Source: an optimization exercise on an open RTL-to-GDS flow (aim: small area, a short achievable clock period and few clock cycles). Production flows keep margins and buffers that such runs may drop. Only simulation tests tie the RTL to the original design; equivalence was not proved. The series may have gaps, and a smaller design here may also do less where the tests do not look.

File: design/flow/design.v
module riscv_alu
(
     input  [  3:0]  alu_op_i
    ,input  [ 31:0]  alu_a_i
    ,input  [ 31:0]  alu_b_i
    ,output [ 31:0]  alu_p_o
);
reg [31:0]      result_r;
reg [31:16]     shift_right_fill_r;
reg [31:0]      shift_right_1_r;
reg [31:0]      shift_right_2_r;
reg [31:0]      shift_right_4_r;
reg [31:0]      shift_right_8_r;
reg [31:0]      shift_left_1_r;
reg [31:0]      shift_left_2_r;
reg [31:0]      shift_left_4_r;
reg [31:0]      shift_left_8_r;
wire [31:0]     sub_res_w = alu_a_i - alu_b_i;
always @ (alu_op_i or alu_a_i or alu_b_i or sub_res_w)
begin
    shift_right_fill_r = 16'b0;
    shift_right_1_r = 32'b0;
    shift_right_2_r = 32'b0;
    shift_right_4_r = 32'b0;
    shift_right_8_r = 32'b0;
    shift_left_1_r = 32'b0;
    shift_left_2_r = 32'b0;
    shift_left_4_r = 32'b0;
    shift_left_8_r = 32'b0;
    case (alu_op_i)
       4'b0001 :
       begin
            if (alu_b_i[0] == 1'b1)
                shift_left_1_r = {alu_a_i[30:0],1'b0};
            else
                shift_left_1_r = alu_a_i;
            if (alu_b_i[1] == 1'b1)
                shift_left_2_r = {shift_left_1_r[29:0],2'b00};
            else
                shift_left_2_r = shift_left_1_r;
            if (alu_b_i[2] == 1'b1)
                shift_left_4_r = {shift_left_2_r[27:0],4'b0000};
            else
                shift_left_4_r = shift_left_2_r;
            if (alu_b_i[3] == 1'b1)
                shift_left_8_r = {shift_left_4_r[23:0],8'b00000000};
            else
                shift_left_8_r = shift_left_4_r;
            if (alu_b_i[4] == 1'b1)
                result_r = {shift_left_8_r[15:0],16'b0000000000000000};
            else
                result_r = shift_left_8_r;
       end
       4'b0010, 4'b0011:
       begin
            if (alu_a_i[31] == 1'b1 && alu_op_i == 4'b0011)
                shift_right_fill_r = 16'b1111111111111111;
            else
                shift_right_fill_r = 16'b0000000000000000;
            if (alu_b_i[0] == 1'b1)
                shift_right_1_r = {shift_right_fill_r[31], alu_a_i[31:1]};
            else
                shift_right_1_r = alu_a_i;
            if (alu_b_i[1] == 1'b1)
                shift_right_2_r = {shift_right_fill_r[31:30], shift_right_1_r[31:2]};
            else
                shift_right_2_r = shift_right_1_r;
            if (alu_b_i[2] == 1'b1)
                shift_right_4_r = {shift_right_fill_r[31:28], shift_right_2_r[31:4]};
            else
                shift_right_4_r = shift_right_2_r;
            if (alu_b_i[3] == 1'b1)
                shift_right_8_r = {shift_right_fill_r[31:24], shift_right_4_r[31:8]};
            else
                shift_right_8_r = shift_right_4_r;
            if (alu_b_i[4] == 1'b1)
                result_r = {shift_right_fill_r[31:16], shift_right_8_r[31:16]};
            else
                result_r = shift_right_8_r;
       end       
       4'b0100 : 
       begin
            result_r      = (alu_a_i + alu_b_i);
       end
       4'b0110 : 
       begin
            result_r      = sub_res_w;
       end
       4'b0111 : 
       begin
            result_r      = (alu_a_i & alu_b_i);
       end
       4'b1000  : 
       begin
            result_r      = (alu_a_i | alu_b_i);
       end
       4'b1001 : 
       begin
            result_r      = (alu_a_i ^ alu_b_i);
       end
       4'b1010 : 
       begin
            result_r      = (alu_a_i < alu_b_i) ? 32'h1 : 32'h0;
       end
       4'b1011 : 
       begin
            if (alu_a_i[31] != alu_b_i[31])
                result_r  = alu_a_i[31] ? 32'h1 : 32'h0;
            else
                result_r  = sub_res_w[31] ? 32'h1 : 32'h0;            
       end       
       default  : 
       begin
            result_r      = alu_a_i;
       end
    endcase
end
assign alu_p_o    = result_r;
endmodule
module riscv_csr_regfile
#(
     parameter SUPPORT_MTIMECMP    = 1,
     parameter SUPPORT_SUPER       = 0
)
(
     input           clk_i
    ,input           rst_i
    ,input           ext_intr_i
    ,input           timer_intr_i
    ,input [31:0]    cpu_id_i
    ,input [31:0]    misa_i
    ,input [5:0]     exception_i
    ,input [31:0]    exception_pc_i
    ,input [31:0]    exception_addr_i
    ,input           csr_ren_i
    ,input  [11:0]   csr_raddr_i
    ,output [31:0]   csr_rdata_o
    ,input  [11:0]   csr_waddr_i
    ,input  [31:0]   csr_wdata_i
    ,output          csr_branch_o
    ,output [31:0]   csr_target_o
    ,output [1:0]    priv_o
    ,output [31:0]   status_o
    ,output [31:0]   satp_o
    ,output [31:0]   interrupt_o
);
reg [31:0]  csr_mepc_q;
reg [31:0]  csr_mcause_q;
reg [31:0]  csr_sr_q;
reg [31:0]  csr_mtvec_q;
reg [31:0]  csr_mip_q;
reg [31:0]  csr_mie_q;
reg [1:0]   csr_mpriv_q;
reg [31:0]  csr_mcycle_q;
reg [31:0]  csr_mcycle_h_q;
reg [31:0]  csr_mscratch_q;
reg [31:0]  csr_mtval_q;
reg [31:0]  csr_mtimecmp_q;
reg         csr_mtime_ie_q;
reg [31:0]  csr_medeleg_q;
reg [31:0]  csr_mideleg_q;
reg [31:0]  csr_sepc_q;
reg [31:0]  csr_stvec_q;
reg [31:0]  csr_scause_q;
reg [31:0]  csr_stval_q;
reg [31:0]  csr_satp_q;
reg [31:0]  csr_sscratch_q;
reg [31:0] irq_pending_r;
reg [31:0] irq_masked_r;
reg [1:0]  irq_priv_r;
reg        m_enabled_r;
reg [31:0] m_interrupts_r;
reg        s_enabled_r;
reg [31:0] s_interrupts_r;
always @ *
begin
    if (SUPPORT_SUPER)
    begin
        irq_pending_r   = (csr_mip_q & csr_mie_q);
        m_enabled_r     = (csr_mpriv_q < 2'd3) || (csr_mpriv_q == 2'd3 && csr_sr_q[3]);
        s_enabled_r     = (csr_mpriv_q < 2'd1)   || (csr_mpriv_q == 2'd1   && csr_sr_q[1]);
        m_interrupts_r  = m_enabled_r    ? (irq_pending_r & ~csr_mideleg_q) : 32'b0;
        s_interrupts_r  = s_enabled_r    ? (irq_pending_r &  csr_mideleg_q) : 32'b0;
        irq_masked_r    = (|m_interrupts_r) ? m_interrupts_r : s_interrupts_r;
        irq_priv_r      = (|m_interrupts_r) ? 2'd3 : 2'd1;
    end
    else
    begin
        irq_pending_r   = (csr_mip_q & csr_mie_q);
        irq_masked_r    = csr_sr_q[3] ? irq_pending_r : 32'b0;
        irq_priv_r      = 2'd3;
    end
end
reg [1:0] irq_priv_q;
always @ (posedge clk_i or posedge rst_i)
if (rst_i)
    irq_priv_q <= 2'd3;
else if (|irq_masked_r)
    irq_priv_q <= irq_priv_r;
assign interrupt_o = irq_masked_r;
reg csr_mip_upd_q;
always @ (posedge clk_i or posedge rst_i)
if (rst_i)
    csr_mip_upd_q <= 1'b0;
else if ((csr_ren_i && csr_raddr_i == 12'h344) || (csr_ren_i && csr_raddr_i == 12'h144))
    csr_mip_upd_q <= 1'b1;
else if (csr_waddr_i == 12'h344 || csr_waddr_i == 12'h144 || (|exception_i))
    csr_mip_upd_q <= 1'b0;
wire buffer_mip_w = (csr_ren_i && csr_raddr_i == 12'h344) | (csr_ren_i && csr_raddr_i == 12'h144) | csr_mip_upd_q;
reg [31:0] rdata_r;
always @ *
begin
    rdata_r = 32'b0;
    case (csr_raddr_i)
    12'h340: rdata_r = csr_mscratch_q & 32'hFFFFFFFF;
    12'h341:     rdata_r = csr_mepc_q & 32'hFFFFFFFF;
    12'h305:    rdata_r = csr_mtvec_q & 32'hFFFFFFFF;
    12'h342:   rdata_r = csr_mcause_q & 32'h8000000F;
    12'h343:    rdata_r = csr_mtval_q & 32'hFFFFFFFF;
    12'h300:  rdata_r = csr_sr_q & 32'hFFFFFFFF;
    12'h344:      rdata_r = csr_mip_q & ((1 << 11)   | (1 << 9)   |                       (1 << 7) | (1 << 5) |                       (1 << 3)  | (1 << 1));
    12'h304:      rdata_r = csr_mie_q & ((1 << 11)   | (1 << 9)   |                       (1 << 7) | (1 << 5) |                       (1 << 3)  | (1 << 1));
    12'hc00,
    12'hc01:    rdata_r = csr_mcycle_q;
    12'hc81:   rdata_r = csr_mcycle_h_q;
    12'hF14:  rdata_r = cpu_id_i;
    12'h301:     rdata_r = misa_i;
    12'h302:  rdata_r = SUPPORT_SUPER ? (csr_medeleg_q & 32'h0000FFFF) : 32'b0;
    12'h303:  rdata_r = SUPPORT_SUPER ? (csr_mideleg_q & 32'h0000FFFF) : 32'b0;
    12'h7c0: rdata_r = SUPPORT_MTIMECMP ? csr_mtimecmp_q : 32'b0;
    12'h100:  rdata_r = SUPPORT_SUPER ? (csr_sr_q       & ((1 << 0) | (1 << 1) | (1 << 4) | (1 << 5) | (1 << 8) | (1 << 18)))  : 32'b0;
    12'h144:      rdata_r = SUPPORT_SUPER ? (csr_mip_q      & ((1 << 9) | (1 << 5) | (1 << 1)))      : 32'b0;
    12'h104:      rdata_r = SUPPORT_SUPER ? (csr_mie_q      & ((1 << 9) | (1 << 5) | (1 << 1)))      : 32'b0;
    12'h141:     rdata_r = SUPPORT_SUPER ? (csr_sepc_q     & 32'hFFFFFFFF)     : 32'b0;
    12'h105:    rdata_r = SUPPORT_SUPER ? (csr_stvec_q    & 32'hFFFFFFFF)    : 32'b0;
    12'h142:   rdata_r = SUPPORT_SUPER ? (csr_scause_q   & 32'h8000000F)   : 32'b0;
    12'h143:    rdata_r = SUPPORT_SUPER ? (csr_stval_q    & 32'hFFFFFFFF)    : 32'b0;
    12'h180:     rdata_r = SUPPORT_SUPER ? (csr_satp_q     & 32'hFFFFFFFF)     : 32'b0;
    12'h140: rdata_r = SUPPORT_SUPER ? (csr_sscratch_q & 32'hFFFFFFFF) : 32'b0;
    default:       rdata_r = 32'b0;
    endcase
end
assign csr_rdata_o = rdata_r;
assign priv_o      = csr_mpriv_q;
assign status_o    = csr_sr_q;
assign satp_o      = csr_satp_q;
reg [31:0]  csr_mepc_r;
reg [31:0]  csr_mcause_r;
reg [31:0]  csr_mtval_r;
reg [31:0]  csr_sr_r;
reg [31:0]  csr_mtvec_r;
reg [31:0]  csr_mip_r;
reg [31:0]  csr_mie_r;
reg [1:0]   csr_mpriv_r;
reg [31:0]  csr_mcycle_r;
reg [31:0]  csr_mscratch_r;
reg [31:0]  csr_mtimecmp_r;
reg         csr_mtime_ie_r;
reg [31:0]  csr_medeleg_r;
reg [31:0]  csr_mideleg_r;
reg [31:0]  csr_mip_next_q;
reg [31:0]  csr_mip_next_r;
reg [31:0]  csr_sepc_r;
reg [31:0]  csr_stvec_r;
reg [31:0]  csr_scause_r;
reg [31:0]  csr_stval_r;
reg [31:0]  csr_satp_r;
reg [31:0]  csr_sscratch_r;
wire is_exception_w = ((exception_i & 6'h30) == 6'h10);
wire exception_s_w  = SUPPORT_SUPER ? ((csr_mpriv_q <= 2'd1) & is_exception_w & csr_medeleg_q[{1'b0, exception_i[3:0]}]) : 1'b0;
always @ *
begin
    csr_mip_next_r  = csr_mip_next_q;
    csr_mepc_r      = csr_mepc_q;
    csr_sr_r        = csr_sr_q;
    csr_mcause_r    = csr_mcause_q;
    csr_mtval_r     = csr_mtval_q;
    csr_mtvec_r     = csr_mtvec_q;
    csr_mip_r       = csr_mip_q;
    csr_mie_r       = csr_mie_q;
    csr_mpriv_r     = csr_mpriv_q;
    csr_mscratch_r  = csr_mscratch_q;
    csr_mcycle_r    = csr_mcycle_q + 32'd1;
    csr_mtimecmp_r  = csr_mtimecmp_q;
    csr_mtime_ie_r  = csr_mtime_ie_q;
    csr_medeleg_r   = csr_medeleg_q;
    csr_mideleg_r   = csr_mideleg_q;
    csr_sepc_r      = csr_sepc_q;
    csr_stvec_r     = csr_stvec_q;
    csr_scause_r    = csr_scause_q;
    csr_stval_r     = csr_stval_q;
    csr_satp_r      = csr_satp_q;
    csr_sscratch_r  = csr_sscratch_q;
    if ((exception_i & 6'h30) == 6'h20)
    begin
        if (irq_priv_q == 2'd3)
        begin
            csr_sr_r[7] = csr_sr_r[3];
            csr_sr_r[12:11]  = csr_mpriv_q;
            csr_sr_r[3]  = 1'b0;
            csr_mpriv_r          = 2'd3;
            csr_mepc_r           = exception_pc_i;
            csr_mtval_r          = 32'b0;
            if (interrupt_o[3])
                csr_mcause_r = (1 << 31) + 32'd3;
            else if (interrupt_o[7])
                csr_mcause_r = (1 << 31) + 32'd7;
            else if (interrupt_o[11])
                csr_mcause_r = (1 << 31) + 32'd11;
        end
        else
        begin
            csr_sr_r[5] = csr_sr_r[1];
            csr_sr_r[8]  = (csr_mpriv_q == 2'd1);
            csr_sr_r[1]  = 1'b0;
            csr_mpriv_r  = 2'd1;
            csr_sepc_r   = exception_pc_i;
            csr_stval_r  = 32'b0;
            if (interrupt_o[1])
                csr_scause_r = (1 << 31) + 32'd1;
            else if (interrupt_o[5])
                csr_scause_r = (1 << 31) + 32'd5;
            else if (interrupt_o[9])
                csr_scause_r = (1 << 31) + 32'd9;
        end
    end
    else if (exception_i >= 6'h30 && exception_i <= 6'h33)
    begin
        if (exception_i[1:0] == 2'd3)
        begin
            csr_mpriv_r          = csr_sr_r[12:11];
            csr_sr_r[3]  = csr_sr_r[7];
            csr_sr_r[7] = 1'b1;
            csr_sr_r[12:11] = 2'd0;
        end
        else
        begin
            csr_mpriv_r          = csr_sr_r[8] ? 2'd1 : 2'd0;
            csr_sr_r[1]  = csr_sr_r[5];
            csr_sr_r[5] = 1'b1;
            csr_sr_r[8] = 1'b0;
        end
    end
    else if (is_exception_w && exception_s_w)
    begin
        csr_sr_r[5] = csr_sr_r[1];
        csr_sr_r[8]  = (csr_mpriv_q == 2'd1);
        csr_sr_r[1]  = 1'b0;
        csr_mpriv_r  = 2'd1;
        csr_sepc_r   = exception_pc_i;
        case (exception_i)
        6'h10,
        6'h11,
        6'h1c:     csr_stval_r = exception_pc_i;
        6'h12,
        6'h14,
        6'h15,
        6'h16,
        6'h17,
        6'h1d,
        6'h1f:    csr_stval_r = exception_addr_i;
        default:                        csr_stval_r = 32'b0;
        endcase
        csr_scause_r = {28'b0, exception_i[3:0]};
    end
    else if (is_exception_w)
    begin
        csr_sr_r[7] = csr_sr_r[3];
        csr_sr_r[12:11]  = csr_mpriv_q;
        csr_sr_r[3]  = 1'b0;
        csr_mpriv_r  = 2'd3;
        csr_mepc_r   = exception_pc_i;
        case (exception_i)
        6'h10,
        6'h11,
        6'h1c:     csr_mtval_r = exception_pc_i;
        6'h12,
        6'h14,
        6'h15,
        6'h16,
        6'h17,
        6'h1d,
        6'h1f:    csr_mtval_r = exception_addr_i;
        default:                        csr_mtval_r = 32'b0;
        endcase        
        csr_mcause_r = {28'b0, exception_i[3:0]};
    end
    else
    begin
        case (csr_waddr_i)
        12'h340: csr_mscratch_r = csr_wdata_i & 32'hFFFFFFFF;
        12'h341:     csr_mepc_r     = csr_wdata_i & 32'hFFFFFFFF;
        12'h305:    csr_mtvec_r    = csr_wdata_i & 32'hFFFFFFFF;
        12'h342:   csr_mcause_r   = csr_wdata_i & 32'h8000000F;
        12'h343:    csr_mtval_r    = csr_wdata_i & 32'hFFFFFFFF;
        12'h300:  csr_sr_r       = csr_wdata_i & 32'hFFFFFFFF;
        12'h344:      csr_mip_r      = csr_wdata_i & ((1 << 11)   | (1 << 9)   |                       (1 << 7) | (1 << 5) |                       (1 << 3)  | (1 << 1));
        12'h304:      csr_mie_r      = csr_wdata_i & ((1 << 11)   | (1 << 9)   |                       (1 << 7) | (1 << 5) |                       (1 << 3)  | (1 << 1));
        12'h302:  csr_medeleg_r  = csr_wdata_i & 32'h0000FFFF;
        12'h303:  csr_mideleg_r  = csr_wdata_i & 32'h0000FFFF;
        12'h7c0:
        begin
            csr_mtimecmp_r = csr_wdata_i & 32'hFFFFFFFF;
            csr_mtime_ie_r = 1'b1;
        end
        12'h141:     csr_sepc_r     = csr_wdata_i & 32'hFFFFFFFF;
        12'h105:    csr_stvec_r    = csr_wdata_i & 32'hFFFFFFFF;
        12'h142:   csr_scause_r   = csr_wdata_i & 32'h8000000F;
        12'h143:    csr_stval_r    = csr_wdata_i & 32'hFFFFFFFF;
        12'h180:     csr_satp_r     = csr_wdata_i & 32'hFFFFFFFF;
        12'h140: csr_sscratch_r = csr_wdata_i & 32'hFFFFFFFF;
        12'h100:  csr_sr_r       = (csr_sr_r & ~((1 << 0) | (1 << 1) | (1 << 4) | (1 << 5) | (1 << 8) | (1 << 18))) | (csr_wdata_i & ((1 << 0) | (1 << 1) | (1 << 4) | (1 << 5) | (1 << 8) | (1 << 18)));
        12'h144:      csr_mip_r      = (csr_mip_r & ~((1 << 9) | (1 << 5) | (1 << 1))) | (csr_wdata_i & ((1 << 9) | (1 << 5) | (1 << 1)));
        12'h104:      csr_mie_r      = (csr_mie_r & ~((1 << 9) | (1 << 5) | (1 << 1))) | (csr_wdata_i & ((1 << 9) | (1 << 5) | (1 << 1)));
        default:
            ;
        endcase
    end
    if (ext_intr_i   &&  csr_mideleg_q[11]) csr_mip_next_r[9] = 1'b1;
    if (ext_intr_i   && ~csr_mideleg_q[11]) csr_mip_next_r[11] = 1'b1;
    if (timer_intr_i &&  csr_mideleg_q[7]) csr_mip_next_r[5] = 1'b1;
    if (timer_intr_i && ~csr_mideleg_q[7]) csr_mip_next_r[7] = 1'b1;
    if (SUPPORT_MTIMECMP && csr_mcycle_q == csr_mtimecmp_q)
    begin
        if (csr_mideleg_q[7])
            csr_mip_next_r[5] = csr_mtime_ie_q;
        else
            csr_mip_next_r[7] = csr_mtime_ie_q;
        csr_mtime_ie_r  = 1'b0;
    end
    csr_mip_r = csr_mip_r | csr_mip_next_r;
end
always @ (posedge clk_i or posedge rst_i)
if (rst_i)
begin
    csr_mepc_q         <= 32'b0;
    csr_sr_q           <= 32'b0;
    csr_mcause_q       <= 32'b0;
    csr_mtval_q        <= 32'b0;
    csr_mtvec_q        <= 32'b0;
    csr_mip_q          <= 32'b0;
    csr_mie_q          <= 32'b0;
    csr_mpriv_q        <= 2'd3;
    csr_mcycle_q       <= 32'b0;
    csr_mcycle_h_q     <= 32'b0;
    csr_mscratch_q     <= 32'b0;
    csr_mtimecmp_q     <= 32'b0;
    csr_mtime_ie_q     <= 1'b0;
    csr_medeleg_q      <= 32'b0;
    csr_mideleg_q      <= 32'b0;
    csr_sepc_q         <= 32'b0;
    csr_stvec_q        <= 32'b0;
    csr_scause_q       <= 32'b0;
    csr_stval_q        <= 32'b0;
    csr_satp_q         <= 32'b0;
    csr_sscratch_q     <= 32'b0;
    csr_mip_next_q     <= 32'b0;
end
else
begin
    csr_mepc_q         <= csr_mepc_r;
    csr_sr_q           <= csr_sr_r;
    csr_mcause_q       <= csr_mcause_r;
    csr_mtval_q        <= csr_mtval_r;
    csr_mtvec_q        <= csr_mtvec_r;
    csr_mip_q          <= csr_mip_r;
    csr_mie_q          <= csr_mie_r;
    csr_mpriv_q        <= SUPPORT_SUPER ? csr_mpriv_r : 2'd3;
    csr_mcycle_q       <= csr_mcycle_r;
    csr_mscratch_q     <= csr_mscratch_r;
    csr_mtimecmp_q     <= SUPPORT_MTIMECMP ? csr_mtimecmp_r : 32'b0;
    csr_mtime_ie_q     <= SUPPORT_MTIMECMP ? csr_mtime_ie_r : 1'b0;
    csr_medeleg_q      <= SUPPORT_SUPER ? (csr_medeleg_r   & 32'h0000FFFF) : 32'b0;
    csr_mideleg_q      <= SUPPORT_SUPER ? (csr_mideleg_r   & 32'h0000FFFF) : 32'b0;
    csr_sepc_q         <= SUPPORT_SUPER ? (csr_sepc_r     & 32'hFFFFFFFF)     : 32'b0;
    csr_stvec_q        <= SUPPORT_SUPER ? (csr_stvec_r    & 32'hFFFFFFFF)    : 32'b0;
    csr_scause_q       <= SUPPORT_SUPER ? (csr_scause_r   & 32'h8000000F)   : 32'b0;
    csr_stval_q        <= SUPPORT_SUPER ? (csr_stval_r    & 32'hFFFFFFFF)    : 32'b0;
    csr_satp_q         <= SUPPORT_SUPER ? (csr_satp_r     & 32'hFFFFFFFF)     : 32'b0;
    csr_sscratch_q     <= SUPPORT_SUPER ? (csr_sscratch_r & 32'hFFFFFFFF) : 32'b0;
    csr_mip_next_q     <= buffer_mip_w ? csr_mip_next_r : 32'b0;
    if (csr_mcycle_q == 32'hFFFFFFFF)
        csr_mcycle_h_q <= csr_mcycle_h_q + 32'd1;
end
reg        branch_r;
reg [31:0] branch_target_r;
always @ *
begin
    branch_r        = 1'b0;
    branch_target_r = 32'b0;
    if (exception_i == 6'h20)
    begin
        branch_r        = 1'b1;
        branch_target_r = (irq_priv_q == 2'd3) ? csr_mtvec_q : csr_stvec_q;
    end
    else if (exception_i >= 6'h30 && exception_i <= 6'h33)
    begin
        if (exception_i[1:0] == 2'd3)
        begin    
            branch_r        = 1'b1;
            branch_target_r = csr_mepc_q;
        end
        else
        begin
            branch_r        = 1'b1;
            branch_target_r = csr_sepc_q;
        end
    end
    else if (is_exception_w && exception_s_w)
    begin
        branch_r        = 1'b1;
        branch_target_r = csr_stvec_q;
    end
    else if (is_exception_w)
    begin
        branch_r        = 1'b1;
        branch_target_r = csr_mtvec_q;
    end
    else if (exception_i == 6'h34)
    begin
        branch_r        = 1'b1;
        branch_target_r = exception_pc_i + 32'd4;
    end
end
assign csr_branch_o = branch_r;
assign csr_target_o = branch_target_r;
endmodule
module riscv_csr
#(
     parameter SUPPORT_MULDIV   = 1
    ,parameter SUPPORT_SUPER    = 1
)
(
     input           clk_i
    ,input           rst_i
    ,input           intr_i
    ,input           opcode_valid_i
    ,input  [ 31:0]  opcode_opcode_i
    ,input  [ 31:0]  opcode_pc_i
    ,input           opcode_invalid_i
    ,input  [  4:0]  opcode_rd_idx_i
    ,input  [  4:0]  opcode_ra_idx_i
    ,input  [  4:0]  opcode_rb_idx_i
    ,input  [ 31:0]  opcode_ra_operand_i
    ,input  [ 31:0]  opcode_rb_operand_i
    ,input           csr_writeback_write_i
    ,input  [ 11:0]  csr_writeback_waddr_i
    ,input  [ 31:0]  csr_writeback_wdata_i
    ,input  [  5:0]  csr_writeback_exception_i
    ,input  [ 31:0]  csr_writeback_exception_pc_i
    ,input  [ 31:0]  csr_writeback_exception_addr_i
    ,input  [ 31:0]  cpu_id_i
    ,input  [ 31:0]  reset_vector_i
    ,input           interrupt_inhibit_i
    ,output [ 31:0]  csr_result_e1_value_o
    ,output          csr_result_e1_write_o
    ,output [ 31:0]  csr_result_e1_wdata_o
    ,output [  5:0]  csr_result_e1_exception_o
    ,output          branch_csr_request_o
    ,output [ 31:0]  branch_csr_pc_o
    ,output [  1:0]  branch_csr_priv_o
    ,output          take_interrupt_o
    ,output          ifence_o
    ,output [  1:0]  mmu_priv_d_o
    ,output          mmu_sum_o
    ,output          mmu_mxr_o
    ,output          mmu_flush_o
    ,output [ 31:0]  mmu_satp_o
);
wire ecall_w             = opcode_valid_i && ((opcode_opcode_i & 32'hffffffff)      == 32'h73);
wire ebreak_w            = opcode_valid_i && ((opcode_opcode_i & 32'hffffffff)     == 32'h100073);
wire eret_w              = opcode_valid_i && ((opcode_opcode_i & 32'hcfffffff)       == 32'h200073);
wire [1:0] eret_priv_w   = opcode_opcode_i[29:28];
wire csrrw_w             = opcode_valid_i && ((opcode_opcode_i & 32'h707f)      == 32'h1073);
wire csrrs_w             = opcode_valid_i && ((opcode_opcode_i & 32'h707f)      == 32'h2073);
wire csrrc_w             = opcode_valid_i && ((opcode_opcode_i & 32'h707f)      == 32'h3073);
wire csrrwi_w            = opcode_valid_i && ((opcode_opcode_i & 32'h707f)     == 32'h5073);
wire csrrsi_w            = opcode_valid_i && ((opcode_opcode_i & 32'h707f)     == 32'h6073);
wire csrrci_w            = opcode_valid_i && ((opcode_opcode_i & 32'h707f)     == 32'h7073);
wire wfi_w               = opcode_valid_i && ((opcode_opcode_i & 32'hffff8fff)        == 32'h10500073);
wire fence_w             = opcode_valid_i && ((opcode_opcode_i & 32'h707f)      == 32'hf);
wire sfence_w            = opcode_valid_i && ((opcode_opcode_i & 32'hfe007fff)     == 32'h12000073);
wire ifence_w            = opcode_valid_i && ((opcode_opcode_i & 32'h707f)     == 32'h100f);
wire [1:0]  current_priv_w;
reg [1:0]   csr_priv_r;
reg         csr_readonly_r;
reg         csr_write_r;
reg         set_r;
reg         clr_r;
reg         csr_fault_r;
reg [31:0]  data_r;
always @ *
begin
    set_r           = csrrw_w | csrrs_w | csrrwi_w | csrrsi_w;
    clr_r           = csrrw_w | csrrc_w | csrrwi_w | csrrci_w;
    csr_priv_r      = opcode_opcode_i[29:28];
    csr_readonly_r  = (opcode_opcode_i[31:30] == 2'd3);
    csr_write_r     = (opcode_ra_idx_i != 5'b0) | csrrw_w | csrrwi_w;
    data_r          = (csrrwi_w | 
                       csrrsi_w | 
                       csrrci_w) ?
                            {27'b0, opcode_ra_idx_i} : opcode_ra_operand_i;
    csr_fault_r     = SUPPORT_SUPER ? (opcode_valid_i && (set_r | clr_r) && ((csr_write_r && csr_readonly_r) || (current_priv_w < csr_priv_r))) : 1'b0;
end
wire satp_update_w = (opcode_valid_i && (set_r || clr_r) && csr_write_r && (opcode_opcode_i[31:20] == 12'h180));
wire timer_irq_w = 1'b0;
wire [31:0] misa_w = SUPPORT_MULDIV ? (32'h40000000 | 32'h00000100 | 32'h00001000): (32'h40000000 | 32'h00000100);
wire [31:0] csr_rdata_w;
wire        csr_branch_w;
wire [31:0] csr_target_w;
wire [31:0] interrupt_w;
wire [31:0] status_reg_w;
wire [31:0] satp_reg_w;
riscv_csr_regfile
#( .SUPPORT_MTIMECMP(0)
  ,.SUPPORT_SUPER(SUPPORT_SUPER) )
u_csrfile
(
     .clk_i(clk_i)
    ,.rst_i(rst_i)
    ,.ext_intr_i(intr_i)
    ,.timer_intr_i(timer_irq_w)
    ,.cpu_id_i(cpu_id_i)
    ,.misa_i(misa_w)
    ,.csr_ren_i(opcode_valid_i)
    ,.csr_raddr_i(opcode_opcode_i[31:20])
    ,.csr_rdata_o(csr_rdata_w)
    ,.exception_i(csr_writeback_exception_i)
    ,.exception_pc_i(csr_writeback_exception_pc_i)
    ,.exception_addr_i(csr_writeback_exception_addr_i)
    ,.csr_waddr_i(csr_writeback_write_i ? csr_writeback_waddr_i : 12'b0)
    ,.csr_wdata_i(csr_writeback_wdata_i)
    ,.csr_branch_o(csr_branch_w)
    ,.csr_target_o(csr_target_w)
    ,.priv_o(current_priv_w)
    ,.status_o(status_reg_w)
    ,.satp_o(satp_reg_w)
    ,.interrupt_o(interrupt_w)
);
reg                     rd_valid_e1_q;
reg [ 31:0]             rd_result_e1_q;
reg [ 31:0]             csr_wdata_e1_q;
reg [6-1:0]  exception_e1_q;
wire                    eret_fault_w = eret_w && (current_priv_w < eret_priv_w);
wire set_u_w = ((opcode_opcode_i & 32'h707f)  == 32'h1073)  | ((opcode_opcode_i & 32'h707f)  == 32'h2073) |
               ((opcode_opcode_i & 32'h707f) == 32'h5073) | ((opcode_opcode_i & 32'h707f) == 32'h6073);
wire clr_u_w = ((opcode_opcode_i & 32'h707f)  == 32'h1073)  | ((opcode_opcode_i & 32'h707f)  == 32'h3073) |
               ((opcode_opcode_i & 32'h707f) == 32'h5073) | ((opcode_opcode_i & 32'h707f) == 32'h7073);
wire [31:0] data_u_w = (((opcode_opcode_i & 32'h707f) == 32'h5073) |
                        ((opcode_opcode_i & 32'h707f) == 32'h6073) |
                        ((opcode_opcode_i & 32'h707f) == 32'h7073)) ? {27'b0, opcode_ra_idx_i} : opcode_ra_operand_i;
always @ (posedge clk_i or posedge rst_i)
if (rst_i)
begin
    rd_valid_e1_q   <= 1'b0;
    exception_e1_q  <= 6'b0;
end
else if (opcode_valid_i)
begin
    rd_valid_e1_q   <= (set_r || clr_r) && ~csr_fault_r;
    if ((opcode_opcode_i & 32'hffffffff) == 32'h73)
        exception_e1_q  <= 6'h18 + {4'b0, current_priv_w};
    else if (eret_fault_w)
        exception_e1_q  <= 6'h12;
    else if ((opcode_opcode_i & 32'hcfffffff) == 32'h200073)
        exception_e1_q  <= 6'h30 + {4'b0, eret_priv_w};
    else if ((opcode_opcode_i & 32'hffffffff) == 32'h100073)
        exception_e1_q  <= 6'h13;
    else if (opcode_invalid_i || csr_fault_r)
        exception_e1_q  <= 6'h12;
    else if (satp_update_w || ifence_w || sfence_w)
        exception_e1_q  <= 6'h34;
    else
        exception_e1_q  <= 6'b0;
end
else
begin
    rd_valid_e1_q   <= 1'b0;
    exception_e1_q  <= 6'b0;
end
always @ (posedge clk_i)
begin
    if (opcode_invalid_i || csr_fault_r)
        rd_result_e1_q  <= opcode_opcode_i;
    else
        rd_result_e1_q  <= csr_rdata_w;
    if (set_u_w && clr_u_w)
        csr_wdata_e1_q <= data_u_w;
    else if (set_u_w)
        csr_wdata_e1_q <= csr_rdata_w | data_u_w;
    else
        csr_wdata_e1_q <= csr_rdata_w & ~data_u_w;
end
assign csr_result_e1_value_o     = rd_result_e1_q;
assign csr_result_e1_write_o     = rd_valid_e1_q;
assign csr_result_e1_wdata_o     = csr_wdata_e1_q;
assign csr_result_e1_exception_o = exception_e1_q;
reg take_interrupt_q;
always @ (posedge clk_i or posedge rst_i)
if (rst_i)
    take_interrupt_q    <= 1'b0;
else
    take_interrupt_q    <= (|interrupt_w) & ~interrupt_inhibit_i;
assign take_interrupt_o = take_interrupt_q;
reg tlb_flush_q;
always @ (posedge clk_i or posedge rst_i)
if (rst_i)
    tlb_flush_q <= 1'b0;
else
    tlb_flush_q <= satp_update_w || sfence_w;
reg ifence_q;
always @ (posedge clk_i or posedge rst_i)
if (rst_i)
    ifence_q    <= 1'b0;
else
    ifence_q    <= ifence_w;
assign ifence_o = ifence_q;
reg        branch_q;
reg [31:0] branch_target_q;
reg        reset_q;
always @ (posedge clk_i or posedge rst_i)
if (rst_i)
begin
    branch_target_q <= 32'b0;
    branch_q        <= 1'b0;
    reset_q         <= 1'b1;
end
else if (reset_q)
begin
    branch_target_q <= reset_vector_i;
    branch_q        <= 1'b1;
    reset_q         <= 1'b0;
end
else
begin
    branch_q        <= csr_branch_w;
    branch_target_q <= csr_target_w;
end
assign branch_csr_request_o = branch_q;
assign branch_csr_pc_o      = branch_target_q;
assign branch_csr_priv_o    = satp_reg_w[31] ? current_priv_w : 2'd3;
assign mmu_priv_d_o     = status_reg_w[17] ? status_reg_w[12:11] : current_priv_w;
assign mmu_satp_o       = satp_reg_w;
assign mmu_flush_o      = tlb_flush_q;
assign mmu_sum_o        = status_reg_w[18];
assign mmu_mxr_o        = status_reg_w[19];
endmodule
module riscv_decoder
(
     input                        valid_i
    ,input                        fetch_fault_i
    ,input                        enable_muldiv_i
    ,input  [31:0]                opcode_i
    ,output                       invalid_o
    ,output                       exec_o
    ,output                       lsu_o
    ,output                       branch_o
    ,output                       mul_o
    ,output                       div_o
    ,output                       csr_o
    ,output                       rd_valid_o
);
wire invalid_w =    valid_i && 
                   ~(((opcode_i & 32'h707f) == 32'h7013)             ||
                    ((opcode_i & 32'h707f) == 32'h13)              ||
                    ((opcode_i & 32'h707f) == 32'h2013)              ||
                    ((opcode_i & 32'h707f) == 32'h3013)            ||
                    ((opcode_i & 32'h707f) == 32'h6013)                ||
                    ((opcode_i & 32'h707f) == 32'h4013)              ||
                    ((opcode_i & 32'hfc00707f) == 32'h1013)              ||
                    ((opcode_i & 32'hfc00707f) == 32'h5013)              ||
                    ((opcode_i & 32'hfc00707f) == 32'h40005013)              ||
                    ((opcode_i & 32'h7f) == 32'h37)                ||
                    ((opcode_i & 32'h7f) == 32'h17)            ||
                    ((opcode_i & 32'hfe00707f) == 32'h33)                ||
                    ((opcode_i & 32'hfe00707f) == 32'h40000033)                ||
                    ((opcode_i & 32'hfe00707f) == 32'h2033)                ||
                    ((opcode_i & 32'hfe00707f) == 32'h3033)              ||
                    ((opcode_i & 32'hfe00707f) == 32'h4033)                ||
                    ((opcode_i & 32'hfe00707f) == 32'h6033)                  ||
                    ((opcode_i & 32'hfe00707f) == 32'h7033)                ||
                    ((opcode_i & 32'hfe00707f) == 32'h1033)                ||
                    ((opcode_i & 32'hfe00707f) == 32'h5033)                ||
                    ((opcode_i & 32'hfe00707f) == 32'h40005033)                ||
                    ((opcode_i & 32'h7f) == 32'h6f)                ||
                    ((opcode_i & 32'h707f) == 32'h67)              ||
                    ((opcode_i & 32'h707f) == 32'h63)                ||
                    ((opcode_i & 32'h707f) == 32'h1063)                ||
                    ((opcode_i & 32'h707f) == 32'h4063)                ||
                    ((opcode_i & 32'h707f) == 32'h5063)                ||
                    ((opcode_i & 32'h707f) == 32'h6063)              ||
                    ((opcode_i & 32'h707f) == 32'h7063)              ||
                    ((opcode_i & 32'h707f) == 32'h3)                  ||
                    ((opcode_i & 32'h707f) == 32'h1003)                  ||
                    ((opcode_i & 32'h707f) == 32'h2003)                  ||
                    ((opcode_i & 32'h707f) == 32'h4003)                ||
                    ((opcode_i & 32'h707f) == 32'h5003)                ||
                    ((opcode_i & 32'h707f) == 32'h6003)                ||
                    ((opcode_i & 32'h707f) == 32'h23)                  ||
                    ((opcode_i & 32'h707f) == 32'h1023)                  ||
                    ((opcode_i & 32'h707f) == 32'h2023)                  ||
                    ((opcode_i & 32'hffffffff) == 32'h73)            ||
                    ((opcode_i & 32'hffffffff) == 32'h100073)          ||
                    ((opcode_i & 32'hcfffffff) == 32'h200073)              ||
                    ((opcode_i & 32'h707f) == 32'h1073)            ||
                    ((opcode_i & 32'h707f) == 32'h2073)            ||
                    ((opcode_i & 32'h707f) == 32'h3073)            ||
                    ((opcode_i & 32'h707f) == 32'h5073)          ||
                    ((opcode_i & 32'h707f) == 32'h6073)          ||
                    ((opcode_i & 32'h707f) == 32'h7073)          ||
                    ((opcode_i & 32'hffff8fff) == 32'h10500073)                ||
                    ((opcode_i & 32'h707f) == 32'hf)            ||
                    ((opcode_i & 32'h707f) == 32'h100f)          ||
                    ((opcode_i & 32'hfe007fff) == 32'h12000073)          ||
                    (enable_muldiv_i && (opcode_i & 32'hfe00707f) == 32'h2000033)       ||
                    (enable_muldiv_i && (opcode_i & 32'hfe00707f) == 32'h2001033)     ||
                    (enable_muldiv_i && (opcode_i & 32'hfe00707f) == 32'h2002033) ||
                    (enable_muldiv_i && (opcode_i & 32'hfe00707f) == 32'h2003033)   ||
                    (enable_muldiv_i && (opcode_i & 32'hfe00707f) == 32'h2004033)       ||
                    (enable_muldiv_i && (opcode_i & 32'hfe00707f) == 32'h2005033)     ||
                    (enable_muldiv_i && (opcode_i & 32'hfe00707f) == 32'h2006033)       ||
                    (enable_muldiv_i && (opcode_i & 32'hfe00707f) == 32'h2007033));
assign invalid_o = invalid_w;
assign rd_valid_o = ((opcode_i & 32'h707f) == 32'h67)     ||
                    ((opcode_i & 32'h7f) == 32'h6f)       ||
                    ((opcode_i & 32'h7f) == 32'h37)       ||
                    ((opcode_i & 32'h7f) == 32'h17)   ||
                    ((opcode_i & 32'h707f) == 32'h13)     ||
                    ((opcode_i & 32'hfc00707f) == 32'h1013)     ||
                    ((opcode_i & 32'h707f) == 32'h2013)     ||
                    ((opcode_i & 32'h707f) == 32'h3013)   ||
                    ((opcode_i & 32'h707f) == 32'h4013)     ||
                    ((opcode_i & 32'hfc00707f) == 32'h5013)     ||
                    ((opcode_i & 32'hfc00707f) == 32'h40005013)     ||
                    ((opcode_i & 32'h707f) == 32'h6013)       ||
                    ((opcode_i & 32'h707f) == 32'h7013)     ||
                    ((opcode_i & 32'hfe00707f) == 32'h33)       ||
                    ((opcode_i & 32'hfe00707f) == 32'h40000033)       ||
                    ((opcode_i & 32'hfe00707f) == 32'h1033)       ||
                    ((opcode_i & 32'hfe00707f) == 32'h2033)       ||
                    ((opcode_i & 32'hfe00707f) == 32'h3033)     ||
                    ((opcode_i & 32'hfe00707f) == 32'h4033)       ||
                    ((opcode_i & 32'hfe00707f) == 32'h5033)       ||
                    ((opcode_i & 32'hfe00707f) == 32'h40005033)       ||
                    ((opcode_i & 32'hfe00707f) == 32'h6033)         ||
                    ((opcode_i & 32'hfe00707f) == 32'h7033)       ||
                    ((opcode_i & 32'h707f) == 32'h3)         ||
                    ((opcode_i & 32'h707f) == 32'h1003)         ||
                    ((opcode_i & 32'h707f) == 32'h2003)         ||
                    ((opcode_i & 32'h707f) == 32'h4003)       ||
                    ((opcode_i & 32'h707f) == 32'h5003)       ||
                    ((opcode_i & 32'h707f) == 32'h6003)       ||
                    ((opcode_i & 32'hfe00707f) == 32'h2000033)       ||
                    ((opcode_i & 32'hfe00707f) == 32'h2001033)     ||
                    ((opcode_i & 32'hfe00707f) == 32'h2002033) ||
                    ((opcode_i & 32'hfe00707f) == 32'h2003033)   ||
                    ((opcode_i & 32'hfe00707f) == 32'h2004033)       ||
                    ((opcode_i & 32'hfe00707f) == 32'h2005033)     ||
                    ((opcode_i & 32'hfe00707f) == 32'h2006033)       ||
                    ((opcode_i & 32'hfe00707f) == 32'h2007033)     ||
                    ((opcode_i & 32'h707f) == 32'h1073)   ||
                    ((opcode_i & 32'h707f) == 32'h2073)   ||
                    ((opcode_i & 32'h707f) == 32'h3073)   ||
                    ((opcode_i & 32'h707f) == 32'h5073) ||
                    ((opcode_i & 32'h707f) == 32'h6073) ||
                    ((opcode_i & 32'h707f) == 32'h7073);
assign exec_o =     ((opcode_i & 32'h707f) == 32'h7013)  ||
                    ((opcode_i & 32'h707f) == 32'h13)  ||
                    ((opcode_i & 32'h707f) == 32'h2013)  ||
                    ((opcode_i & 32'h707f) == 32'h3013)||
                    ((opcode_i & 32'h707f) == 32'h6013)    ||
                    ((opcode_i & 32'h707f) == 32'h4013)  ||
                    ((opcode_i & 32'hfc00707f) == 32'h1013)  ||
                    ((opcode_i & 32'hfc00707f) == 32'h5013)  ||
                    ((opcode_i & 32'hfc00707f) == 32'h40005013)  ||
                    ((opcode_i & 32'h7f) == 32'h37)    ||
                    ((opcode_i & 32'h7f) == 32'h17)||
                    ((opcode_i & 32'hfe00707f) == 32'h33)    ||
                    ((opcode_i & 32'hfe00707f) == 32'h40000033)    ||
                    ((opcode_i & 32'hfe00707f) == 32'h2033)    ||
                    ((opcode_i & 32'hfe00707f) == 32'h3033)  ||
                    ((opcode_i & 32'hfe00707f) == 32'h4033)    ||
                    ((opcode_i & 32'hfe00707f) == 32'h6033)      ||
                    ((opcode_i & 32'hfe00707f) == 32'h7033)    ||
                    ((opcode_i & 32'hfe00707f) == 32'h1033)    ||
                    ((opcode_i & 32'hfe00707f) == 32'h5033)    ||
                    ((opcode_i & 32'hfe00707f) == 32'h40005033);
assign lsu_o =      ((opcode_i & 32'h707f) == 32'h3)   ||
                    ((opcode_i & 32'h707f) == 32'h1003)   ||
                    ((opcode_i & 32'h707f) == 32'h2003)   ||
                    ((opcode_i & 32'h707f) == 32'h4003) ||
                    ((opcode_i & 32'h707f) == 32'h5003) ||
                    ((opcode_i & 32'h707f) == 32'h6003) ||
                    ((opcode_i & 32'h707f) == 32'h23)   ||
                    ((opcode_i & 32'h707f) == 32'h1023)   ||
                    ((opcode_i & 32'h707f) == 32'h2023);
assign branch_o =   ((opcode_i & 32'h7f) == 32'h6f)   ||
                    ((opcode_i & 32'h707f) == 32'h67) ||
                    ((opcode_i & 32'h707f) == 32'h63)   ||
                    ((opcode_i & 32'h707f) == 32'h1063)   ||
                    ((opcode_i & 32'h707f) == 32'h4063)   ||
                    ((opcode_i & 32'h707f) == 32'h5063)   ||
                    ((opcode_i & 32'h707f) == 32'h6063) ||
                    ((opcode_i & 32'h707f) == 32'h7063);
assign mul_o =      enable_muldiv_i &&
                    (((opcode_i & 32'hfe00707f) == 32'h2000033)    ||
                    ((opcode_i & 32'hfe00707f) == 32'h2001033)   ||
                    ((opcode_i & 32'hfe00707f) == 32'h2002033) ||
                    ((opcode_i & 32'hfe00707f) == 32'h2003033));
assign div_o =      enable_muldiv_i &&
                    (((opcode_i & 32'hfe00707f) == 32'h2004033) ||
                    ((opcode_i & 32'hfe00707f) == 32'h2005033) ||
                    ((opcode_i & 32'hfe00707f) == 32'h2006033) ||
                    ((opcode_i & 32'hfe00707f) == 32'h2007033));
assign csr_o =      ((opcode_i & 32'hffffffff) == 32'h73)            ||
                    ((opcode_i & 32'hffffffff) == 32'h100073)          ||
                    ((opcode_i & 32'hcfffffff) == 32'h200073)              ||
                    ((opcode_i & 32'h707f) == 32'h1073)            ||
                    ((opcode_i & 32'h707f) == 32'h2073)            ||
                    ((opcode_i & 32'h707f) == 32'h3073)            ||
                    ((opcode_i & 32'h707f) == 32'h5073)          ||
                    ((opcode_i & 32'h707f) == 32'h6073)          ||
                    ((opcode_i & 32'h707f) == 32'h7073)          ||
                    ((opcode_i & 32'hffff8fff) == 32'h10500073)                ||
                    ((opcode_i & 32'h707f) == 32'hf)            ||
                    ((opcode_i & 32'h707f) == 32'h100f)          ||
                    ((opcode_i & 32'hfe007fff) == 32'h12000073)          ||
                    invalid_w || fetch_fault_i;
endmodule
module riscv_decode
#(
     parameter SUPPORT_MULDIV   = 1
    ,parameter EXTRA_DECODE_STAGE = 0
)
(
     input           clk_i
    ,input           rst_i
    ,input           fetch_in_valid_i
    ,input  [ 31:0]  fetch_in_instr_i
    ,input  [ 31:0]  fetch_in_pc_i
    ,input           fetch_in_fault_fetch_i
    ,input           fetch_in_fault_page_i
    ,input           fetch_out_accept_i
    ,input           squash_decode_i
    ,output          fetch_in_accept_o
    ,output          fetch_out_valid_o
    ,output [ 31:0]  fetch_out_instr_o
    ,output [ 31:0]  fetch_out_pc_o
    ,output          fetch_out_fault_fetch_o
    ,output          fetch_out_fault_page_o
    ,output          fetch_out_instr_exec_o
    ,output          fetch_out_instr_lsu_o
    ,output          fetch_out_instr_branch_o
    ,output          fetch_out_instr_mul_o
    ,output          fetch_out_instr_div_o
    ,output          fetch_out_instr_csr_o
    ,output          fetch_out_instr_rd_valid_o
    ,output          fetch_out_instr_invalid_o
    ,output [ 31:0]  fetch_out_instr_raw_o       
);
wire        enable_muldiv_w     = SUPPORT_MULDIV;
generate
if (EXTRA_DECODE_STAGE)
begin
    wire [31:0] fetch_in_instr_w = (fetch_in_fault_page_i | fetch_in_fault_fetch_i) ? 32'b0 : fetch_in_instr_i;
    reg [66:0]  buffer_q;
    always @(posedge clk_i or posedge rst_i)
    if (rst_i)
        buffer_q <= 67'b0;
    else if (squash_decode_i)
        buffer_q <= 67'b0;
    else if (fetch_out_accept_i || !fetch_out_valid_o)
        buffer_q <= {fetch_in_valid_i, fetch_in_fault_page_i, fetch_in_fault_fetch_i, fetch_in_instr_w, fetch_in_pc_i};
    assign {fetch_out_valid_o,
            fetch_out_fault_page_o,
            fetch_out_fault_fetch_o,
            fetch_out_instr_o,
            fetch_out_pc_o} = buffer_q;
    riscv_decoder
    u_dec
    (
         .valid_i(fetch_out_valid_o)
        ,.fetch_fault_i(fetch_out_fault_page_o | fetch_out_fault_fetch_o)
        ,.enable_muldiv_i(enable_muldiv_w)
        ,.opcode_i(fetch_out_instr_o)
        ,.invalid_o(fetch_out_instr_invalid_o)
        ,.exec_o(fetch_out_instr_exec_o)
        ,.lsu_o(fetch_out_instr_lsu_o)
        ,.branch_o(fetch_out_instr_branch_o)
        ,.mul_o(fetch_out_instr_mul_o)
        ,.div_o(fetch_out_instr_div_o)
        ,.csr_o(fetch_out_instr_csr_o)
        ,.rd_valid_o(fetch_out_instr_rd_valid_o)
    );
    assign fetch_in_accept_o        = fetch_out_accept_i;
end
else
begin
    wire [31:0] fetch_in_instr_w = (fetch_in_fault_page_i | fetch_in_fault_fetch_i) ? 32'b0 : fetch_in_instr_i;
    riscv_decoder
    u_dec
    (
         .valid_i(fetch_in_valid_i)
        ,.fetch_fault_i(fetch_in_fault_fetch_i | fetch_in_fault_page_i)
        ,.enable_muldiv_i(enable_muldiv_w)
        ,.opcode_i(fetch_out_instr_o)
        ,.invalid_o(fetch_out_instr_invalid_o)
        ,.exec_o(fetch_out_instr_exec_o)
        ,.lsu_o(fetch_out_instr_lsu_o)
        ,.branch_o(fetch_out_instr_branch_o)
        ,.mul_o(fetch_out_instr_mul_o)
        ,.div_o(fetch_out_instr_div_o)
        ,.csr_o(fetch_out_instr_csr_o)
        ,.rd_valid_o(fetch_out_instr_rd_valid_o)
    );
    assign fetch_out_valid_o        = fetch_in_valid_i;
    assign fetch_out_pc_o           = fetch_in_pc_i;
    assign fetch_out_instr_o        = fetch_in_instr_w;
    assign fetch_out_fault_page_o   = fetch_in_fault_page_i;
    assign fetch_out_fault_fetch_o  = fetch_in_fault_fetch_i;
    assign fetch_out_instr_raw_o    = fetch_in_instr_i;
    assign fetch_in_accept_o        = fetch_out_accept_i;
end
endgenerate
endmodule
module riscv_divider
(
     input           clk_i
    ,input           rst_i
    ,input           opcode_valid_i
    ,input  [ 31:0]  opcode_opcode_i
    ,input  [ 31:0]  opcode_pc_i
    ,input           opcode_invalid_i
    ,input  [  4:0]  opcode_rd_idx_i
    ,input  [  4:0]  opcode_ra_idx_i
    ,input  [  4:0]  opcode_rb_idx_i
    ,input  [ 31:0]  opcode_ra_operand_i
    ,input  [ 31:0]  opcode_rb_operand_i
    ,input  [ 31:0]  operand_a_e1_i         
    ,input  [ 31:0]  operand_b_e1_i
    ,output          writeback_valid_o
    ,output [ 31:0]  writeback_value_o
);
wire div_rem_inst_w     = ((opcode_opcode_i & 32'hfe00707f) == 32'h2004033)  ||
                          ((opcode_opcode_i & 32'hfe00707f) == 32'h2005033) ||
                          ((opcode_opcode_i & 32'hfe00707f) == 32'h2006033)  ||
                          ((opcode_opcode_i & 32'hfe00707f) == 32'h2007033);
wire signed_operation_w = ((opcode_opcode_i & 32'hfe00707f) == 32'h2004033) || ((opcode_opcode_i & 32'hfe00707f) == 32'h2006033);
wire div_operation_w    = ((opcode_opcode_i & 32'hfe00707f) == 32'h2004033) || ((opcode_opcode_i & 32'hfe00707f) == 32'h2005033);
wire div_start_w        = opcode_valid_i & div_rem_inst_w;
reg         busy_q;
reg         first_q;      
reg  [5:0]  cnt_q;        
reg         div_inst_q;
reg         signed_q;
reg         invert_res_q;
reg  [31:0] rem_q;        
reg  [31:0] nq_q;         
reg  [31:0] den_q;        
reg         valid_q;
reg  [31:0] wb_result_q;
wire div_complete_w = busy_q & (cnt_q == 6'd32);
wire [31:0] n_w   = ~first_q ? nq_q  : (signed_q && operand_a_e1_i[31]) ? (32'b0 - operand_a_e1_i) : operand_a_e1_i;
wire [31:0] d_w   = ~first_q ? den_q : (signed_q && operand_b_e1_i[31]) ? (32'b0 - operand_b_e1_i) : operand_b_e1_i;
wire [31:0] r_w   = first_q ? 32'b0 : rem_q;
wire [32:0] shl_w = {r_w, n_w[31]};
wire [33:0] sub_w = {1'b0, shl_w} - {2'b0, d_w};
wire        ge_w  = ~sub_w[33];
always @ (posedge clk_i or posedge rst_i)
if (rst_i)
begin
    busy_q       <= 1'b0;
    first_q      <= 1'b0;
    cnt_q        <= 6'd0;
    div_inst_q   <= 1'b0;
    signed_q     <= 1'b0;
    invert_res_q <= 1'b0;
end
else if (div_start_w)
begin
    busy_q       <= 1'b1;
    first_q      <= 1'b1;
    cnt_q        <= 6'd0;
    div_inst_q   <= div_operation_w;
    signed_q     <= signed_operation_w;
end
else if (div_complete_w)
    busy_q       <= 1'b0;
else if (busy_q)
begin
    if (first_q)
        invert_res_q <= signed_q && (div_inst_q ? ((operand_a_e1_i[31] != operand_b_e1_i[31]) && |operand_b_e1_i)
                                                : operand_a_e1_i[31]);
    first_q      <= 1'b0;
    cnt_q        <= cnt_q + 6'd1;
end
always @ (posedge clk_i)
if (busy_q && !div_complete_w)
begin
    rem_q <= ge_w ? sub_w[31:0] : shl_w[31:0];
    nq_q  <= {n_w[30:0], ge_w};
    den_q <= d_w;
end
wire [31:0] res_w = div_inst_q ? nq_q : rem_q;
always @ (posedge clk_i or posedge rst_i)
if (rst_i)
    valid_q <= 1'b0;
else
    valid_q <= div_complete_w;
always @ (posedge clk_i)
if (div_complete_w)
    wb_result_q <= invert_res_q ? (32'b0 - res_w) : res_w;
assign writeback_valid_o = valid_q;
assign writeback_value_o = wb_result_q;
endmodule
module riscv_exec
(
     input           clk_i
    ,input           rst_i
    ,input           opcode_valid_i
    ,input  [ 31:0]  opcode_opcode_i
    ,input  [ 31:0]  opcode_pc_i
    ,input           opcode_invalid_i
    ,input  [  4:0]  opcode_rd_idx_i
    ,input  [  4:0]  opcode_ra_idx_i
    ,input  [  4:0]  opcode_rb_idx_i
    ,input  [ 31:0]  opcode_ra_operand_i
    ,input  [ 31:0]  opcode_rb_operand_i
    ,input           hold_i
    ,input           opcode_fault_i         
    ,output          branch_e1_fire_o       
    ,output          branch_e1_taken_o      
    ,output [ 31:0]  branch_e1_pc_o
    ,output [ 31:0]  writeback_value_o
    ,output [ 31:0]  operand_a_e1_o         
    ,output [ 31:0]  operand_b_e1_o
);
reg [31:0]  imm20_r;
reg [31:0]  imm12_r;
reg [31:0]  bimm_r;
reg [31:0]  jimm20_r;
reg [4:0]   shamt_r;
always @ *
begin
    imm20_r     = {opcode_opcode_i[31:12], 12'b0};
    imm12_r     = {{20{opcode_opcode_i[31]}}, opcode_opcode_i[31:20]};
    bimm_r      = {{19{opcode_opcode_i[31]}}, opcode_opcode_i[31], opcode_opcode_i[7], opcode_opcode_i[30:25], opcode_opcode_i[11:8], 1'b0};
    jimm20_r    = {{12{opcode_opcode_i[31]}}, opcode_opcode_i[19:12], opcode_opcode_i[20], opcode_opcode_i[30:25], opcode_opcode_i[24:21], 1'b0};
    shamt_r     = opcode_opcode_i[24:20];
end
wire inst_jal_w  = ((opcode_opcode_i & 32'h7f) == 32'h6f);
wire inst_jalr_w = ((opcode_opcode_i & 32'h707f) == 32'h67);
wire inst_muldiv_w = (opcode_opcode_i[6:0] == 7'b0110011) && (opcode_opcode_i[31:25] == 7'b0000001);
wire inst_bxx_w  = ((opcode_opcode_i & 32'h707f) == 32'h63) ||
                   ((opcode_opcode_i & 32'h707f) == 32'h1063) ||
                   ((opcode_opcode_i & 32'h707f) == 32'h4063) ||
                   ((opcode_opcode_i & 32'h707f) == 32'h5063) ||
                   ((opcode_opcode_i & 32'h707f) == 32'h6063) ||
                   ((opcode_opcode_i & 32'h707f) == 32'h7063);
reg [3:0]  alu_func_r;
reg [31:0] alu_input_a_r;
reg [31:0] alu_input_b_r;
always @ *
begin
    alu_func_r     = 4'b0000;
    alu_input_a_r  = 32'b0;
    alu_input_b_r  = 32'b0;
    if ((opcode_opcode_i & 32'hfe00707f) == 32'h33)  
    begin
        alu_func_r     = 4'b0100;
        alu_input_a_r  = opcode_ra_operand_i;
        alu_input_b_r  = opcode_rb_operand_i;
    end
    else if ((opcode_opcode_i & 32'hfe00707f) == 32'h7033)  
    begin
        alu_func_r     = 4'b0111;
        alu_input_a_r  = opcode_ra_operand_i;
        alu_input_b_r  = opcode_rb_operand_i;
    end
    else if ((opcode_opcode_i & 32'hfe00707f) == 32'h6033)  
    begin
        alu_func_r     = 4'b1000;
        alu_input_a_r  = opcode_ra_operand_i;
        alu_input_b_r  = opcode_rb_operand_i;
    end
    else if ((opcode_opcode_i & 32'hfe00707f) == 32'h1033)  
    begin
        alu_func_r     = 4'b0001;
        alu_input_a_r  = opcode_ra_operand_i;
        alu_input_b_r  = opcode_rb_operand_i;
    end
    else if ((opcode_opcode_i & 32'hfe00707f) == 32'h40005033)  
    begin
        alu_func_r     = 4'b0011;
        alu_input_a_r  = opcode_ra_operand_i;
        alu_input_b_r  = opcode_rb_operand_i;
    end
    else if ((opcode_opcode_i & 32'hfe00707f) == 32'h5033)  
    begin
        alu_func_r     = 4'b0010;
        alu_input_a_r  = opcode_ra_operand_i;
        alu_input_b_r  = opcode_rb_operand_i;
    end
    else if ((opcode_opcode_i & 32'hfe00707f) == 32'h40000033)  
    begin
        alu_func_r     = 4'b0110;
        alu_input_a_r  = opcode_ra_operand_i;
        alu_input_b_r  = opcode_rb_operand_i;
    end
    else if ((opcode_opcode_i & 32'hfe00707f) == 32'h4033)  
    begin
        alu_func_r     = 4'b1001;
        alu_input_a_r  = opcode_ra_operand_i;
        alu_input_b_r  = opcode_rb_operand_i;
    end
    else if ((opcode_opcode_i & 32'hfe00707f) == 32'h2033)  
    begin
        alu_func_r     = 4'b1011;
        alu_input_a_r  = opcode_ra_operand_i;
        alu_input_b_r  = opcode_rb_operand_i;
    end
    else if ((opcode_opcode_i & 32'hfe00707f) == 32'h3033)  
    begin
        alu_func_r     = 4'b1010;
        alu_input_a_r  = opcode_ra_operand_i;
        alu_input_b_r  = opcode_rb_operand_i;
    end
    else if ((opcode_opcode_i & 32'h707f) == 32'h13)  
    begin
        alu_func_r     = 4'b0100;
        alu_input_a_r  = opcode_ra_operand_i;
        alu_input_b_r  = imm12_r;
    end
    else if ((opcode_opcode_i & 32'h707f) == 32'h7013)  
    begin
        alu_func_r     = 4'b0111;
        alu_input_a_r  = opcode_ra_operand_i;
        alu_input_b_r  = imm12_r;
    end
    else if ((opcode_opcode_i & 32'h707f) == 32'h2013)  
    begin
        alu_func_r     = 4'b1011;
        alu_input_a_r  = opcode_ra_operand_i;
        alu_input_b_r  = imm12_r;
    end
    else if ((opcode_opcode_i & 32'h707f) == 32'h3013)  
    begin
        alu_func_r     = 4'b1010;
        alu_input_a_r  = opcode_ra_operand_i;
        alu_input_b_r  = imm12_r;
    end
    else if ((opcode_opcode_i & 32'h707f) == 32'h6013)  
    begin
        alu_func_r     = 4'b1000;
        alu_input_a_r  = opcode_ra_operand_i;
        alu_input_b_r  = imm12_r;
    end
    else if ((opcode_opcode_i & 32'h707f) == 32'h4013)  
    begin
        alu_func_r     = 4'b1001;
        alu_input_a_r  = opcode_ra_operand_i;
        alu_input_b_r  = imm12_r;
    end
    else if ((opcode_opcode_i & 32'hfc00707f) == 32'h1013)  
    begin
        alu_func_r     = 4'b0001;
        alu_input_a_r  = opcode_ra_operand_i;
        alu_input_b_r  = {27'b0, shamt_r};
    end
    else if ((opcode_opcode_i & 32'hfc00707f) == 32'h5013)  
    begin
        alu_func_r     = 4'b0010;
        alu_input_a_r  = opcode_ra_operand_i;
        alu_input_b_r  = {27'b0, shamt_r};
    end
    else if ((opcode_opcode_i & 32'hfc00707f) == 32'h40005013)  
    begin
        alu_func_r     = 4'b0011;
        alu_input_a_r  = opcode_ra_operand_i;
        alu_input_b_r  = {27'b0, shamt_r};
    end
    else if ((opcode_opcode_i & 32'h7f) == 32'h37)  
    begin
        alu_input_a_r  = imm20_r;
    end
    else if ((opcode_opcode_i & 32'h7f) == 32'h17)  
    begin
        alu_func_r     = 4'b0100;
        alu_input_a_r  = opcode_pc_i;
        alu_input_b_r  = imm20_r;
    end
    else if (inst_jal_w || inst_jalr_w)  
    begin
        alu_func_r     = 4'b0100;
        alu_input_a_r  = opcode_pc_i;
        alu_input_b_r  = 32'd4;
    end
    else if (inst_bxx_w || inst_muldiv_w)  
    begin                                  
        alu_input_a_r  = opcode_ra_operand_i;
        alu_input_b_r  = opcode_rb_operand_i;
    end
end
reg [3:0]  alu_func_q;
reg [31:0] alu_a_q;
reg [31:0] alu_b_q;
reg        br_jal_q;
reg        br_jalr_q;
reg        br_bxx_q;
reg [2:0]  br_f3_q;
reg [31:0] br_base_q;      
reg [11:0] br_imm_q;       
reg        fresh_q;
always @ (posedge clk_i)
if (~hold_i)
begin
    alu_func_q <= alu_func_r;
    alu_a_q    <= alu_input_a_r;
    alu_b_q    <= alu_input_b_r;
    br_f3_q    <= opcode_opcode_i[14:12];
    br_base_q  <= inst_jalr_w ? opcode_ra_operand_i : (opcode_pc_i + (inst_jal_w ? jimm20_r : bimm_r));
    br_imm_q   <= opcode_opcode_i[31:20];
end
always @ (posedge clk_i or posedge rst_i)
if (rst_i)
begin
    br_jal_q  <= 1'b0;
    br_jalr_q <= 1'b0;
    br_bxx_q  <= 1'b0;
    fresh_q   <= 1'b0;
end
else
begin
    if (~hold_i)
    begin
        br_jal_q  <= opcode_valid_i & ~opcode_fault_i & inst_jal_w;
        br_jalr_q <= opcode_valid_i & ~opcode_fault_i & inst_jalr_w;
        br_bxx_q  <= opcode_valid_i & ~opcode_fault_i & inst_bxx_w;
    end
    fresh_q <= opcode_valid_i;
end
wire [31:0]  alu_p_w;
riscv_alu
u_alu
(
    .alu_op_i(alu_func_q),
    .alu_a_i(alu_a_q),
    .alu_b_i(alu_b_q),
    .alu_p_o(alu_p_w)
);
assign writeback_value_o = alu_p_w;
assign operand_a_e1_o    = alu_a_q;
assign operand_b_e1_o    = alu_b_q;
function [1:0] cmp_lt_eq;    
    input [31:0] a;
    input [31:0] b;
    reg [31:0] lt0, eq0;
    reg [15:0] lt1, eq1;
    reg [7:0]  lt2, eq2;
    reg [3:0]  lt3, eq3;
    reg [1:0]  lt4, eq4;
    integer k;
begin
    lt0 = ~a & b;
    eq0 = ~(a ^ b);
    for (k = 0; k < 16; k = k + 1) begin lt1[k] = lt0[2*k+1] | (eq0[2*k+1] & lt0[2*k]); eq1[k] = eq0[2*k+1] & eq0[2*k]; end
    for (k = 0; k < 8;  k = k + 1) begin lt2[k] = lt1[2*k+1] | (eq1[2*k+1] & lt1[2*k]); eq2[k] = eq1[2*k+1] & eq1[2*k]; end
    for (k = 0; k < 4;  k = k + 1) begin lt3[k] = lt2[2*k+1] | (eq2[2*k+1] & lt2[2*k]); eq3[k] = eq2[2*k+1] & eq2[2*k]; end
    for (k = 0; k < 2;  k = k + 1) begin lt4[k] = lt3[2*k+1] | (eq3[2*k+1] & lt3[2*k]); eq4[k] = eq3[2*k+1] & eq3[2*k]; end
    cmp_lt_eq = {lt4[1] | (eq4[1] & lt4[0]), eq4[1] & eq4[0]};
end
endfunction
wire [1:0] cmp_u_w   = cmp_lt_eq(alu_a_q, alu_b_q);
wire [1:0] cmp_s_w   = cmp_lt_eq({~alu_a_q[31], alu_a_q[30:0]}, {~alu_b_q[31], alu_b_q[30:0]});
wire       cmp_eq_w  = cmp_u_w[0];
wire       cmp_ltu_w = cmp_u_w[1];
wire       cmp_lt_w  = cmp_s_w[1];
reg cond_r;
always @ *
begin
    case (br_f3_q)
    3'b000:  cond_r = cmp_eq_w;
    3'b001:  cond_r = ~cmp_eq_w;
    3'b100:  cond_r = cmp_lt_w;
    3'b101:  cond_r = ~cmp_lt_w;
    3'b110:  cond_r = cmp_ltu_w;
    default: cond_r = ~cmp_ltu_w;
    endcase
end
wire [31:0] jalr_target_w = br_base_q + {{20{br_imm_q[11]}}, br_imm_q};
wire        taken_w       = br_jal_q | br_jalr_q | (br_bxx_q & cond_r);
assign branch_e1_taken_o = taken_w;
assign branch_e1_fire_o  = fresh_q & taken_w;
assign branch_e1_pc_o    = br_jalr_q ? {jalr_target_w[31:1], 1'b0} : br_base_q;
endmodule
module riscv_fetch
#(
     parameter SUPPORT_MMU      = 1
)
(
     input           clk_i
    ,input           rst_i
    ,input           fetch_accept_i
    ,input           icache_accept_i
    ,input           icache_valid_i
    ,input           icache_error_i
    ,input  [ 31:0]  icache_inst_i
    ,input           icache_page_fault_i
    ,input           fetch_invalidate_i
    ,input           branch_request_i        
    ,input  [ 31:0]  branch_pc_i
    ,input  [  1:0]  branch_priv_i
    ,input           branch_e1_i             
    ,input  [ 31:0]  branch_e1_pc_i
    ,output          fetch_valid_o
    ,output [ 31:0]  fetch_instr_o
    ,output [ 31:0]  fetch_pc_o
    ,output          fetch_fault_fetch_o
    ,output          fetch_fault_page_o
    ,output          icache_rd_o
    ,output          icache_flush_o
    ,output          icache_invalidate_o
    ,output [ 31:0]  icache_pc_o
    ,output [  1:0]  icache_priv_o
    ,output          squash_decode_o
);
reg         active_q;
wire        icache_busy_w;
wire        stall_w       = !fetch_accept_i || icache_busy_w || !icache_accept_i;
reg         branch_q;
reg [31:0]  branch_pc_q;
reg [1:0]   branch_priv_q;
wire        branch_w      = branch_e1_i | branch_q;
wire [31:0] branch_pc_w   = branch_e1_i ? branch_e1_pc_i : branch_pc_q;
wire [1:0]  branch_priv_w = branch_priv_q;
always @ (posedge clk_i or posedge rst_i)
if (rst_i)
begin
    branch_q       <= 1'b0;
    branch_pc_q    <= 32'b0;
    branch_priv_q  <= 2'd3;
end
else if (branch_request_i)
begin
    branch_q       <= 1'b1;
    branch_pc_q    <= branch_pc_i;
    branch_priv_q  <= branch_priv_i;
end
else if (icache_rd_o && icache_accept_i)
begin
    branch_q       <= 1'b0;
    branch_pc_q    <= 32'b0;
end
else if (branch_e1_i)
begin
    branch_q       <= 1'b1;
    branch_pc_q    <= branch_e1_pc_i;
end
assign squash_decode_o    = branch_request_i;
always @ (posedge clk_i or posedge rst_i)
if (rst_i)
    active_q    <= 1'b0;
else if (branch_w && ~stall_w)
    active_q    <= 1'b1;
reg stall_q;
always @ (posedge clk_i or posedge rst_i)
if (rst_i)
    stall_q    <= 1'b0;
else
    stall_q    <= stall_w;
reg icache_fetch_q;
reg icache_invalidate_q;
always @ (posedge clk_i or posedge rst_i)
if (rst_i)
    icache_fetch_q <= 1'b0;
else if (icache_rd_o && icache_accept_i)
    icache_fetch_q <= 1'b1;
else if (icache_valid_i)
    icache_fetch_q <= 1'b0;
always @ (posedge clk_i or posedge rst_i)
if (rst_i)
    icache_invalidate_q <= 1'b0;
else if (icache_invalidate_o && !icache_accept_i)
    icache_invalidate_q <= 1'b1;
else
    icache_invalidate_q <= 1'b0;
reg [31:0]  pc_f_q;
reg [31:0]  pc_d_q;
wire [31:0] icache_pc_w;
wire [1:0]  icache_priv_w;
wire        fetch_resp_drop_w;
always @ (posedge clk_i or posedge rst_i)
if (rst_i)
    pc_f_q  <= 32'b0;
else if (branch_w && ~stall_w)
    pc_f_q  <= branch_pc_w;
else if (!stall_w)
    pc_f_q  <= {icache_pc_w[31:2],2'b0} + 32'd4;
reg [1:0] priv_f_q;
reg       branch_d_q;
always @ (posedge clk_i or posedge rst_i)
if (rst_i)
    priv_f_q  <= 2'd3;
else if (branch_w && ~stall_w)
    priv_f_q  <= branch_priv_w;
always @ (posedge clk_i or posedge rst_i)
if (rst_i)
    branch_d_q  <= 1'b0;
else if (branch_w && ~stall_w)
    branch_d_q  <= 1'b1;
else if (!stall_w)
    branch_d_q  <= 1'b0;
assign icache_pc_w       = pc_f_q;
assign icache_priv_w     = priv_f_q;
assign fetch_resp_drop_w = branch_w | branch_d_q;
always @ (posedge clk_i or posedge rst_i)
if (rst_i)
    pc_d_q <= 32'b0;
else if (icache_rd_o && icache_accept_i)
    pc_d_q <= icache_pc_w;
assign icache_rd_o         = active_q & fetch_accept_i & !icache_busy_w;
assign icache_pc_o         = {icache_pc_w[31:2],2'b0};
assign icache_priv_o       = icache_priv_w;
assign icache_flush_o      = fetch_invalidate_i | icache_invalidate_q;
assign icache_invalidate_o = 1'b0;
assign icache_busy_w       =  icache_fetch_q && !icache_valid_i;
reg [65:0]  skid_buffer_q;
reg         skid_valid_q;
always @ (posedge clk_i or posedge rst_i)
if (rst_i)
    skid_valid_q  <= 1'b0;
else if (fetch_valid_o && !fetch_accept_i)
    skid_valid_q  <= 1'b1;
else
    skid_valid_q  <= 1'b0;
always @ (posedge clk_i)
    skid_buffer_q <= {fetch_fault_page_o, fetch_fault_fetch_o, fetch_pc_o, fetch_instr_o};
assign fetch_valid_o       = (icache_valid_i || skid_valid_q) & !fetch_resp_drop_w;
assign fetch_pc_o          = skid_valid_q ? skid_buffer_q[63:32] : {pc_d_q[31:2],2'b0};
assign fetch_instr_o       = skid_valid_q ? skid_buffer_q[31:0]  : icache_inst_i;
assign fetch_fault_fetch_o = skid_valid_q ? skid_buffer_q[64] : icache_error_i;
assign fetch_fault_page_o  = skid_valid_q ? skid_buffer_q[65] : icache_page_fault_i;
endmodule
module riscv_lsu
#(
     parameter MEM_CACHE_ADDR_MIN = 32'h80000000
    ,parameter MEM_CACHE_ADDR_MAX = 32'h8fffffff
)
(
     input           clk_i
    ,input           rst_i
    ,input           opcode_valid_i
    ,input  [ 31:0]  opcode_opcode_i
    ,input  [ 31:0]  opcode_pc_i
    ,input           opcode_invalid_i
    ,input  [  4:0]  opcode_rd_idx_i
    ,input  [  4:0]  opcode_ra_idx_i
    ,input  [  4:0]  opcode_rb_idx_i
    ,input  [ 31:0]  opcode_ra_operand_i
    ,input  [ 31:0]  opcode_rb_operand_i
    ,input  [ 31:0]  mem_data_rd_i
    ,input           mem_accept_i
    ,input           mem_ack_i
    ,input           mem_error_i
    ,input  [ 10:0]  mem_resp_tag_i
    ,input           mem_load_fault_i
    ,input           mem_store_fault_i
    ,output [ 31:0]  mem_addr_o
    ,output [ 31:0]  mem_data_wr_o
    ,output          mem_rd_o
    ,output [  3:0]  mem_wr_o
    ,output          mem_cacheable_o
    ,output [ 10:0]  mem_req_tag_o
    ,output          mem_invalidate_o
    ,output          mem_writeback_o
    ,output          mem_flush_o
    ,output          writeback_valid_o
    ,output [ 31:0]  writeback_value_o
    ,output [  5:0]  writeback_exception_o
    ,output          stall_o
);
wire [ 31:0] mem_addr_q;
wire [ 31:0] mem_data_wr_q;
wire         mem_rd_q;
wire [  3:0] mem_wr_q;
wire         mem_cacheable_q;
wire         mem_invalidate_q;
wire         mem_writeback_q;
wire         mem_flush_q;
wire         mem_unaligned_e1_w;
reg          mem_unaligned_e2_q;
reg          mem_load_q;
reg          mem_xb_q;
reg          mem_xh_q;
reg          mem_ls_q;
reg pending_lsu_e2_q;
wire issue_lsu_e1_w    = (mem_rd_o || (|mem_wr_o) || mem_writeback_o || mem_invalidate_o || mem_flush_o) && mem_accept_i;
wire complete_ok_e2_w  = mem_ack_i & ~mem_error_i;
wire complete_err_e2_w = mem_ack_i & mem_error_i;
always @ (posedge clk_i or posedge rst_i)
if (rst_i)
    pending_lsu_e2_q <= 1'b0;
else if (issue_lsu_e1_w)
    pending_lsu_e2_q <= 1'b1;
else if (complete_ok_e2_w || complete_err_e2_w)
    pending_lsu_e2_q <= 1'b0;
wire delay_lsu_e2_w = pending_lsu_e2_q && !complete_ok_e2_w;
always @ (posedge clk_i or posedge rst_i)
if (rst_i)
    mem_unaligned_e2_q <= 1'b0;
else
    mem_unaligned_e2_q <= mem_unaligned_e1_w & ~delay_lsu_e2_w;
wire load_inst_w = (((opcode_opcode_i & 32'h707f) == 32'h3)  || 
                    ((opcode_opcode_i & 32'h707f) == 32'h1003)  || 
                    ((opcode_opcode_i & 32'h707f) == 32'h2003)  || 
                    ((opcode_opcode_i & 32'h707f) == 32'h4003) || 
                    ((opcode_opcode_i & 32'h707f) == 32'h5003) || 
                    ((opcode_opcode_i & 32'h707f) == 32'h6003));
wire load_signed_inst_w = (((opcode_opcode_i & 32'h707f) == 32'h3)  || 
                           ((opcode_opcode_i & 32'h707f) == 32'h1003)  || 
                           ((opcode_opcode_i & 32'h707f) == 32'h2003));
wire store_inst_w = (((opcode_opcode_i & 32'h707f) == 32'h23)  || 
                     ((opcode_opcode_i & 32'h707f) == 32'h1023)  || 
                     ((opcode_opcode_i & 32'h707f) == 32'h2023));
wire req_lb_w = ((opcode_opcode_i & 32'h707f) == 32'h3) || ((opcode_opcode_i & 32'h707f) == 32'h4003);
wire req_lh_w = ((opcode_opcode_i & 32'h707f) == 32'h1003) || ((opcode_opcode_i & 32'h707f) == 32'h5003);
wire req_lw_w = ((opcode_opcode_i & 32'h707f) == 32'h2003) || ((opcode_opcode_i & 32'h707f) == 32'h6003);
wire req_sb_w = ((opcode_opcode_i & 32'h707f) == 32'h23);
wire req_sh_w = ((opcode_opcode_i & 32'h707f) == 32'h1023);
wire req_sw_w = ((opcode_opcode_i & 32'h707f) == 32'h2023);
wire req_sw_lw_w = ((opcode_opcode_i & 32'h707f) == 32'h2023) || ((opcode_opcode_i & 32'h707f) == 32'h2003) || ((opcode_opcode_i & 32'h707f) == 32'h6003);
wire req_sh_lh_w = ((opcode_opcode_i & 32'h707f) == 32'h1023) || ((opcode_opcode_i & 32'h707f) == 32'h1003) || ((opcode_opcode_i & 32'h707f) == 32'h5003);
reg [31:0]  ra_q;
reg [11:0]  imm_q;
reg [31:0]  rb_q;
reg         valid_q;
reg         sw_lw_q;
reg         sh_lh_q;
reg         ld_q;
reg         st_w_q;
reg         st_h_q;
reg         st_b_q;
reg [2:0]   cop_q;       
wire        csrrw_w = ((opcode_opcode_i & 32'h707f) == 32'h1073);
wire dcache_flush_w      = csrrw_w && (opcode_opcode_i[31:20] == 12'h3a0);
wire dcache_writeback_w  = csrrw_w && (opcode_opcode_i[31:20] == 12'h3a1);
wire dcache_invalidate_w = csrrw_w && (opcode_opcode_i[31:20] == 12'h3a2);
wire [31:0] mem_addr_w = ra_q + {{20{imm_q[11]}}, imm_q};
assign mem_unaligned_e1_w = (sw_lw_q && (mem_addr_w[1:0] != 2'b0)) || (sh_lh_q && mem_addr_w[0]);
assign mem_rd_q = ld_q && !mem_unaligned_e1_w;
reg [31:0]  mem_data_r;
reg [3:0]   mem_wr_r;
always @ *
begin
    mem_data_r = 32'b0;
    mem_wr_r   = 4'b0;
    if (st_w_q && !mem_unaligned_e1_w)
    begin
        mem_data_r  = rb_q;
        mem_wr_r    = 4'hF;
    end
    else if (st_h_q && !mem_unaligned_e1_w)
    begin
        case (mem_addr_w[1:0])
        2'h2 :
        begin
            mem_data_r  = {rb_q[15:0],16'h0000};
            mem_wr_r    = 4'b1100;
        end
        default :
        begin
            mem_data_r  = {16'h0000,rb_q[15:0]};
            mem_wr_r    = 4'b0011;
        end
        endcase
    end
    else if (st_b_q)
    begin
        case (mem_addr_w[1:0])
        2'h3 :
        begin
            mem_data_r  = {rb_q[7:0],24'h000000};
            mem_wr_r    = 4'b1000;
        end
        2'h2 :
        begin
            mem_data_r  = {{8'h00,rb_q[7:0]},16'h0000};
            mem_wr_r    = 4'b0100;
        end
        2'h1 :
        begin
            mem_data_r  = {{16'h0000,rb_q[7:0]},8'h00};
            mem_wr_r    = 4'b0010;
        end
        default :
        begin
            mem_data_r  = {24'h000000,rb_q[7:0]};
            mem_wr_r    = 4'b0001;
        end
        endcase
    end
end
assign mem_addr_q       = mem_addr_w;
assign mem_data_wr_q    = mem_data_r;
assign mem_wr_q         = mem_wr_r;
assign mem_flush_q      = cop_q[0];
assign mem_writeback_q  = cop_q[1];
assign mem_invalidate_q = cop_q[2];
/*verilator lint_off UNSIGNED*/
/*verilator lint_off CMPCONST*/
assign mem_cacheable_q  = (mem_addr_w >= MEM_CACHE_ADDR_MIN && mem_addr_w <= MEM_CACHE_ADDR_MAX) || (|cop_q);
/*verilator lint_on CMPCONST*/
/*verilator lint_on UNSIGNED*/
wire lsu_clear_w = complete_err_e2_w || mem_unaligned_e2_q;
wire lsu_hold_w  = ((mem_rd_q || (|mem_wr_q) || mem_unaligned_e1_w) && delay_lsu_e2_w) ||
                   ((mem_writeback_o || mem_invalidate_o || mem_flush_o || mem_rd_o || mem_wr_o != 4'b0) && !mem_accept_i);
always @ (posedge clk_i or posedge rst_i)
if (rst_i)
begin
    valid_q            <= 1'b0;
    sw_lw_q            <= 1'b0;
    sh_lh_q            <= 1'b0;
    ld_q               <= 1'b0;
    st_w_q             <= 1'b0;
    st_h_q             <= 1'b0;
    st_b_q             <= 1'b0;
    cop_q              <= 3'b0;
    mem_load_q         <= 1'b0;
    mem_xb_q           <= 1'b0;
    mem_xh_q           <= 1'b0;
    mem_ls_q           <= 1'b0;
end
else if (lsu_clear_w)
begin
    valid_q            <= 1'b0;
    sw_lw_q            <= 1'b0;
    sh_lh_q            <= 1'b0;
    ld_q               <= 1'b0;
    st_w_q             <= 1'b0;
    st_h_q             <= 1'b0;
    st_b_q             <= 1'b0;
    cop_q              <= 3'b0;
    mem_load_q         <= 1'b0;
    mem_xb_q           <= 1'b0;
    mem_xh_q           <= 1'b0;
    mem_ls_q           <= 1'b0;
end
else if (!lsu_hold_w)
begin
    valid_q            <= opcode_valid_i;
    sw_lw_q            <= opcode_valid_i && req_sw_lw_w;
    sh_lh_q            <= opcode_valid_i && req_sh_lh_w && !req_sw_lw_w;
    ld_q               <= opcode_valid_i && load_inst_w;
    st_w_q             <= opcode_valid_i && ((opcode_opcode_i & 32'h707f) == 32'h2023);
    st_h_q             <= opcode_valid_i && ((opcode_opcode_i & 32'h707f) == 32'h1023);
    st_b_q             <= opcode_valid_i && ((opcode_opcode_i & 32'h707f) == 32'h23);
    cop_q              <= {opcode_valid_i & dcache_invalidate_w, opcode_valid_i & dcache_writeback_w, opcode_valid_i & dcache_flush_w};
    mem_load_q         <= opcode_valid_i && load_inst_w;
    mem_xb_q           <= req_lb_w | req_sb_w;
    mem_xh_q           <= req_lh_w | req_sh_w;
    mem_ls_q           <= load_signed_inst_w;
end
always @ (posedge clk_i)
if (!lsu_clear_w && !lsu_hold_w)
begin
    ra_q  <= opcode_ra_operand_i;
    rb_q  <= opcode_rb_operand_i;
    imm_q <= (opcode_valid_i && csrrw_w)     ? 12'b0 :
             (opcode_valid_i && load_inst_w) ? opcode_opcode_i[31:20] :
                                               {opcode_opcode_i[31:25], opcode_opcode_i[11:7]};
end
assign mem_addr_o       = {mem_addr_q[31:2], 2'b0};
assign mem_data_wr_o    = mem_data_wr_q;
assign mem_rd_o         = mem_rd_q & ~delay_lsu_e2_w;
assign mem_wr_o         = mem_wr_q & ~{4{delay_lsu_e2_w}};
assign mem_cacheable_o  = mem_cacheable_q;
assign mem_req_tag_o    = 11'b0;
assign mem_invalidate_o = mem_invalidate_q;
assign mem_writeback_o  = mem_writeback_q;
assign mem_flush_o      = mem_flush_q;
assign stall_o          = ((mem_writeback_o || mem_invalidate_o || mem_flush_o || mem_rd_o || mem_wr_o != 4'b0) && !mem_accept_i) || delay_lsu_e2_w || mem_unaligned_e1_w;
wire        resp_load_w;
wire [31:0] resp_addr_w;
wire        resp_byte_w;
wire        resp_half_w;
wire        resp_signed_w;
riscv_lsu_fifo
#(
     .WIDTH(36)
    ,.DEPTH(2)
    ,.ADDR_W(1)
)
u_lsu_request
(
     .clk_i(clk_i)
    ,.rst_i(rst_i)
    ,.push_i(((mem_rd_o || (|mem_wr_o) || mem_writeback_o || mem_invalidate_o || mem_flush_o) && mem_accept_i) || (mem_unaligned_e1_w && ~delay_lsu_e2_w))
    ,.data_in_i({mem_addr_q, mem_ls_q, mem_xh_q, mem_xb_q, mem_load_q})
    ,.accept_o()
    ,.valid_o()
    ,.data_out_o({resp_addr_w, resp_signed_w, resp_half_w, resp_byte_w, resp_load_w})
    ,.pop_i(mem_ack_i || mem_unaligned_e2_q)
);
reg [1:0]  addr_lsb_r;
reg        load_byte_r;
reg        load_half_r;
reg        load_signed_r;
reg [31:0] wb_result_r;
always @ *
begin
    wb_result_r   = 32'b0;
    addr_lsb_r    = resp_addr_w[1:0];
    load_byte_r   = resp_byte_w;
    load_half_r   = resp_half_w;
    load_signed_r = resp_signed_w;
    if ((mem_ack_i && mem_error_i) || mem_unaligned_e2_q)
        wb_result_r = resp_addr_w;
    else if (mem_ack_i && resp_load_w)
    begin
        if (load_byte_r)
        begin
            case (addr_lsb_r[1:0])
            2'h3: wb_result_r = {24'b0, mem_data_rd_i[31:24]};
            2'h2: wb_result_r = {24'b0, mem_data_rd_i[23:16]};
            2'h1: wb_result_r = {24'b0, mem_data_rd_i[15:8]};
            2'h0: wb_result_r = {24'b0, mem_data_rd_i[7:0]};
            endcase
            if (load_signed_r && wb_result_r[7])
                wb_result_r = {24'hFFFFFF, wb_result_r[7:0]};
        end
        else if (load_half_r)
        begin
            if (addr_lsb_r[1])
                wb_result_r = {16'b0, mem_data_rd_i[31:16]};
            else
                wb_result_r = {16'b0, mem_data_rd_i[15:0]};
            if (load_signed_r && wb_result_r[15])
                wb_result_r = {16'hFFFF, wb_result_r[15:0]};
        end
        else
            wb_result_r = mem_data_rd_i;
    end
end
assign writeback_valid_o    = mem_ack_i | mem_unaligned_e2_q;
assign writeback_value_o    = wb_result_r;
wire fault_load_align_w     = mem_unaligned_e2_q & resp_load_w;
wire fault_store_align_w    = mem_unaligned_e2_q & ~resp_load_w;
wire fault_load_bus_w       = mem_error_i &&  resp_load_w;
wire fault_store_bus_w      = mem_error_i && ~resp_load_w;
wire fault_load_page_w      = mem_error_i && mem_load_fault_i;
wire fault_store_page_w     = mem_error_i && mem_store_fault_i;
assign writeback_exception_o         = fault_load_align_w  ? 6'h14:
                                       fault_store_align_w ? 6'h16:
                                       fault_load_page_w   ? 6'h1d:
                                       fault_store_page_w  ? 6'h1f:
                                       fault_load_bus_w    ? 6'h15:
                                       fault_store_bus_w   ? 6'h17:
                                       6'b0;
endmodule 
module riscv_lsu_fifo
#(
    parameter WIDTH   = 8,
    parameter DEPTH   = 4,
    parameter ADDR_W  = 2
)
(
     input               clk_i
    ,input               rst_i
    ,input  [WIDTH-1:0]  data_in_i
    ,input               push_i
    ,input               pop_i
    ,output [WIDTH-1:0]  data_out_o
    ,output              accept_o
    ,output              valid_o
);
localparam COUNT_W = ADDR_W + 1;
reg [WIDTH-1:0]   ram_q[DEPTH-1:0];
reg [ADDR_W-1:0]  rd_ptr_q;
reg [ADDR_W-1:0]  wr_ptr_q;
reg [COUNT_W-1:0] count_q;
integer i;
always @ (posedge clk_i or posedge rst_i)
if (rst_i)
begin
    count_q   <= {(COUNT_W) {1'b0}};
    rd_ptr_q  <= {(ADDR_W) {1'b0}};
    wr_ptr_q  <= {(ADDR_W) {1'b0}};
    for (i=0;i<DEPTH;i=i+1)
    begin
        ram_q[i] <= {(WIDTH) {1'b0}};
    end
end
else
begin
    if (push_i & accept_o)
    begin
        ram_q[wr_ptr_q] <= data_in_i;
        wr_ptr_q        <= wr_ptr_q + 1;
    end
    if (pop_i & valid_o)
        rd_ptr_q      <= rd_ptr_q + 1;
    if ((push_i & accept_o) & ~(pop_i & valid_o))
        count_q <= count_q + 1;
    else if (~(push_i & accept_o) & (pop_i & valid_o))
        count_q <= count_q - 1;
end
/*verilator lint_off WIDTH*/
assign valid_o       = (count_q != 0);
assign accept_o      = (count_q != DEPTH);
/*verilator lint_on WIDTH*/
assign data_out_o    = ram_q[rd_ptr_q];
endmodule
module riscv_mmu
#(
     parameter MEM_CACHE_ADDR_MIN = 32'h80000000
    ,parameter MEM_CACHE_ADDR_MAX = 32'h8fffffff
    ,parameter SUPPORT_MMU      = 1
)
(
     input           clk_i
    ,input           rst_i
    ,input  [  1:0]  priv_d_i
    ,input           sum_i
    ,input           mxr_i
    ,input           flush_i
    ,input  [ 31:0]  satp_i
    ,input           fetch_in_rd_i
    ,input           fetch_in_flush_i
    ,input           fetch_in_invalidate_i
    ,input  [ 31:0]  fetch_in_pc_i
    ,input  [  1:0]  fetch_in_priv_i
    ,input           fetch_out_accept_i
    ,input           fetch_out_valid_i
    ,input           fetch_out_error_i
    ,input  [ 31:0]  fetch_out_inst_i
    ,input  [ 31:0]  lsu_in_addr_i
    ,input  [ 31:0]  lsu_in_data_wr_i
    ,input           lsu_in_rd_i
    ,input  [  3:0]  lsu_in_wr_i
    ,input           lsu_in_cacheable_i
    ,input  [ 10:0]  lsu_in_req_tag_i
    ,input           lsu_in_invalidate_i
    ,input           lsu_in_writeback_i
    ,input           lsu_in_flush_i
    ,input  [ 31:0]  lsu_out_data_rd_i
    ,input           lsu_out_accept_i
    ,input           lsu_out_ack_i
    ,input           lsu_out_error_i
    ,input  [ 10:0]  lsu_out_resp_tag_i
    ,output          fetch_in_accept_o
    ,output          fetch_in_valid_o
    ,output          fetch_in_error_o
    ,output [ 31:0]  fetch_in_inst_o
    ,output          fetch_out_rd_o
    ,output          fetch_out_flush_o
    ,output          fetch_out_invalidate_o
    ,output [ 31:0]  fetch_out_pc_o
    ,output          fetch_in_fault_o
    ,output [ 31:0]  lsu_in_data_rd_o
    ,output          lsu_in_accept_o
    ,output          lsu_in_ack_o
    ,output          lsu_in_error_o
    ,output [ 10:0]  lsu_in_resp_tag_o
    ,output [ 31:0]  lsu_out_addr_o
    ,output [ 31:0]  lsu_out_data_wr_o
    ,output          lsu_out_rd_o
    ,output [  3:0]  lsu_out_wr_o
    ,output          lsu_out_cacheable_o
    ,output [ 10:0]  lsu_out_req_tag_o
    ,output          lsu_out_invalidate_o
    ,output          lsu_out_writeback_o
    ,output          lsu_out_flush_o
    ,output          lsu_in_load_fault_o
    ,output          lsu_in_store_fault_o
);
localparam  STATE_W            = 2;
localparam  STATE_IDLE         = 0;
localparam  STATE_LEVEL_FIRST  = 1;
localparam  STATE_LEVEL_SECOND = 2;
localparam  STATE_UPDATE       = 3;
generate
if (SUPPORT_MMU)
begin
    reg [STATE_W-1:0] state_q;
    wire              idle_w = (state_q == STATE_IDLE);
    wire        resp_mmu_w   = (lsu_out_resp_tag_i[9:7] == 3'b111);
    wire        resp_valid_w = resp_mmu_w & lsu_out_ack_i;
    wire        resp_error_w = resp_mmu_w & lsu_out_error_i;
    wire [31:0] resp_data_w  = lsu_out_data_rd_i;
    wire        cpu_accept_w;
    reg       load_q;
    reg [3:0] store_q;
    always @ (posedge clk_i or posedge rst_i)
    if (rst_i)
        load_q <= 1'b0;
    else if (lsu_in_rd_i)
        load_q <= ~lsu_in_accept_o;
    always @ (posedge clk_i or posedge rst_i)
    if (rst_i)
        store_q <= 4'b0;
    else if (|lsu_in_wr_i)
        store_q <= lsu_in_accept_o ? 4'b0 : lsu_in_wr_i;
    wire       load_w  = lsu_in_rd_i | load_q;
    wire [3:0] store_w = lsu_in_wr_i | store_q;
    reg [31:0] lsu_in_addr_q;
    always @ (posedge clk_i or posedge rst_i)
    if (rst_i)
        lsu_in_addr_q <= 32'b0;
    else if (load_w || (|store_w))
        lsu_in_addr_q <= lsu_in_addr_i;
    wire [31:0] lsu_addr_w = (load_w || (|store_w)) ? lsu_in_addr_i : lsu_in_addr_q;
    wire        itlb_hit_w;
    wire        dtlb_hit_w;
    reg         dtlb_req_q;
    wire        vm_enable_w = satp_i[31];
    wire [31:0] ptbr_w      = {satp_i[19:0], 12'b0};
    wire        ifetch_vm_w = (fetch_in_priv_i != 2'd3);
    wire        dfetch_vm_w = (priv_d_i != 2'd3);
    wire        supervisor_i_w = (fetch_in_priv_i == 2'd1);
    wire        supervisor_d_w = (priv_d_i == 2'd1);
    wire        vm_i_enable_w = (ifetch_vm_w);
    wire        vm_d_enable_w = (vm_enable_w & dfetch_vm_w);
    wire        itlb_miss_w = fetch_in_rd_i & vm_i_enable_w & ~itlb_hit_w;
    wire        dtlb_miss_w = (load_w || (|store_w)) & vm_d_enable_w & ~dtlb_hit_w;
    wire [31:0] request_addr_w = idle_w ? 
                                (dtlb_miss_w ? lsu_addr_w : fetch_in_pc_i) :
                                 dtlb_req_q ? lsu_addr_w : fetch_in_pc_i;
    reg [31:0]  pte_addr_q;
    reg [31:0]  pte_entry_q;
    reg [31:0]  virt_addr_q;
    wire [31:0] pte_ppn_w   = {10'b0, resp_data_w[31:10]};
    wire [9:0]  pte_flags_w = resp_data_w[9:0];
    always @ (posedge clk_i or posedge rst_i)
    if (rst_i)
    begin
        pte_addr_q  <= 32'b0;
        pte_entry_q <= 32'b0;
        virt_addr_q <= 32'b0;
        dtlb_req_q  <= 1'b0;
        state_q     <= STATE_IDLE;
    end
    else
    begin
        if (state_q == STATE_IDLE && (itlb_miss_w || dtlb_miss_w))
        begin
            pte_addr_q  <= ptbr_w + {20'b0, request_addr_w[31:22], 2'b0};
            virt_addr_q <= request_addr_w;
            dtlb_req_q  <= dtlb_miss_w;
            state_q     <= STATE_LEVEL_FIRST;
        end
        else if (state_q == STATE_LEVEL_FIRST && resp_valid_w)
        begin
            if (resp_error_w || !resp_data_w[0])
            begin
                pte_entry_q <= 32'b0;
                state_q     <= STATE_UPDATE;
            end
            else if (!(resp_data_w[1] || resp_data_w[2] || resp_data_w[3]))
            begin
                pte_addr_q  <= {resp_data_w[29:10], 12'b0} + {20'b0, request_addr_w[21:12], 2'b0};
                state_q     <= STATE_LEVEL_SECOND;
            end
            else
            begin
                pte_entry_q <= ((pte_ppn_w | {22'b0, request_addr_w[21:12]}) << (10 + 2)) | {22'b0, pte_flags_w};
                state_q     <= STATE_UPDATE;
            end
        end
        else if (state_q == STATE_LEVEL_SECOND && resp_valid_w)
        begin
            if (resp_data_w[0])
            begin
                pte_entry_q <= (pte_ppn_w << (10 + 2)) | {22'b0, pte_flags_w};
                state_q     <= STATE_UPDATE;
            end
            else
            begin
                pte_entry_q <= 32'b0;
                state_q     <= STATE_UPDATE;
            end
        end
        else if (state_q == STATE_UPDATE)
        begin
            state_q    <= STATE_IDLE;
        end
    end
    reg         itlb_valid_q;
    reg [31:12] itlb_va_addr_q;
    reg [31:0]  itlb_entry_q;
    always @ (posedge clk_i or posedge rst_i)
    if (rst_i)
        itlb_valid_q <= 1'b0;
    else if (flush_i)
        itlb_valid_q <= 1'b0;
    else if (state_q == STATE_UPDATE && !dtlb_req_q)
        itlb_valid_q <= (itlb_va_addr_q == fetch_in_pc_i[31:12]);  
    else if (state_q != STATE_IDLE && !dtlb_req_q)
        itlb_valid_q <= 1'b0;
    always @ (posedge clk_i or posedge rst_i)
    if (rst_i)
    begin
        itlb_va_addr_q <= 20'b0;
        itlb_entry_q   <= 32'b0;
    end
    else if (state_q == STATE_UPDATE && !dtlb_req_q)
    begin
        itlb_va_addr_q <= virt_addr_q[31:12];
        itlb_entry_q   <= pte_entry_q;
    end
    assign itlb_hit_w   = fetch_in_rd_i & itlb_valid_q & (itlb_va_addr_q == fetch_in_pc_i[31:12]);
    reg pc_fault_r;
    always @ *
    begin
        pc_fault_r = 1'b0;
        if (vm_i_enable_w && itlb_hit_w)
        begin
            if (supervisor_i_w)
            begin
                if (itlb_entry_q[4])
                    pc_fault_r = 1'b1;
                else
                    pc_fault_r = ~itlb_entry_q[3];
            end
            else
                pc_fault_r = (~itlb_entry_q[3]) | (~itlb_entry_q[4]);
        end
    end
    reg pc_fault_q;
    always @ (posedge clk_i or posedge rst_i)
    if (rst_i)
        pc_fault_q <= 1'b0;
    else
        pc_fault_q <= pc_fault_r;
    assign fetch_out_rd_o         = (~vm_i_enable_w & fetch_in_rd_i) || (itlb_hit_w & ~pc_fault_r);
    assign fetch_out_pc_o         = vm_i_enable_w ? {itlb_entry_q[31:12], fetch_in_pc_i[11:0]} : fetch_in_pc_i;
    assign fetch_out_flush_o      = fetch_in_flush_i;
    assign fetch_out_invalidate_o = fetch_in_invalidate_i;  
    assign fetch_in_accept_o      = (~vm_i_enable_w & fetch_out_accept_i) | (vm_i_enable_w & itlb_hit_w & fetch_out_accept_i) | pc_fault_r;
    assign fetch_in_valid_o       = fetch_out_valid_i | pc_fault_q;
    assign fetch_in_error_o       = fetch_out_valid_i & fetch_out_error_i;
    assign fetch_in_fault_o       = pc_fault_q;
    assign fetch_in_inst_o        = fetch_out_inst_i;
    reg         dtlb_valid_q;
    reg [31:12] dtlb_va_addr_q;
    reg [31:0]  dtlb_entry_q;
    always @ (posedge clk_i or posedge rst_i)
    if (rst_i)
        dtlb_valid_q <= 1'b0;
    else if (flush_i)
        dtlb_valid_q <= 1'b0;
    else if (state_q == STATE_UPDATE && dtlb_req_q)
        dtlb_valid_q <= 1'b1;
    always @ (posedge clk_i or posedge rst_i)
    if (rst_i)
    begin
        dtlb_va_addr_q <= 20'b0;
        dtlb_entry_q   <= 32'b0;
    end
    else if (state_q == STATE_UPDATE && dtlb_req_q)
    begin
        dtlb_va_addr_q <= virt_addr_q[31:12];
        dtlb_entry_q   <= pte_entry_q;
    end
    assign dtlb_hit_w   = dtlb_valid_q & (dtlb_va_addr_q == lsu_addr_w[31:12]);
    reg load_fault_r;
    always @ *
    begin
        load_fault_r = 1'b0;
        if (vm_d_enable_w && load_w && dtlb_hit_w)
        begin
            if (supervisor_d_w)
            begin
                if (dtlb_entry_q[4] && !sum_i)
                    load_fault_r = 1'b1;
                else
                    load_fault_r = ~(dtlb_entry_q[1] | (mxr_i & dtlb_entry_q[3]));
            end
            else
                load_fault_r = (~dtlb_entry_q[1]) | (~dtlb_entry_q[4]);
        end
    end
    reg store_fault_r;
    always @ *
    begin
        store_fault_r = 1'b0;
        if (vm_d_enable_w && (|store_w) && dtlb_hit_w)
        begin
            if (supervisor_d_w)
            begin
                if (dtlb_entry_q[4] && !sum_i)
                    store_fault_r = 1'b1;
                else
                    store_fault_r = (~dtlb_entry_q[1]) | (~dtlb_entry_q[2]);
            end
            else
                store_fault_r = (~dtlb_entry_q[1]) | (~dtlb_entry_q[2]) | (~dtlb_entry_q[4]);
        end
    end
    reg store_fault_q;
    reg load_fault_q;
    always @ (posedge clk_i or posedge rst_i)
    if (rst_i)
        store_fault_q <= 1'b0;
    else
        store_fault_q <= store_fault_r;
    always @ (posedge clk_i or posedge rst_i)
    if (rst_i)
        load_fault_q <= 1'b0;
    else
        load_fault_q <= load_fault_r;   
    wire        lsu_out_rd_w         = vm_d_enable_w ? (load_w  & dtlb_hit_w & ~load_fault_r)       : lsu_in_rd_i;
    wire [3:0]  lsu_out_wr_w         = vm_d_enable_w ? (store_w & {4{dtlb_hit_w & ~store_fault_r}}) : lsu_in_wr_i;
    wire [31:0] lsu_out_addr_w       = vm_d_enable_w ? {dtlb_entry_q[31:12], lsu_addr_w[11:0]}      : lsu_addr_w;
    wire [31:0] lsu_out_data_wr_w    = lsu_in_data_wr_i;
    wire        lsu_out_invalidate_w = lsu_in_invalidate_i;
    wire        lsu_out_writeback_w  = lsu_in_writeback_i;
    reg         lsu_out_cacheable_r;
    always @ *
    begin
/*verilator lint_off UNSIGNED*/
/*verilator lint_off CMPCONST*/
        if (lsu_in_invalidate_i || lsu_in_writeback_i || lsu_in_flush_i)
            lsu_out_cacheable_r = 1'b1;
        else
            lsu_out_cacheable_r = (lsu_out_addr_w >= MEM_CACHE_ADDR_MIN && lsu_out_addr_w <= MEM_CACHE_ADDR_MAX);
/*verilator lint_on CMPCONST*/
/*verilator lint_on UNSIGNED*/
    end
    wire [10:0] lsu_out_req_tag_w    = lsu_in_req_tag_i;
    wire        lsu_out_flush_w      = lsu_in_flush_i;
    assign lsu_in_ack_o         = (lsu_out_ack_i & ~resp_mmu_w) | store_fault_q | load_fault_q;
    assign lsu_in_resp_tag_o    = lsu_out_resp_tag_i;
    assign lsu_in_error_o       = (lsu_out_error_i & ~resp_mmu_w) | store_fault_q | load_fault_q;
    assign lsu_in_data_rd_o     = lsu_out_data_rd_i;
    assign lsu_in_store_fault_o = store_fault_q;
    assign lsu_in_load_fault_o  = load_fault_q;
    assign lsu_in_accept_o      = (~vm_d_enable_w & cpu_accept_w) | (vm_d_enable_w & dtlb_hit_w & cpu_accept_w) | store_fault_r | load_fault_r;
    reg mem_req_q;
    wire mmu_accept_w;
    always @ (posedge clk_i or posedge rst_i)
    if (rst_i)
        mem_req_q <= 1'b0;
    else if (state_q == STATE_IDLE && (itlb_miss_w || dtlb_miss_w))
        mem_req_q <= 1'b1;
    else if (state_q == STATE_LEVEL_FIRST && resp_valid_w && !resp_error_w && resp_data_w[0] && (!(resp_data_w[1] || resp_data_w[2] || resp_data_w[3])))
        mem_req_q <= 1'b1;    
    else if (mmu_accept_w)
        mem_req_q <= 1'b0;
    reg  read_hold_q;
    reg  src_mmu_q;
    wire src_mmu_w = read_hold_q ? src_mmu_q : mem_req_q;
    always @ (posedge clk_i or posedge rst_i)
    if (rst_i)
    begin
        read_hold_q  <= 1'b0;
        src_mmu_q    <= 1'b0;
    end
    else if ((lsu_out_rd_o || (|lsu_out_wr_o)) && !lsu_out_accept_i)
    begin
        read_hold_q  <= 1'b1;
        src_mmu_q    <= src_mmu_w;
    end
    else if (lsu_out_accept_i)
        read_hold_q  <= 1'b0;
    assign mmu_accept_w         = src_mmu_w  & lsu_out_accept_i;
    assign cpu_accept_w         = ~src_mmu_w & lsu_out_accept_i;
    assign lsu_out_rd_o         = src_mmu_w ? mem_req_q  : lsu_out_rd_w;
    assign lsu_out_wr_o         = src_mmu_w ? 4'b0       : lsu_out_wr_w;
    assign lsu_out_addr_o       = src_mmu_w ? pte_addr_q : lsu_out_addr_w;
    assign lsu_out_data_wr_o    = lsu_out_data_wr_w;
    assign lsu_out_invalidate_o = src_mmu_w ? 1'b0 : lsu_out_invalidate_w;
    assign lsu_out_writeback_o  = src_mmu_w ? 1'b0 : lsu_out_writeback_w;
    assign lsu_out_cacheable_o  = src_mmu_w ? 1'b1 : lsu_out_cacheable_r;
    assign lsu_out_req_tag_o    = src_mmu_w ? {1'b0, 3'b111, 7'b0} : lsu_out_req_tag_w;
    assign lsu_out_flush_o      = src_mmu_w ? 1'b0 : lsu_out_flush_w;
end
else
begin
    assign fetch_out_rd_o         = fetch_in_rd_i;
    assign fetch_out_pc_o         = fetch_in_pc_i;
    assign fetch_out_flush_o      = fetch_in_flush_i;
    assign fetch_out_invalidate_o = fetch_in_invalidate_i;
    assign fetch_in_accept_o      = fetch_out_accept_i;
    assign fetch_in_valid_o       = fetch_out_valid_i;
    assign fetch_in_error_o       = fetch_out_error_i;
    assign fetch_in_fault_o       = 1'b0;
    assign fetch_in_inst_o        = fetch_out_inst_i;
    assign lsu_out_rd_o           = lsu_in_rd_i;
    assign lsu_out_wr_o           = lsu_in_wr_i;
    assign lsu_out_addr_o         = lsu_in_addr_i;
    assign lsu_out_data_wr_o      = lsu_in_data_wr_i;
    assign lsu_out_invalidate_o   = lsu_in_invalidate_i;
    assign lsu_out_writeback_o    = lsu_in_writeback_i;
    assign lsu_out_cacheable_o    = lsu_in_cacheable_i;
    assign lsu_out_req_tag_o      = lsu_in_req_tag_i;
    assign lsu_out_flush_o        = lsu_in_flush_i;
    assign lsu_in_ack_o           = lsu_out_ack_i;
    assign lsu_in_resp_tag_o      = lsu_out_resp_tag_i;
    assign lsu_in_error_o         = lsu_out_error_i;
    assign lsu_in_data_rd_o       = lsu_out_data_rd_i;
    assign lsu_in_store_fault_o   = 1'b0;
    assign lsu_in_load_fault_o    = 1'b0;
    assign lsu_in_accept_o        = lsu_out_accept_i;
end
endgenerate
endmodule
module riscv_multiplier
(
     input           clk_i
    ,input           rst_i
    ,input           opcode_valid_i
    ,input  [ 31:0]  opcode_opcode_i
    ,input  [ 31:0]  opcode_pc_i
    ,input           opcode_invalid_i
    ,input  [  4:0]  opcode_rd_idx_i
    ,input  [  4:0]  opcode_ra_idx_i
    ,input  [  4:0]  opcode_rb_idx_i
    ,input  [ 31:0]  opcode_ra_operand_i
    ,input  [ 31:0]  opcode_rb_operand_i
    ,input           hold_i
    ,output [ 31:0]  writeback_value_o
);
localparam MULT_STAGES = 2;  
reg [32:0]   operand_a_e1_q;
reg [32:0]   operand_b_e1_q;
reg          mulhi_sel_e1_q;
reg  [32:0]  operand_b_r;
reg  [32:0]  operand_a_r;
reg  [31:0]  result_r;
wire mult_inst_w    = ((opcode_opcode_i & 32'hfe00707f) == 32'h2000033)        || 
                      ((opcode_opcode_i & 32'hfe00707f) == 32'h2001033)      ||
                      ((opcode_opcode_i & 32'hfe00707f) == 32'h2002033)  ||
                      ((opcode_opcode_i & 32'hfe00707f) == 32'h2003033);
always @ *
begin
    if ((opcode_opcode_i & 32'hfe00707f) == 32'h2002033)
        operand_a_r = {opcode_ra_operand_i[31], opcode_ra_operand_i[31:0]};
    else if ((opcode_opcode_i & 32'hfe00707f) == 32'h2001033)
        operand_a_r = {opcode_ra_operand_i[31], opcode_ra_operand_i[31:0]};
    else  
        operand_a_r = {1'b0, opcode_ra_operand_i[31:0]};
end
always @ *
begin
    if ((opcode_opcode_i & 32'hfe00707f) == 32'h2002033)
        operand_b_r = {1'b0, opcode_rb_operand_i[31:0]};
    else if ((opcode_opcode_i & 32'hfe00707f) == 32'h2001033)
        operand_b_r = {opcode_rb_operand_i[31], opcode_rb_operand_i[31:0]};
    else  
        operand_b_r = {1'b0, opcode_rb_operand_i[31:0]};
end
always @(posedge clk_i)
if (~hold_i)
begin
    operand_a_e1_q <= operand_a_r;
    operand_b_e1_q <= operand_b_r;
    mulhi_sel_e1_q <= ~((opcode_opcode_i & 32'hfe00707f) == 32'h2000033);
end
wire [63:0] csa_sum_w;
wire [63:0] csa_carry_w;
riscv_mul_csa
u_csa
(
     .a_i(operand_a_e1_q)
    ,.b_i(operand_b_e1_q)
    ,.sum_o(csa_sum_w)
    ,.carry_o(csa_carry_w)
);
reg  [63:0] sum_q;
reg  [63:0] carry_q;
reg         mulhi_sel_e2_q;
always @(posedge clk_i)
if (~hold_i)
begin
    sum_q          <= csa_sum_w;
    carry_q        <= csa_carry_w;
    mulhi_sel_e2_q <= mulhi_sel_e1_q;
end
wire [63:0] prod_w = sum_q + carry_q;
always @ *
begin
    result_r = mulhi_sel_e2_q ? prod_w[63:32] : prod_w[31:0];
end
assign writeback_value_o  = result_r;
endmodule
module riscv_mul_csa
(
     input  [32:0]  a_i        
    ,input  [32:0]  b_i        
    ,output [63:0]  sum_o
    ,output [63:0]  carry_o
);
wire [33:0] b_w = {b_i[32], b_i};           
wire [33:0] a1_w = {a_i[32], a_i};          
wire [33:0] a2_w = {a_i, 1'b0};             
reg [63:0] row_r [0:17];
integer i;
reg [2:0]  trip;
reg [33:0] m;
reg        neg;
reg [63:0] k;
always @ *
begin
    for (i = 0; i < 18; i = i + 1)
        row_r[i] = 64'b0;
    for (i = 0; i < 17; i = i + 1)
    begin
        trip = {b_w[2*i+1], b_w[2*i], (i == 0) ? 1'b0 : b_w[2*i-1]};
        case (trip)
        3'b001, 3'b010: begin m = a1_w;  neg = 1'b0; end
        3'b011:         begin m = a2_w;  neg = 1'b0; end
        3'b100:         begin m = a2_w;  neg = 1'b1; end
        3'b101, 3'b110: begin m = a1_w;  neg = 1'b1; end
        default:        begin m = 34'b0; neg = 1'b0; end
        endcase
        if (neg)
            m = ~m;
        row_r[i] = row_r[i] | ({30'b0, ~m[33], m[32:0]} << (2*i));
        if (i < 16)
            row_r[i+1] = row_r[i+1] | ({63'b0, neg} << (2*i));
        else
            row_r[17] = row_r[17] | ({63'b0, neg} << (2*i));
    end
    k = 64'b0;
    for (i = 0; i < 17; i = i + 1)
        k = k - (64'd1 << (33 + 2*i));
    row_r[17] = row_r[17] | k;
end
function [127:0] csa;
    input [63:0] x, y, z;
begin
    csa = {((x & y) | (x & z) | (y & z)) << 1, x ^ y ^ z};
end
endfunction
wire [127:0] l1_0 = csa(row_r[0],  row_r[1],  row_r[2]);
wire [127:0] l1_1 = csa(row_r[3],  row_r[4],  row_r[5]);
wire [127:0] l1_2 = csa(row_r[6],  row_r[7],  row_r[8]);
wire [127:0] l1_3 = csa(row_r[9],  row_r[10], row_r[11]);
wire [127:0] l1_4 = csa(row_r[12], row_r[13], row_r[14]);
wire [127:0] l1_5 = csa(row_r[15], row_r[16], row_r[17]);
wire [127:0] l2_0 = csa(l1_0[63:0], l1_0[127:64], l1_1[63:0]);
wire [127:0] l2_1 = csa(l1_1[127:64], l1_2[63:0], l1_2[127:64]);
wire [127:0] l2_2 = csa(l1_3[63:0], l1_3[127:64], l1_4[63:0]);
wire [127:0] l2_3 = csa(l1_4[127:64], l1_5[63:0], l1_5[127:64]);
wire [127:0] l3_0 = csa(l2_0[63:0], l2_0[127:64], l2_1[63:0]);
wire [127:0] l3_1 = csa(l2_1[127:64], l2_2[63:0], l2_2[127:64]);
wire [127:0] l4_0 = csa(l3_0[63:0], l3_0[127:64], l3_1[63:0]);
wire [127:0] l4_1 = csa(l3_1[127:64], l2_3[63:0], l2_3[127:64]);
wire [127:0] l5_0 = csa(l4_0[63:0], l4_0[127:64], l4_1[63:0]);
wire [127:0] l6_0 = csa(l5_0[63:0], l5_0[127:64], l4_1[127:64]);
assign sum_o   = l6_0[63:0];
assign carry_o = l6_0[127:64];
endmodule
module riscv_pipe_ctrl
#(
     parameter SUPPORT_LOAD_BYPASS = 1
    ,parameter SUPPORT_MUL_BYPASS  = 1
)
(
     input           clk_i
    ,input           rst_i
    ,input           issue_valid_i
    ,input           issue_accept_i
    ,input           issue_stall_i
    ,input           issue_lsu_i
    ,input           issue_csr_i
    ,input           issue_div_i
    ,input           issue_mul_i
    ,input           issue_branch_i
    ,input           issue_rd_valid_i
    ,input  [4:0]    issue_rd_i
    ,input  [5:0]    issue_exception_i
    ,input           take_interrupt_i
    ,input           branch_e1_taken_i       
    ,input [31:0]    branch_e1_target_i
    ,input [31:0]    issue_pc_i
    ,input [31:0]    issue_opcode_i
    ,input [31:0]    issue_operand_ra_i
    ,input [31:0]    issue_operand_rb_i
    ,input [31:0]    alu_result_e1_i
    ,input [ 31:0]   csr_result_value_e1_i
    ,input           csr_result_write_e1_i
    ,input [ 31:0]   csr_result_wdata_e1_i
    ,input [  5:0]   csr_result_exception_e1_i
    ,output          load_e1_o
    ,output          store_e1_o
    ,output          mul_e1_o
    ,output          branch_e1_o
    ,output [  4:0]  rd_e1_o
    ,output [31:0]   pc_e1_o
    ,output [31:0]   opcode_e1_o
    ,output [31:0]   operand_ra_e1_o
    ,output [31:0]   operand_rb_e1_o
    ,input           mem_complete_i
    ,input [31:0]    mem_result_e2_i
    ,input  [5:0]    mem_exception_e2_i
    ,input [31:0]    mul_result_e2_i
    ,output          load_e2_o
    ,output          mul_e2_o
    ,output [  4:0]  rd_e2_o
    ,output [31:0]   result_e2_o
    ,input           div_complete_i
    ,input  [31:0]   div_result_i
    ,output          valid_wb_o
    ,output          csr_wb_o
    ,output [  4:0]  rd_wb_o
    ,output [31:0]   result_wb_o
    ,output [31:0]   pc_wb_o
    ,output [31:0]   opcode_wb_o
    ,output [31:0]   operand_ra_wb_o
    ,output [31:0]   operand_rb_wb_o
    ,output [5:0]    exception_wb_o
    ,output          csr_write_wb_o
    ,output [11:0]   csr_waddr_wb_o
    ,output [31:0]   csr_wdata_wb_o
    ,output          stall_o
    ,output          squash_e1_e2_o
    ,input           squash_e1_e2_i
    ,input           squash_wb_i
);
wire squash_e1_e2_w;
reg                     valid_e1_q;
reg [10-1:0]     ctrl_e1_q;
reg [31:0]              pc_e1_q;
reg [31:0]              opcode_e1_q;
reg [31:0]              operand_ra_e1_q;
reg [31:0]              operand_rb_e1_q;
reg [6-1:0]  exception_e1_q;
always @ (posedge clk_i or posedge rst_i)
if (rst_i)
begin
    valid_e1_q      <= 1'b0;
    ctrl_e1_q       <= 10'b0;
    exception_e1_q  <= 6'b0;
end
else if (issue_stall_i)
    ;
else if ((issue_valid_i && issue_accept_i) && ~(squash_e1_e2_o || squash_e1_e2_i))
begin
    valid_e1_q                  <= 1'b1;
    ctrl_e1_q[0]      <= ~(issue_lsu_i | issue_csr_i | issue_div_i | issue_mul_i);
    ctrl_e1_q[1]     <= issue_lsu_i &  issue_rd_valid_i & ~take_interrupt_i;  
    ctrl_e1_q[2]    <= issue_lsu_i & ~issue_rd_valid_i & ~take_interrupt_i;
    ctrl_e1_q[3]      <= issue_csr_i & ~take_interrupt_i;
    ctrl_e1_q[4]      <= issue_div_i & ~take_interrupt_i;
    ctrl_e1_q[5]      <= issue_mul_i & ~take_interrupt_i;
    ctrl_e1_q[6]   <= issue_branch_i & ~take_interrupt_i;
    ctrl_e1_q[7] <= issue_rd_valid_i & ~take_interrupt_i;
    ctrl_e1_q[8]     <= take_interrupt_i;
    ctrl_e1_q[9] <= 1'b1;
    exception_e1_q  <= issue_exception_i;
end
else
begin
    valid_e1_q      <= 1'b0;
    ctrl_e1_q       <= 10'b0;
    exception_e1_q  <= 6'b0;
end
always @ (posedge clk_i)
if (!issue_stall_i)
begin
    pc_e1_q         <= issue_pc_i;
    opcode_e1_q     <= issue_opcode_i;
    operand_ra_e1_q <= issue_operand_ra_i;
    operand_rb_e1_q <= issue_operand_rb_i;
end
wire                    branch_misaligned_e1_w = valid_e1_q && branch_e1_taken_i && (branch_e1_target_i[1:0] != 2'b0);
wire [6-1:0] exception_e1_w = (|exception_e1_q)      ? exception_e1_q :
                                         branch_misaligned_e1_w ? 6'h10 : 6'b0;
wire   alu_e1_w        = ctrl_e1_q[0];
assign load_e1_o       = ctrl_e1_q[1];
assign store_e1_o      = ctrl_e1_q[2];
wire   csr_e1_w        = ctrl_e1_q[3];
wire   div_e1_w        = ctrl_e1_q[4];
assign mul_e1_o        = ctrl_e1_q[5];
assign branch_e1_o     = ctrl_e1_q[6];
assign rd_e1_o         = {5{ctrl_e1_q[7]}} & opcode_e1_q[11:7];
assign pc_e1_o         = pc_e1_q;
assign opcode_e1_o     = opcode_e1_q;
assign operand_ra_e1_o = operand_ra_e1_q;
assign operand_rb_e1_o = operand_rb_e1_q;
reg                     valid_e2_q;
reg [10-1:0]     ctrl_e2_q;
reg                     csr_wr_e2_q;
reg [31:0]              csr_wdata_e2_q;
reg [31:0]              result_e2_q;
reg [31:0]              pc_e2_q;
reg [31:0]              opcode_e2_q;
reg [31:0]              operand_ra_e2_q;
reg [31:0]              operand_rb_e2_q;
reg [6-1:0]  exception_e2_q;
always @ (posedge clk_i or posedge rst_i)
if (rst_i)
begin
    valid_e2_q      <= 1'b0;
    ctrl_e2_q       <= 10'b0;
    csr_wr_e2_q     <= 1'b0;
    exception_e2_q  <= 6'b0;
end
else if (issue_stall_i)
    ;
else if (squash_e1_e2_o || squash_e1_e2_i)
begin
    valid_e2_q      <= 1'b0;
    ctrl_e2_q       <= 10'b0;
    csr_wr_e2_q     <= 1'b0;
    exception_e2_q  <= 6'b0;
end
else
begin
    valid_e2_q      <= valid_e1_q;
    ctrl_e2_q       <= ctrl_e1_q;
    csr_wr_e2_q     <= csr_result_write_e1_i;
    if (ctrl_e1_q[8])
        exception_e2_q  <= 6'h20;
    else if (|exception_e1_w)
    begin
        valid_e2_q      <= 1'b0;
        exception_e2_q  <= exception_e1_w;
    end
    else
        exception_e2_q  <= csr_result_exception_e1_i;
end
always @ (posedge clk_i)
if (!issue_stall_i)
begin
    csr_wdata_e2_q  <= csr_result_wdata_e1_i;
    pc_e2_q         <= pc_e1_q;
    opcode_e2_q     <= opcode_e1_q;
    operand_ra_e2_q <= operand_ra_e1_q;
    operand_rb_e2_q <= operand_rb_e1_q;
    if (ctrl_e1_q[4])
        result_e2_q <= div_result_i;
    else if (ctrl_e1_q[3])
        result_e2_q <= csr_result_value_e1_i;
    else
        result_e2_q <= alu_result_e1_i;
end
reg [31:0] result_e2_r;
wire valid_e2_w      = valid_e2_q & ~issue_stall_i;
always @ *
begin
    result_e2_r = result_e2_q;
    if (SUPPORT_LOAD_BYPASS && valid_e2_w && (ctrl_e2_q[1] || ctrl_e2_q[2]))
        result_e2_r = mem_result_e2_i;
    else if (SUPPORT_MUL_BYPASS && valid_e2_w && ctrl_e2_q[5])
        result_e2_r = mul_result_e2_i;
end
wire   load_store_e2_w = ctrl_e2_q[1] | ctrl_e2_q[2];
assign load_e2_o       = ctrl_e2_q[1];
assign mul_e2_o        = ctrl_e2_q[5];
assign rd_e2_o         = {5{(valid_e2_w && ctrl_e2_q[7] && ~stall_o)}} & opcode_e2_q[11:7];
assign result_e2_o     = result_e2_r;
assign stall_o         = (ctrl_e1_q[4] && ~div_complete_i) || ((ctrl_e2_q[1] | ctrl_e2_q[2]) & ~mem_complete_i);
reg [6-1:0] exception_e2_r;
always @ *
begin
    if (valid_e2_q && (ctrl_e2_q[1] || ctrl_e2_q[2]) && mem_complete_i)
        exception_e2_r = mem_exception_e2_i;
    else
        exception_e2_r = exception_e2_q;
end
assign squash_e1_e2_w = |exception_e2_r;
reg squash_e1_e2_q;
always @ (posedge clk_i or posedge rst_i)
if (rst_i)
    squash_e1_e2_q <= 1'b0;
else if (~issue_stall_i)
    squash_e1_e2_q <= squash_e1_e2_w;
assign squash_e1_e2_o = squash_e1_e2_w | squash_e1_e2_q;
reg                     valid_wb_q;
reg [10-1:0]     ctrl_wb_q;
reg                     csr_wr_wb_q;
reg [31:0]              csr_wdata_wb_q;
reg [31:0]              result_wb_q;
reg [31:0]              pc_wb_q;
reg [31:0]              opcode_wb_q;
reg [31:0]              operand_ra_wb_q;
reg [31:0]              operand_rb_wb_q;
reg [6-1:0]  exception_wb_q;
always @ (posedge clk_i or posedge rst_i)
if (rst_i)
begin
    valid_wb_q      <= 1'b0;
    ctrl_wb_q       <= 10'b0;
    csr_wr_wb_q     <= 1'b0;
    exception_wb_q  <= 6'b0;
end
else if (issue_stall_i)
    ;
else if (squash_wb_i)
begin
    valid_wb_q      <= 1'b0;
    ctrl_wb_q       <= 10'b0;
    csr_wr_wb_q     <= 1'b0;
    exception_wb_q  <= 6'b0;
end
else
begin
    case (exception_e2_r)
    6'h14,
    6'h15,
    6'h16,
    6'h17,
    6'h1d,
    6'h1f:
        valid_wb_q      <= 1'b0;
    default:
        valid_wb_q      <= valid_e2_q;
    endcase
    csr_wr_wb_q     <= csr_wr_e2_q;   
    if (|exception_e2_r)
        ctrl_wb_q       <= ctrl_e2_q & ~(1 << 7);
    else
        ctrl_wb_q       <= ctrl_e2_q;
    exception_wb_q  <= exception_e2_r;
end
always @ (posedge clk_i)
if (!issue_stall_i)
begin
    csr_wdata_wb_q  <= csr_wdata_e2_q;
    pc_wb_q         <= pc_e2_q;
    opcode_wb_q     <= opcode_e2_q;
    operand_ra_wb_q <= operand_ra_e2_q;
    operand_rb_wb_q <= operand_rb_e2_q;
    if (valid_e2_w && (ctrl_e2_q[1] || ctrl_e2_q[2]))
        result_wb_q <= mem_result_e2_i;
    else if (valid_e2_w && ctrl_e2_q[5])
        result_wb_q <= mul_result_e2_i;
    else
        result_wb_q <= result_e2_q;
end
wire complete_wb_w     = ctrl_wb_q[9] & ~issue_stall_i;
assign valid_wb_o      = valid_wb_q & ~issue_stall_i;
assign csr_wb_o        = ctrl_wb_q[3] & ~issue_stall_i;  
assign rd_wb_o         = {5{(valid_wb_o && ctrl_wb_q[7] && ~stall_o)}} & opcode_wb_q[11:7];
assign result_wb_o     = result_wb_q;
assign pc_wb_o         = pc_wb_q;
assign opcode_wb_o     = opcode_wb_q;
assign operand_ra_wb_o = operand_ra_wb_q;
assign operand_rb_wb_o = operand_rb_wb_q;
assign exception_wb_o  = exception_wb_q;
assign csr_write_wb_o  = csr_wr_wb_q;
assign csr_waddr_wb_o  = opcode_wb_q[31:20];
assign csr_wdata_wb_o  = csr_wdata_wb_q;
endmodule
module riscv_regfile
#(
     parameter SUPPORT_REGFILE_XILINX = 0
)
(
     input           clk_i
    ,input           rst_i
    ,input  [  4:0]  rd0_i
    ,input  [ 31:0]  rd0_value_i
    ,input  [  4:0]  ra0_i
    ,input  [  4:0]  rb0_i
    ,output [ 31:0]  ra0_value_o
    ,output [ 31:0]  rb0_value_o
);
generate
if (SUPPORT_REGFILE_XILINX)
begin: REGFILE_XILINX_SINGLE
    riscv_xilinx_2r1w
    u_reg
    (
         .clk_i(clk_i)
        ,.rst_i(rst_i)
        ,.rd0_i(rd0_i)
        ,.rd0_value_i(rd0_value_i)
        ,.ra_i(ra0_i)
        ,.rb_i(rb0_i)
        ,.ra_value_o(ra0_value_o)
        ,.rb_value_o(rb0_value_o)
    );
end
else
begin: REGFILE
    reg [31:0] reg_r1_q;
    reg [31:0] reg_r2_q;
    reg [31:0] reg_r3_q;
    reg [31:0] reg_r4_q;
    reg [31:0] reg_r5_q;
    reg [31:0] reg_r6_q;
    reg [31:0] reg_r7_q;
    reg [31:0] reg_r8_q;
    reg [31:0] reg_r9_q;
    reg [31:0] reg_r10_q;
    reg [31:0] reg_r11_q;
    reg [31:0] reg_r12_q;
    reg [31:0] reg_r13_q;
    reg [31:0] reg_r14_q;
    reg [31:0] reg_r15_q;
    reg [31:0] reg_r16_q;
    reg [31:0] reg_r17_q;
    reg [31:0] reg_r18_q;
    reg [31:0] reg_r19_q;
    reg [31:0] reg_r20_q;
    reg [31:0] reg_r21_q;
    reg [31:0] reg_r22_q;
    reg [31:0] reg_r23_q;
    reg [31:0] reg_r24_q;
    reg [31:0] reg_r25_q;
    reg [31:0] reg_r26_q;
    reg [31:0] reg_r27_q;
    reg [31:0] reg_r28_q;
    reg [31:0] reg_r29_q;
    reg [31:0] reg_r30_q;
    reg [31:0] reg_r31_q;
    wire [31:0] x0_zero_w = 32'b0;
    wire [31:0] x1_ra_w   = reg_r1_q;
    wire [31:0] x2_sp_w   = reg_r2_q;
    wire [31:0] x3_gp_w   = reg_r3_q;
    wire [31:0] x4_tp_w   = reg_r4_q;
    wire [31:0] x5_t0_w   = reg_r5_q;
    wire [31:0] x6_t1_w   = reg_r6_q;
    wire [31:0] x7_t2_w   = reg_r7_q;
    wire [31:0] x8_s0_w   = reg_r8_q;
    wire [31:0] x9_s1_w   = reg_r9_q;
    wire [31:0] x10_a0_w  = reg_r10_q;
    wire [31:0] x11_a1_w  = reg_r11_q;
    wire [31:0] x12_a2_w  = reg_r12_q;
    wire [31:0] x13_a3_w  = reg_r13_q;
    wire [31:0] x14_a4_w  = reg_r14_q;
    wire [31:0] x15_a5_w  = reg_r15_q;
    wire [31:0] x16_a6_w  = reg_r16_q;
    wire [31:0] x17_a7_w  = reg_r17_q;
    wire [31:0] x18_s2_w  = reg_r18_q;
    wire [31:0] x19_s3_w  = reg_r19_q;
    wire [31:0] x20_s4_w  = reg_r20_q;
    wire [31:0] x21_s5_w  = reg_r21_q;
    wire [31:0] x22_s6_w  = reg_r22_q;
    wire [31:0] x23_s7_w  = reg_r23_q;
    wire [31:0] x24_s8_w  = reg_r24_q;
    wire [31:0] x25_s9_w  = reg_r25_q;
    wire [31:0] x26_s10_w = reg_r26_q;
    wire [31:0] x27_s11_w = reg_r27_q;
    wire [31:0] x28_t3_w  = reg_r28_q;
    wire [31:0] x29_t4_w  = reg_r29_q;
    wire [31:0] x30_t5_w  = reg_r30_q;
    wire [31:0] x31_t6_w  = reg_r31_q;
    reg [31:1] written_q;
    always @ (posedge clk_i or posedge rst_i)
    if (rst_i)
        written_q <= 31'b0;
    else if (rd0_i != 5'd0)
        written_q[rd0_i] <= 1'b1;
    always @ (posedge clk_i )
    begin
        if      (rd0_i == 5'd1) reg_r1_q <= rd0_value_i;
        if      (rd0_i == 5'd2) reg_r2_q <= rd0_value_i;
        if      (rd0_i == 5'd3) reg_r3_q <= rd0_value_i;
        if      (rd0_i == 5'd4) reg_r4_q <= rd0_value_i;
        if      (rd0_i == 5'd5) reg_r5_q <= rd0_value_i;
        if      (rd0_i == 5'd6) reg_r6_q <= rd0_value_i;
        if      (rd0_i == 5'd7) reg_r7_q <= rd0_value_i;
        if      (rd0_i == 5'd8) reg_r8_q <= rd0_value_i;
        if      (rd0_i == 5'd9) reg_r9_q <= rd0_value_i;
        if      (rd0_i == 5'd10) reg_r10_q <= rd0_value_i;
        if      (rd0_i == 5'd11) reg_r11_q <= rd0_value_i;
        if      (rd0_i == 5'd12) reg_r12_q <= rd0_value_i;
        if      (rd0_i == 5'd13) reg_r13_q <= rd0_value_i;
        if      (rd0_i == 5'd14) reg_r14_q <= rd0_value_i;
        if      (rd0_i == 5'd15) reg_r15_q <= rd0_value_i;
        if      (rd0_i == 5'd16) reg_r16_q <= rd0_value_i;
        if      (rd0_i == 5'd17) reg_r17_q <= rd0_value_i;
        if      (rd0_i == 5'd18) reg_r18_q <= rd0_value_i;
        if      (rd0_i == 5'd19) reg_r19_q <= rd0_value_i;
        if      (rd0_i == 5'd20) reg_r20_q <= rd0_value_i;
        if      (rd0_i == 5'd21) reg_r21_q <= rd0_value_i;
        if      (rd0_i == 5'd22) reg_r22_q <= rd0_value_i;
        if      (rd0_i == 5'd23) reg_r23_q <= rd0_value_i;
        if      (rd0_i == 5'd24) reg_r24_q <= rd0_value_i;
        if      (rd0_i == 5'd25) reg_r25_q <= rd0_value_i;
        if      (rd0_i == 5'd26) reg_r26_q <= rd0_value_i;
        if      (rd0_i == 5'd27) reg_r27_q <= rd0_value_i;
        if      (rd0_i == 5'd28) reg_r28_q <= rd0_value_i;
        if      (rd0_i == 5'd29) reg_r29_q <= rd0_value_i;
        if      (rd0_i == 5'd30) reg_r30_q <= rd0_value_i;
        if      (rd0_i == 5'd31) reg_r31_q <= rd0_value_i;
    end
    reg [31:0] ra0_value_r;
    reg [31:0] rb0_value_r;
    always @ *
    begin
        case (ra0_i)
        5'd1: ra0_value_r = reg_r1_q;
        5'd2: ra0_value_r = reg_r2_q;
        5'd3: ra0_value_r = reg_r3_q;
        5'd4: ra0_value_r = reg_r4_q;
        5'd5: ra0_value_r = reg_r5_q;
        5'd6: ra0_value_r = reg_r6_q;
        5'd7: ra0_value_r = reg_r7_q;
        5'd8: ra0_value_r = reg_r8_q;
        5'd9: ra0_value_r = reg_r9_q;
        5'd10: ra0_value_r = reg_r10_q;
        5'd11: ra0_value_r = reg_r11_q;
        5'd12: ra0_value_r = reg_r12_q;
        5'd13: ra0_value_r = reg_r13_q;
        5'd14: ra0_value_r = reg_r14_q;
        5'd15: ra0_value_r = reg_r15_q;
        5'd16: ra0_value_r = reg_r16_q;
        5'd17: ra0_value_r = reg_r17_q;
        5'd18: ra0_value_r = reg_r18_q;
        5'd19: ra0_value_r = reg_r19_q;
        5'd20: ra0_value_r = reg_r20_q;
        5'd21: ra0_value_r = reg_r21_q;
        5'd22: ra0_value_r = reg_r22_q;
        5'd23: ra0_value_r = reg_r23_q;
        5'd24: ra0_value_r = reg_r24_q;
        5'd25: ra0_value_r = reg_r25_q;
        5'd26: ra0_value_r = reg_r26_q;
        5'd27: ra0_value_r = reg_r27_q;
        5'd28: ra0_value_r = reg_r28_q;
        5'd29: ra0_value_r = reg_r29_q;
        5'd30: ra0_value_r = reg_r30_q;
        5'd31: ra0_value_r = reg_r31_q;
        default : ra0_value_r = 32'h00000000;
        endcase
        case (rb0_i)
        5'd1: rb0_value_r = reg_r1_q;
        5'd2: rb0_value_r = reg_r2_q;
        5'd3: rb0_value_r = reg_r3_q;
        5'd4: rb0_value_r = reg_r4_q;
        5'd5: rb0_value_r = reg_r5_q;
        5'd6: rb0_value_r = reg_r6_q;
        5'd7: rb0_value_r = reg_r7_q;
        5'd8: rb0_value_r = reg_r8_q;
        5'd9: rb0_value_r = reg_r9_q;
        5'd10: rb0_value_r = reg_r10_q;
        5'd11: rb0_value_r = reg_r11_q;
        5'd12: rb0_value_r = reg_r12_q;
        5'd13: rb0_value_r = reg_r13_q;
        5'd14: rb0_value_r = reg_r14_q;
        5'd15: rb0_value_r = reg_r15_q;
        5'd16: rb0_value_r = reg_r16_q;
        5'd17: rb0_value_r = reg_r17_q;
        5'd18: rb0_value_r = reg_r18_q;
        5'd19: rb0_value_r = reg_r19_q;
        5'd20: rb0_value_r = reg_r20_q;
        5'd21: rb0_value_r = reg_r21_q;
        5'd22: rb0_value_r = reg_r22_q;
        5'd23: rb0_value_r = reg_r23_q;
        5'd24: rb0_value_r = reg_r24_q;
        5'd25: rb0_value_r = reg_r25_q;
        5'd26: rb0_value_r = reg_r26_q;
        5'd27: rb0_value_r = reg_r27_q;
        5'd28: rb0_value_r = reg_r28_q;
        5'd29: rb0_value_r = reg_r29_q;
        5'd30: rb0_value_r = reg_r30_q;
        5'd31: rb0_value_r = reg_r31_q;
        default : rb0_value_r = 32'h00000000;
        endcase
    end
    wire [31:0] written_w = {written_q, 1'b0};
    assign ra0_value_o = written_w[ra0_i] ? ra0_value_r : 32'b0;
    assign rb0_value_o = written_w[rb0_i] ? rb0_value_r : 32'b0;
end
endgenerate
endmodule
module riscv_issue
#(
     parameter SUPPORT_MULDIV   = 1
    ,parameter SUPPORT_DUAL_ISSUE = 1
    ,parameter SUPPORT_LOAD_BYPASS = 1
    ,parameter SUPPORT_MUL_BYPASS = 1
    ,parameter SUPPORT_REGFILE_XILINX = 0
)
(
     input           clk_i
    ,input           rst_i
    ,input           fetch_valid_i
    ,input  [ 31:0]  fetch_instr_i
    ,input  [ 31:0]  fetch_pc_i
    ,input           fetch_fault_fetch_i
    ,input           fetch_fault_page_i
    ,input           fetch_instr_exec_i
    ,input           fetch_instr_lsu_i
    ,input           fetch_instr_branch_i
    ,input           fetch_instr_mul_i
    ,input           fetch_instr_div_i
    ,input           fetch_instr_csr_i
    ,input           fetch_instr_rd_valid_i
    ,input           fetch_instr_invalid_i
    ,input  [ 31:0]  fetch_instr_raw_i
    ,input           branch_e1_taken_i
    ,input  [ 31:0]  branch_e1_pc_i
    ,input           branch_csr_request_i
    ,input  [ 31:0]  branch_csr_pc_i
    ,input  [  1:0]  branch_csr_priv_i
    ,input  [ 31:0]  writeback_exec_value_i
    ,input           writeback_mem_valid_i
    ,input  [ 31:0]  writeback_mem_value_i
    ,input  [  5:0]  writeback_mem_exception_i
    ,input  [ 31:0]  writeback_mul_value_i
    ,input           writeback_div_valid_i
    ,input  [ 31:0]  writeback_div_value_i
    ,input  [ 31:0]  csr_result_e1_value_i
    ,input           csr_result_e1_write_i
    ,input  [ 31:0]  csr_result_e1_wdata_i
    ,input  [  5:0]  csr_result_e1_exception_i
    ,input           lsu_stall_i
    ,input           take_interrupt_i
    ,output          fetch_accept_o
    ,output          branch_request_o
    ,output [ 31:0]  branch_pc_o
    ,output [  1:0]  branch_priv_o
    ,output          exec_opcode_valid_o
    ,output          lsu_opcode_valid_o
    ,output          csr_opcode_valid_o
    ,output          mul_opcode_valid_o
    ,output          div_opcode_valid_o
    ,output [ 31:0]  opcode_opcode_o
    ,output          opcode_fault_o
    ,output [ 31:0]  opcode_pc_o
    ,output          opcode_invalid_o
    ,output [  4:0]  opcode_rd_idx_o
    ,output [  4:0]  opcode_ra_idx_o
    ,output [  4:0]  opcode_rb_idx_o
    ,output [ 31:0]  opcode_ra_operand_o
    ,output [ 31:0]  opcode_rb_operand_o
    ,output [ 31:0]  lsu_opcode_opcode_o
    ,output [ 31:0]  lsu_opcode_pc_o
    ,output          lsu_opcode_invalid_o
    ,output [  4:0]  lsu_opcode_rd_idx_o
    ,output [  4:0]  lsu_opcode_ra_idx_o
    ,output [  4:0]  lsu_opcode_rb_idx_o
    ,output [ 31:0]  lsu_opcode_ra_operand_o
    ,output [ 31:0]  lsu_opcode_rb_operand_o
    ,output [ 31:0]  mul_opcode_opcode_o
    ,output [ 31:0]  mul_opcode_pc_o
    ,output          mul_opcode_invalid_o
    ,output [  4:0]  mul_opcode_rd_idx_o
    ,output [  4:0]  mul_opcode_ra_idx_o
    ,output [  4:0]  mul_opcode_rb_idx_o
    ,output [ 31:0]  mul_opcode_ra_operand_o
    ,output [ 31:0]  mul_opcode_rb_operand_o
    ,output [ 31:0]  csr_opcode_opcode_o
    ,output [ 31:0]  csr_opcode_pc_o
    ,output          csr_opcode_invalid_o
    ,output [  4:0]  csr_opcode_rd_idx_o
    ,output [  4:0]  csr_opcode_ra_idx_o
    ,output [  4:0]  csr_opcode_rb_idx_o
    ,output [ 31:0]  csr_opcode_ra_operand_o
    ,output [ 31:0]  csr_opcode_rb_operand_o
    ,output          csr_writeback_write_o
    ,output [ 11:0]  csr_writeback_waddr_o
    ,output [ 31:0]  csr_writeback_wdata_o
    ,output [  5:0]  csr_writeback_exception_o
    ,output [ 31:0]  csr_writeback_exception_pc_o
    ,output [ 31:0]  csr_writeback_exception_addr_o
    ,output          exec_hold_o
    ,output          mul_hold_o
    ,output          interrupt_inhibit_o
);
wire enable_muldiv_w     = SUPPORT_MULDIV;
wire enable_mul_bypass_w = SUPPORT_MUL_BYPASS;
wire stall_w;
wire squash_w;
reg [1:0] priv_x_q;
always @ (posedge clk_i or posedge rst_i)
if (rst_i)
    priv_x_q <= 2'd3;
else if (branch_csr_request_i)
    priv_x_q <= branch_csr_priv_i;
wire opcode_valid_w = fetch_valid_i & ~squash_w & ~branch_csr_request_i;
assign branch_request_o     = branch_csr_request_i;
assign branch_pc_o          = branch_csr_pc_i;
assign branch_priv_o        = branch_csr_request_i ? branch_csr_priv_i : priv_x_q;
wire [4:0] issue_ra_idx_w   = fetch_instr_raw_i[19:15];
wire [4:0] issue_rb_idx_w   = fetch_instr_raw_i[24:20];
wire [4:0] issue_rd_idx_w   = fetch_instr_raw_i[11:7];
wire       issue_sb_alloc_w = fetch_instr_rd_valid_i;
wire       issue_exec_w     = fetch_instr_exec_i;
wire       issue_lsu_w      = fetch_instr_lsu_i;
wire       issue_branch_w   = fetch_instr_branch_i;
wire       issue_mul_w      = fetch_instr_mul_i;
wire       issue_div_w      = fetch_instr_div_i;
wire       issue_csr_w      = fetch_instr_csr_i;
wire       issue_invalid_w  = fetch_instr_invalid_i;
wire        pipe_squash_e1_e2_w;
reg         opcode_issue_r;
reg         opcode_accept_r;
wire        pipe_stall_raw_w;
wire        pipe_load_e1_w;
wire        pipe_store_e1_w;
wire        pipe_mul_e1_w;
wire        pipe_branch_e1_w;
wire [4:0]  pipe_rd_e1_w;
wire [31:0] pipe_pc_e1_w;
wire [31:0] pipe_opcode_e1_w;
wire [31:0] pipe_operand_ra_e1_w;
wire [31:0] pipe_operand_rb_e1_w;
wire        pipe_load_e2_w;
wire        pipe_mul_e2_w;
wire [4:0]  pipe_rd_e2_w;
wire [31:0] pipe_result_e2_w;
wire        pipe_valid_wb_w;
wire        pipe_csr_wb_w;
wire [4:0]  pipe_rd_wb_w;
wire [31:0] pipe_result_wb_w;
wire [31:0] pipe_pc_wb_w;
wire [31:0] pipe_opc_wb_w;
wire [31:0] pipe_ra_val_wb_w;
wire [31:0] pipe_rb_val_wb_w;
wire [6-1:0] pipe_exception_wb_w;
wire [6-1:0] issue_fault_w = fetch_fault_fetch_i ? 6'h11:
                                        fetch_fault_page_i  ? 6'h1c: 6'b0;
riscv_pipe_ctrl
#( 
     .SUPPORT_LOAD_BYPASS(SUPPORT_LOAD_BYPASS)
    ,.SUPPORT_MUL_BYPASS(SUPPORT_MUL_BYPASS)
)
u_pipe_ctrl
(
     .clk_i(clk_i)
    ,.rst_i(rst_i)    
    ,.issue_valid_i(opcode_issue_r)
    ,.issue_accept_i(opcode_accept_r)
    ,.issue_stall_i(stall_w)
    ,.issue_lsu_i(issue_lsu_w)
    ,.issue_csr_i(issue_csr_w)
    ,.issue_div_i(issue_div_w)
    ,.issue_mul_i(issue_mul_w)
    ,.issue_branch_i(issue_branch_w)
    ,.issue_rd_valid_i(issue_sb_alloc_w)
    ,.issue_rd_i(issue_rd_idx_w)
    ,.issue_exception_i(issue_fault_w)
    ,.issue_pc_i(opcode_pc_o)
    ,.issue_opcode_i(opcode_opcode_o)
    ,.issue_operand_ra_i(opcode_ra_operand_o)
    ,.issue_operand_rb_i(opcode_rb_operand_o)
    ,.branch_e1_taken_i(branch_e1_taken_i)
    ,.branch_e1_target_i(branch_e1_pc_i)
    ,.take_interrupt_i(take_interrupt_i)
    ,.alu_result_e1_i(writeback_exec_value_i)
    ,.csr_result_value_e1_i(csr_result_e1_value_i)
    ,.csr_result_write_e1_i(csr_result_e1_write_i)
    ,.csr_result_wdata_e1_i(csr_result_e1_wdata_i)
    ,.csr_result_exception_e1_i(csr_result_e1_exception_i)
    ,.load_e1_o(pipe_load_e1_w)
    ,.store_e1_o(pipe_store_e1_w)
    ,.mul_e1_o(pipe_mul_e1_w)
    ,.branch_e1_o(pipe_branch_e1_w)
    ,.rd_e1_o(pipe_rd_e1_w)
    ,.pc_e1_o(pipe_pc_e1_w)
    ,.opcode_e1_o(pipe_opcode_e1_w)
    ,.operand_ra_e1_o(pipe_operand_ra_e1_w)
    ,.operand_rb_e1_o(pipe_operand_rb_e1_w)
    ,.mem_complete_i(writeback_mem_valid_i)
    ,.mem_result_e2_i(writeback_mem_value_i)
    ,.mem_exception_e2_i(writeback_mem_exception_i)
    ,.mul_result_e2_i(writeback_mul_value_i)
    ,.load_e2_o(pipe_load_e2_w)
    ,.mul_e2_o(pipe_mul_e2_w)
    ,.rd_e2_o(pipe_rd_e2_w)
    ,.result_e2_o(pipe_result_e2_w)
    ,.stall_o(pipe_stall_raw_w)
    ,.squash_e1_e2_o(pipe_squash_e1_e2_w)
    ,.squash_e1_e2_i(1'b0)
    ,.squash_wb_i(1'b0)
    ,.div_complete_i(writeback_div_valid_i)
    ,.div_result_i(writeback_div_value_i)
    ,.valid_wb_o(pipe_valid_wb_w)
    ,.csr_wb_o(pipe_csr_wb_w)
    ,.rd_wb_o(pipe_rd_wb_w)
    ,.result_wb_o(pipe_result_wb_w)
    ,.pc_wb_o(pipe_pc_wb_w)
    ,.opcode_wb_o(pipe_opc_wb_w)
    ,.operand_ra_wb_o(pipe_ra_val_wb_w)
    ,.operand_rb_wb_o(pipe_rb_val_wb_w)
    ,.exception_wb_o(pipe_exception_wb_w)
    ,.csr_write_wb_o(csr_writeback_write_o)
    ,.csr_waddr_wb_o(csr_writeback_waddr_o)
    ,.csr_wdata_wb_o(csr_writeback_wdata_o)   
);
assign exec_hold_o = stall_w;
assign mul_hold_o  = stall_w;
assign csr_writeback_exception_o      = pipe_exception_wb_w;
assign csr_writeback_exception_pc_o   = pipe_pc_wb_w;
assign csr_writeback_exception_addr_o = pipe_result_wb_w;
reg div_pending_q;
reg csr_pending_q;
always @ (posedge clk_i or posedge rst_i)
if (rst_i)
    div_pending_q <= 1'b0;
else if (pipe_squash_e1_e2_w)
    div_pending_q <= 1'b0;
else if (div_opcode_valid_o && issue_div_w)
    div_pending_q <= 1'b1;
else if (writeback_div_valid_i)
    div_pending_q <= 1'b0;
always @ (posedge clk_i or posedge rst_i)
if (rst_i)
    csr_pending_q <= 1'b0;
else if (pipe_squash_e1_e2_w)
    csr_pending_q <= 1'b0;
else if (csr_opcode_valid_o && issue_csr_w)
    csr_pending_q <= 1'b1;
else if (pipe_csr_wb_w)
    csr_pending_q <= 1'b0;
assign squash_w = pipe_squash_e1_e2_w;
wire       issue_fault_any_w = fetch_fault_fetch_i | fetch_fault_page_i;
wire [6:0] raw_opc_w = fetch_instr_raw_i[6:0];
wire [2:0] raw_f3_w  = fetch_instr_raw_i[14:12];
wire [6:0] raw_f7_w  = fetch_instr_raw_i[31:25];
wire       raw_elb_w = (raw_opc_w == 7'b0110111) ||                                        
                       (raw_opc_w == 7'b0010111) ||                                        
                       (raw_opc_w == 7'b1101111) ||                                        
                       ((raw_opc_w == 7'b1100111) && (raw_f3_w == 3'b000)) ||              
                       ((raw_opc_w == 7'b1100011) && (raw_f3_w[2:1] != 2'b01)) ||          
                       ((raw_opc_w == 7'b0000011) && (raw_f3_w[1:0] != 2'b11)) ||          
                       ((raw_opc_w == 7'b0100011) && !raw_f3_w[2] && (raw_f3_w[1:0] != 2'b11)) ||  
                       ((raw_opc_w == 7'b0010011) && ((raw_f3_w[1:0] != 2'b01) ||
                                                      (raw_f7_w[6:1] == 6'b000000) ||
                                                      ((raw_f3_w == 3'b101) && (raw_f7_w[6:1] == 6'b010000)))) ||  
                       ((raw_opc_w == 7'b0110011) && ((raw_f7_w == 7'b0000000) ||
                                                      ((raw_f7_w == 7'b0100000) && ((raw_f3_w == 3'b000) || (raw_f3_w == 3'b101)))));  
wire       issue_mdc_w = issue_fault_any_w | ~raw_elb_w;
wire [4:0] hz_ra_w = fetch_instr_raw_i[19:15] & {5{~issue_fault_any_w}};
wire [4:0] hz_rb_w = fetch_instr_raw_i[24:20] & {5{~issue_fault_any_w}};
wire [4:0] hz_rd_w = fetch_instr_raw_i[11:7]  & {5{~issue_fault_any_w}};
wire       hz_sb_w = (pipe_load_e1_w | pipe_mul_e1_w) &
                     ((hz_ra_w == pipe_rd_e1_w) | (hz_rb_w == pipe_rd_e1_w) | (hz_rd_w == pipe_rd_e1_w));
wire       hz_cls_w = (pipe_load_e1_w | pipe_store_e1_w) & issue_mdc_w;
wire       issue_blocked_w = lsu_stall_i | stall_w | div_pending_q | csr_pending_q;
always @ *
begin
    opcode_issue_r  = opcode_valid_w & ~issue_blocked_w & ~hz_sb_w & ~hz_cls_w;
    opcode_accept_r = opcode_issue_r;
end
assign lsu_opcode_valid_o   = opcode_issue_r & ~take_interrupt_i;
assign exec_opcode_valid_o  = opcode_issue_r;
assign mul_opcode_valid_o   = enable_muldiv_w & opcode_issue_r;
assign div_opcode_valid_o   = enable_muldiv_w & opcode_issue_r;
assign interrupt_inhibit_o  = csr_pending_q || issue_csr_w;
assign fetch_accept_o       = opcode_valid_w ? (opcode_accept_r & ~take_interrupt_i) : 1'b1;
assign stall_w              = pipe_stall_raw_w;
wire [31:0] issue_ra_value_w;
wire [31:0] issue_rb_value_w;
wire [31:0] issue_b_ra_value_w;
wire [31:0] issue_b_rb_value_w;
riscv_regfile
#(
     .SUPPORT_REGFILE_XILINX(SUPPORT_REGFILE_XILINX)
)
u_regfile
(
    .clk_i(clk_i),
    .rst_i(rst_i),
    .rd0_i(pipe_rd_wb_w),
    .rd0_value_i(pipe_result_wb_w),
    .ra0_i(issue_ra_idx_w),
    .rb0_i(issue_rb_idx_w),
    .ra0_value_o(issue_ra_value_w),
    .rb0_value_o(issue_rb_value_w)
);
assign opcode_opcode_o = fetch_instr_raw_i;
assign opcode_fault_o  = issue_fault_any_w;
assign opcode_pc_o     = fetch_pc_i;
assign opcode_rd_idx_o = issue_rd_idx_w;
assign opcode_ra_idx_o = issue_ra_idx_w;
assign opcode_rb_idx_o = issue_rb_idx_w;
assign opcode_invalid_o= 1'b0; 
reg [31:0] issue_ra_value_r;
reg [31:0] issue_rb_value_r;
always @ *
begin
    issue_ra_value_r = issue_ra_value_w;
    issue_rb_value_r = issue_rb_value_w;
    if (pipe_rd_wb_w == issue_ra_idx_w)
        issue_ra_value_r = pipe_result_wb_w;
    if (pipe_rd_wb_w == issue_rb_idx_w)
        issue_rb_value_r = pipe_result_wb_w;
    if (pipe_rd_e2_w == issue_ra_idx_w)
        issue_ra_value_r = pipe_result_e2_w;
    if (pipe_rd_e2_w == issue_rb_idx_w)
        issue_rb_value_r = pipe_result_e2_w;
    if (pipe_rd_e1_w == issue_ra_idx_w)
        issue_ra_value_r = writeback_exec_value_i;
    if (pipe_rd_e1_w == issue_rb_idx_w)
        issue_rb_value_r = writeback_exec_value_i;
    if (issue_ra_idx_w == 5'b0)
        issue_ra_value_r = 32'b0;
    if (issue_rb_idx_w == 5'b0)
        issue_rb_value_r = 32'b0;
end
assign opcode_ra_operand_o = issue_ra_value_r;
assign opcode_rb_operand_o = issue_rb_value_r;
assign lsu_opcode_opcode_o      = fetch_instr_i;
assign lsu_opcode_pc_o          = opcode_pc_o;
assign lsu_opcode_rd_idx_o      = opcode_rd_idx_o;
assign lsu_opcode_ra_idx_o      = opcode_ra_idx_o;
assign lsu_opcode_rb_idx_o      = opcode_rb_idx_o;
assign lsu_opcode_ra_operand_o  = opcode_ra_operand_o;
assign lsu_opcode_rb_operand_o  = opcode_rb_operand_o;
assign lsu_opcode_invalid_o     = 1'b0;
assign mul_opcode_opcode_o      = opcode_opcode_o;
assign mul_opcode_pc_o          = opcode_pc_o;
assign mul_opcode_rd_idx_o      = opcode_rd_idx_o;
assign mul_opcode_ra_idx_o      = opcode_ra_idx_o;
assign mul_opcode_rb_idx_o      = opcode_rb_idx_o;
assign mul_opcode_ra_operand_o  = opcode_ra_operand_o;
assign mul_opcode_rb_operand_o  = opcode_rb_operand_o;
assign mul_opcode_invalid_o     = 1'b0;
assign csr_opcode_valid_o       = opcode_issue_r & ~take_interrupt_i;
assign csr_opcode_opcode_o      = fetch_instr_i;
assign csr_opcode_pc_o          = opcode_pc_o;
assign csr_opcode_rd_idx_o      = opcode_rd_idx_o;
assign csr_opcode_ra_idx_o      = opcode_ra_idx_o;
assign csr_opcode_rb_idx_o      = opcode_rb_idx_o;
assign csr_opcode_ra_operand_o  = opcode_ra_operand_o;
assign csr_opcode_rb_operand_o  = opcode_rb_operand_o;
assign csr_opcode_invalid_o     = issue_invalid_w;    
endmodule
module riscv_core
#(
     parameter SUPPORT_MULDIV   = 1
    ,parameter SUPPORT_SUPER    = 0
    ,parameter SUPPORT_MMU      = 0
    ,parameter SUPPORT_LOAD_BYPASS = 1
    ,parameter SUPPORT_MUL_BYPASS = 1
    ,parameter SUPPORT_REGFILE_XILINX = 0
    ,parameter EXTRA_DECODE_STAGE = 0
    ,parameter MEM_CACHE_ADDR_MIN = 32'h80000000
    ,parameter MEM_CACHE_ADDR_MAX = 32'h8fffffff
)
(
     input           clk_i
    ,input           rst_i
    ,input  [ 31:0]  mem_d_data_rd_i
    ,input           mem_d_accept_i
    ,input           mem_d_ack_i
    ,input           mem_d_error_i
    ,input  [ 10:0]  mem_d_resp_tag_i
    ,input           mem_i_accept_i
    ,input           mem_i_valid_i
    ,input           mem_i_error_i
    ,input  [ 31:0]  mem_i_inst_i
    ,input           intr_i
    ,input  [ 31:0]  reset_vector_i
    ,input  [ 31:0]  cpu_id_i
    ,output [ 31:0]  mem_d_addr_o
    ,output [ 31:0]  mem_d_data_wr_o
    ,output          mem_d_rd_o
    ,output [  3:0]  mem_d_wr_o
    ,output          mem_d_cacheable_o
    ,output [ 10:0]  mem_d_req_tag_o
    ,output          mem_d_invalidate_o
    ,output          mem_d_writeback_o
    ,output          mem_d_flush_o
    ,output          mem_i_rd_o
    ,output          mem_i_flush_o
    ,output          mem_i_invalidate_o
    ,output [ 31:0]  mem_i_pc_o
);
wire           mmu_lsu_writeback_w;
wire  [  1:0]  fetch_in_priv_w;
wire  [  4:0]  mul_opcode_rd_idx_w;
wire           mmu_flush_w;
wire  [ 31:0]  lsu_opcode_pc_w;
wire           fetch_accept_w;
wire  [  4:0]  csr_opcode_rd_idx_w;
wire  [ 31:0]  branch_exec_source_w;
wire  [ 31:0]  csr_opcode_rb_operand_w;
wire  [ 31:0]  writeback_div_value_w;
wire           csr_opcode_valid_w;
wire           branch_csr_request_w;
wire  [ 31:0]  mmu_ifetch_inst_w;
wire  [ 31:0]  opcode_pc_w;
wire  [  4:0]  opcode_rb_idx_w;
wire           mmu_lsu_error_w;
wire           mul_opcode_valid_w;
wire           mmu_mxr_w;
wire  [  1:0]  branch_d_exec_priv_w;
wire           mmu_ifetch_valid_w;
wire           csr_opcode_invalid_w;
wire  [  5:0]  csr_writeback_exception_w;
wire           fetch_instr_mul_w;
wire           branch_exec_is_ret_w;
wire  [ 31:0]  csr_writeback_exception_addr_w;
wire  [  3:0]  mmu_lsu_wr_w;
wire           fetch_in_fault_w;
wire           branch_request_w;
wire  [ 31:0]  csr_opcode_pc_w;
wire           writeback_mem_valid_w;
wire  [  5:0]  csr_result_e1_exception_w;
wire  [ 31:0]  branch_csr_pc_w;
wire  [ 31:0]  mmu_lsu_data_wr_w;
wire           fetch_fault_page_w;
wire  [ 10:0]  mmu_lsu_resp_tag_w;
wire  [ 10:0]  mmu_lsu_req_tag_w;
wire  [ 31:0]  opcode_ra_operand_w;
wire           squash_decode_w;
wire           fetch_dec_fault_page_w;
wire  [ 31:0]  mul_opcode_opcode_w;
wire           exec_hold_w;
wire           fetch_instr_invalid_w;
wire  [ 31:0]  branch_pc_w;
wire  [  4:0]  mul_opcode_ra_idx_w;
wire  [  4:0]  csr_opcode_rb_idx_w;
wire           lsu_stall_w;
wire           branch_exec_is_not_taken_w;
wire  [ 31:0]  branch_exec_pc_w;
wire  [ 31:0]  opcode_opcode_w;
wire  [ 31:0]  mul_opcode_pc_w;
wire           branch_d_exec_request_w;
wire  [ 31:0]  mul_opcode_ra_operand_w;
wire           branch_exec_is_taken_w;
wire           fetch_dec_fault_fetch_w;
wire           fetch_dec_valid_w;
wire           fetch_fault_fetch_w;
wire           lsu_opcode_invalid_w;
wire  [ 31:0]  mmu_lsu_addr_w;
wire           mul_hold_w;
wire           mmu_ifetch_accept_w;
wire           mmu_lsu_ack_w;
wire  [ 31:0]  fetch_pc_w;
wire           mmu_ifetch_invalidate_w;
wire  [ 31:0]  mul_opcode_rb_operand_w;
wire  [  1:0]  branch_csr_priv_w;
wire           branch_exec_request_w;
wire  [ 31:0]  lsu_opcode_ra_operand_w;
wire           div_opcode_valid_w;
wire  [  1:0]  branch_priv_w;
wire           mmu_lsu_rd_w;
wire  [ 31:0]  fetch_dec_pc_w;
wire           interrupt_inhibit_w;
wire           mmu_ifetch_error_w;
wire  [  5:0]  writeback_mem_exception_w;
wire           fetch_instr_lsu_w;
wire  [  1:0]  mmu_priv_d_w;
wire  [  4:0]  opcode_ra_idx_w;
wire  [ 31:0]  csr_opcode_ra_operand_w;
wire  [ 31:0]  writeback_mem_value_w;
wire           writeback_div_valid_w;
wire  [  4:0]  mul_opcode_rb_idx_w;
wire           opcode_invalid_w;
wire           fetch_instr_branch_w;
wire  [ 31:0]  mmu_ifetch_pc_w;
wire           mmu_ifetch_rd_w;
wire           mmu_ifetch_flush_w;
wire  [  4:0]  lsu_opcode_rd_idx_w;
wire  [ 31:0]  lsu_opcode_opcode_w;
wire           mmu_load_fault_w;
wire  [ 31:0]  mmu_satp_w;
wire  [ 31:0]  csr_result_e1_wdata_w;
wire  [ 31:0]  opcode_rb_operand_w;
wire           mmu_lsu_invalidate_w;
wire           fetch_dec_accept_w;
wire  [  4:0]  csr_opcode_ra_idx_w;
wire           ifence_w;
wire           fetch_instr_exec_w;
wire  [  4:0]  opcode_rd_idx_w;
wire  [ 31:0]  csr_writeback_wdata_w;
wire           csr_writeback_write_w;
wire           take_interrupt_w;
wire  [ 31:0]  csr_result_e1_value_w;
wire  [ 31:0]  branch_d_exec_pc_w;
wire           fetch_valid_w;
wire  [ 11:0]  csr_writeback_waddr_w;
wire           branch_exec_is_jmp_w;
wire           mmu_lsu_cacheable_w;
wire           fetch_instr_csr_w;
wire           lsu_opcode_valid_w;
wire  [ 31:0]  fetch_dec_instr_w;
wire           csr_result_e1_write_w;
wire  [ 31:0]  csr_opcode_opcode_w;
wire           fetch_instr_div_w;
wire  [ 31:0]  fetch_instr_w;
wire           mul_opcode_invalid_w;
wire           fetch_instr_rd_valid_w;
wire  [ 31:0]  mmu_lsu_data_rd_w;
wire           exec_opcode_valid_w;
wire  [ 31:0]  writeback_mul_value_w;
wire           mmu_lsu_flush_w;
wire  [  4:0]  lsu_opcode_rb_idx_w;
wire           mmu_lsu_accept_w;
wire  [ 31:0]  lsu_opcode_rb_operand_w;
wire           mmu_sum_w;
wire  [ 31:0]  writeback_exec_value_w;
wire  [  4:0]  lsu_opcode_ra_idx_w;
wire  [ 31:0]  csr_writeback_exception_pc_w;
wire           mmu_store_fault_w;
wire           branch_exec_is_call_w;
wire           branch_e1_fire_w;
wire           branch_e1_taken_w;
wire  [ 31:0]  branch_e1_pc_w;
wire  [ 31:0]  exec_operand_a_e1_w;
wire  [ 31:0]  fetch_instr_raw_w;
wire           opcode_fault_w;
wire  [ 31:0]  exec_operand_b_e1_w;
riscv_exec
u_exec
(
     .clk_i(clk_i)
    ,.rst_i(rst_i)
    ,.opcode_valid_i(exec_opcode_valid_w)
    ,.opcode_opcode_i(opcode_opcode_w)
    ,.opcode_pc_i(opcode_pc_w)
    ,.opcode_invalid_i(opcode_invalid_w)
    ,.opcode_rd_idx_i(opcode_rd_idx_w)
    ,.opcode_ra_idx_i(opcode_ra_idx_w)
    ,.opcode_rb_idx_i(opcode_rb_idx_w)
    ,.opcode_ra_operand_i(opcode_ra_operand_w)
    ,.opcode_rb_operand_i(opcode_rb_operand_w)
    ,.hold_i(exec_hold_w)
    ,.opcode_fault_i(opcode_fault_w)
    ,.branch_e1_fire_o(branch_e1_fire_w)
    ,.branch_e1_taken_o(branch_e1_taken_w)
    ,.branch_e1_pc_o(branch_e1_pc_w)
    ,.operand_a_e1_o(exec_operand_a_e1_w)
    ,.operand_b_e1_o(exec_operand_b_e1_w)
    ,.writeback_value_o(writeback_exec_value_w)
);
riscv_decode
#(
     .EXTRA_DECODE_STAGE(EXTRA_DECODE_STAGE)
    ,.SUPPORT_MULDIV(SUPPORT_MULDIV)
)
u_decode
(
     .clk_i(clk_i)
    ,.rst_i(rst_i)
    ,.fetch_in_valid_i(fetch_dec_valid_w)
    ,.fetch_in_instr_i(fetch_dec_instr_w)
    ,.fetch_in_pc_i(fetch_dec_pc_w)
    ,.fetch_in_fault_fetch_i(fetch_dec_fault_fetch_w)
    ,.fetch_in_fault_page_i(fetch_dec_fault_page_w)
    ,.fetch_out_accept_i(fetch_accept_w)
    ,.squash_decode_i(squash_decode_w)
    ,.fetch_in_accept_o(fetch_dec_accept_w)
    ,.fetch_out_valid_o(fetch_valid_w)
    ,.fetch_out_instr_o(fetch_instr_w)
    ,.fetch_out_pc_o(fetch_pc_w)
    ,.fetch_out_fault_fetch_o(fetch_fault_fetch_w)
    ,.fetch_out_fault_page_o(fetch_fault_page_w)
    ,.fetch_out_instr_exec_o(fetch_instr_exec_w)
    ,.fetch_out_instr_lsu_o(fetch_instr_lsu_w)
    ,.fetch_out_instr_branch_o(fetch_instr_branch_w)
    ,.fetch_out_instr_mul_o(fetch_instr_mul_w)
    ,.fetch_out_instr_div_o(fetch_instr_div_w)
    ,.fetch_out_instr_csr_o(fetch_instr_csr_w)
    ,.fetch_out_instr_rd_valid_o(fetch_instr_rd_valid_w)
    ,.fetch_out_instr_invalid_o(fetch_instr_invalid_w)
    ,.fetch_out_instr_raw_o(fetch_instr_raw_w)
);
riscv_mmu
#(
     .MEM_CACHE_ADDR_MAX(MEM_CACHE_ADDR_MAX)
    ,.SUPPORT_MMU(SUPPORT_MMU)
    ,.MEM_CACHE_ADDR_MIN(MEM_CACHE_ADDR_MIN)
)
u_mmu
(
     .clk_i(clk_i)
    ,.rst_i(rst_i)
    ,.priv_d_i(mmu_priv_d_w)
    ,.sum_i(mmu_sum_w)
    ,.mxr_i(mmu_mxr_w)
    ,.flush_i(mmu_flush_w)
    ,.satp_i(mmu_satp_w)
    ,.fetch_in_rd_i(mmu_ifetch_rd_w)
    ,.fetch_in_flush_i(mmu_ifetch_flush_w)
    ,.fetch_in_invalidate_i(mmu_ifetch_invalidate_w)
    ,.fetch_in_pc_i(mmu_ifetch_pc_w)
    ,.fetch_in_priv_i(fetch_in_priv_w)
    ,.fetch_out_accept_i(mem_i_accept_i)
    ,.fetch_out_valid_i(mem_i_valid_i)
    ,.fetch_out_error_i(mem_i_error_i)
    ,.fetch_out_inst_i(mem_i_inst_i)
    ,.lsu_in_addr_i(mmu_lsu_addr_w)
    ,.lsu_in_data_wr_i(mmu_lsu_data_wr_w)
    ,.lsu_in_rd_i(mmu_lsu_rd_w)
    ,.lsu_in_wr_i(mmu_lsu_wr_w)
    ,.lsu_in_cacheable_i(mmu_lsu_cacheable_w)
    ,.lsu_in_req_tag_i(mmu_lsu_req_tag_w)
    ,.lsu_in_invalidate_i(mmu_lsu_invalidate_w)
    ,.lsu_in_writeback_i(mmu_lsu_writeback_w)
    ,.lsu_in_flush_i(mmu_lsu_flush_w)
    ,.lsu_out_data_rd_i(mem_d_data_rd_i)
    ,.lsu_out_accept_i(mem_d_accept_i)
    ,.lsu_out_ack_i(mem_d_ack_i)
    ,.lsu_out_error_i(mem_d_error_i)
    ,.lsu_out_resp_tag_i(mem_d_resp_tag_i)
    ,.fetch_in_accept_o(mmu_ifetch_accept_w)
    ,.fetch_in_valid_o(mmu_ifetch_valid_w)
    ,.fetch_in_error_o(mmu_ifetch_error_w)
    ,.fetch_in_inst_o(mmu_ifetch_inst_w)
    ,.fetch_out_rd_o(mem_i_rd_o)
    ,.fetch_out_flush_o(mem_i_flush_o)
    ,.fetch_out_invalidate_o(mem_i_invalidate_o)
    ,.fetch_out_pc_o(mem_i_pc_o)
    ,.fetch_in_fault_o(fetch_in_fault_w)
    ,.lsu_in_data_rd_o(mmu_lsu_data_rd_w)
    ,.lsu_in_accept_o(mmu_lsu_accept_w)
    ,.lsu_in_ack_o(mmu_lsu_ack_w)
    ,.lsu_in_error_o(mmu_lsu_error_w)
    ,.lsu_in_resp_tag_o(mmu_lsu_resp_tag_w)
    ,.lsu_out_addr_o(mem_d_addr_o)
    ,.lsu_out_data_wr_o(mem_d_data_wr_o)
    ,.lsu_out_rd_o(mem_d_rd_o)
    ,.lsu_out_wr_o(mem_d_wr_o)
    ,.lsu_out_cacheable_o(mem_d_cacheable_o)
    ,.lsu_out_req_tag_o(mem_d_req_tag_o)
    ,.lsu_out_invalidate_o(mem_d_invalidate_o)
    ,.lsu_out_writeback_o(mem_d_writeback_o)
    ,.lsu_out_flush_o(mem_d_flush_o)
    ,.lsu_in_load_fault_o(mmu_load_fault_w)
    ,.lsu_in_store_fault_o(mmu_store_fault_w)
);
riscv_lsu
#(
     .MEM_CACHE_ADDR_MAX(MEM_CACHE_ADDR_MAX)
    ,.MEM_CACHE_ADDR_MIN(MEM_CACHE_ADDR_MIN)
)
u_lsu
(
     .clk_i(clk_i)
    ,.rst_i(rst_i)
    ,.opcode_valid_i(lsu_opcode_valid_w)
    ,.opcode_opcode_i(lsu_opcode_opcode_w)
    ,.opcode_pc_i(lsu_opcode_pc_w)
    ,.opcode_invalid_i(lsu_opcode_invalid_w)
    ,.opcode_rd_idx_i(lsu_opcode_rd_idx_w)
    ,.opcode_ra_idx_i(lsu_opcode_ra_idx_w)
    ,.opcode_rb_idx_i(lsu_opcode_rb_idx_w)
    ,.opcode_ra_operand_i(lsu_opcode_ra_operand_w)
    ,.opcode_rb_operand_i(lsu_opcode_rb_operand_w)
    ,.mem_data_rd_i(mmu_lsu_data_rd_w)
    ,.mem_accept_i(mmu_lsu_accept_w)
    ,.mem_ack_i(mmu_lsu_ack_w)
    ,.mem_error_i(mmu_lsu_error_w)
    ,.mem_resp_tag_i(mmu_lsu_resp_tag_w)
    ,.mem_load_fault_i(mmu_load_fault_w)
    ,.mem_store_fault_i(mmu_store_fault_w)
    ,.mem_addr_o(mmu_lsu_addr_w)
    ,.mem_data_wr_o(mmu_lsu_data_wr_w)
    ,.mem_rd_o(mmu_lsu_rd_w)
    ,.mem_wr_o(mmu_lsu_wr_w)
    ,.mem_cacheable_o(mmu_lsu_cacheable_w)
    ,.mem_req_tag_o(mmu_lsu_req_tag_w)
    ,.mem_invalidate_o(mmu_lsu_invalidate_w)
    ,.mem_writeback_o(mmu_lsu_writeback_w)
    ,.mem_flush_o(mmu_lsu_flush_w)
    ,.writeback_valid_o(writeback_mem_valid_w)
    ,.writeback_value_o(writeback_mem_value_w)
    ,.writeback_exception_o(writeback_mem_exception_w)
    ,.stall_o(lsu_stall_w)
);
riscv_csr
#(
     .SUPPORT_SUPER(SUPPORT_SUPER)
    ,.SUPPORT_MULDIV(SUPPORT_MULDIV)
)
u_csr
(
     .clk_i(clk_i)
    ,.rst_i(rst_i)
    ,.intr_i(intr_i)
    ,.opcode_valid_i(csr_opcode_valid_w)
    ,.opcode_opcode_i(csr_opcode_opcode_w)
    ,.opcode_pc_i(csr_opcode_pc_w)
    ,.opcode_invalid_i(csr_opcode_invalid_w)
    ,.opcode_rd_idx_i(csr_opcode_rd_idx_w)
    ,.opcode_ra_idx_i(csr_opcode_ra_idx_w)
    ,.opcode_rb_idx_i(csr_opcode_rb_idx_w)
    ,.opcode_ra_operand_i(csr_opcode_ra_operand_w)
    ,.opcode_rb_operand_i(csr_opcode_rb_operand_w)
    ,.csr_writeback_write_i(csr_writeback_write_w)
    ,.csr_writeback_waddr_i(csr_writeback_waddr_w)
    ,.csr_writeback_wdata_i(csr_writeback_wdata_w)
    ,.csr_writeback_exception_i(csr_writeback_exception_w)
    ,.csr_writeback_exception_pc_i(csr_writeback_exception_pc_w)
    ,.csr_writeback_exception_addr_i(csr_writeback_exception_addr_w)
    ,.cpu_id_i(cpu_id_i)
    ,.reset_vector_i(reset_vector_i)
    ,.interrupt_inhibit_i(interrupt_inhibit_w)
    ,.csr_result_e1_value_o(csr_result_e1_value_w)
    ,.csr_result_e1_write_o(csr_result_e1_write_w)
    ,.csr_result_e1_wdata_o(csr_result_e1_wdata_w)
    ,.csr_result_e1_exception_o(csr_result_e1_exception_w)
    ,.branch_csr_request_o(branch_csr_request_w)
    ,.branch_csr_pc_o(branch_csr_pc_w)
    ,.branch_csr_priv_o(branch_csr_priv_w)
    ,.take_interrupt_o(take_interrupt_w)
    ,.ifence_o(ifence_w)
    ,.mmu_priv_d_o(mmu_priv_d_w)
    ,.mmu_sum_o(mmu_sum_w)
    ,.mmu_mxr_o(mmu_mxr_w)
    ,.mmu_flush_o(mmu_flush_w)
    ,.mmu_satp_o(mmu_satp_w)
);
riscv_multiplier
u_mul
(
     .clk_i(clk_i)
    ,.rst_i(rst_i)
    ,.opcode_valid_i(mul_opcode_valid_w)
    ,.opcode_opcode_i(mul_opcode_opcode_w)
    ,.opcode_pc_i(mul_opcode_pc_w)
    ,.opcode_invalid_i(mul_opcode_invalid_w)
    ,.opcode_rd_idx_i(mul_opcode_rd_idx_w)
    ,.opcode_ra_idx_i(mul_opcode_ra_idx_w)
    ,.opcode_rb_idx_i(mul_opcode_rb_idx_w)
    ,.opcode_ra_operand_i(mul_opcode_ra_operand_w)
    ,.opcode_rb_operand_i(mul_opcode_rb_operand_w)
    ,.hold_i(mul_hold_w)
    ,.writeback_value_o(writeback_mul_value_w)
);
riscv_divider
u_div
(
     .clk_i(clk_i)
    ,.rst_i(rst_i)
    ,.opcode_valid_i(div_opcode_valid_w)
    ,.opcode_opcode_i(csr_opcode_opcode_w)
    ,.opcode_pc_i(opcode_pc_w)
    ,.opcode_invalid_i(opcode_invalid_w)
    ,.opcode_rd_idx_i(opcode_rd_idx_w)
    ,.opcode_ra_idx_i(opcode_ra_idx_w)
    ,.opcode_rb_idx_i(opcode_rb_idx_w)
    ,.opcode_ra_operand_i(opcode_ra_operand_w)
    ,.opcode_rb_operand_i(opcode_rb_operand_w)
    ,.operand_a_e1_i(exec_operand_a_e1_w)
    ,.operand_b_e1_i(exec_operand_b_e1_w)
    ,.writeback_valid_o(writeback_div_valid_w)
    ,.writeback_value_o(writeback_div_value_w)
);
riscv_issue
#(
     .SUPPORT_REGFILE_XILINX(SUPPORT_REGFILE_XILINX)
    ,.SUPPORT_LOAD_BYPASS(SUPPORT_LOAD_BYPASS)
    ,.SUPPORT_MULDIV(SUPPORT_MULDIV)
    ,.SUPPORT_MUL_BYPASS(SUPPORT_MUL_BYPASS)
    ,.SUPPORT_DUAL_ISSUE(1)
)
u_issue
(
     .clk_i(clk_i)
    ,.rst_i(rst_i)
    ,.fetch_valid_i(fetch_valid_w)
    ,.fetch_instr_i(fetch_instr_w)
    ,.fetch_pc_i(fetch_pc_w)
    ,.fetch_fault_fetch_i(fetch_fault_fetch_w)
    ,.fetch_fault_page_i(fetch_fault_page_w)
    ,.fetch_instr_exec_i(fetch_instr_exec_w)
    ,.fetch_instr_lsu_i(fetch_instr_lsu_w)
    ,.fetch_instr_branch_i(fetch_instr_branch_w)
    ,.fetch_instr_mul_i(fetch_instr_mul_w)
    ,.fetch_instr_div_i(fetch_instr_div_w)
    ,.fetch_instr_csr_i(fetch_instr_csr_w)
    ,.fetch_instr_rd_valid_i(fetch_instr_rd_valid_w)
    ,.fetch_instr_invalid_i(fetch_instr_invalid_w)
    ,.fetch_instr_raw_i(fetch_instr_raw_w)
    ,.branch_e1_taken_i(branch_e1_taken_w)
    ,.branch_e1_pc_i(branch_e1_pc_w)
    ,.branch_csr_request_i(branch_csr_request_w)
    ,.branch_csr_pc_i(branch_csr_pc_w)
    ,.branch_csr_priv_i(branch_csr_priv_w)
    ,.writeback_exec_value_i(writeback_exec_value_w)
    ,.writeback_mem_valid_i(writeback_mem_valid_w)
    ,.writeback_mem_value_i(writeback_mem_value_w)
    ,.writeback_mem_exception_i(writeback_mem_exception_w)
    ,.writeback_mul_value_i(writeback_mul_value_w)
    ,.writeback_div_valid_i(writeback_div_valid_w)
    ,.writeback_div_value_i(writeback_div_value_w)
    ,.csr_result_e1_value_i(csr_result_e1_value_w)
    ,.csr_result_e1_write_i(csr_result_e1_write_w)
    ,.csr_result_e1_wdata_i(csr_result_e1_wdata_w)
    ,.csr_result_e1_exception_i(csr_result_e1_exception_w)
    ,.lsu_stall_i(lsu_stall_w)
    ,.take_interrupt_i(take_interrupt_w)
    ,.fetch_accept_o(fetch_accept_w)
    ,.branch_request_o(branch_request_w)
    ,.branch_pc_o(branch_pc_w)
    ,.branch_priv_o(branch_priv_w)
    ,.exec_opcode_valid_o(exec_opcode_valid_w)
    ,.lsu_opcode_valid_o(lsu_opcode_valid_w)
    ,.csr_opcode_valid_o(csr_opcode_valid_w)
    ,.mul_opcode_valid_o(mul_opcode_valid_w)
    ,.div_opcode_valid_o(div_opcode_valid_w)
    ,.opcode_opcode_o(opcode_opcode_w)
    ,.opcode_fault_o(opcode_fault_w)
    ,.opcode_pc_o(opcode_pc_w)
    ,.opcode_invalid_o(opcode_invalid_w)
    ,.opcode_rd_idx_o(opcode_rd_idx_w)
    ,.opcode_ra_idx_o(opcode_ra_idx_w)
    ,.opcode_rb_idx_o(opcode_rb_idx_w)
    ,.opcode_ra_operand_o(opcode_ra_operand_w)
    ,.opcode_rb_operand_o(opcode_rb_operand_w)
    ,.lsu_opcode_opcode_o(lsu_opcode_opcode_w)
    ,.lsu_opcode_pc_o(lsu_opcode_pc_w)
    ,.lsu_opcode_invalid_o(lsu_opcode_invalid_w)
    ,.lsu_opcode_rd_idx_o(lsu_opcode_rd_idx_w)
    ,.lsu_opcode_ra_idx_o(lsu_opcode_ra_idx_w)
    ,.lsu_opcode_rb_idx_o(lsu_opcode_rb_idx_w)
    ,.lsu_opcode_ra_operand_o(lsu_opcode_ra_operand_w)
    ,.lsu_opcode_rb_operand_o(lsu_opcode_rb_operand_w)
    ,.mul_opcode_opcode_o(mul_opcode_opcode_w)
    ,.mul_opcode_pc_o(mul_opcode_pc_w)
    ,.mul_opcode_invalid_o(mul_opcode_invalid_w)
    ,.mul_opcode_rd_idx_o(mul_opcode_rd_idx_w)
    ,.mul_opcode_ra_idx_o(mul_opcode_ra_idx_w)
    ,.mul_opcode_rb_idx_o(mul_opcode_rb_idx_w)
    ,.mul_opcode_ra_operand_o(mul_opcode_ra_operand_w)
    ,.mul_opcode_rb_operand_o(mul_opcode_rb_operand_w)
    ,.csr_opcode_opcode_o(csr_opcode_opcode_w)
    ,.csr_opcode_pc_o(csr_opcode_pc_w)
    ,.csr_opcode_invalid_o(csr_opcode_invalid_w)
    ,.csr_opcode_rd_idx_o(csr_opcode_rd_idx_w)
    ,.csr_opcode_ra_idx_o(csr_opcode_ra_idx_w)
    ,.csr_opcode_rb_idx_o(csr_opcode_rb_idx_w)
    ,.csr_opcode_ra_operand_o(csr_opcode_ra_operand_w)
    ,.csr_opcode_rb_operand_o(csr_opcode_rb_operand_w)
    ,.csr_writeback_write_o(csr_writeback_write_w)
    ,.csr_writeback_waddr_o(csr_writeback_waddr_w)
    ,.csr_writeback_wdata_o(csr_writeback_wdata_w)
    ,.csr_writeback_exception_o(csr_writeback_exception_w)
    ,.csr_writeback_exception_pc_o(csr_writeback_exception_pc_w)
    ,.csr_writeback_exception_addr_o(csr_writeback_exception_addr_w)
    ,.exec_hold_o(exec_hold_w)
    ,.mul_hold_o(mul_hold_w)
    ,.interrupt_inhibit_o(interrupt_inhibit_w)
);
riscv_fetch
#(
     .SUPPORT_MMU(SUPPORT_MMU)
)
u_fetch
(
     .clk_i(clk_i)
    ,.rst_i(rst_i)
    ,.fetch_accept_i(fetch_dec_accept_w)
    ,.icache_accept_i(mmu_ifetch_accept_w)
    ,.icache_valid_i(mmu_ifetch_valid_w)
    ,.icache_error_i(mmu_ifetch_error_w)
    ,.icache_inst_i(mmu_ifetch_inst_w)
    ,.icache_page_fault_i(fetch_in_fault_w)
    ,.fetch_invalidate_i(ifence_w)
    ,.branch_request_i(branch_request_w)
    ,.branch_pc_i(branch_pc_w)
    ,.branch_priv_i(branch_priv_w)
    ,.branch_e1_i(branch_e1_fire_w)
    ,.branch_e1_pc_i(branch_e1_pc_w)
    ,.fetch_valid_o(fetch_dec_valid_w)
    ,.fetch_instr_o(fetch_dec_instr_w)
    ,.fetch_pc_o(fetch_dec_pc_w)
    ,.fetch_fault_fetch_o(fetch_dec_fault_fetch_w)
    ,.fetch_fault_page_o(fetch_dec_fault_page_w)
    ,.icache_rd_o(mmu_ifetch_rd_w)
    ,.icache_flush_o(mmu_ifetch_flush_w)
    ,.icache_invalidate_o(mmu_ifetch_invalidate_w)
    ,.icache_pc_o(mmu_ifetch_pc_w)
    ,.icache_priv_o(fetch_in_priv_w)
    ,.squash_decode_o(squash_decode_w)
);
endmodule
File: design/flow/constraint.sdc
create_clock -name core_clock -period 13.0 [get_ports {clk_i}]
set_input_delay 2.6000 -clock core_clock [delete_from_list [all_inputs] [get_ports {clk_i}]]
set_output_delay 2.6000 -clock core_clock [all_outputs]
set_load 0.01 [all_outputs]
File: design/flow/config.mk
export PLATFORM = sky130hd
export DESIGN_NAME = riscv_core
export DESIGN_NICKNAME = riscv_core
export VERILOG_FILES = /design/flow/design.v
export SDC_FILE = /design/flow/constraint.sdc
export NUM_CORES = 8
export LEC_CHECK = 0
export CAP_MARGIN = 30
export CORE_MARGIN = 2
export CORE_UTILIZATION = 30
export GPL_ROUTABILITY_DRIVEN = 1
export SETUP_SLACK_MARGIN = 5
export SLEW_MARGIN = 30
File: design/flow/run.sh
#!/bin/bash
# synth_recipe.tcl (not shown) runs the flow's synth.tcl, then flattens the netlist and writes it again
# the make line also repeats each setting of config.mk as NAME=value (left out here)
make -C /OpenROAD-flow-scripts/flow DESIGN_CONFIG=/design/flow/config.mk WORK_HOME=/design/flow/orfs CLKGATE_MAP_FILE= SYNTH_SCRIPT=/design/flow/synth_recipe.tcl finish
Fig. 1: run 1, placement density heat map
(0.5 px per um) The die is cut into 36 by 36 equal tiles; dark purple is low, yellow is high, 0 to 100% covered.
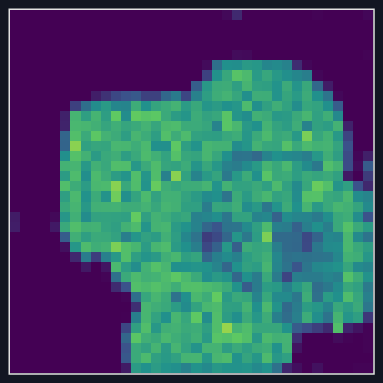
mean over tiles: 32%
tiles over 75% full: 1.0%
emptiest ninth of the die: lower left
nearly empty tiles: 39%
CORE AREA: 521000 um^2
Initial Utilization: 30.1%
Util after Layout: 34.5%

Fig. 2: run 1, cell outlines without signal wires
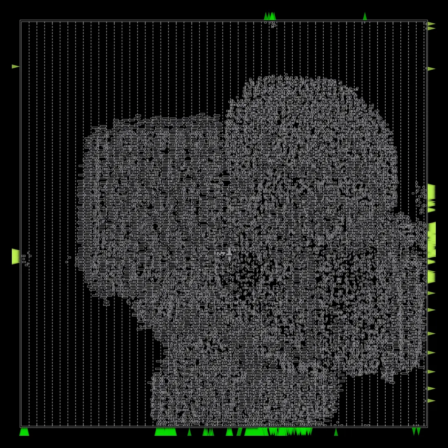
# fillers: 52152
Std-Cell Rows: 265

Fig. 3: run 1, a small window of the routed layout
Window x 172 to 192, y 535 to 555 um. Cells in grey, sequential cells in the stronger grey; small squares are vias.
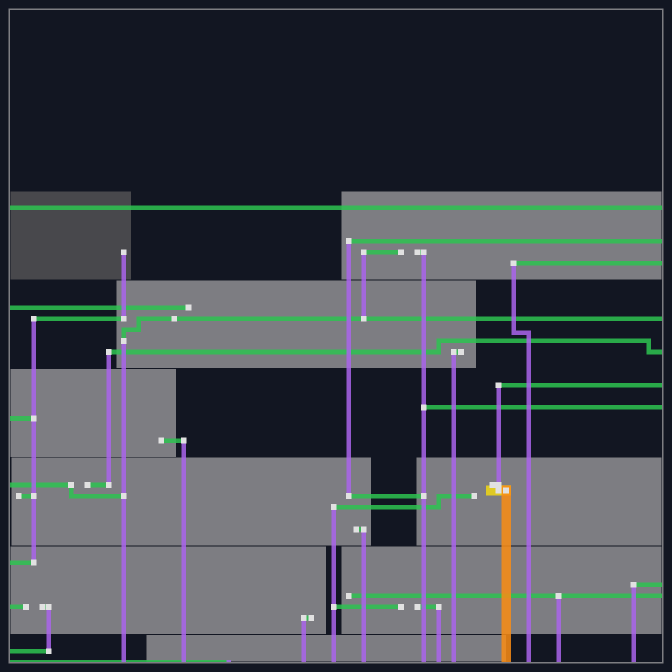
[M1] green
[M3] yellow
[M2] purple
[M4] orange
cells with their middle in the window: 6
sequential cells in the window: 6
most frequent: edfxtp_1 (6)

Fig. 4: run 1, cell classes on the final placement
(1 px per um)
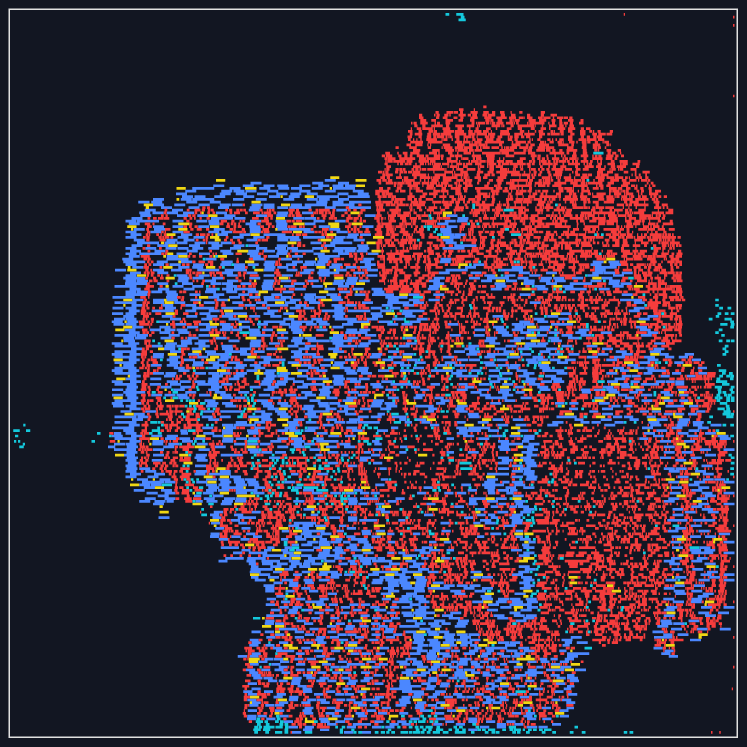
[remaining buffers and delay cells] cyan | cells: 817
[clock drivers and dummy loads] yellow | cells: 501
[remaining logic cells] red | cells: 11361
[registers] blue | cells: 2446
finished layout cell area: 179000 um^2
fraction of area in registers: 38.7%

[run 1: sequential cells by signal, indices dropped and copies added (netlist names), 33 cells and up, named ones only]
register,cells
u_mul.sum_q,64
u_mul.operand_a_e1_q,33
u_mul.operand_b_e1_q,33
u_fetch.skid_buffer_q,66
u_mul.carry_q,57
u_lsu.u_lsu_request.ram_q,72
[run 1: metal layers]
metal	global-route usage, %	share of wire, %
met1	34.7	36
met2	39.0	40
met3	11.3	16
met4	17.9	8.3
met5	0.417	0.14
[run 1: worst max-delay path: stages]
cell and delay [ps]:
dlygate4sd2_1 400, and3b_2 320, o221a_4 280, and2_2 290, nand2_4 130, a41o_4 320, o41ai_4 420, a31oi_4 260
and2_4 220, nor2_1 90, clkbuf_2 150
[run 1: final timing paths]
path | start | depth (start not counted) | end
setup / recovery | mem_i_inst_i[1] | 11 | mem_i_rd_o
hold / removal | u_csr.csr_wdata_e1_q[0] | 0 | u_issue.u_pipe_ctrl.csr_wdata_e2_q[0]
setup reg to reg | u_exec.alu_b_q[1] | 22 | u_exec.br_base_q[0]
hold reg to reg | u_csr.csr_wdata_e1_q[0] | 0 | u_issue.u_pipe_ctrl.csr_wdata_e2_q[0]
max in group asynchronous | rst_i | 6 | u_csr.u_csrfile.csr_mcycle_h_q[21]
min in group asynchronous | rst_i | 2 | u_div.cnt_q[0]
[run 1: per-stage QoR]
stage	hold slack [ps]	worst slack, ps	instance area [um^2]	utilization, %
3_3_place_gp	387	3150	168000	32.3
4_1_cts	391	4780	178000	34.3
2_1_floorplan	386	2880	157000	-
6_report	388	4900	179000	34.5
3_5_place_dp	389	3160	168000	32.4
5_1_grt	405	4850	179000	34.4
[run 1: cell families after synthesis]
logic type / Yosys count
AO/OA/AOI/OAI: 4213
AND/OR/NAND/NOR: 3781
flip-flops: 2446
buffers and inverters: 1951
multiplexers: 680
adder cells (fa/ha/maj): 962
other: 1
XOR/XNOR: 940
[run 1: layout make-up]
| type | count | area [um^2] |
|---|---|---|
| clock inverters | 136 | 1540 |
| multi-input cells | 10593 | 81700 |
| inverters | 768 | 2920 |
| fillers | 52152 | 341000 |
| diodes | 113 | 283 |
| well taps | 6942 | 8690 |
| flip-flops and latches | 2446 | 69400 |
| repair buffers | 817 | 7190 |
| clock buffers | 365 | 7640 |
==> flow_summary_export.csv, run 1 <==
group,metric,value,unit
run_status,outcome,"complete, no violations",
logic_synthesis,ys_types,110,
grt,grt_pass1_vias,129151,
floorplan,die_w,727,um
clock_tree,clockRootBuffer,"clkbuf_16",
routing,routed_wl,767000,um
placement,port_buffers,237,
routing,vias,141080,
logic_synthesis,synth_compound_area_share,19.2,%
final_layout,syn_to_final_growth,14.5,%
logic_synthesis,synth_fa_ha_area_share,9.93,%
routing,dr.pass1.iters,13,
clock_tree,cts_buffers,274,
placement,dpl.hpwl,521000,um
logic_synthesis,synth.most_common_cell,"edfxtp_1",
floorplan,io_pins,267,
sta,max-slew-margin-rel,17.3,%
final_layout,final_common_cell,"edfxtp_1",
logic_synthesis,synth_top_family_by_area,"compound AO/OA/AOI/OAI gates",
critical_path,crit_arrival,5500,ps
clock_tree,ctsHoldBuffers,0,
routing,drc,0,
critical_path,cp-end-kind,"output pin",
logic_synthesis,yosys_warnings,15,
clock_tree,cts_buffer_depth,4,
clock_tree,clk_pin_slew_worst_paths,70,ps
final_layout,final_net_count,16010,
grt,grt-ovfl-total,0,
clock_tree,post_cts_buffers,33,
routing,routed_via_density,6.36,
routing,routedWlPerCell,34.6,um
logic_synthesis,synth_ff_type,"edfxtp_1",
logic_synthesis,synth-xor-area-share,5.26,%
sta,period_needed,8100,ps
logic_synthesis,synth_seq_cells,2446,
placement,place_inst,21506,
clock_tree,worstSkewPairLatency,1040,ps
sta,maxSlewViolCount,0,
critical_path,critical_path.max_fanout,7,
final_layout,stdcell_count,22180,
critical_path,critPathLaunchType,"primary input",
logic_synthesis,synth_mux_area_share,5.25,%
sta,setup-violations-final,0,
floorplan,die_y,727,um
critical_path,r2r_slack,5030,ps
logic_synthesis,synth_top_area_share,33.8,%
min_path,worstHoldPathType,"flip-flop to flip-flop",
critical_path,cp.required,10400,ps
critical_path,worstSetupPathType,"primary input to output pin",
logic_synthesis,ys_seq_area_share,44.3,%
grt,antenna_found_initial,89,
logic_synthesis,syn_inst,14974,
placement,gp_congestion,1.06,
clock_tree,h-tree-depth,5,
logic_synthesis,synth_top_area_cell,"edfxtp_1",
routing,postRouteAntennaNets,0,
clock_tree,cts_num_sinks,2446,
logic_synthesis,synth_edf_count,1763,
sta,period_share,62.3,%
clock_tree,post_cts_resized,135,
sta,fmax,123,MHz
logic_synthesis,yosys.area_share.simple,11.2,%
grt,grt_max_degree,153,
logic_synthesis,syn-cell-area,157000,um^2
sta,tns,0,ps
final_layout,final_layout_size_suffix_gt1_share,11.9,%
sta,tightest_slew,1220,ps
floorplan,die_area,528000,um^2
flow_run,drv_cap,0,
logic_synthesis,synth_area_leaders,"edfxtp_1, dfrtp_1, fa_1",
final_layout,layout_common_cells,"edfxtp_1, nor2_1, nand2_1",
logic_synthesis,ys_top_cells_by_count,"edfxtp_1, nor2_1, nand2_1",
routing,drtIter0Drc,28131,
logic_synthesis,synthArstFlopShare,22.6,%
sta,hold_viol,0,
clock_tree,cts_tree,"built",
sta,fin_worst_skew,168,ps
grt,grt_pass1_wl,1040000,um
sta,rsz0062_at_grt,"yes",
grt,grt_util_all_layers,27.7,%
logic_synthesis,syn_avg_cell_area,10.5,um^2
Testbench counts for the RTL of run 1, summed over its fixed seeds: cycles 592,794.
==> run 2, diff against run 1 <==
--- a/design/flow/design.v
+++ b/design/flow/design.v
@@ -1056,12 +1056,11 @@
 reg         invert_res_q;
 reg  [31:0] rem_q;        
 reg  [31:0] nq_q;         
-reg  [31:0] den_q;        
 reg         valid_q;
 reg  [31:0] wb_result_q;
 wire div_complete_w = busy_q & (cnt_q == 6'd32);
 wire [31:0] n_w   = ~first_q ? nq_q  : (signed_q && operand_a_e1_i[31]) ? (32'b0 - operand_a_e1_i) : operand_a_e1_i;
-wire [31:0] d_w   = ~first_q ? den_q : (signed_q && operand_b_e1_i[31]) ? (32'b0 - operand_b_e1_i) : operand_b_e1_i;
+wire [31:0] d_w   = (signed_q && operand_b_e1_i[31]) ? (32'b0 - operand_b_e1_i) : operand_b_e1_i;
 wire [31:0] r_w   = first_q ? 32'b0 : rem_q;
 wire [32:0] shl_w = {r_w, n_w[31]};
 wire [33:0] sub_w = {1'b0, shl_w} - {2'b0, d_w};
@@ -1099,7 +1098,6 @@
 begin
     rem_q <= ge_w ? sub_w[31:0] : shl_w[31:0];
     nq_q  <= {n_w[30:0], ge_w};
-    den_q <= d_w;
 end
 wire [31:0] res_w = div_inst_q ? nq_q : rem_q;
 always @ (posedge clk_i or posedge rst_i)
@@ -2318,6 +2316,8 @@
     ,input  [ 31:0]  opcode_ra_operand_i
     ,input  [ 31:0]  opcode_rb_operand_i
     ,input           hold_i
+    ,input  [ 31:0]  operand_a_e1_i         
+    ,input  [ 31:0]  operand_b_e1_i
     ,output [ 31:0]  writeback_value_o
 );
 localparam MULT_STAGES = 2;  
@@ -2331,31 +2331,20 @@
                       ((opcode_opcode_i & 32'hfe00707f) == 32'h2001033)      ||
                       ((opcode_opcode_i & 32'hfe00707f) == 32'h2002033)  ||
                       ((opcode_opcode_i & 32'hfe00707f) == 32'h2003033);
-always @ *
-begin
-    if ((opcode_opcode_i & 32'hfe00707f) == 32'h2002033)
-        operand_a_r = {opcode_ra_operand_i[31], opcode_ra_operand_i[31:0]};
-    else if ((opcode_opcode_i & 32'hfe00707f) == 32'h2001033)
-        operand_a_r = {opcode_ra_operand_i[31], opcode_ra_operand_i[31:0]};
-    else  
-        operand_a_r = {1'b0, opcode_ra_operand_i[31:0]};
-end
-always @ *
-begin
-    if ((opcode_opcode_i & 32'hfe00707f) == 32'h2002033)
-        operand_b_r = {1'b0, opcode_rb_operand_i[31:0]};
-    else if ((opcode_opcode_i & 32'hfe00707f) == 32'h2001033)
-        operand_b_r = {opcode_rb_operand_i[31], opcode_rb_operand_i[31:0]};
-    else  
-        operand_b_r = {1'b0, opcode_rb_operand_i[31:0]};
-end
+reg a_signed_e1_q;
+reg b_signed_e1_q;
 always @(posedge clk_i)
 if (~hold_i)
 begin
-    operand_a_e1_q <= operand_a_r;
-    operand_b_e1_q <= operand_b_r;
+    a_signed_e1_q  <= ((opcode_opcode_i & 32'hfe00707f) == 32'h2002033) || ((opcode_opcode_i & 32'hfe00707f) == 32'h2001033);
+    b_signed_e1_q  <= ((opcode_opcode_i & 32'hfe00707f) == 32'h2001033);
     mulhi_sel_e1_q <= ~((opcode_opcode_i & 32'hfe00707f) == 32'h2000033);
 end
+always @ *
+begin
+    operand_a_e1_q = {a_signed_e1_q & operand_a_e1_i[31], operand_a_e1_i};
+    operand_b_e1_q = {b_signed_e1_q & operand_b_e1_i[31], operand_b_e1_i};
+end
 wire [63:0] csa_sum_w;
 wire [63:0] csa_carry_w;
 riscv_mul_csa
@@ -2641,15 +2630,15 @@
 always @ *
 begin
     result_e2_r = result_e2_q;
-    if (SUPPORT_LOAD_BYPASS && valid_e2_w && (ctrl_e2_q[1] || ctrl_e2_q[2]))
+    if (SUPPORT_LOAD_BYPASS && valid_e2_q && (ctrl_e2_q[1] || ctrl_e2_q[2]))
         result_e2_r = mem_result_e2_i;
-    else if (SUPPORT_MUL_BYPASS && valid_e2_w && ctrl_e2_q[5])
+    else if (SUPPORT_MUL_BYPASS && valid_e2_q && ctrl_e2_q[5])
         result_e2_r = mul_result_e2_i;
 end
 wire   load_store_e2_w = ctrl_e2_q[1] | ctrl_e2_q[2];
 assign load_e2_o       = ctrl_e2_q[1];
 assign mul_e2_o        = ctrl_e2_q[5];
-assign rd_e2_o         = {5{(valid_e2_w && ctrl_e2_q[7] && ~stall_o)}} & opcode_e2_q[11:7];
+assign rd_e2_o         = {5{(valid_e2_q && ctrl_e2_q[7])}} & opcode_e2_q[11:7];
 assign result_e2_o     = result_e2_r;
 assign stall_o         = (ctrl_e1_q[4] && ~div_complete_i) || ((ctrl_e2_q[1] | ctrl_e2_q[2]) & ~mem_complete_i);
 reg [6-1:0] exception_e2_r;
@@ -2733,7 +2722,7 @@
 wire complete_wb_w     = ctrl_wb_q[9] & ~issue_stall_i;
 assign valid_wb_o      = valid_wb_q & ~issue_stall_i;
 assign csr_wb_o        = ctrl_wb_q[3] & ~issue_stall_i;  
-assign rd_wb_o         = {5{(valid_wb_o && ctrl_wb_q[7] && ~stall_o)}} & opcode_wb_q[11:7];
+assign rd_wb_o         = {5{(valid_wb_q && ctrl_wb_q[7])}} & opcode_wb_q[11:7];
 assign result_wb_o     = result_wb_q;
 assign pc_wb_o         = pc_wb_q;
 assign opcode_wb_o     = opcode_wb_q;
@@ -3706,6 +3695,8 @@
     ,.opcode_ra_operand_i(mul_opcode_ra_operand_w)
     ,.opcode_rb_operand_i(mul_opcode_rb_operand_w)
     ,.hold_i(mul_hold_w)
+    ,.operand_a_e1_i(exec_operand_a_e1_w)
+    ,.operand_b_e1_i(exec_operand_b_e1_w)
     ,.writeback_value_o(writeback_mul_value_w)
 );
 riscv_divider
==> design/flow/flow/run.sh (new file) <==
#!/bin/bash
# Layout flow: the standard flow, with the input/output port buffers
# made from sky130_fd_sc_hd__buf_4 (the standard flow's buffer_ports
# picks a delay cell, clkdlybuf4s50_1, which is slow on the port paths).
# The tools' output goes to standard.log in this folder.
set -euo pipefail
export BUFFER_PORTS_ARGS="-buffer_cell sky130_fd_sc_hd__buf_4"
bash standard.sh finish > standard.log 2>&1
==> design/flow/standard.sh (new file) <==
#!/bin/bash
# synth_recipe.tcl (not shown) runs the flow's synth.tcl, then flattens the netlist and writes it again
# the make line also repeats each setting of config.mk as NAME=value (left out here)
make -C /OpenROAD-flow-scripts/flow DESIGN_CONFIG=/design/flow/config.mk WORK_HOME=/design/flow/orfs CLKGATE_MAP_FILE= SYNTH_SCRIPT=/design/flow/synth_recipe.tcl "${@:-finish}"
--- a/design/flow/config.mk
+++ b/design/flow/config.mk
@@ -7,7 +7,7 @@
 export LEC_CHECK = 0
 export CAP_MARGIN = 30
 export CORE_MARGIN = 2
-export CORE_UTILIZATION = 30
+export CORE_UTILIZATION = 55
 export GPL_ROUTABILITY_DRIVEN = 1
 export SETUP_SLACK_MARGIN = 5
 export SLEW_MARGIN = 30
removed: design/flow/run.sh
Fig. 5: run 2, placement density heat map
The die is cut into 27 by 27 equal tiles; dark purple is low, yellow is high, 0 to 100% covered.
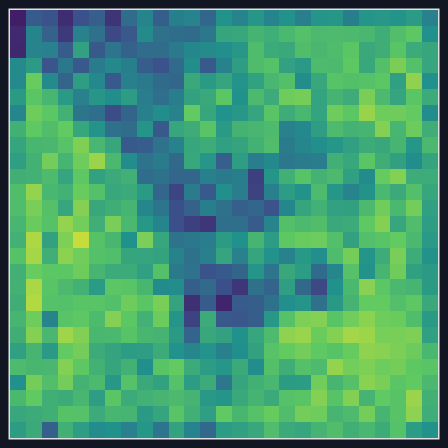
mean over tiles: 58%
fullest tile: 91%
tiles over 75% full: 15%
Util after Layout: 61.4%
Initial Utilization: 55.4%
CORE AREA: 277000 um^2

Fig. 6: run 2, cell outlines without signal wires
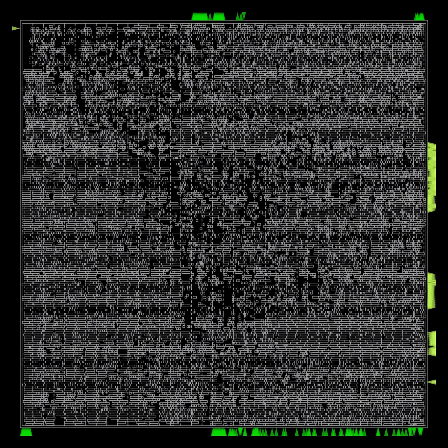
non-filler cells, final: 18756
Seq cells: 2350
n_taps: 3705
Std-Cell Rows: 193
fraction of area in registers: 39.2%

==> run 2 against run 1 <==
  * First-iteration DRC count is 12% higher
  * Synthesized area shrank 2.2%
  * Critical endpoint unchanged
  * Still clean on timing, DRC and antenna
  * Largest cell class unchanged
==> flow_summary_export.csv, run 2 <==
group,metric,value,unit
final_layout,syn_to_final_growth,10.9,%
clock_tree,cts_tree,"built",
sta,maxSlewViolCount,0,
critical_path,rr_worst_depth,17,
logic_synthesis,synth_top_family_by_area,"compound AO/OA/AOI/OAI gates",
grt,grt_util_all_layers,53.2,%
grt,use_met1,65.4,%
critical_path,worst_path_max_delay_cell,"edfxtp_1",
routing,m1WireLength,260000,um
logic_synthesis,syn_inst,14886,
flow_run,drv_cap,0,
grt,use_met2,70.8,%
sta,setup-violations-final,0,
final_layout,stdcell_area,170000,um^2
sta,fin_worst_skew,155,ps
clock_tree,post_cts_resized,47,
logic_synthesis,synth_top_area_cell,"edfxtp_1",
run_status,outcome,"complete, no violations",
logic_synthesis,synth-xor-area-share,4.99,%
critical_path,r2r_slack,5170,ps
grt,antenna_found_initial,99,
logic_synthesis,yosys.area_share.simple,11.3,%
clock_tree,clk_pin_slew_worst_paths,60,ps
sta,tightest_slew,1240,ps
routing,dr.pass1.iters,15,
floorplan,die_y,532,um
critical_path,r2r_start,"u_fetch.skid_valid_q",
logic_synthesis,synth_edf_count,1667,
sta,timing.hold.ws,380,ps
grt,grt_pass1_vias,133251,
clock_tree,post_cts_buffers,14,
logic_synthesis,synth_fa_ha_area_share,10.3,%
critical_path,critPathLaunchType,"flip-flop",
logic_synthesis,ys_types,108,
final_layout,top_regs,"u_lsu.u_lsu_request.ram_q x72, u_fetch.skid_buffer_q x66, u_mul.sum_q x64",
routing,drtIter0Drc,31517,
placement,port_buffers,237,
final_layout,final_layout_size_suffix_gt1_share,12.6,%
sta,hold_viol,0,
placement,place_inst,18164,
grt,grt_max_degree,177,
critical_path,worst-path-buf-inv,4,
critical_path,critical_path.max_fanout,12,
grt,grt-ovfl-total,0,
grt,grt_util_met3,27.1,%
routing,top_layer,"met5",
sta,fmax,124,MHz
critical_path,crit_family,"buffers and inverters",
final_layout,final_common_cell,"edfxtp_1",
logic_synthesis,synth_mux_area_share,4.60,%
min_path,whs_path_depth,0,
final_layout,regMostFlops,"u_lsu.u_lsu_request.ram_q",
placement,place_area,160000,um^2
sta,rsz0062_at_grt,"no",
final_layout,layout_common_cells,"edfxtp_1, nor2_1, nand2_1",
logic_synthesis,synthArstFlopShare,23.5,%
clock_tree,worstSkewPairLatency,1030,ps
sta,tns,0,ps
clock_tree,h-tree-depth,4,
routing,routedWlPerCell,41.6,um
logic_synthesis,synth_area_leaders,"edfxtp_1, dfrtp_1, fa_1",
routing,vias,145932,
final_layout,largest_register_ffs,72,
logic_synthesis,synth_seq_cells,2350,
logic_synthesis,synth_ff_type,"edfxtp_1",
routing,wl_met3,141000,um
logic_synthesis,syn-cell-area,153000,um^2
logic_synthesis,yosys_warnings,15,
floorplan,io_pins,267,
Testbench counts for the RTL of run 2, summed over its fixed seeds: cycles 592,794.
Fig. 7: run 2, a small window of the routed layout
Window x 123 to 143, y 389 to 409 um. Cells in grey, sequential cells in the stronger grey; small squares are vias.
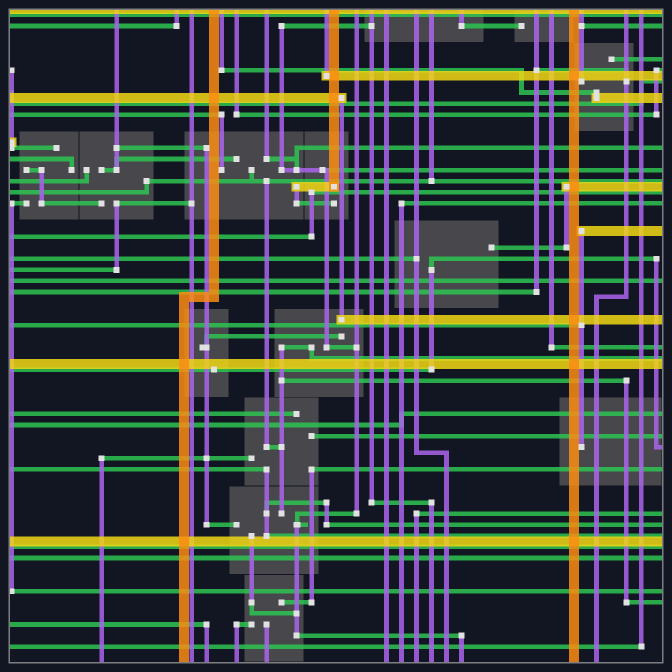
[M2] purple
[M1] green
[M4] orange
[M3] yellow
most frequent: inv_1 (2), o21ai_0 (2)
cells with their middle in the window: 11
sequential cells in the window: 0

[run 2: cell types whose count changed after synthesis, sizes merged, moves of 98 or more]
| cell | previous run | this run |
|---|---|---|
| nor2 | 1301 | 1104 |
| xnor2 | 437 | 610 |
| xor2 | 503 | 263 |
| o21ai | 681 | 779 |
| a21oi | 684 | 799 |
| a221oi | 440 | 243 |
[run 2: kinds of logic (layout without fill, tap and decap cells)]
logic type / count (synthesis) / count (layout)
other: 1 / 108
adder cells (fa/ha/maj): 984 / 984
XOR/XNOR: 873 / 873
multiplexers: 578 / 578
AO/OA/AOI/OAI: 4462 / 4462
flip-flops: 2350 / 2350
AND/OR/NAND/NOR: 3699 / 3700
buffers and inverters: 1939 / 1996
[run 2: worst register-to-register path: stages, from the launching register on]
cell and delay, ps:
dfrtp_4 730, buf_6 440, buf_6 410, mux2i_4 130
buf_8 290, inv_2 120, buf_4 620, buf_4 510
nand3_1 680, nor2_4 810, buf_4 790, a22oi_1 210
and3_1 210, a31oi_1 870, a211oi_1 120, a21oi_1 410
nor2_1 90, nor3_1 200
[run 2: layout make-up]
type / count / area, um^2
fill: 22556 / 107000
multi-input combinational: 10614 / 80800
clock inverter: 146 / 1730
inverter: 752 / 2870
antenna: 91 / 228
clock buffer: 302 / 6570
sequential: 2350 / 66500
timing repair buffer: 796 / 6530
tap: 3705 / 4640
[run 2: worst max path at each step]
stage	from	end	slack, ps	cells after the start
floorplan	rst_i	async pin	2880	1
global placement	mem_i_inst_i[20]	mem_i_rd_o	4120	15
detailed placement	mem_i_inst_i[13]	mem_i_rd_o	4180	12
CTS	u_exec.alu_a_q[19]	mem_i_rd_o	4960	14
global route	u_exec.alu_a_q[23]	mem_i_rd_o	5000	14
finish	u_exec.alu_b_q[15]	mem_i_rd_o	4930	13
[run 2: through the flow]
stage	setup slack [ps]
after floorplan	2880
after global placement	4120
after detailed placement	4180
after CTS	4960
after global routing	5000
final	4930
Fig. 8: run 2, cell classes on the final placement
(1 px per um)
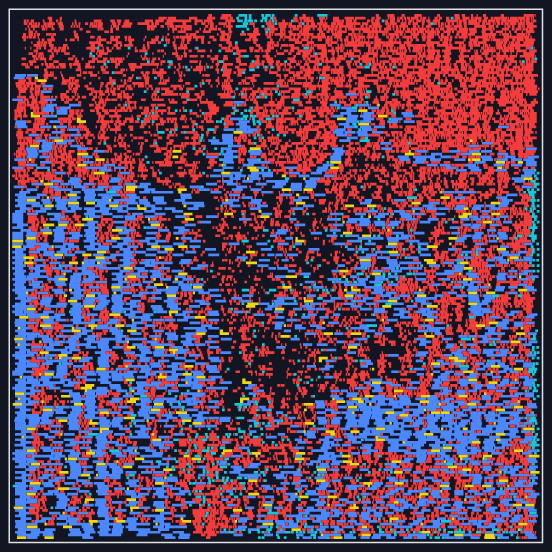

==> run 3, diff against run 2 <==
--- a/design/flow/design.v
+++ b/design/flow/design.v
@@ -1059,12 +1059,16 @@
 reg         valid_q;
 reg  [31:0] wb_result_q;
 wire div_complete_w = busy_q & (cnt_q == 6'd32);
-wire [31:0] n_w   = ~first_q ? nq_q  : (signed_q && operand_a_e1_i[31]) ? (32'b0 - operand_a_e1_i) : operand_a_e1_i;
-wire [31:0] d_w   = (signed_q && operand_b_e1_i[31]) ? (32'b0 - operand_b_e1_i) : operand_b_e1_i;
-wire [31:0] r_w   = first_q ? 32'b0 : rem_q;
-wire [32:0] shl_w = {r_w, n_w[31]};
-wire [33:0] sub_w = {1'b0, shl_w} - {2'b0, d_w};
-wire        ge_w  = ~sub_w[33];
+wire        a_neg_w = first_q & signed_q & operand_a_e1_i[31];
+wire [31:0] a_abs_w = a_neg_w ? (32'b0 - operand_a_e1_i) : operand_a_e1_i;
+wire        a_top_w = a_neg_w ? (operand_a_e1_i[30:0] == 31'b0) : operand_a_e1_i[31];
+wire [31:0] n_w     = first_q ? a_abs_w : nq_q;
+wire        n_top_w = first_q ? a_top_w : nq_q[31];
+wire [31:0] r_w     = first_q ? 32'b0 : rem_q;
+wire        d_neg_w = signed_q & operand_b_e1_i[31];
+wire [32:0] shl_w   = {r_w, n_top_w};
+wire [33:0] sub_w   = {1'b0, shl_w} + (d_neg_w ? {{2{1'b1}}, operand_b_e1_i} : {2'b11, ~operand_b_e1_i}) + {33'b0, ~d_neg_w};
+wire        ge_w    = ~sub_w[33];
 always @ (posedge clk_i or posedge rst_i)
 if (rst_i)
 begin
@@ -1097,7 +1101,7 @@
 if (busy_q && !div_complete_w)
 begin
     rem_q <= ge_w ? sub_w[31:0] : shl_w[31:0];
-    nq_q  <= {n_w[30:0], ge_w};
+    nq_q  <= {n_w[30:0], ge_w};    
 end
 wire [31:0] res_w = div_inst_q ? nq_q : rem_q;
 always @ (posedge clk_i or posedge rst_i)
@@ -1306,6 +1310,9 @@
 reg        br_jalr_q;
 reg        br_bxx_q;
 reg [2:0]  br_f3_q;
+reg [31:0] cmp_a_q;        
+reg [31:0] cmp_b_q;
+reg [5:0]  br_kind_q;      
 reg [31:0] br_base_q;      
 reg [11:0] br_imm_q;       
 reg        fresh_q;
@@ -1316,6 +1323,8 @@
     alu_a_q    <= alu_input_a_r;
     alu_b_q    <= alu_input_b_r;
     br_f3_q    <= opcode_opcode_i[14:12];
+    cmp_a_q    <= opcode_ra_operand_i;
+    cmp_b_q    <= opcode_rb_operand_i;
     br_base_q  <= inst_jalr_w ? opcode_ra_operand_i : (opcode_pc_i + (inst_jal_w ? jimm20_r : bimm_r));
     br_imm_q   <= opcode_opcode_i[31:20];
 end
@@ -1325,6 +1334,7 @@
     br_jal_q  <= 1'b0;
     br_jalr_q <= 1'b0;
     br_bxx_q  <= 1'b0;
+    br_kind_q <= 6'b0;
     fresh_q   <= 1'b0;
 end
 else
@@ -1334,6 +1344,10 @@
         br_jal_q  <= opcode_valid_i & ~opcode_fault_i & inst_jal_w;
         br_jalr_q <= opcode_valid_i & ~opcode_fault_i & inst_jalr_w;
         br_bxx_q  <= opcode_valid_i & ~opcode_fault_i & inst_bxx_w;
+        br_kind_q <= {6{opcode_valid_i & ~opcode_fault_i & inst_bxx_w}} &
+                     {opcode_opcode_i[14:12] == 3'b111, opcode_opcode_i[14:12] == 3'b110,
+                      opcode_opcode_i[14:12] == 3'b101, opcode_opcode_i[14:12] == 3'b100,
+                      opcode_opcode_i[14:12] == 3'b001, opcode_opcode_i[14:12] == 3'b000};
     end
     fresh_q <= opcode_valid_i;
 end
@@ -1368,25 +1382,16 @@
     cmp_lt_eq = {lt4[1] | (eq4[1] & lt4[0]), eq4[1] & eq4[0]};
 end
 endfunction
-wire [1:0] cmp_u_w   = cmp_lt_eq(alu_a_q, alu_b_q);
-wire [1:0] cmp_s_w   = cmp_lt_eq({~alu_a_q[31], alu_a_q[30:0]}, {~alu_b_q[31], alu_b_q[30:0]});
+wire [1:0] cmp_u_w   = cmp_lt_eq(cmp_a_q, cmp_b_q);
+wire [1:0] cmp_s_w   = cmp_lt_eq({~cmp_a_q[31], cmp_a_q[30:0]}, {~cmp_b_q[31], cmp_b_q[30:0]});
 wire       cmp_eq_w  = cmp_u_w[0];
 wire       cmp_ltu_w = cmp_u_w[1];
 wire       cmp_lt_w  = cmp_s_w[1];
-reg cond_r;
-always @ *
-begin
-    case (br_f3_q)
-    3'b000:  cond_r = cmp_eq_w;
-    3'b001:  cond_r = ~cmp_eq_w;
-    3'b100:  cond_r = cmp_lt_w;
-    3'b101:  cond_r = ~cmp_lt_w;
-    3'b110:  cond_r = cmp_ltu_w;
-    default: cond_r = ~cmp_ltu_w;
-    endcase
-end
+wire cond_w = (br_kind_q[0] &  cmp_eq_w)  | (br_kind_q[1] & ~cmp_eq_w) |
+              (br_kind_q[2] &  cmp_lt_w)  | (br_kind_q[3] & ~cmp_lt_w) |
+              (br_kind_q[4] &  cmp_ltu_w) | (br_kind_q[5] & ~cmp_ltu_w);
 wire [31:0] jalr_target_w = br_base_q + {{20{br_imm_q[11]}}, br_imm_q};
-wire        taken_w       = br_jal_q | br_jalr_q | (br_bxx_q & cond_r);
+wire        taken_w       = br_jal_q | br_jalr_q | cond_w;
 assign branch_e1_taken_o = taken_w;
 assign branch_e1_fire_o  = fresh_q & taken_w;
 assign branch_e1_pc_o    = br_jalr_q ? {jalr_target_w[31:1], 1'b0} : br_base_q;
@@ -1411,6 +1416,11 @@
     ,input           branch_e1_i             
     ,input  [ 31:0]  branch_e1_pc_i
     ,output          fetch_valid_o
+    ,output          fetch_valid_nb_o        
+    ,output          skid_valid_o            
+    ,output [ 31:0]  skid_instr_o
+    ,output          skid_fault_o
+    ,input           fetch_accept_nb_i       
     ,output [ 31:0]  fetch_instr_o
     ,output [ 31:0]  fetch_pc_o
     ,output          fetch_fault_fetch_o
@@ -1516,7 +1526,7 @@
     pc_d_q <= 32'b0;
 else if (icache_rd_o && icache_accept_i)
     pc_d_q <= icache_pc_w;
-assign icache_rd_o         = active_q & fetch_accept_i & !icache_busy_w;
+assign icache_rd_o         = active_q & (branch_e1_i | fetch_accept_nb_i) & !icache_busy_w;
 assign icache_pc_o         = {icache_pc_w[31:2],2'b0};
 assign icache_priv_o       = icache_priv_w;
 assign icache_flush_o      = fetch_invalidate_i | icache_invalidate_q;
@@ -1534,6 +1544,10 @@
 always @ (posedge clk_i)
     skid_buffer_q <= {fetch_fault_page_o, fetch_fault_fetch_o, fetch_pc_o, fetch_instr_o};
 assign fetch_valid_o       = (icache_valid_i || skid_valid_q) & !fetch_resp_drop_w;
+assign fetch_valid_nb_o    = (icache_valid_i || skid_valid_q) & !(branch_q | branch_d_q);
+assign skid_valid_o        = skid_valid_q;
+assign skid_instr_o        = skid_buffer_q[31:0];
+assign skid_fault_o        = skid_buffer_q[64] | skid_buffer_q[65];
 assign fetch_pc_o          = skid_valid_q ? skid_buffer_q[63:32] : {pc_d_q[31:2],2'b0};
 assign fetch_instr_o       = skid_valid_q ? skid_buffer_q[31:0]  : icache_inst_i;
 assign fetch_fault_fetch_o = skid_valid_q ? skid_buffer_q[64] : icache_error_i;
@@ -1643,7 +1657,13 @@
 wire dcache_flush_w      = csrrw_w && (opcode_opcode_i[31:20] == 12'h3a0);
 wire dcache_writeback_w  = csrrw_w && (opcode_opcode_i[31:20] == 12'h3a1);
 wire dcache_invalidate_w = csrrw_w && (opcode_opcode_i[31:20] == 12'h3a2);
-wire [31:0] mem_addr_w = ra_q + {{20{imm_q[11]}}, imm_q};
+wire [12:0] addr_lo_w  = {1'b0, ra_q[11:0]} + {1'b0, imm_q};
+wire [19:0] addr_hp1_w = ra_q[31:12] + 20'd1;
+wire [19:0] addr_hm1_w = ra_q[31:12] - 20'd1;
+wire [1:0]  addr_hsel_w = {imm_q[11], addr_lo_w[12]};    
+wire [19:0] addr_hi_w  = (addr_hsel_w == 2'b01) ? addr_hp1_w :
+                         (addr_hsel_w == 2'b10) ? addr_hm1_w : ra_q[31:12];
+wire [31:0] mem_addr_w = {addr_hi_w, addr_lo_w[11:0]};
 assign mem_unaligned_e1_w = (sw_lw_q && (mem_addr_w[1:0] != 2'b0)) || (sh_lh_q && mem_addr_w[0]);
 assign mem_rd_q = ld_q && !mem_unaligned_e1_w;
 reg [31:0]  mem_data_r;
@@ -1704,11 +1724,10 @@
 assign mem_flush_q      = cop_q[0];
 assign mem_writeback_q  = cop_q[1];
 assign mem_invalidate_q = cop_q[2];
-/*verilator lint_off UNSIGNED*/
-/*verilator lint_off CMPCONST*/
-assign mem_cacheable_q  = (mem_addr_w >= MEM_CACHE_ADDR_MIN && mem_addr_w <= MEM_CACHE_ADDR_MAX) || (|cop_q);
-/*verilator lint_on CMPCONST*/
-/*verilator lint_on UNSIGNED*/
+wire        in_range_w = (addr_hsel_w == 2'b01) ? (addr_hp1_w[19:16] == MEM_CACHE_ADDR_MIN[31:28]) :
+                         (addr_hsel_w == 2'b10) ? (addr_hm1_w[19:16] == MEM_CACHE_ADDR_MIN[31:28]) :
+                                                  (ra_q[31:28]       == MEM_CACHE_ADDR_MIN[31:28]);
+assign mem_cacheable_q  = in_range_w || (|cop_q);
 wire lsu_clear_w = complete_err_e2_w || mem_unaligned_e2_q;
 wire lsu_hold_w  = ((mem_rd_q || (|mem_wr_q) || mem_unaligned_e1_w) && delay_lsu_e2_w) ||
                    ((mem_writeback_o || mem_invalidate_o || mem_flush_o || mem_rd_o || mem_wr_o != 4'b0) && !mem_accept_i);
@@ -2972,6 +2991,11 @@
     ,input           fetch_instr_rd_valid_i
     ,input           fetch_instr_invalid_i
     ,input  [ 31:0]  fetch_instr_raw_i
+    ,input           fetch_skid_valid_i      
+    ,input  [ 31:0]  fetch_skid_instr_i
+    ,input           fetch_skid_fault_i
+    ,input  [ 31:0]  fetch_port_instr_i
+    ,input           fetch_port_fault_i
     ,input           branch_e1_taken_i
     ,input  [ 31:0]  branch_e1_pc_i
     ,input           branch_csr_request_i
@@ -2991,6 +3015,8 @@
     ,input           lsu_stall_i
     ,input           take_interrupt_i
     ,output          fetch_accept_o
+    ,input           fetch_valid_nb_i        
+    ,output          fetch_accept_nb_o       
     ,output          branch_request_o
     ,output [ 31:0]  branch_pc_o
     ,output [  1:0]  branch_priv_o
@@ -3190,28 +3216,45 @@
     csr_pending_q <= 1'b0;
 assign squash_w = pipe_squash_e1_e2_w;
 wire       issue_fault_any_w = fetch_fault_fetch_i | fetch_fault_page_i;
-wire [6:0] raw_opc_w = fetch_instr_raw_i[6:0];
-wire [2:0] raw_f3_w  = fetch_instr_raw_i[14:12];
-wire [6:0] raw_f7_w  = fetch_instr_raw_i[31:25];
-wire       raw_elb_w = (raw_opc_w == 7'b0110111) ||                                        
-                       (raw_opc_w == 7'b0010111) ||                                        
-                       (raw_opc_w == 7'b1101111) ||                                        
-                       ((raw_opc_w == 7'b1100111) && (raw_f3_w == 3'b000)) ||              
-                       ((raw_opc_w == 7'b1100011) && (raw_f3_w[2:1] != 2'b01)) ||          
-                       ((raw_opc_w == 7'b0000011) && (raw_f3_w[1:0] != 2'b11)) ||          
-                       ((raw_opc_w == 7'b0100011) && !raw_f3_w[2] && (raw_f3_w[1:0] != 2'b11)) ||  
-                       ((raw_opc_w == 7'b0010011) && ((raw_f3_w[1:0] != 2'b01) ||
-                                                      (raw_f7_w[6:1] == 6'b000000) ||
-                                                      ((raw_f3_w == 3'b101) && (raw_f7_w[6:1] == 6'b010000)))) ||  
-                       ((raw_opc_w == 7'b0110011) && ((raw_f7_w == 7'b0000000) ||
-                                                      ((raw_f7_w == 7'b0100000) && ((raw_f3_w == 3'b000) || (raw_f3_w == 3'b101)))));  
-wire       issue_mdc_w = issue_fault_any_w | ~raw_elb_w;
-wire [4:0] hz_ra_w = fetch_instr_raw_i[19:15] & {5{~issue_fault_any_w}};
-wire [4:0] hz_rb_w = fetch_instr_raw_i[24:20] & {5{~issue_fault_any_w}};
-wire [4:0] hz_rd_w = fetch_instr_raw_i[11:7]  & {5{~issue_fault_any_w}};
-wire       hz_sb_w = (pipe_load_e1_w | pipe_mul_e1_w) &
-                     ((hz_ra_w == pipe_rd_e1_w) | (hz_rb_w == pipe_rd_e1_w) | (hz_rd_w == pipe_rd_e1_w));
-wire       hz_cls_w = (pipe_load_e1_w | pipe_store_e1_w) & issue_mdc_w;
+function hazard;
+    input [31:0] raw;
+    input        fault;
+    input        sb_e1;         
+    input        ls_e1;         
+    input [4:0]  rd_e1;
+    reg [6:0] opc;
+    reg [2:0] f3;
+    reg [6:0] f7;
+    reg       elb;
+    reg [4:0] ra, rb, rd;
+begin
+    opc = raw[6:0]; f3 = raw[14:12]; f7 = raw[31:25];
+    elb = (opc == 7'b0110111) ||                                        
+          (opc == 7'b0010111) ||                                        
+          (opc == 7'b1101111) ||                                        
+          ((opc == 7'b1100111) && (f3 == 3'b000)) ||                    
+          ((opc == 7'b1100011) && (f3[2:1] != 2'b01)) ||                
+          ((opc == 7'b0000011) && (f3[1:0] != 2'b11)) ||                
+          ((opc == 7'b0100011) && !f3[2] && (f3[1:0] != 2'b11)) ||      
+          ((opc == 7'b0010011) && ((f3[1:0] != 2'b01) ||
+                                   (f7[6:1] == 6'b000000) ||
+                                   ((f3 == 3'b101) && (f7[6:1] == 6'b010000)))) ||  
+          ((opc == 7'b0110011) && ((f7 == 7'b0000000) ||
+                                   ((f7 == 7'b0100000) && ((f3 == 3'b000) || (f3 == 3'b101)))));  
+    ra = raw[19:15] & {5{~fault}};
+    rb = raw[24:20] & {5{~fault}};
+    rd = raw[11:7]  & {5{~fault}};
+    hazard = (sb_e1 & ((ra == rd_e1) | (rb == rd_e1) | (rd == rd_e1))) |
+             (ls_e1 & (fault | ~elb));
+end
+endfunction
+wire hz_skid_w = hazard(fetch_skid_instr_i, fetch_skid_fault_i, pipe_load_e1_w | pipe_mul_e1_w,
+                        pipe_load_e1_w | pipe_store_e1_w, pipe_rd_e1_w);
+wire hz_port_w = hazard(fetch_port_instr_i, fetch_port_fault_i, pipe_load_e1_w | pipe_mul_e1_w,
+                        pipe_load_e1_w | pipe_store_e1_w, pipe_rd_e1_w);
+wire hz_any_w  = fetch_skid_valid_i ? hz_skid_w : hz_port_w;
+wire hz_sb_w   = hz_any_w;
+wire hz_cls_w  = 1'b0;
 wire       issue_blocked_w = lsu_stall_i | stall_w | div_pending_q | csr_pending_q;
 always @ *
 begin
@@ -3224,6 +3267,8 @@
 assign div_opcode_valid_o   = enable_muldiv_w & opcode_issue_r;
 assign interrupt_inhibit_o  = csr_pending_q || issue_csr_w;
 assign fetch_accept_o       = opcode_valid_w ? (opcode_accept_r & ~take_interrupt_i) : 1'b1;
+wire opcode_valid_nb_w      = fetch_valid_nb_i & ~squash_w & ~branch_csr_request_i;
+assign fetch_accept_nb_o    = ~opcode_valid_nb_w | (~issue_blocked_w & ~hz_sb_w & ~hz_cls_w & ~take_interrupt_i);
 assign stall_w              = pipe_stall_raw_w;
 wire [31:0] issue_ra_value_w;
 wire [31:0] issue_rb_value_w;
@@ -3478,6 +3523,11 @@
 wire  [ 31:0]  exec_operand_a_e1_w;
 wire  [ 31:0]  fetch_instr_raw_w;
 wire           opcode_fault_w;
+wire           fetch_valid_nb_w;
+wire           fetch_skid_valid_w;
+wire  [ 31:0]  fetch_skid_instr_w;
+wire           fetch_skid_fault_w;
+wire           fetch_accept_nb_w;
 wire  [ 31:0]  exec_operand_b_e1_w;
 riscv_exec
 u_exec
@@ -3744,6 +3794,11 @@
     ,.fetch_instr_rd_valid_i(fetch_instr_rd_valid_w)
     ,.fetch_instr_invalid_i(fetch_instr_invalid_w)
     ,.fetch_instr_raw_i(fetch_instr_raw_w)
+    ,.fetch_skid_valid_i(fetch_skid_valid_w)
+    ,.fetch_skid_instr_i(fetch_skid_instr_w)
+    ,.fetch_skid_fault_i(fetch_skid_fault_w)
+    ,.fetch_port_instr_i(mem_i_inst_i)
+    ,.fetch_port_fault_i(mem_i_error_i)
     ,.branch_e1_taken_i(branch_e1_taken_w)
     ,.branch_e1_pc_i(branch_e1_pc_w)
     ,.branch_csr_request_i(branch_csr_request_w)
@@ -3763,6 +3818,8 @@
     ,.lsu_stall_i(lsu_stall_w)
     ,.take_interrupt_i(take_interrupt_w)
     ,.fetch_accept_o(fetch_accept_w)
+    ,.fetch_valid_nb_i(fetch_valid_nb_w)
+    ,.fetch_accept_nb_o(fetch_accept_nb_w)
     ,.branch_request_o(branch_request_w)
     ,.branch_pc_o(branch_pc_w)
     ,.branch_priv_o(branch_priv_w)
@@ -3835,6 +3892,11 @@
     ,.branch_e1_i(branch_e1_fire_w)
     ,.branch_e1_pc_i(branch_e1_pc_w)
     ,.fetch_valid_o(fetch_dec_valid_w)
+    ,.fetch_valid_nb_o(fetch_valid_nb_w)
+    ,.skid_valid_o(fetch_skid_valid_w)
+    ,.skid_instr_o(fetch_skid_instr_w)
+    ,.skid_fault_o(fetch_skid_fault_w)
+    ,.fetch_accept_nb_i(fetch_accept_nb_w)
     ,.fetch_instr_o(fetch_dec_instr_w)
     ,.fetch_pc_o(fetch_dec_pc_w)
     ,.fetch_fault_fetch_o(fetch_dec_fault_fetch_w)
==> design/flow/flow/run.sh (replaced) <==
#!/bin/bash
set -euo pipefail
export BUFFER_PORTS_ARGS="-buffer_cell sky130_fd_sc_hd__buf_4"
bash standard.sh SETUP_SLACK_MARGIN=6 finish > standard.log 2>&1
Fig. 9: run 3, cell classes on the final placement
(1 px per um)
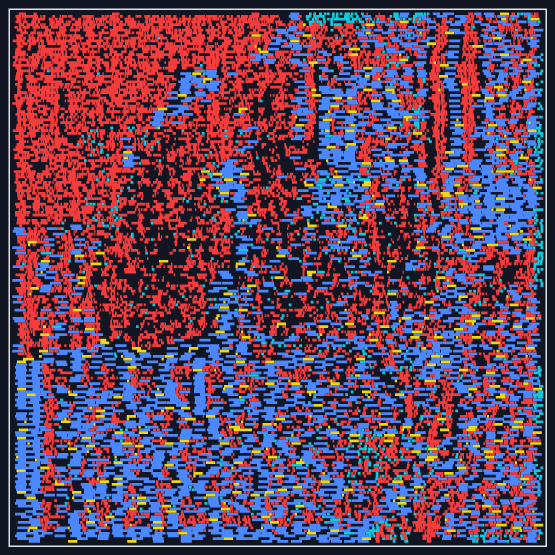
[remaining buffers and delay cells] cyan | cells: 837
[clock drivers and dummy loads] yellow | cells: 487
[registers] blue | cells: 2416
[remaining logic cells] red | cells: 11591
Std-Cell Rows: 195
fraction of area in registers: 39.6%
Util after Layout: 61.4%

Fig. 10: run 3, a small window of the routed layout
Window x 124 to 144, y 392 to 412 um. Cells in grey, sequential cells in the stronger grey; small squares are vias.
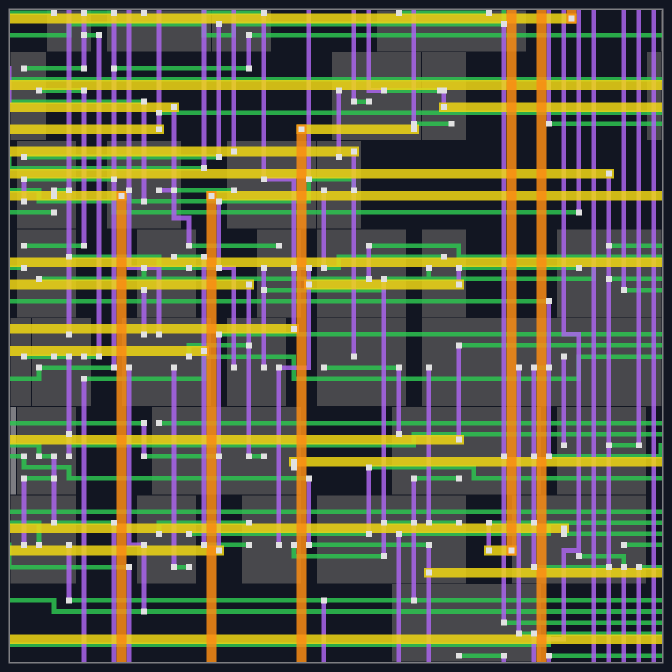
[M2] purple
[M1] green
[M4] orange
[M3] yellow
cells with their middle in the window: 27
sequential cells in the window: 0
most frequent: buf_4 (5), ha_1 (4)

Fig. 11: run 3, cell outlines without signal wires
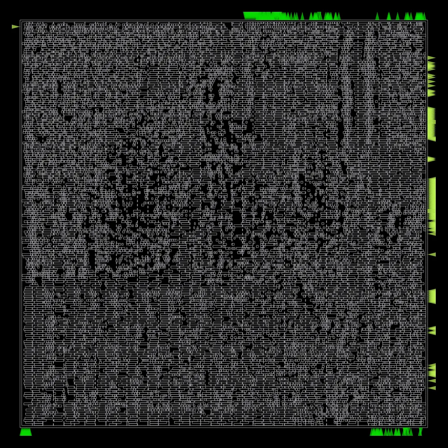
n_taps: 3743
Seq cells: 2416
# fillers: 22931

==> run 3 against run 2 <==
  * Still clean on timing, DRC and antenna
  * Utilization is 0.058 points higher
  * Synthesized area grew 1.4%
  * Cell count up 2.2%
  * First-iteration DRC count decreased by 3.5%
  * Critical endpoint is now u_lsu.rb_q[21]
  * Largest cell class unchanged
==> flow_summary_export.csv, run 3 <==
group,metric,value,unit
logic_synthesis,synth_top_family_by_area,"compound AO/OA/AOI/OAI gates",
logic_synthesis,yosys_warnings,15,
clock_tree,h-tree-depth,5,
floorplan,die_y,535,um
critical_path,critical_path.max_fanout,24,
sta,setup_slack,5500,ps
grt,grt_max_degree,156,
placement,place_area,163000,um^2
critical_path,critPathLaunchType,"primary input",
clock_tree,clockRootBuffer,"clkbuf_16",
logic_synthesis,ys_seq_area_share,44.1,%
logic_synthesis,synth_ff_type,"edfxtp_1",
logic_synthesis,synth_edf_count,1728,
final_layout,top_regs,"u_lsu.u_lsu_request.ram_q x72, u_fetch.skid_buffer_q x66, u_mul.sum_q x64",
critical_path,rr_worst_depth,15,
final_layout,final_net_count,16229,
critical_path,crit_path_frequent_cell,"buf_4",
clock_tree,cts_buffers,272,
placement,dp_slack,4980,ps
final_layout,regMostFlops,"u_lsu.u_lsu_request.ram_q",
sta,tightest_slew,1270,ps
grt,grt-ovfl-total,0,
logic_synthesis,synthArstFlopShare,23.1,%
sta,max-slew-margin-rel,15.6,%
logic_synthesis,synth_compound_area_share,20.0,%
routing,drc,0,
final_layout,final_layout_size_suffix_gt1_share,12.9,%
routing,routedWlPerCell,40.6,um
logic_synthesis,synth_fa_ha_area_share,10.0,%
final_layout,syn_to_final_growth,11.4,%
floorplan,die_w,535,um
routing,vias,146481,
run_status,outcome,"complete, no violations",
placement,dpl.hpwl,528000,um
min_path,whs_path_depth,0,
floorplan,die_area,287000,um^2
logic_synthesis,syn_avg_cell_area,10.2,um^2
logic_synthesis,synth_top_area_cell,"edfxtp_1",
flow_run,drv_cap,0,
grt,grt_util_all_layers,52.6,%
placement,port_buffers,237,
min_path,worstHoldPathType,"flip-flop to flip-flop",
logic_synthesis,synth_area_leaders,"edfxtp_1, dfrtp_1, fa_1",
routing,drtIter0Drc,30411,
logic_synthesis,synth-xor-area-share,5.14,%
routing,postRouteAntennaNets,0,
sta,period_needed,7500,ps
placement,gp_congestion,1.10,
logic_synthesis,ys_top_cells_by_count,"edfxtp_1, nand2_1, nor2_1",
logic_synthesis,synth.most_common_cell,"edfxtp_1",
grt,grt_pass1_wl,1050000,um
critical_path,crit_arrival,8260,ps
sta,period_share,57.7,%
floorplan,io_pins,267,
routing,dr.pass1.iters,14,
grt,grt_pass1_vias,133553,
sta,maxSlewViolCount,0,
critical_path,worstSetupPathType,"primary input to flip-flop",
floorplan,start_util,55.2,%
clock_tree,worstSkewPairLatency,960,ps
sta,tns,0,ps
critical_path,path_cells,"buf_12 > buf_4 > mux2i_4 > buf_4 > nand2_2 > nor3_4 > buf_4 > a22oi_1 > nand3_1 > nor2_1 > a21oi_1 > a21oi_1 > a21oi_1 > nor2_1 > a211oi_1 > buf_4",
critical_path,critPathMaxStageDelay,860,ps
logic_synthesis,syn_inst,15169,
clock_tree,cts_tree,"built",
logic_synthesis,syn-cell-area,155000,um^2
critical_path,cp-end-kind,"flip-flop",
sta,fmax,133,MHz
routing,routed_via_density,7.65,
logic_synthesis,yosys.area_share.simple,11.5,%
clock_tree,cts_buffer_depth,4,
routing,routed_wl,778000,um
floorplan,core,282000,um^2
sta,fin_worst_skew,67.0,ps
grt,antenna_found_initial,86,
sta,setup-violations-final,0,
logic_synthesis,synth_seq_cells,2416,
logic_synthesis,ys_types,127,
logic_synthesis,synth_top_area_share,33.4,%
clock_tree,clk_pin_slew_worst_paths,70,ps
final_layout,layout_common_cells,"edfxtp_1, nand2_1, nor2_1",
final_layout,largest_register_ffs,72,
critical_path,worst_path_max_delay_cell,"a21oi_1",
final_layout,final_common_cell,"edfxtp_1",
critical_path,cp.required,13760,ps
clock_tree,cts_num_sinks,2416,
sta,hold_viol,0,
sta,rsz0062_at_grt,"yes",
logic_synthesis,synth_mux_area_share,4.25,%
final_layout,stdcell_area,173000,um^2
Testbench counts for the RTL of run 3, summed over its fixed seeds: cycles 592,794.
## run 3: cell count changes after synthesis, sizes merged, moves of 36 or more
cell / before / now
and2: 120 / 77
a31oi: 100 / 136
inv: 746 / 793
a21oi: 799 / 879
clkbuf: 872 / 828
nand2: 1044 / 1229
edfxtp: 1667 / 1728
## run 3: layout make-up
cell class | count | area [um^2] | area share (%)
Antenna cell | 86 | 215 | 0.124
Clock buffer | 356 | 7450 | 4.31
Clock inverter | 131 | 1370 | 0.791
Inverter | 799 | 3030 | 1.75
Multi-Input combinational cell | 10792 | 81000 | 46.8
Sequential cell | 2416 | 68500 | 39.6
Tap cell | 3743 | 4680 | 2.71
Timing Repair Buffer | 837 | 6740 | 3.89
## run 3: routing by layer
metal  wire length [um]  global-route usage [%]  share of wire [%]
met3             137000                    25.8                 18
met5               1160                    1.52               0.15
met4              80600                    40.3                 10
met1             260000                    64.5                 33
met2             300000                    70.2                 39
## run 3: critical path: cells and delay by family
kind	cells	cell delay (ps)
AOI/OAI and AO/OA	5	1880
buffers and inverters	5	1640
muxes	1	370
and+or+nand+nor	5	1680
## run 3: worst paths after layout
check / from / to / slack [ps]
max: mem_i_inst_i[20] / u_lsu.rb_q[21] / 5500
min: u_csr.csr_wdata_e1_q[6] / u_issue.u_pipe_ctrl.csr_wdata_e2_q[6] / 390
max reg2reg: u_fetch.skid_valid_q / u_lsu.rb_q[21] / 5780
min reg2reg: u_csr.csr_wdata_e1_q[6] / u_issue.u_pipe_ctrl.csr_wdata_e2_q[6] / 390
max in group asynchronous: rst_i / u_lsu.u_lsu_request.ram_q[0][0] / 8980
min in group asynchronous: rst_i / u_csr.u_csrfile.csr_mcycle_q[17] / 1860
## run 3: per-stage QoR
step	util [%]	hold slack [ps]	std cells
2_1_floorplan	-	386	15185
3_3_place_gp	57.6	388	18508
3_5_place_dp	57.7	390	18522
4_1_cts	61.1	394	19038
5_1_grt	61.4	388	19085
6_report	61.4	392	19160
## run 3: what timing repair did
item | CTS | global route
gates resized for setup | 65 | 72
pin swaps | 27 | 28
setup endpoints to repair | 47 | 38
hold endpoints to repair | 0 | 0
buffers inserted | 29 | 22
hold buffers | 0 | 0
Fig. 12: run 3, placement density heat map
The die is cut into 27 by 27 equal tiles; dark purple is low, yellow is high, 0 to 100% covered.
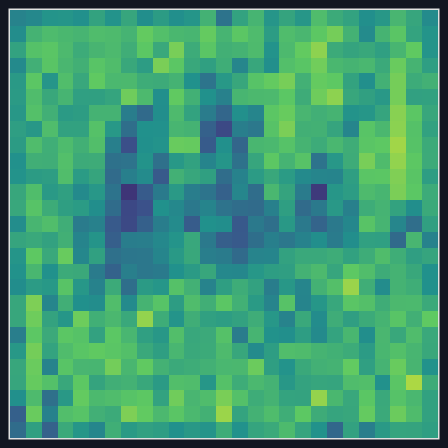

==> run 4, diff against run 3 <==
--- a/design/flow/design.v
+++ b/design/flow/design.v
@@ -1098,7 +1098,6 @@
     cnt_q        <= cnt_q + 6'd1;
 end
 always @ (posedge clk_i)
-if (busy_q && !div_complete_w)
 begin
     rem_q <= ge_w ? sub_w[31:0] : shl_w[31:0];
     nq_q  <= {n_w[30:0], ge_w};    
@@ -1445,25 +1444,22 @@
 if (rst_i)
 begin
     branch_q       <= 1'b0;
-    branch_pc_q    <= 32'b0;
     branch_priv_q  <= 2'd3;
 end
 else if (branch_request_i)
 begin
     branch_q       <= 1'b1;
-    branch_pc_q    <= branch_pc_i;
     branch_priv_q  <= branch_priv_i;
 end
 else if (icache_rd_o && icache_accept_i)
-begin
     branch_q       <= 1'b0;
-    branch_pc_q    <= 32'b0;
-end
 else if (branch_e1_i)
-begin
     branch_q       <= 1'b1;
+always @ (posedge clk_i)
+if (branch_request_i)
+    branch_pc_q    <= branch_pc_i;
+else if (!(icache_rd_o && icache_accept_i) && branch_e1_i)
     branch_pc_q    <= branch_e1_pc_i;
-end
 assign squash_decode_o    = branch_request_i;
 always @ (posedge clk_i or posedge rst_i)
 if (rst_i)
@@ -1497,10 +1493,8 @@
 wire [31:0] icache_pc_w;
 wire [1:0]  icache_priv_w;
 wire        fetch_resp_drop_w;
-always @ (posedge clk_i or posedge rst_i)
-if (rst_i)
-    pc_f_q  <= 32'b0;
-else if (branch_w && ~stall_w)
+always @ (posedge clk_i)
+if (branch_w && ~stall_w)
     pc_f_q  <= branch_pc_w;
 else if (!stall_w)
     pc_f_q  <= {icache_pc_w[31:2],2'b0} + 32'd4;
@@ -1521,10 +1515,8 @@
 assign icache_pc_w       = pc_f_q;
 assign icache_priv_w     = priv_f_q;
 assign fetch_resp_drop_w = branch_w | branch_d_q;
-always @ (posedge clk_i or posedge rst_i)
-if (rst_i)
-    pc_d_q <= 32'b0;
-else if (icache_rd_o && icache_accept_i)
+always @ (posedge clk_i)
+if (icache_rd_o && icache_accept_i)
     pc_d_q <= icache_pc_w;
 assign icache_rd_o         = active_q & (branch_e1_i | fetch_accept_nb_i) & !icache_busy_w;
 assign icache_pc_o         = {icache_pc_w[31:2],2'b0};
@@ -1657,7 +1649,22 @@
 wire dcache_flush_w      = csrrw_w && (opcode_opcode_i[31:20] == 12'h3a0);
 wire dcache_writeback_w  = csrrw_w && (opcode_opcode_i[31:20] == 12'h3a1);
 wire dcache_invalidate_w = csrrw_w && (opcode_opcode_i[31:20] == 12'h3a2);
-wire [12:0] addr_lo_w  = {1'b0, ra_q[11:0]} + {1'b0, imm_q};
+function [12:0] add12;
+    input [11:0] a;
+    input [11:0] b;
+    reg [11:0] g, p, g1, p1, g2, p2, g3, p3, g4;
+    integer k;
+begin
+    g = a & b;
+    p = a ^ b;
+    for (k = 0; k < 12; k = k + 1) begin g1[k] = (k >= 1) ? (g[k]  | (p[k]  & g[k-1]))  : g[k];  p1[k] = (k >= 1) ? (p[k]  & p[k-1])  : p[k];  end
+    for (k = 0; k < 12; k = k + 1) begin g2[k] = (k >= 2) ? (g1[k] | (p1[k] & g1[k-2])) : g1[k]; p2[k] = (k >= 2) ? (p1[k] & p1[k-2]) : p1[k]; end
+    for (k = 0; k < 12; k = k + 1) begin g3[k] = (k >= 4) ? (g2[k] | (p2[k] & g2[k-4])) : g2[k]; p3[k] = (k >= 4) ? (p2[k] & p2[k-4]) : p2[k]; end
+    for (k = 0; k < 12; k = k + 1) begin g4[k] = (k >= 8) ? (g3[k] | (p3[k] & g3[k-8])) : g3[k]; end
+    add12 = {g4[11], p ^ {g4[10:0], 1'b0}};
+end
+endfunction
+wire [12:0] addr_lo_w  = add12(ra_q[11:0], imm_q);
 wire [19:0] addr_hp1_w = ra_q[31:12] + 20'd1;
 wire [19:0] addr_hm1_w = ra_q[31:12] - 20'd1;
 wire [1:0]  addr_hsel_w = {imm_q[11], addr_lo_w[12]};    
@@ -1902,18 +1909,11 @@
     count_q   <= {(COUNT_W) {1'b0}};
     rd_ptr_q  <= {(ADDR_W) {1'b0}};
     wr_ptr_q  <= {(ADDR_W) {1'b0}};
-    for (i=0;i<DEPTH;i=i+1)
-    begin
-        ram_q[i] <= {(WIDTH) {1'b0}};
-    end
 end
 else
 begin
     if (push_i & accept_o)
-    begin
-        ram_q[wr_ptr_q] <= data_in_i;
         wr_ptr_q        <= wr_ptr_q + 1;
-    end
     if (pop_i & valid_o)
         rd_ptr_q      <= rd_ptr_q + 1;
     if ((push_i & accept_o) & ~(pop_i & valid_o))
@@ -1926,6 +1926,9 @@
 assign accept_o      = (count_q != DEPTH);
 /*verilator lint_on WIDTH*/
 assign data_out_o    = ram_q[rd_ptr_q];
+always @ (posedge clk_i)
+if (push_i & accept_o)
+    ram_q[wr_ptr_q] <= data_in_i;
 endmodule
 module riscv_mmu
 #(
--- a/design/flow/config.mk
+++ b/design/flow/config.mk
@@ -7,7 +7,9 @@
 export LEC_CHECK = 0
 export CAP_MARGIN = 30
 export CORE_MARGIN = 2
-export CORE_UTILIZATION = 55
+export CORE_UTILIZATION = 50
+export CTS_CLUSTER_DIAMETER = 80
+export CTS_CLUSTER_SIZE = 24
 export GPL_ROUTABILITY_DRIVEN = 1
 export SETUP_SLACK_MARGIN = 5
 export SLEW_MARGIN = 30
Fig. 13: run 4, placement density heat map
(0.5 px per um) The die is cut into 28 by 28 equal tiles; dark purple is low, yellow is high, 0 to 100% covered.
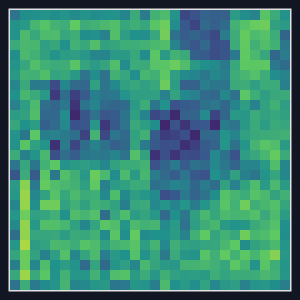
fullest tile: 87%
tiles over 75% full: 3.8%
emptiest ninth of the die: centre
mean over tiles: 52%
CORE AREA: 308000 um^2
Util after Layout: 55.0%
Initial Utilization: 50.1%

Fig. 14: run 4, cell classes on the final placement
(1 px per um)
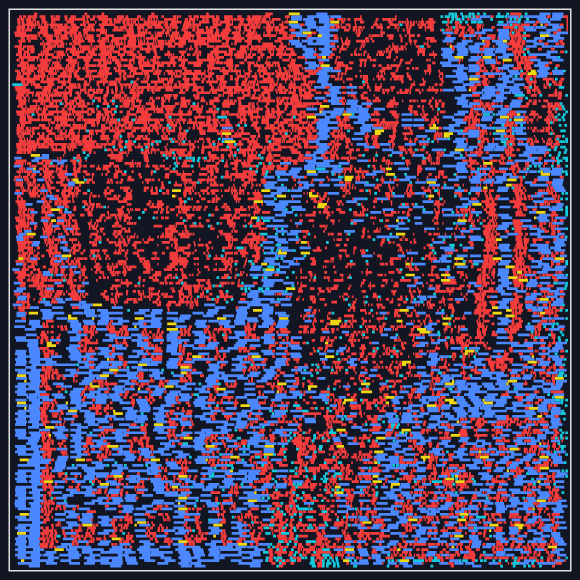
[remaining logic cells] red | cells: 11241
[remaining buffers and delay cells] cyan | cells: 856
[clock drivers and dummy loads] yellow | cells: 257
[registers] blue | cells: 2416
fraction of area in registers: 40.5%
finished layout cell area: 170000 um^2
Std-Cell Rows: 204

Fig. 15: run 4, cell outlines without signal wires
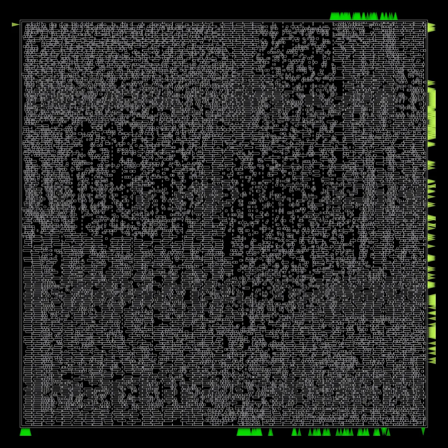
non-filler cells, final: 18990
# fillers: 26642

==> run 4 against run 3 <==
  * Still clean
  * First-iteration DRC count increased by 0.89%
  * Worst hold slack got worse by 36 ps
  * Worst setup slack improved by 110 ps
  * Synthesized cell count decreased by 2.6%
  * Critical path type unchanged
==> flow_summary_export.csv, run 4 <==
group,metric,value,unit
run_status,outcome,"complete, no violations",
logic_synthesis,synth_top_family_by_area,"compound AO/OA/AOI/OAI gates",
clock_tree,worstSkewPairLatency,970,ps
logic_synthesis,yosys_warnings,14,
logic_synthesis,synth_top_area_cell,"edfxtp_1",
sta,tightest_slew,1230,ps
sta,rsz0062_at_grt,"yes",
final_layout,final_common_cell,"edfxtp_1",
clock_tree,cts_buffer_depth,4,
clock_tree,clockRootBuffer,"clkbuf_16",
sta,fin_worst_skew,149,ps
logic_synthesis,synth_ff_type,"edfxtp_1",
critical_path,crit_path_frequent_cell,"buf_4",
sta,fmax,135,MHz
grt,grt_util_all_layers,50.1,%
floorplan,die_area,314000,um^2
critical_path,worst_path_max_delay_cell,"a21oi_1",
min_path,worstHoldPathType,"flip-flop to flip-flop",
critical_path,worstSetupPathType,"primary input to flip-flop",
logic_synthesis,synth_seq_cells,2416,
routing,vias,142761,
placement,port_buffers,237,
sta,tns,0,ps
logic_synthesis,syn_inst,14774,
critical_path,critPathLaunchType,"primary input",
routing,drc,0,
clock_tree,ctsHoldBuffers,0,
critical_path,critical_path.max_fanout,20,
grt,grt-ovfl-total,0,
sta,period_share,56.9,%
critical_path,cp.required,13630,ps
grt,grt_pass1_wl,1090000,um
critical_path,cp-end-kind,"flip-flop",
routing,postRouteAntennaNets,0,
critical_path,rr_worst_depth,24,
placement,dp_slack,4620,ps
logic_synthesis,synth-xor-area-share,5.33,%
logic_synthesis,synth_edf_count,1826,
final_layout,layout_common_cells,"edfxtp_1, nor2_1, nand2_1",
routing,routed_via_density,7.52,
min_path,whs_path_depth,2,
sta,timing.hold.ws,356,ps
placement,dpl.hpwl,560000,um
logic_synthesis,yosys.area_share.simple,11.4,%
critical_path,crit_arrival,8020,ps
floorplan,die_y,560,um
logic_synthesis,synth_mux_area_share,4.78,%
logic_synthesis,synthArstFlopShare,16.4,%
flow_run,drv_cap,0,
critical_path,path_cells,"buf_12 > mux2i_4 > buf_4 > nand2_1 > buf_4 > nor2_4 > buf_4 > a22oi_1 > nand2_1 > nor4_1 > nand4_1 > o21ai_2 > a21oi_1 > a22oi_2 > nor2_1",
sta,maxSlewViolCount,0,
logic_synthesis,synth.most_common_cell,"edfxtp_1",
final_layout,final_layout_size_suffix_gt1_share,12.5,%
logic_synthesis,synth_fa_ha_area_share,10.1,%
sta,setup-violations-final,0,
sta,setup_slack,5610,ps
grt,grt_max_degree,187,
final_layout,top_regs,"u_lsu.u_lsu_request.ram_q x72, u_fetch.skid_buffer_q x66, u_mul.sum_q x64",
routing,routedWlPerCell,42.8,um
final_layout,syn_to_final_growth,9.65,%
routing,dr.pass1.iters,14,
floorplan,die_w,560,um
logic_synthesis,synth_area_leaders,"edfxtp_1, dfrtp_1, fa_1",
final_layout,final_net_count,15776,
clock_tree,cts_buffers,151,
critical_path,critPathMaxStageDelay,670,ps
logic_synthesis,ys_top_cells_by_count,"edfxtp_1, nor2_1, nand2_1",
logic_synthesis,ys_seq_area_share,44.4,%
floorplan,io_pins,267,
final_layout,regMostFlops,"u_lsu.u_lsu_request.ram_q",
clock_tree,cts_num_sinks,2416,
placement,place_area,163000,um^2
placement,gp_congestion,1.09,
clock_tree,cts_tree,"built",
grt,grt_pass1_vias,130139,
logic_synthesis,synth_compound_area_share,19.2,%
logic_synthesis,ys_types,112,
sta,period_needed,7390,ps
sta,max-slew-margin-rel,17.7,%
logic_synthesis,syn_avg_cell_area,10.5,um^2
final_layout,largest_register_ffs,72,
logic_synthesis,syn-cell-area,155000,um^2
clock_tree,clk_pin_slew_worst_paths,90,ps
grt,antenna_found_initial,120,
routing,drtIter0Drc,30683,
logic_synthesis,synth_top_area_share,35.5,%
sta,hold_viol,0,
routing,routed_wl,813000,um
clock_tree,h-tree-depth,4,
Testbench counts for the RTL of run 4, summed over its fixed seeds: cycles 592,794.
==> run 4: final cells by class <==
| cell class | count | area (um^2) |
|---|---|---|
| fill | 26642 | 139000 |
| multi-input combinational | 10496 | 80800 |
| sequential | 2416 | 68600 |
| timing repair buffer | 856 | 6840 |
| tap | 4120 | 5150 |
| clock buffer | 190 | 4100 |
| inverter | 745 | 2820 |
| clock inverter | 67 | 891 |
| antenna | 100 | 250 |
==> run 4: what timing repair did <==
item                                    4_1_cts  5_1_grt
buffers inserted                             33       13
pin swaps                                    38       10
endpoints found under the setup margin       68       58
cloned                                        1        0
gates resized for setup                      91       42
==> run 4: path summary, 6_finish.rpt <==
check / startpoint / end / slack (ps)
worst max-delay path: mem_i_inst_i[23] / u_lsu.rb_q[11] / 5610
worst min-delay path: u_div.nq_q[27] / u_div.nq_q[28] / 360
worst max register to register: u_exec.alu_a_q[10] / u_exec.alu_a_q[31] / 5980
worst min register to register: u_div.nq_q[27] / u_div.nq_q[28] / 360
max in group asynchronous: rst_i / u_div.first_q / 8630
min in group asynchronous: rst_i / u_csr.u_csrfile.csr_mcycle_h_q[20] / 1790
==> run 4: cell families after synthesis <==
group	after synthesis
AOI/OAI and AO/OA	4245
xor gates and xnor gates	941
adders and majority gates	962
buffers and inverters	1878
DFF	2416
muxes	605
other	1
and+or+nand+nor	3726
==> run 4: per-stage QoR <==
stage	instances	util, %
floorplan	14790	-
global placement	18569	52.8
global route	18902	54.9
finish	18990	55.0
CTS	18873	54.7
detailed placement	18582	52.9
==> run 4: critical path, delay by kind of cell <==
family | cells | cell delay (ps)
buffers and inverters | 4 | 1540
and+or+nand+nor | 6 | 1950
AOI/OAI and AO/OA | 4 | 1370
muxes | 1 | 440
==> run 4: per-layer routing <==
metal	global-route usage (%)	wire length, um	vias up
met4	34.0	73000	72
met1	62.6	286000	70264
met5	2.03	1810	-
li1	-	-	55062
met3	24.4	136000	3413
met2	67.4	316000	13950
Fig. 16: run 4, a small window of the routed layout
Window x 130 to 150, y 410 to 430 um. Cells in grey, sequential cells in the stronger grey; small squares are vias.
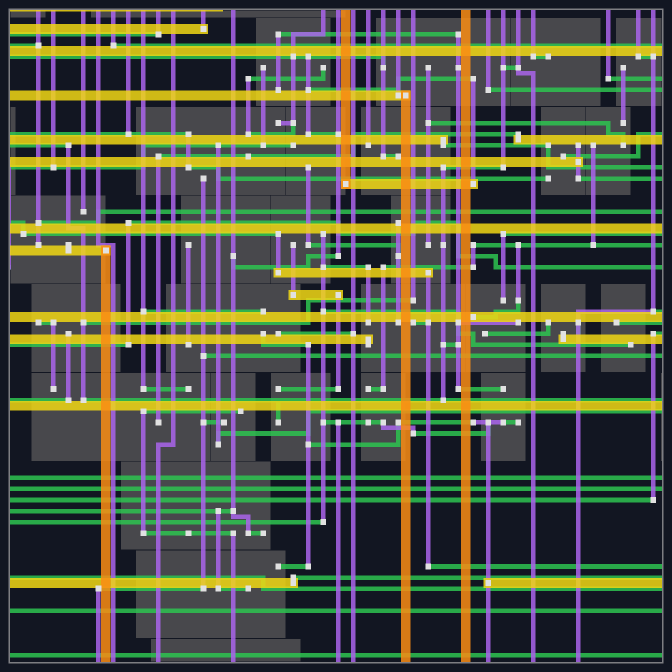

==> run 5, diff against run 4 <==
--- a/design/flow/design.v
+++ b/design/flow/design.v
@@ -1417,6 +1417,7 @@
     ,output          fetch_valid_o
     ,output          fetch_valid_nb_o        
     ,output          skid_valid_o            
+    ,output          drop_nb_o               
     ,output [ 31:0]  skid_instr_o
     ,output          skid_fault_o
     ,input           fetch_accept_nb_i       
@@ -1538,6 +1539,7 @@
 assign fetch_valid_o       = (icache_valid_i || skid_valid_q) & !fetch_resp_drop_w;
 assign fetch_valid_nb_o    = (icache_valid_i || skid_valid_q) & !(branch_q | branch_d_q);
 assign skid_valid_o        = skid_valid_q;
+assign drop_nb_o           = branch_q | branch_d_q;
 assign skid_instr_o        = skid_buffer_q[31:0];
 assign skid_fault_o        = skid_buffer_q[64] | skid_buffer_q[65];
 assign fetch_pc_o          = skid_valid_q ? skid_buffer_q[63:32] : {pc_d_q[31:2],2'b0};
@@ -2995,6 +2997,8 @@
     ,input           fetch_instr_invalid_i
     ,input  [ 31:0]  fetch_instr_raw_i
     ,input           fetch_skid_valid_i      
+    ,input           fetch_drop_nb_i
+    ,input           fetch_port_valid_i
     ,input  [ 31:0]  fetch_skid_instr_i
     ,input           fetch_skid_fault_i
     ,input  [ 31:0]  fetch_port_instr_i
@@ -3270,8 +3274,11 @@
 assign div_opcode_valid_o   = enable_muldiv_w & opcode_issue_r;
 assign interrupt_inhibit_o  = csr_pending_q || issue_csr_w;
 assign fetch_accept_o       = opcode_valid_w ? (opcode_accept_r & ~take_interrupt_i) : 1'b1;
-wire opcode_valid_nb_w      = fetch_valid_nb_i & ~squash_w & ~branch_csr_request_i;
-assign fetch_accept_nb_o    = ~opcode_valid_nb_w | (~issue_blocked_w & ~hz_sb_w & ~hz_cls_w & ~take_interrupt_i);
+wire accept_k_w             = ~fetch_drop_nb_i & ~squash_w & ~branch_csr_request_i;
+wire accept_q_w             = ~issue_blocked_w & ~take_interrupt_i;
+wire accept_skid_w          = ~accept_k_w | (accept_q_w & ~hz_skid_w);
+wire accept_port_w          = ~(fetch_port_valid_i & accept_k_w) | (accept_q_w & ~hz_port_w);
+assign fetch_accept_nb_o    = fetch_skid_valid_i ? accept_skid_w : accept_port_w;
 assign stall_w              = pipe_stall_raw_w;
 wire [31:0] issue_ra_value_w;
 wire [31:0] issue_rb_value_w;
@@ -3528,6 +3535,7 @@
 wire           opcode_fault_w;
 wire           fetch_valid_nb_w;
 wire           fetch_skid_valid_w;
+wire           fetch_drop_nb_w;
 wire  [ 31:0]  fetch_skid_instr_w;
 wire           fetch_skid_fault_w;
 wire           fetch_accept_nb_w;
@@ -3798,6 +3806,8 @@
     ,.fetch_instr_invalid_i(fetch_instr_invalid_w)
     ,.fetch_instr_raw_i(fetch_instr_raw_w)
     ,.fetch_skid_valid_i(fetch_skid_valid_w)
+    ,.fetch_drop_nb_i(fetch_drop_nb_w)
+    ,.fetch_port_valid_i(mem_i_valid_i)
     ,.fetch_skid_instr_i(fetch_skid_instr_w)
     ,.fetch_skid_fault_i(fetch_skid_fault_w)
     ,.fetch_port_instr_i(mem_i_inst_i)
@@ -3897,6 +3907,7 @@
     ,.fetch_valid_o(fetch_dec_valid_w)
     ,.fetch_valid_nb_o(fetch_valid_nb_w)
     ,.skid_valid_o(fetch_skid_valid_w)
+    ,.drop_nb_o(fetch_drop_nb_w)
     ,.skid_instr_o(fetch_skid_instr_w)
     ,.skid_fault_o(fetch_skid_fault_w)
     ,.fetch_accept_nb_i(fetch_accept_nb_w)
--- a/design/flow/config.mk
+++ b/design/flow/config.mk
@@ -11,5 +11,6 @@
 export CTS_CLUSTER_DIAMETER = 80
 export CTS_CLUSTER_SIZE = 24
 export GPL_ROUTABILITY_DRIVEN = 1
+export PLACE_DENSITY = 0.75
 export SETUP_SLACK_MARGIN = 5
 export SLEW_MARGIN = 30
Fig. 17: run 5, a small window of the routed layout
Window x 129 to 149, y 408 to 428 um. Cells in grey, sequential cells in the stronger grey; small squares are vias.
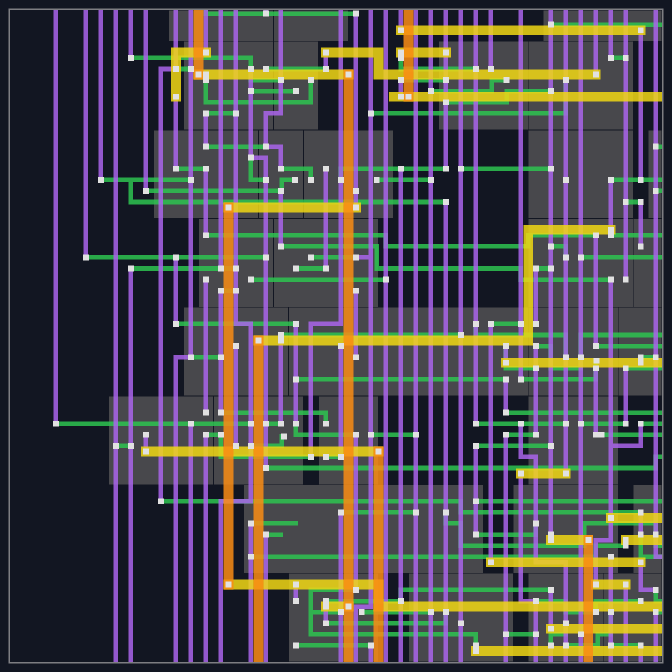
[M4] orange
[M2] purple
[M3] yellow
[M1] green
cells with their middle in the window: 24
most frequent: xnor2_1 (9), a22oi_1 (6)
sequential cells in the window: 0

Fig. 18: run 5, cell outlines without signal wires
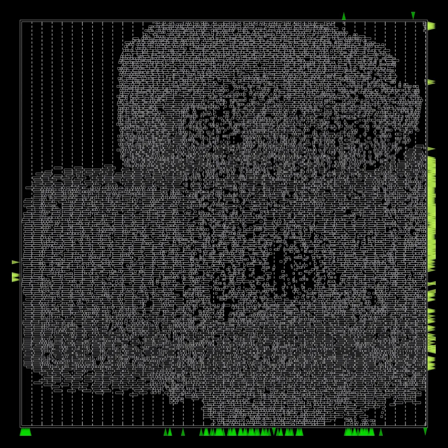
# fillers: 26431
Util after Layout: 54.6%

==> run 5 against run 4 <==
  * Still clean on timing, DRC and antenna
  * Worst hold slack better by 54 ps
  * Fmax down 1.2%
  * Routed wire length down 12%
  * Critical path depth down 3
  * Clock skew down 72 ps
  * Synthesized cell count down 1.8%
  * Non-clock buffer count down 52
  * Critical endpoint is now u_exec.cmp_b_q[13]
  * Highest routed layer unchanged
==> flow_summary_export.csv, run 5 <==
group,metric,value,unit
run_status,outcome,"complete, no violations",
sta,period_needed,7480,ps
final_layout,final_net_count,15456,
floorplan,die_y,557,um
critical_path,r2r_slack,5830,ps
critical_path,critPathLaunchType,"primary input",
sta,fin_worst_skew,76.8,ps
min_path,whs_path_depth,0,
clock_tree,cts_buffer_depth,4,
sta,maxSlewViolCount,0,
final_layout,top_regs,"u_lsu.u_lsu_request.ram_q x72, u_fetch.skid_buffer_q x66, u_mul.sum_q x64",
logic_synthesis,synthArstFlopShare,16.4,%
routing,routed_via_density,7.49,
grt,grt_pass1_vias,125311,
placement,place_area,161000,um^2
placement,dp_slack,4820,ps
logic_synthesis,ys_seq_area_share,44.8,%
placement,gp_congestion,1.07,
logic_synthesis,syn-cell-area,153000,um^2
floorplan,rows,203,
critical_path,r2r_end,"u_exec.cmp_b_q[13]",
final_layout,final_layout_size_suffix_gt1_share,12.3,%
placement,dpl.hpwl,484000,um
grt,grt_max_degree,162,
sta,fmax,134,MHz
final_layout,multi_input_area,79100,um^2
floorplan,die_w,557,um
final_layout,stdcell_area,167000,um^2
floorplan,io_pins,267,
clock_tree,cts_num_sinks,2416,
final_layout,seqCellArea,68600,um^2
final_layout,regMostFlops,"u_lsu.u_lsu_request.ram_q",
critical_path,worstSetupPathType,"primary input to flip-flop",
final_layout,final_common_cell,"edfxtp_1",
sta,max-slew-margin-rel,10.7,%
min_path,worstHoldStart,"u_issue.u_pipe_ctrl.pc_e1_q[0]",
sta,tightest_slew,1330,ps
final_layout,layout_common_cells,"edfxtp_1, nor2_1, nand2_1",
sta,setup_slack,5520,ps
critical_path,critical_path.max_fanout,26,
floorplan,die_area,311000,um^2
critical_path,r2r_start,"u_fetch.skid_valid_q",
logic_synthesis,syn_inst,14510,
grt,grt_util_all_layers,44.3,%
critical_path,crit_arrival,7960,ps
grt,grt-ovfl-total,0,
logic_synthesis,ys_top_cells_by_count,"edfxtp_1, nor2_1, nand2_1",
clock_tree,h-tree-depth,4,
logic_synthesis,synth_seq_cells,2416,
final_layout,largest_register_ffs,72,
clock_tree,clk_pin_slew_worst_paths,100,ps
routing,routedWlPerCell,38.5,um
grt,grt_pass1_wl,972000,um
routing,vias,139224,
flow_run,drv_cap,0,
logic_synthesis,synth_top_area_share,35.8,%
critical_path,cp.required,13480,ps
clock_tree,cts_tree,"built",
logic_synthesis,yosys_warnings,14,
logic_synthesis,synth_edf_count,1826,
sta,tns,0,ps
min_path,worstHoldPathType,"flip-flop to flip-flop",
sta,setup-violations-final,0,
clock_tree,post_cts_resized,100,
critical_path,worst_path_max_delay_cell,"o31ai_1",
clock_tree,post_cts_buffers,23,
routing,drtIter0Drc,31773,
clock_tree,worstSkewPairLatency,910,ps
critical_path,cp-end-kind,"flip-flop",
clock_tree,clockRootBuffer,"clkbuf_16",
logic_synthesis,ys_types,121,
placement,port_buffers,237,
logic_synthesis,synth_area_leaders,"edfxtp_1, dfrtp_1, fa_1",
clock_tree,ctsHoldBuffers,0,
sta,rsz0062_at_grt,"yes",
grt,antenna_found_initial,84,
critical_path,worst-path-buf-inv,4,
sta,period_share,57.6,%
routing,dr.pass1.iters,17,
critical_path,rr_worst_depth,12,
final_layout,syn_to_final_growth,8.86,%
logic_synthesis,synth_top_area_cell,"edfxtp_1",
logic_synthesis,synth.most_common_cell,"edfxtp_1",
clock_tree,cts_buffers,143,
critical_path,crit_path_frequent_cell,"buf_4",
logic_synthesis,syn_avg_cell_area,10.5,um^2
logic_synthesis,synth_ff_type,"edfxtp_1",
min_path,min_to,"u_issue.u_pipe_ctrl.pc_e2_q[0]",
critical_path,crit_family,"simple AND/OR/NAND/NOR gates",
critical_path,path_cells,"buf_4 > mux2i_2 > buf_4 > inv_2 > nand3_4 > nor2_4 > buf_4 > a22oi_1 > nand4_1 > or4_1 > a221oi_2 > o31ai_1",
routing,postRouteAntennaNets,0,
sta,hold_viol,0,
critical_path,critPathMaxStageDelay,1120,ps
routing,drc,0,
routing,routed_wl,715000,um
Testbench counts for the RTL of run 5, summed over its fixed seeds: cycles 592,794.
Fig. 19: run 5, placement density heat map
(0.5 px per um) The die is cut into 28 by 28 equal tiles; dark purple is low, yellow is high, 0 to 100% covered.
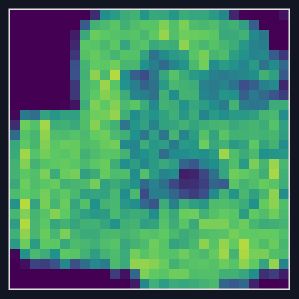
mean over tiles: 52%
emptiest ninth of the die: upper left
fullest tile: 89%
nearly empty tiles: 13%
tiles over 75% full: 14%
Initial Utilization: 50.1%
CORE AREA: 305000 um^2

[run 5: cell types whose count changed after synthesis, moves of 22 or more]
cell / delta
a211oi_1: -155
nand2_1: -77
xor2_1: +39
nor2_1: -106
clkbuf_1: -24
o22ai_1: +144
a222oi_1: +40
a31oi_1: -30
a22oi_1: -115
nand3_1: -79
o21ai_0: -37
a21oi_1: +157
nor4_1: -22
[run 5: how the worst max path moves through the flow]
stage | from | end | slack [ps] | cells after the start
finish | mem_i_inst_i[22] | u_exec.cmp_b_q[13] | 5520 | 12
global route | u_exec.cmp_b_q[19] | mem_i_rd_o | 5690 | 13
global placement | mem_i_inst_i[16] | mem_i_rd_o | 4800 | 13
floorplan | rst_i | async pin | 5070 | 1
CTS | mem_i_inst_i[6] | mem_i_rd_o | 5860 | 13
detailed placement | mem_i_inst_i[16] | mem_i_rd_o | 4820 | 13
[run 5: stage by stage]
step	instances	hold slack, ps	utilization (%)
2_1_floorplan	14526	386	-
3_3_place_gp	18250	388	52.5
3_5_place_dp	18255	390	52.6
4_1_cts	18504	398	54.3
5_1_grt	18536	403	54.5
6_report	18591	410	54.6
[run 5: final cells by class]
type	instances	share of cell area (%)
sequential	2416	41.2
clock inverter	48	0.340
timing repair buffer	804	3.84
inverter	747	1.69
multi-input combinational	10234	47.5
antenna	66	0.0991
clock buffer	176	2.27
tap	4100	3.08
[run 5: layer usage]
metal	vias to the layer above	share of wire (%)	GRT usage, %
met3	3962	18	22.3
met1	67357	34	55.3
met4	101	9.4	30.1
met2	13787	38	59.2
li1	54017	-	-
met5	-	0.28	3.16
[run 5: cells by family (layout without fill, tap and decap cells)]
family,count (synthesis),after routing,synth area share (%)
AO/OA/AOI/OAI,4250,4250,19.2
AND/OR/NAND/NOR,3445,3445,10.7
flip-flops,2416,2416,44.8
buffers and inverters,1876,1775,4.86
adder cells (fa/ha/maj),962,962,10.2
XOR/XNOR,960,960,5.49
multiplexers,600,600,4.70
other,1,83,0.00245
Fig. 20: run 5, cell classes on the final placement
(1 px per um)
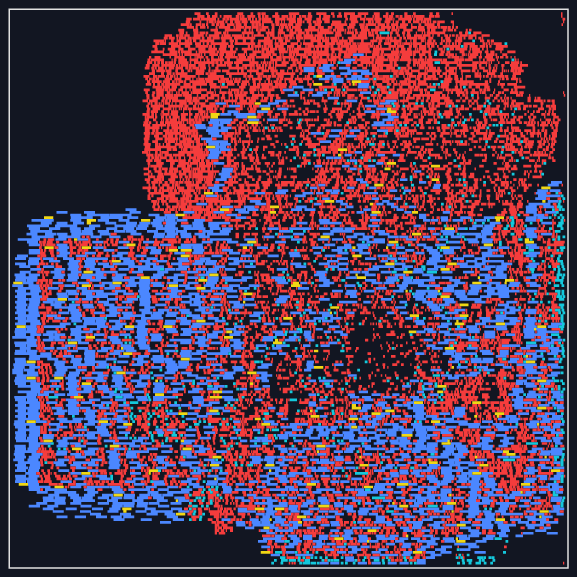

## Run 6: large edit since run 5, in outline
design/flow/design.v: 3925 -> 3953 lines; modules unchanged: 13
  riscv_csr: edited, 220 -> 220 lines
  riscv_exec: edited, 281 -> 301 lines
  riscv_lsu: edited, 336 -> 341 lines
  riscv_pipe_ctrl: edited, 293 -> 296 lines
--- a/design/flow/config.mk
+++ b/design/flow/config.mk
@@ -12,5 +12,4 @@
 export CTS_CLUSTER_SIZE = 24
 export GPL_ROUTABILITY_DRIVEN = 1
-export PLACE_DENSITY = 0.75
 export SETUP_SLACK_MARGIN = 5
 export SLEW_MARGIN = 30
Fig. 21: run 6, cell classes on the final placement
(1 px per um)
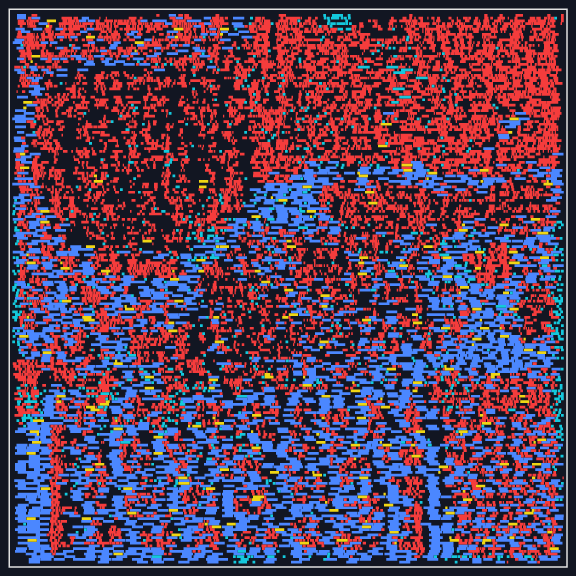
[clock drivers and dummy loads] yellow | cells: 238
[remaining logic cells] red | cells: 11412
[remaining buffers and delay cells] cyan | cells: 919
[registers] blue | cells: 2366
fraction of area in registers: 39.6%
Util after Layout: 55.3%
Std-Cell Rows: 202
CORE AREA: 303000 um^2
finished layout cell area: 168000 um^2

Fig. 22: run 6, cell outlines without signal wires
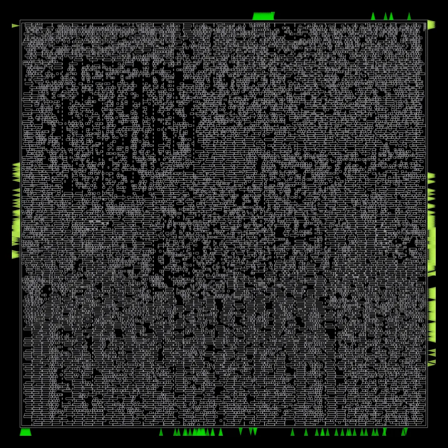
non-filler cells, final: 19100
# fillers: 26234
n_taps: 3978
Seq cells: 2366

Fig. 23: run 6, a small window of the routed layout
Window x 129 to 149, y 407 to 427 um. Cells in grey, sequential cells in the stronger grey; small squares are vias.
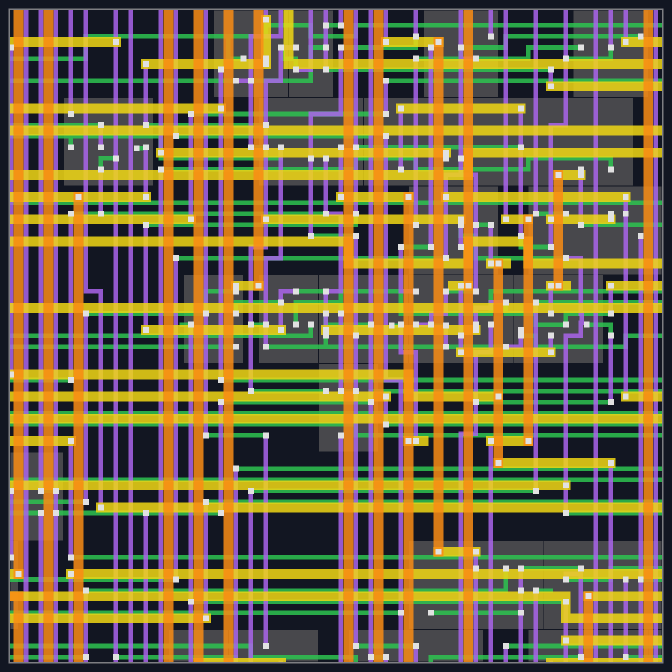
[M2] purple
[M3] yellow
[M4] orange
[M1] green
most frequent: a22oi_1 (3), a221oi_1 (2), nand3_1 (2)
cells with their middle in the window: 15
sequential cells in the window: 0

==> run 6 against run 5 <==
  * Utilization rose by 0.77 points
  * Via count grew 5.0%
  * Register-to-register slack gained 170 ps
  * Sequential share of layout area shrank 1.6 points
  * Highest routed layer unchanged
==> flow_summary_export.csv, run 6 <==
group,metric,value,unit
logic_synthesis,synth_top_area_cell,"edfxtp_1",
grt,grt_max_degree,135,
final_layout,layout_common_cells,"edfxtp_1, nor2_1, nand2_1",
routing,vias,146244,
placement,place_inst,18577,
logic_synthesis,synth_edf_count,1712,
grt,antenna_found_initial,163,
grt,grt_util_all_layers,52.8,%
floorplan,die_w,556,um
sta,fmax,132,MHz
clock_tree,h-tree-depth,4,
clock_tree,clk_pin_slew_worst_paths,100,ps
critical_path,path_cells,"buf_4 > inv_1 > ha_1 > nand4_1 > or4_4 > nor3_4 > mux2i_1 > o311ai_2 > a2111oi_4 > nand2b_4 > and3_4 > buf_6",
clock_tree,clockRootBuffer,"clkbuf_16",
logic_synthesis,synth_area_leaders,"edfxtp_1, fa_1, dfrtp_1",
logic_synthesis,syn-cell-area,152000,um^2
routing,routedWlPerCell,44.2,um
sta,fin_worst_skew,78.7,ps
floorplan,start_util,50.3,%
critical_path,critPathLaunchType,"flip-flop",
logic_synthesis,ys_top_cells_by_count,"edfxtp_1, nor2_1, nand2_1",
routing,dr.pass1.iters,17,
logic_synthesis,synth_seq_cells,2366,
clock_tree,worstSkewPairLatency,930,ps
placement,port_buffers,237,
logic_synthesis,synth_top_area_share,33.7,%
sta,max-slew-margin-rel,12.6,%
flow_run,drv_cap,0,
logic_synthesis,synth.most_common_cell,"edfxtp_1",
clock_tree,cts_buffers,140,
routing,routed_via_density,7.66,
grt,grt_pass1_vias,131679,
grt,use_met2,66.1,%
sta,period_needed,7570,ps
grt,grt_pass1_wl,1120000,um
clock_tree,cts_tree,"built",
run_status,outcome,"complete, no violations",
clock_tree,post_cts_resized,105,
sta,timing.hold.ws,295,ps
logic_synthesis,yosys_warnings,14,
critical_path,crit_arrival,4970,ps
logic_synthesis,syn_inst,14940,
clock_tree,cts_buffer_depth,4,
routing,drtIter0Drc,32604,
routing,postRouteAntennaNets,0,
critical_path,worst_path_max_delay_cell,"or4_4",
grt,grt-ovfl-total,0,
final_layout,largest_register_ffs,72,
logic_synthesis,ys_types,120,
sta,rsz0062_at_grt,"yes",
grt,top_usage_layer,"met2",
final_layout,final_layout_size_suffix_gt1_share,12.7,%
critical_path,worstSetupPathType,"flip-flop to output pin",
logic_synthesis,ys_seq_area_share,43.5,%
clock_tree,post_cts_buffers,56,
floorplan,io_pins,267,
final_layout,final_net_count,15935,
final_layout,top_regs,"u_lsu.u_lsu_request.ram_q x72, u_fetch.skid_buffer_q x66, u_mul.sum_q x64",
critical_path,cp-end-kind,"output pin",
sta,hold_viol,0,
final_layout,final_common_cell,"edfxtp_1",
critical_path,critical_path.max_fanout,6,
final_layout,syn_to_final_growth,9.98,%
logic_synthesis,synth_ff_type,"edfxtp_1",
sta,period_share,58.3,%
sta,setup-violations-final,0,
sta,tns,0,ps
critical_path,critPathMaxStageDelay,610,ps
sta,tightest_slew,1300,ps
clock_tree,cts_num_sinks,2366,
routing,drc,0,
placement,gp_congestion,1.16,
grt,use_met1,64.8,%
clock_tree,ctsHoldBuffers,0,
min_path,worstHoldPathType,"flip-flop to flip-flop",
critical_path,cp.required,10400,ps
floorplan,die_area,309000,um^2
logic_synthesis,syn_avg_cell_area,10.2,um^2
placement,dpl.hpwl,590000,um
grt,grt_util_met3,33.0,%
floorplan,die_y,556,um
sta,maxSlewViolCount,0,
logic_synthesis,synthArstFlopShare,15.5,%
routing,routed_wl,845000,um
final_layout,regMostFlops,"u_lsu.u_lsu_request.ram_q",
Testbench counts for the RTL of run 6, summed over its fixed seeds: cycles 592,794.
## run 6: cell types whose count changed in the layout (fill, tap and decap cells not counted), moves of 72 or more
cell / delta
nor2_1: +213
a211oi_1: +178
diode_2: +121
edfxtp_1: -114
a222oi_1: -100
a221oi_1: +91
dfxtp_1: +91
buf_4: +85
o22ai_1: -76
o211ai_1: +75
xnor2_1: -72
## run 6: cell families after synthesis
| logic type | share of synthesized area, % |
|---|---|
| xor+xnor | 5.18 |
| fa+ha+maj | 10.1 |
| buf+inv | 5.04 |
| other cells | 0.00246 |
| compound gates | 20.5 |
| simple gates | 11.5 |
| flops | 43.5 |
| mux | 4.18 |
## run 6: final timing paths
kind | from | end | slack, ps | cells past startpoint
worst max-delay path | u_exec.ra_q[11] | mem_i_rd_o | 5430 | 12
worst min-delay path | u_issue.u_pipe_ctrl.csr_wdata_e2_q[0] | u_issue.u_pipe_ctrl.csr_wdata_wb_q[0] | 300 | 0
worst max register to register | u_exec.sel_b_q | u_csr.csr_wdata_e1_q[0] | 6000 | 27
worst min register to register | u_issue.u_pipe_ctrl.csr_wdata_e2_q[0] | u_issue.u_pipe_ctrl.csr_wdata_wb_q[0] | 300 | 0
max in group asynchronous | rst_i | u_fetch.skid_valid_q | 8740 | 5
min in group asynchronous | rst_i | u_csr.u_csrfile.csr_mcycle_q[20] | 1780 | 2
## run 6: layout make-up
cell class              instances  area (um^2)  share of cell area [%]
diodes                        187          468                   0.279
clock buffers                 186         3890                    2.32
clock inverters                52          712                   0.425
inverters                     750         2900                    1.73
multi-input cells           10662        80800                    48.2
flip-flops and latches       2366        66300                    39.6
well taps                    3978         4980                    2.97
repair buffers                919         7560                    4.51
## run 6: critical path, delay by kind of cell, from the launching register on
family	cells	cell delay [ps]
and+or+nand+nor	5	1410
buffers and inverters	3	930
AOI/OAI and AO/OA	2	670
adders and majority gates	1	420
DFF	1	350
muxes	1	290
## run 6: per-stage QoR
step	util, %	setup WS [ps]	area, um^2
3_3_place_gp	52.9	4680	160000
3_5_place_dp	53.0	4590	161000
2_1_floorplan	-	5490	153000
5_1_grt	55.2	5490	167000
6_report	55.3	5430	168000
4_1_cts	54.9	5600	166000
## run 6: layer usage
metal,vias up,routed length [um],share of wire [%]
li1,55629,-,-
met1,71335,291000,34
met2,15247,307000,36
met3,3901,166000,20
met4,132,79200,9.4
met5,-,2350,0.28

[re-timing with driven ports]
Ports are ideal in the flow. The routed layouts listed here were re-timed in OpenROAD. Step 1 (the two cells are an assumption about what drives the block):
set clk [get_ports {clk_i}]
set_driving_cell -lib_cell sky130_fd_sc_hd__clkbuf_16 $clk
set_driving_cell -lib_cell sky130_fd_sc_hd__buf_2 [delete_from_list [all_inputs] $clk]
Step 2 also shifts input and output timing later by t, the mid clock arrival at the registers, as if the neighbouring blocks saw the same clock. Three values: ideal, step 1, step 2; two values: the first two.
run	shift t [ns]	slack for setup (ns)	worst setup path after step 2	worst data-port slew with drivers (ns)
run 1	1.097	4.900 / 4.744 / 3.965	input to register	0.56
run 2	1.065	4.928 / 4.812 / 4.035	input to register	0.28
run 3	1.030	5.500 / 5.565 / 4.534	input to register	0.13
run 4	1.017	5.607 / 5.556 / 4.620	input to register	0.22
run 5	0.997	5.516 / 5.488 / 4.490	input to register	0.31
run 6	0.993	5.426 / 5.316 / 4.602	input to register	0.23
After both steps setup and hold are still met in every run listed. For run 5, which loses most, drivers alone change the setup slack by -0.028 ns; drivers and shift together by -1.026 ns.
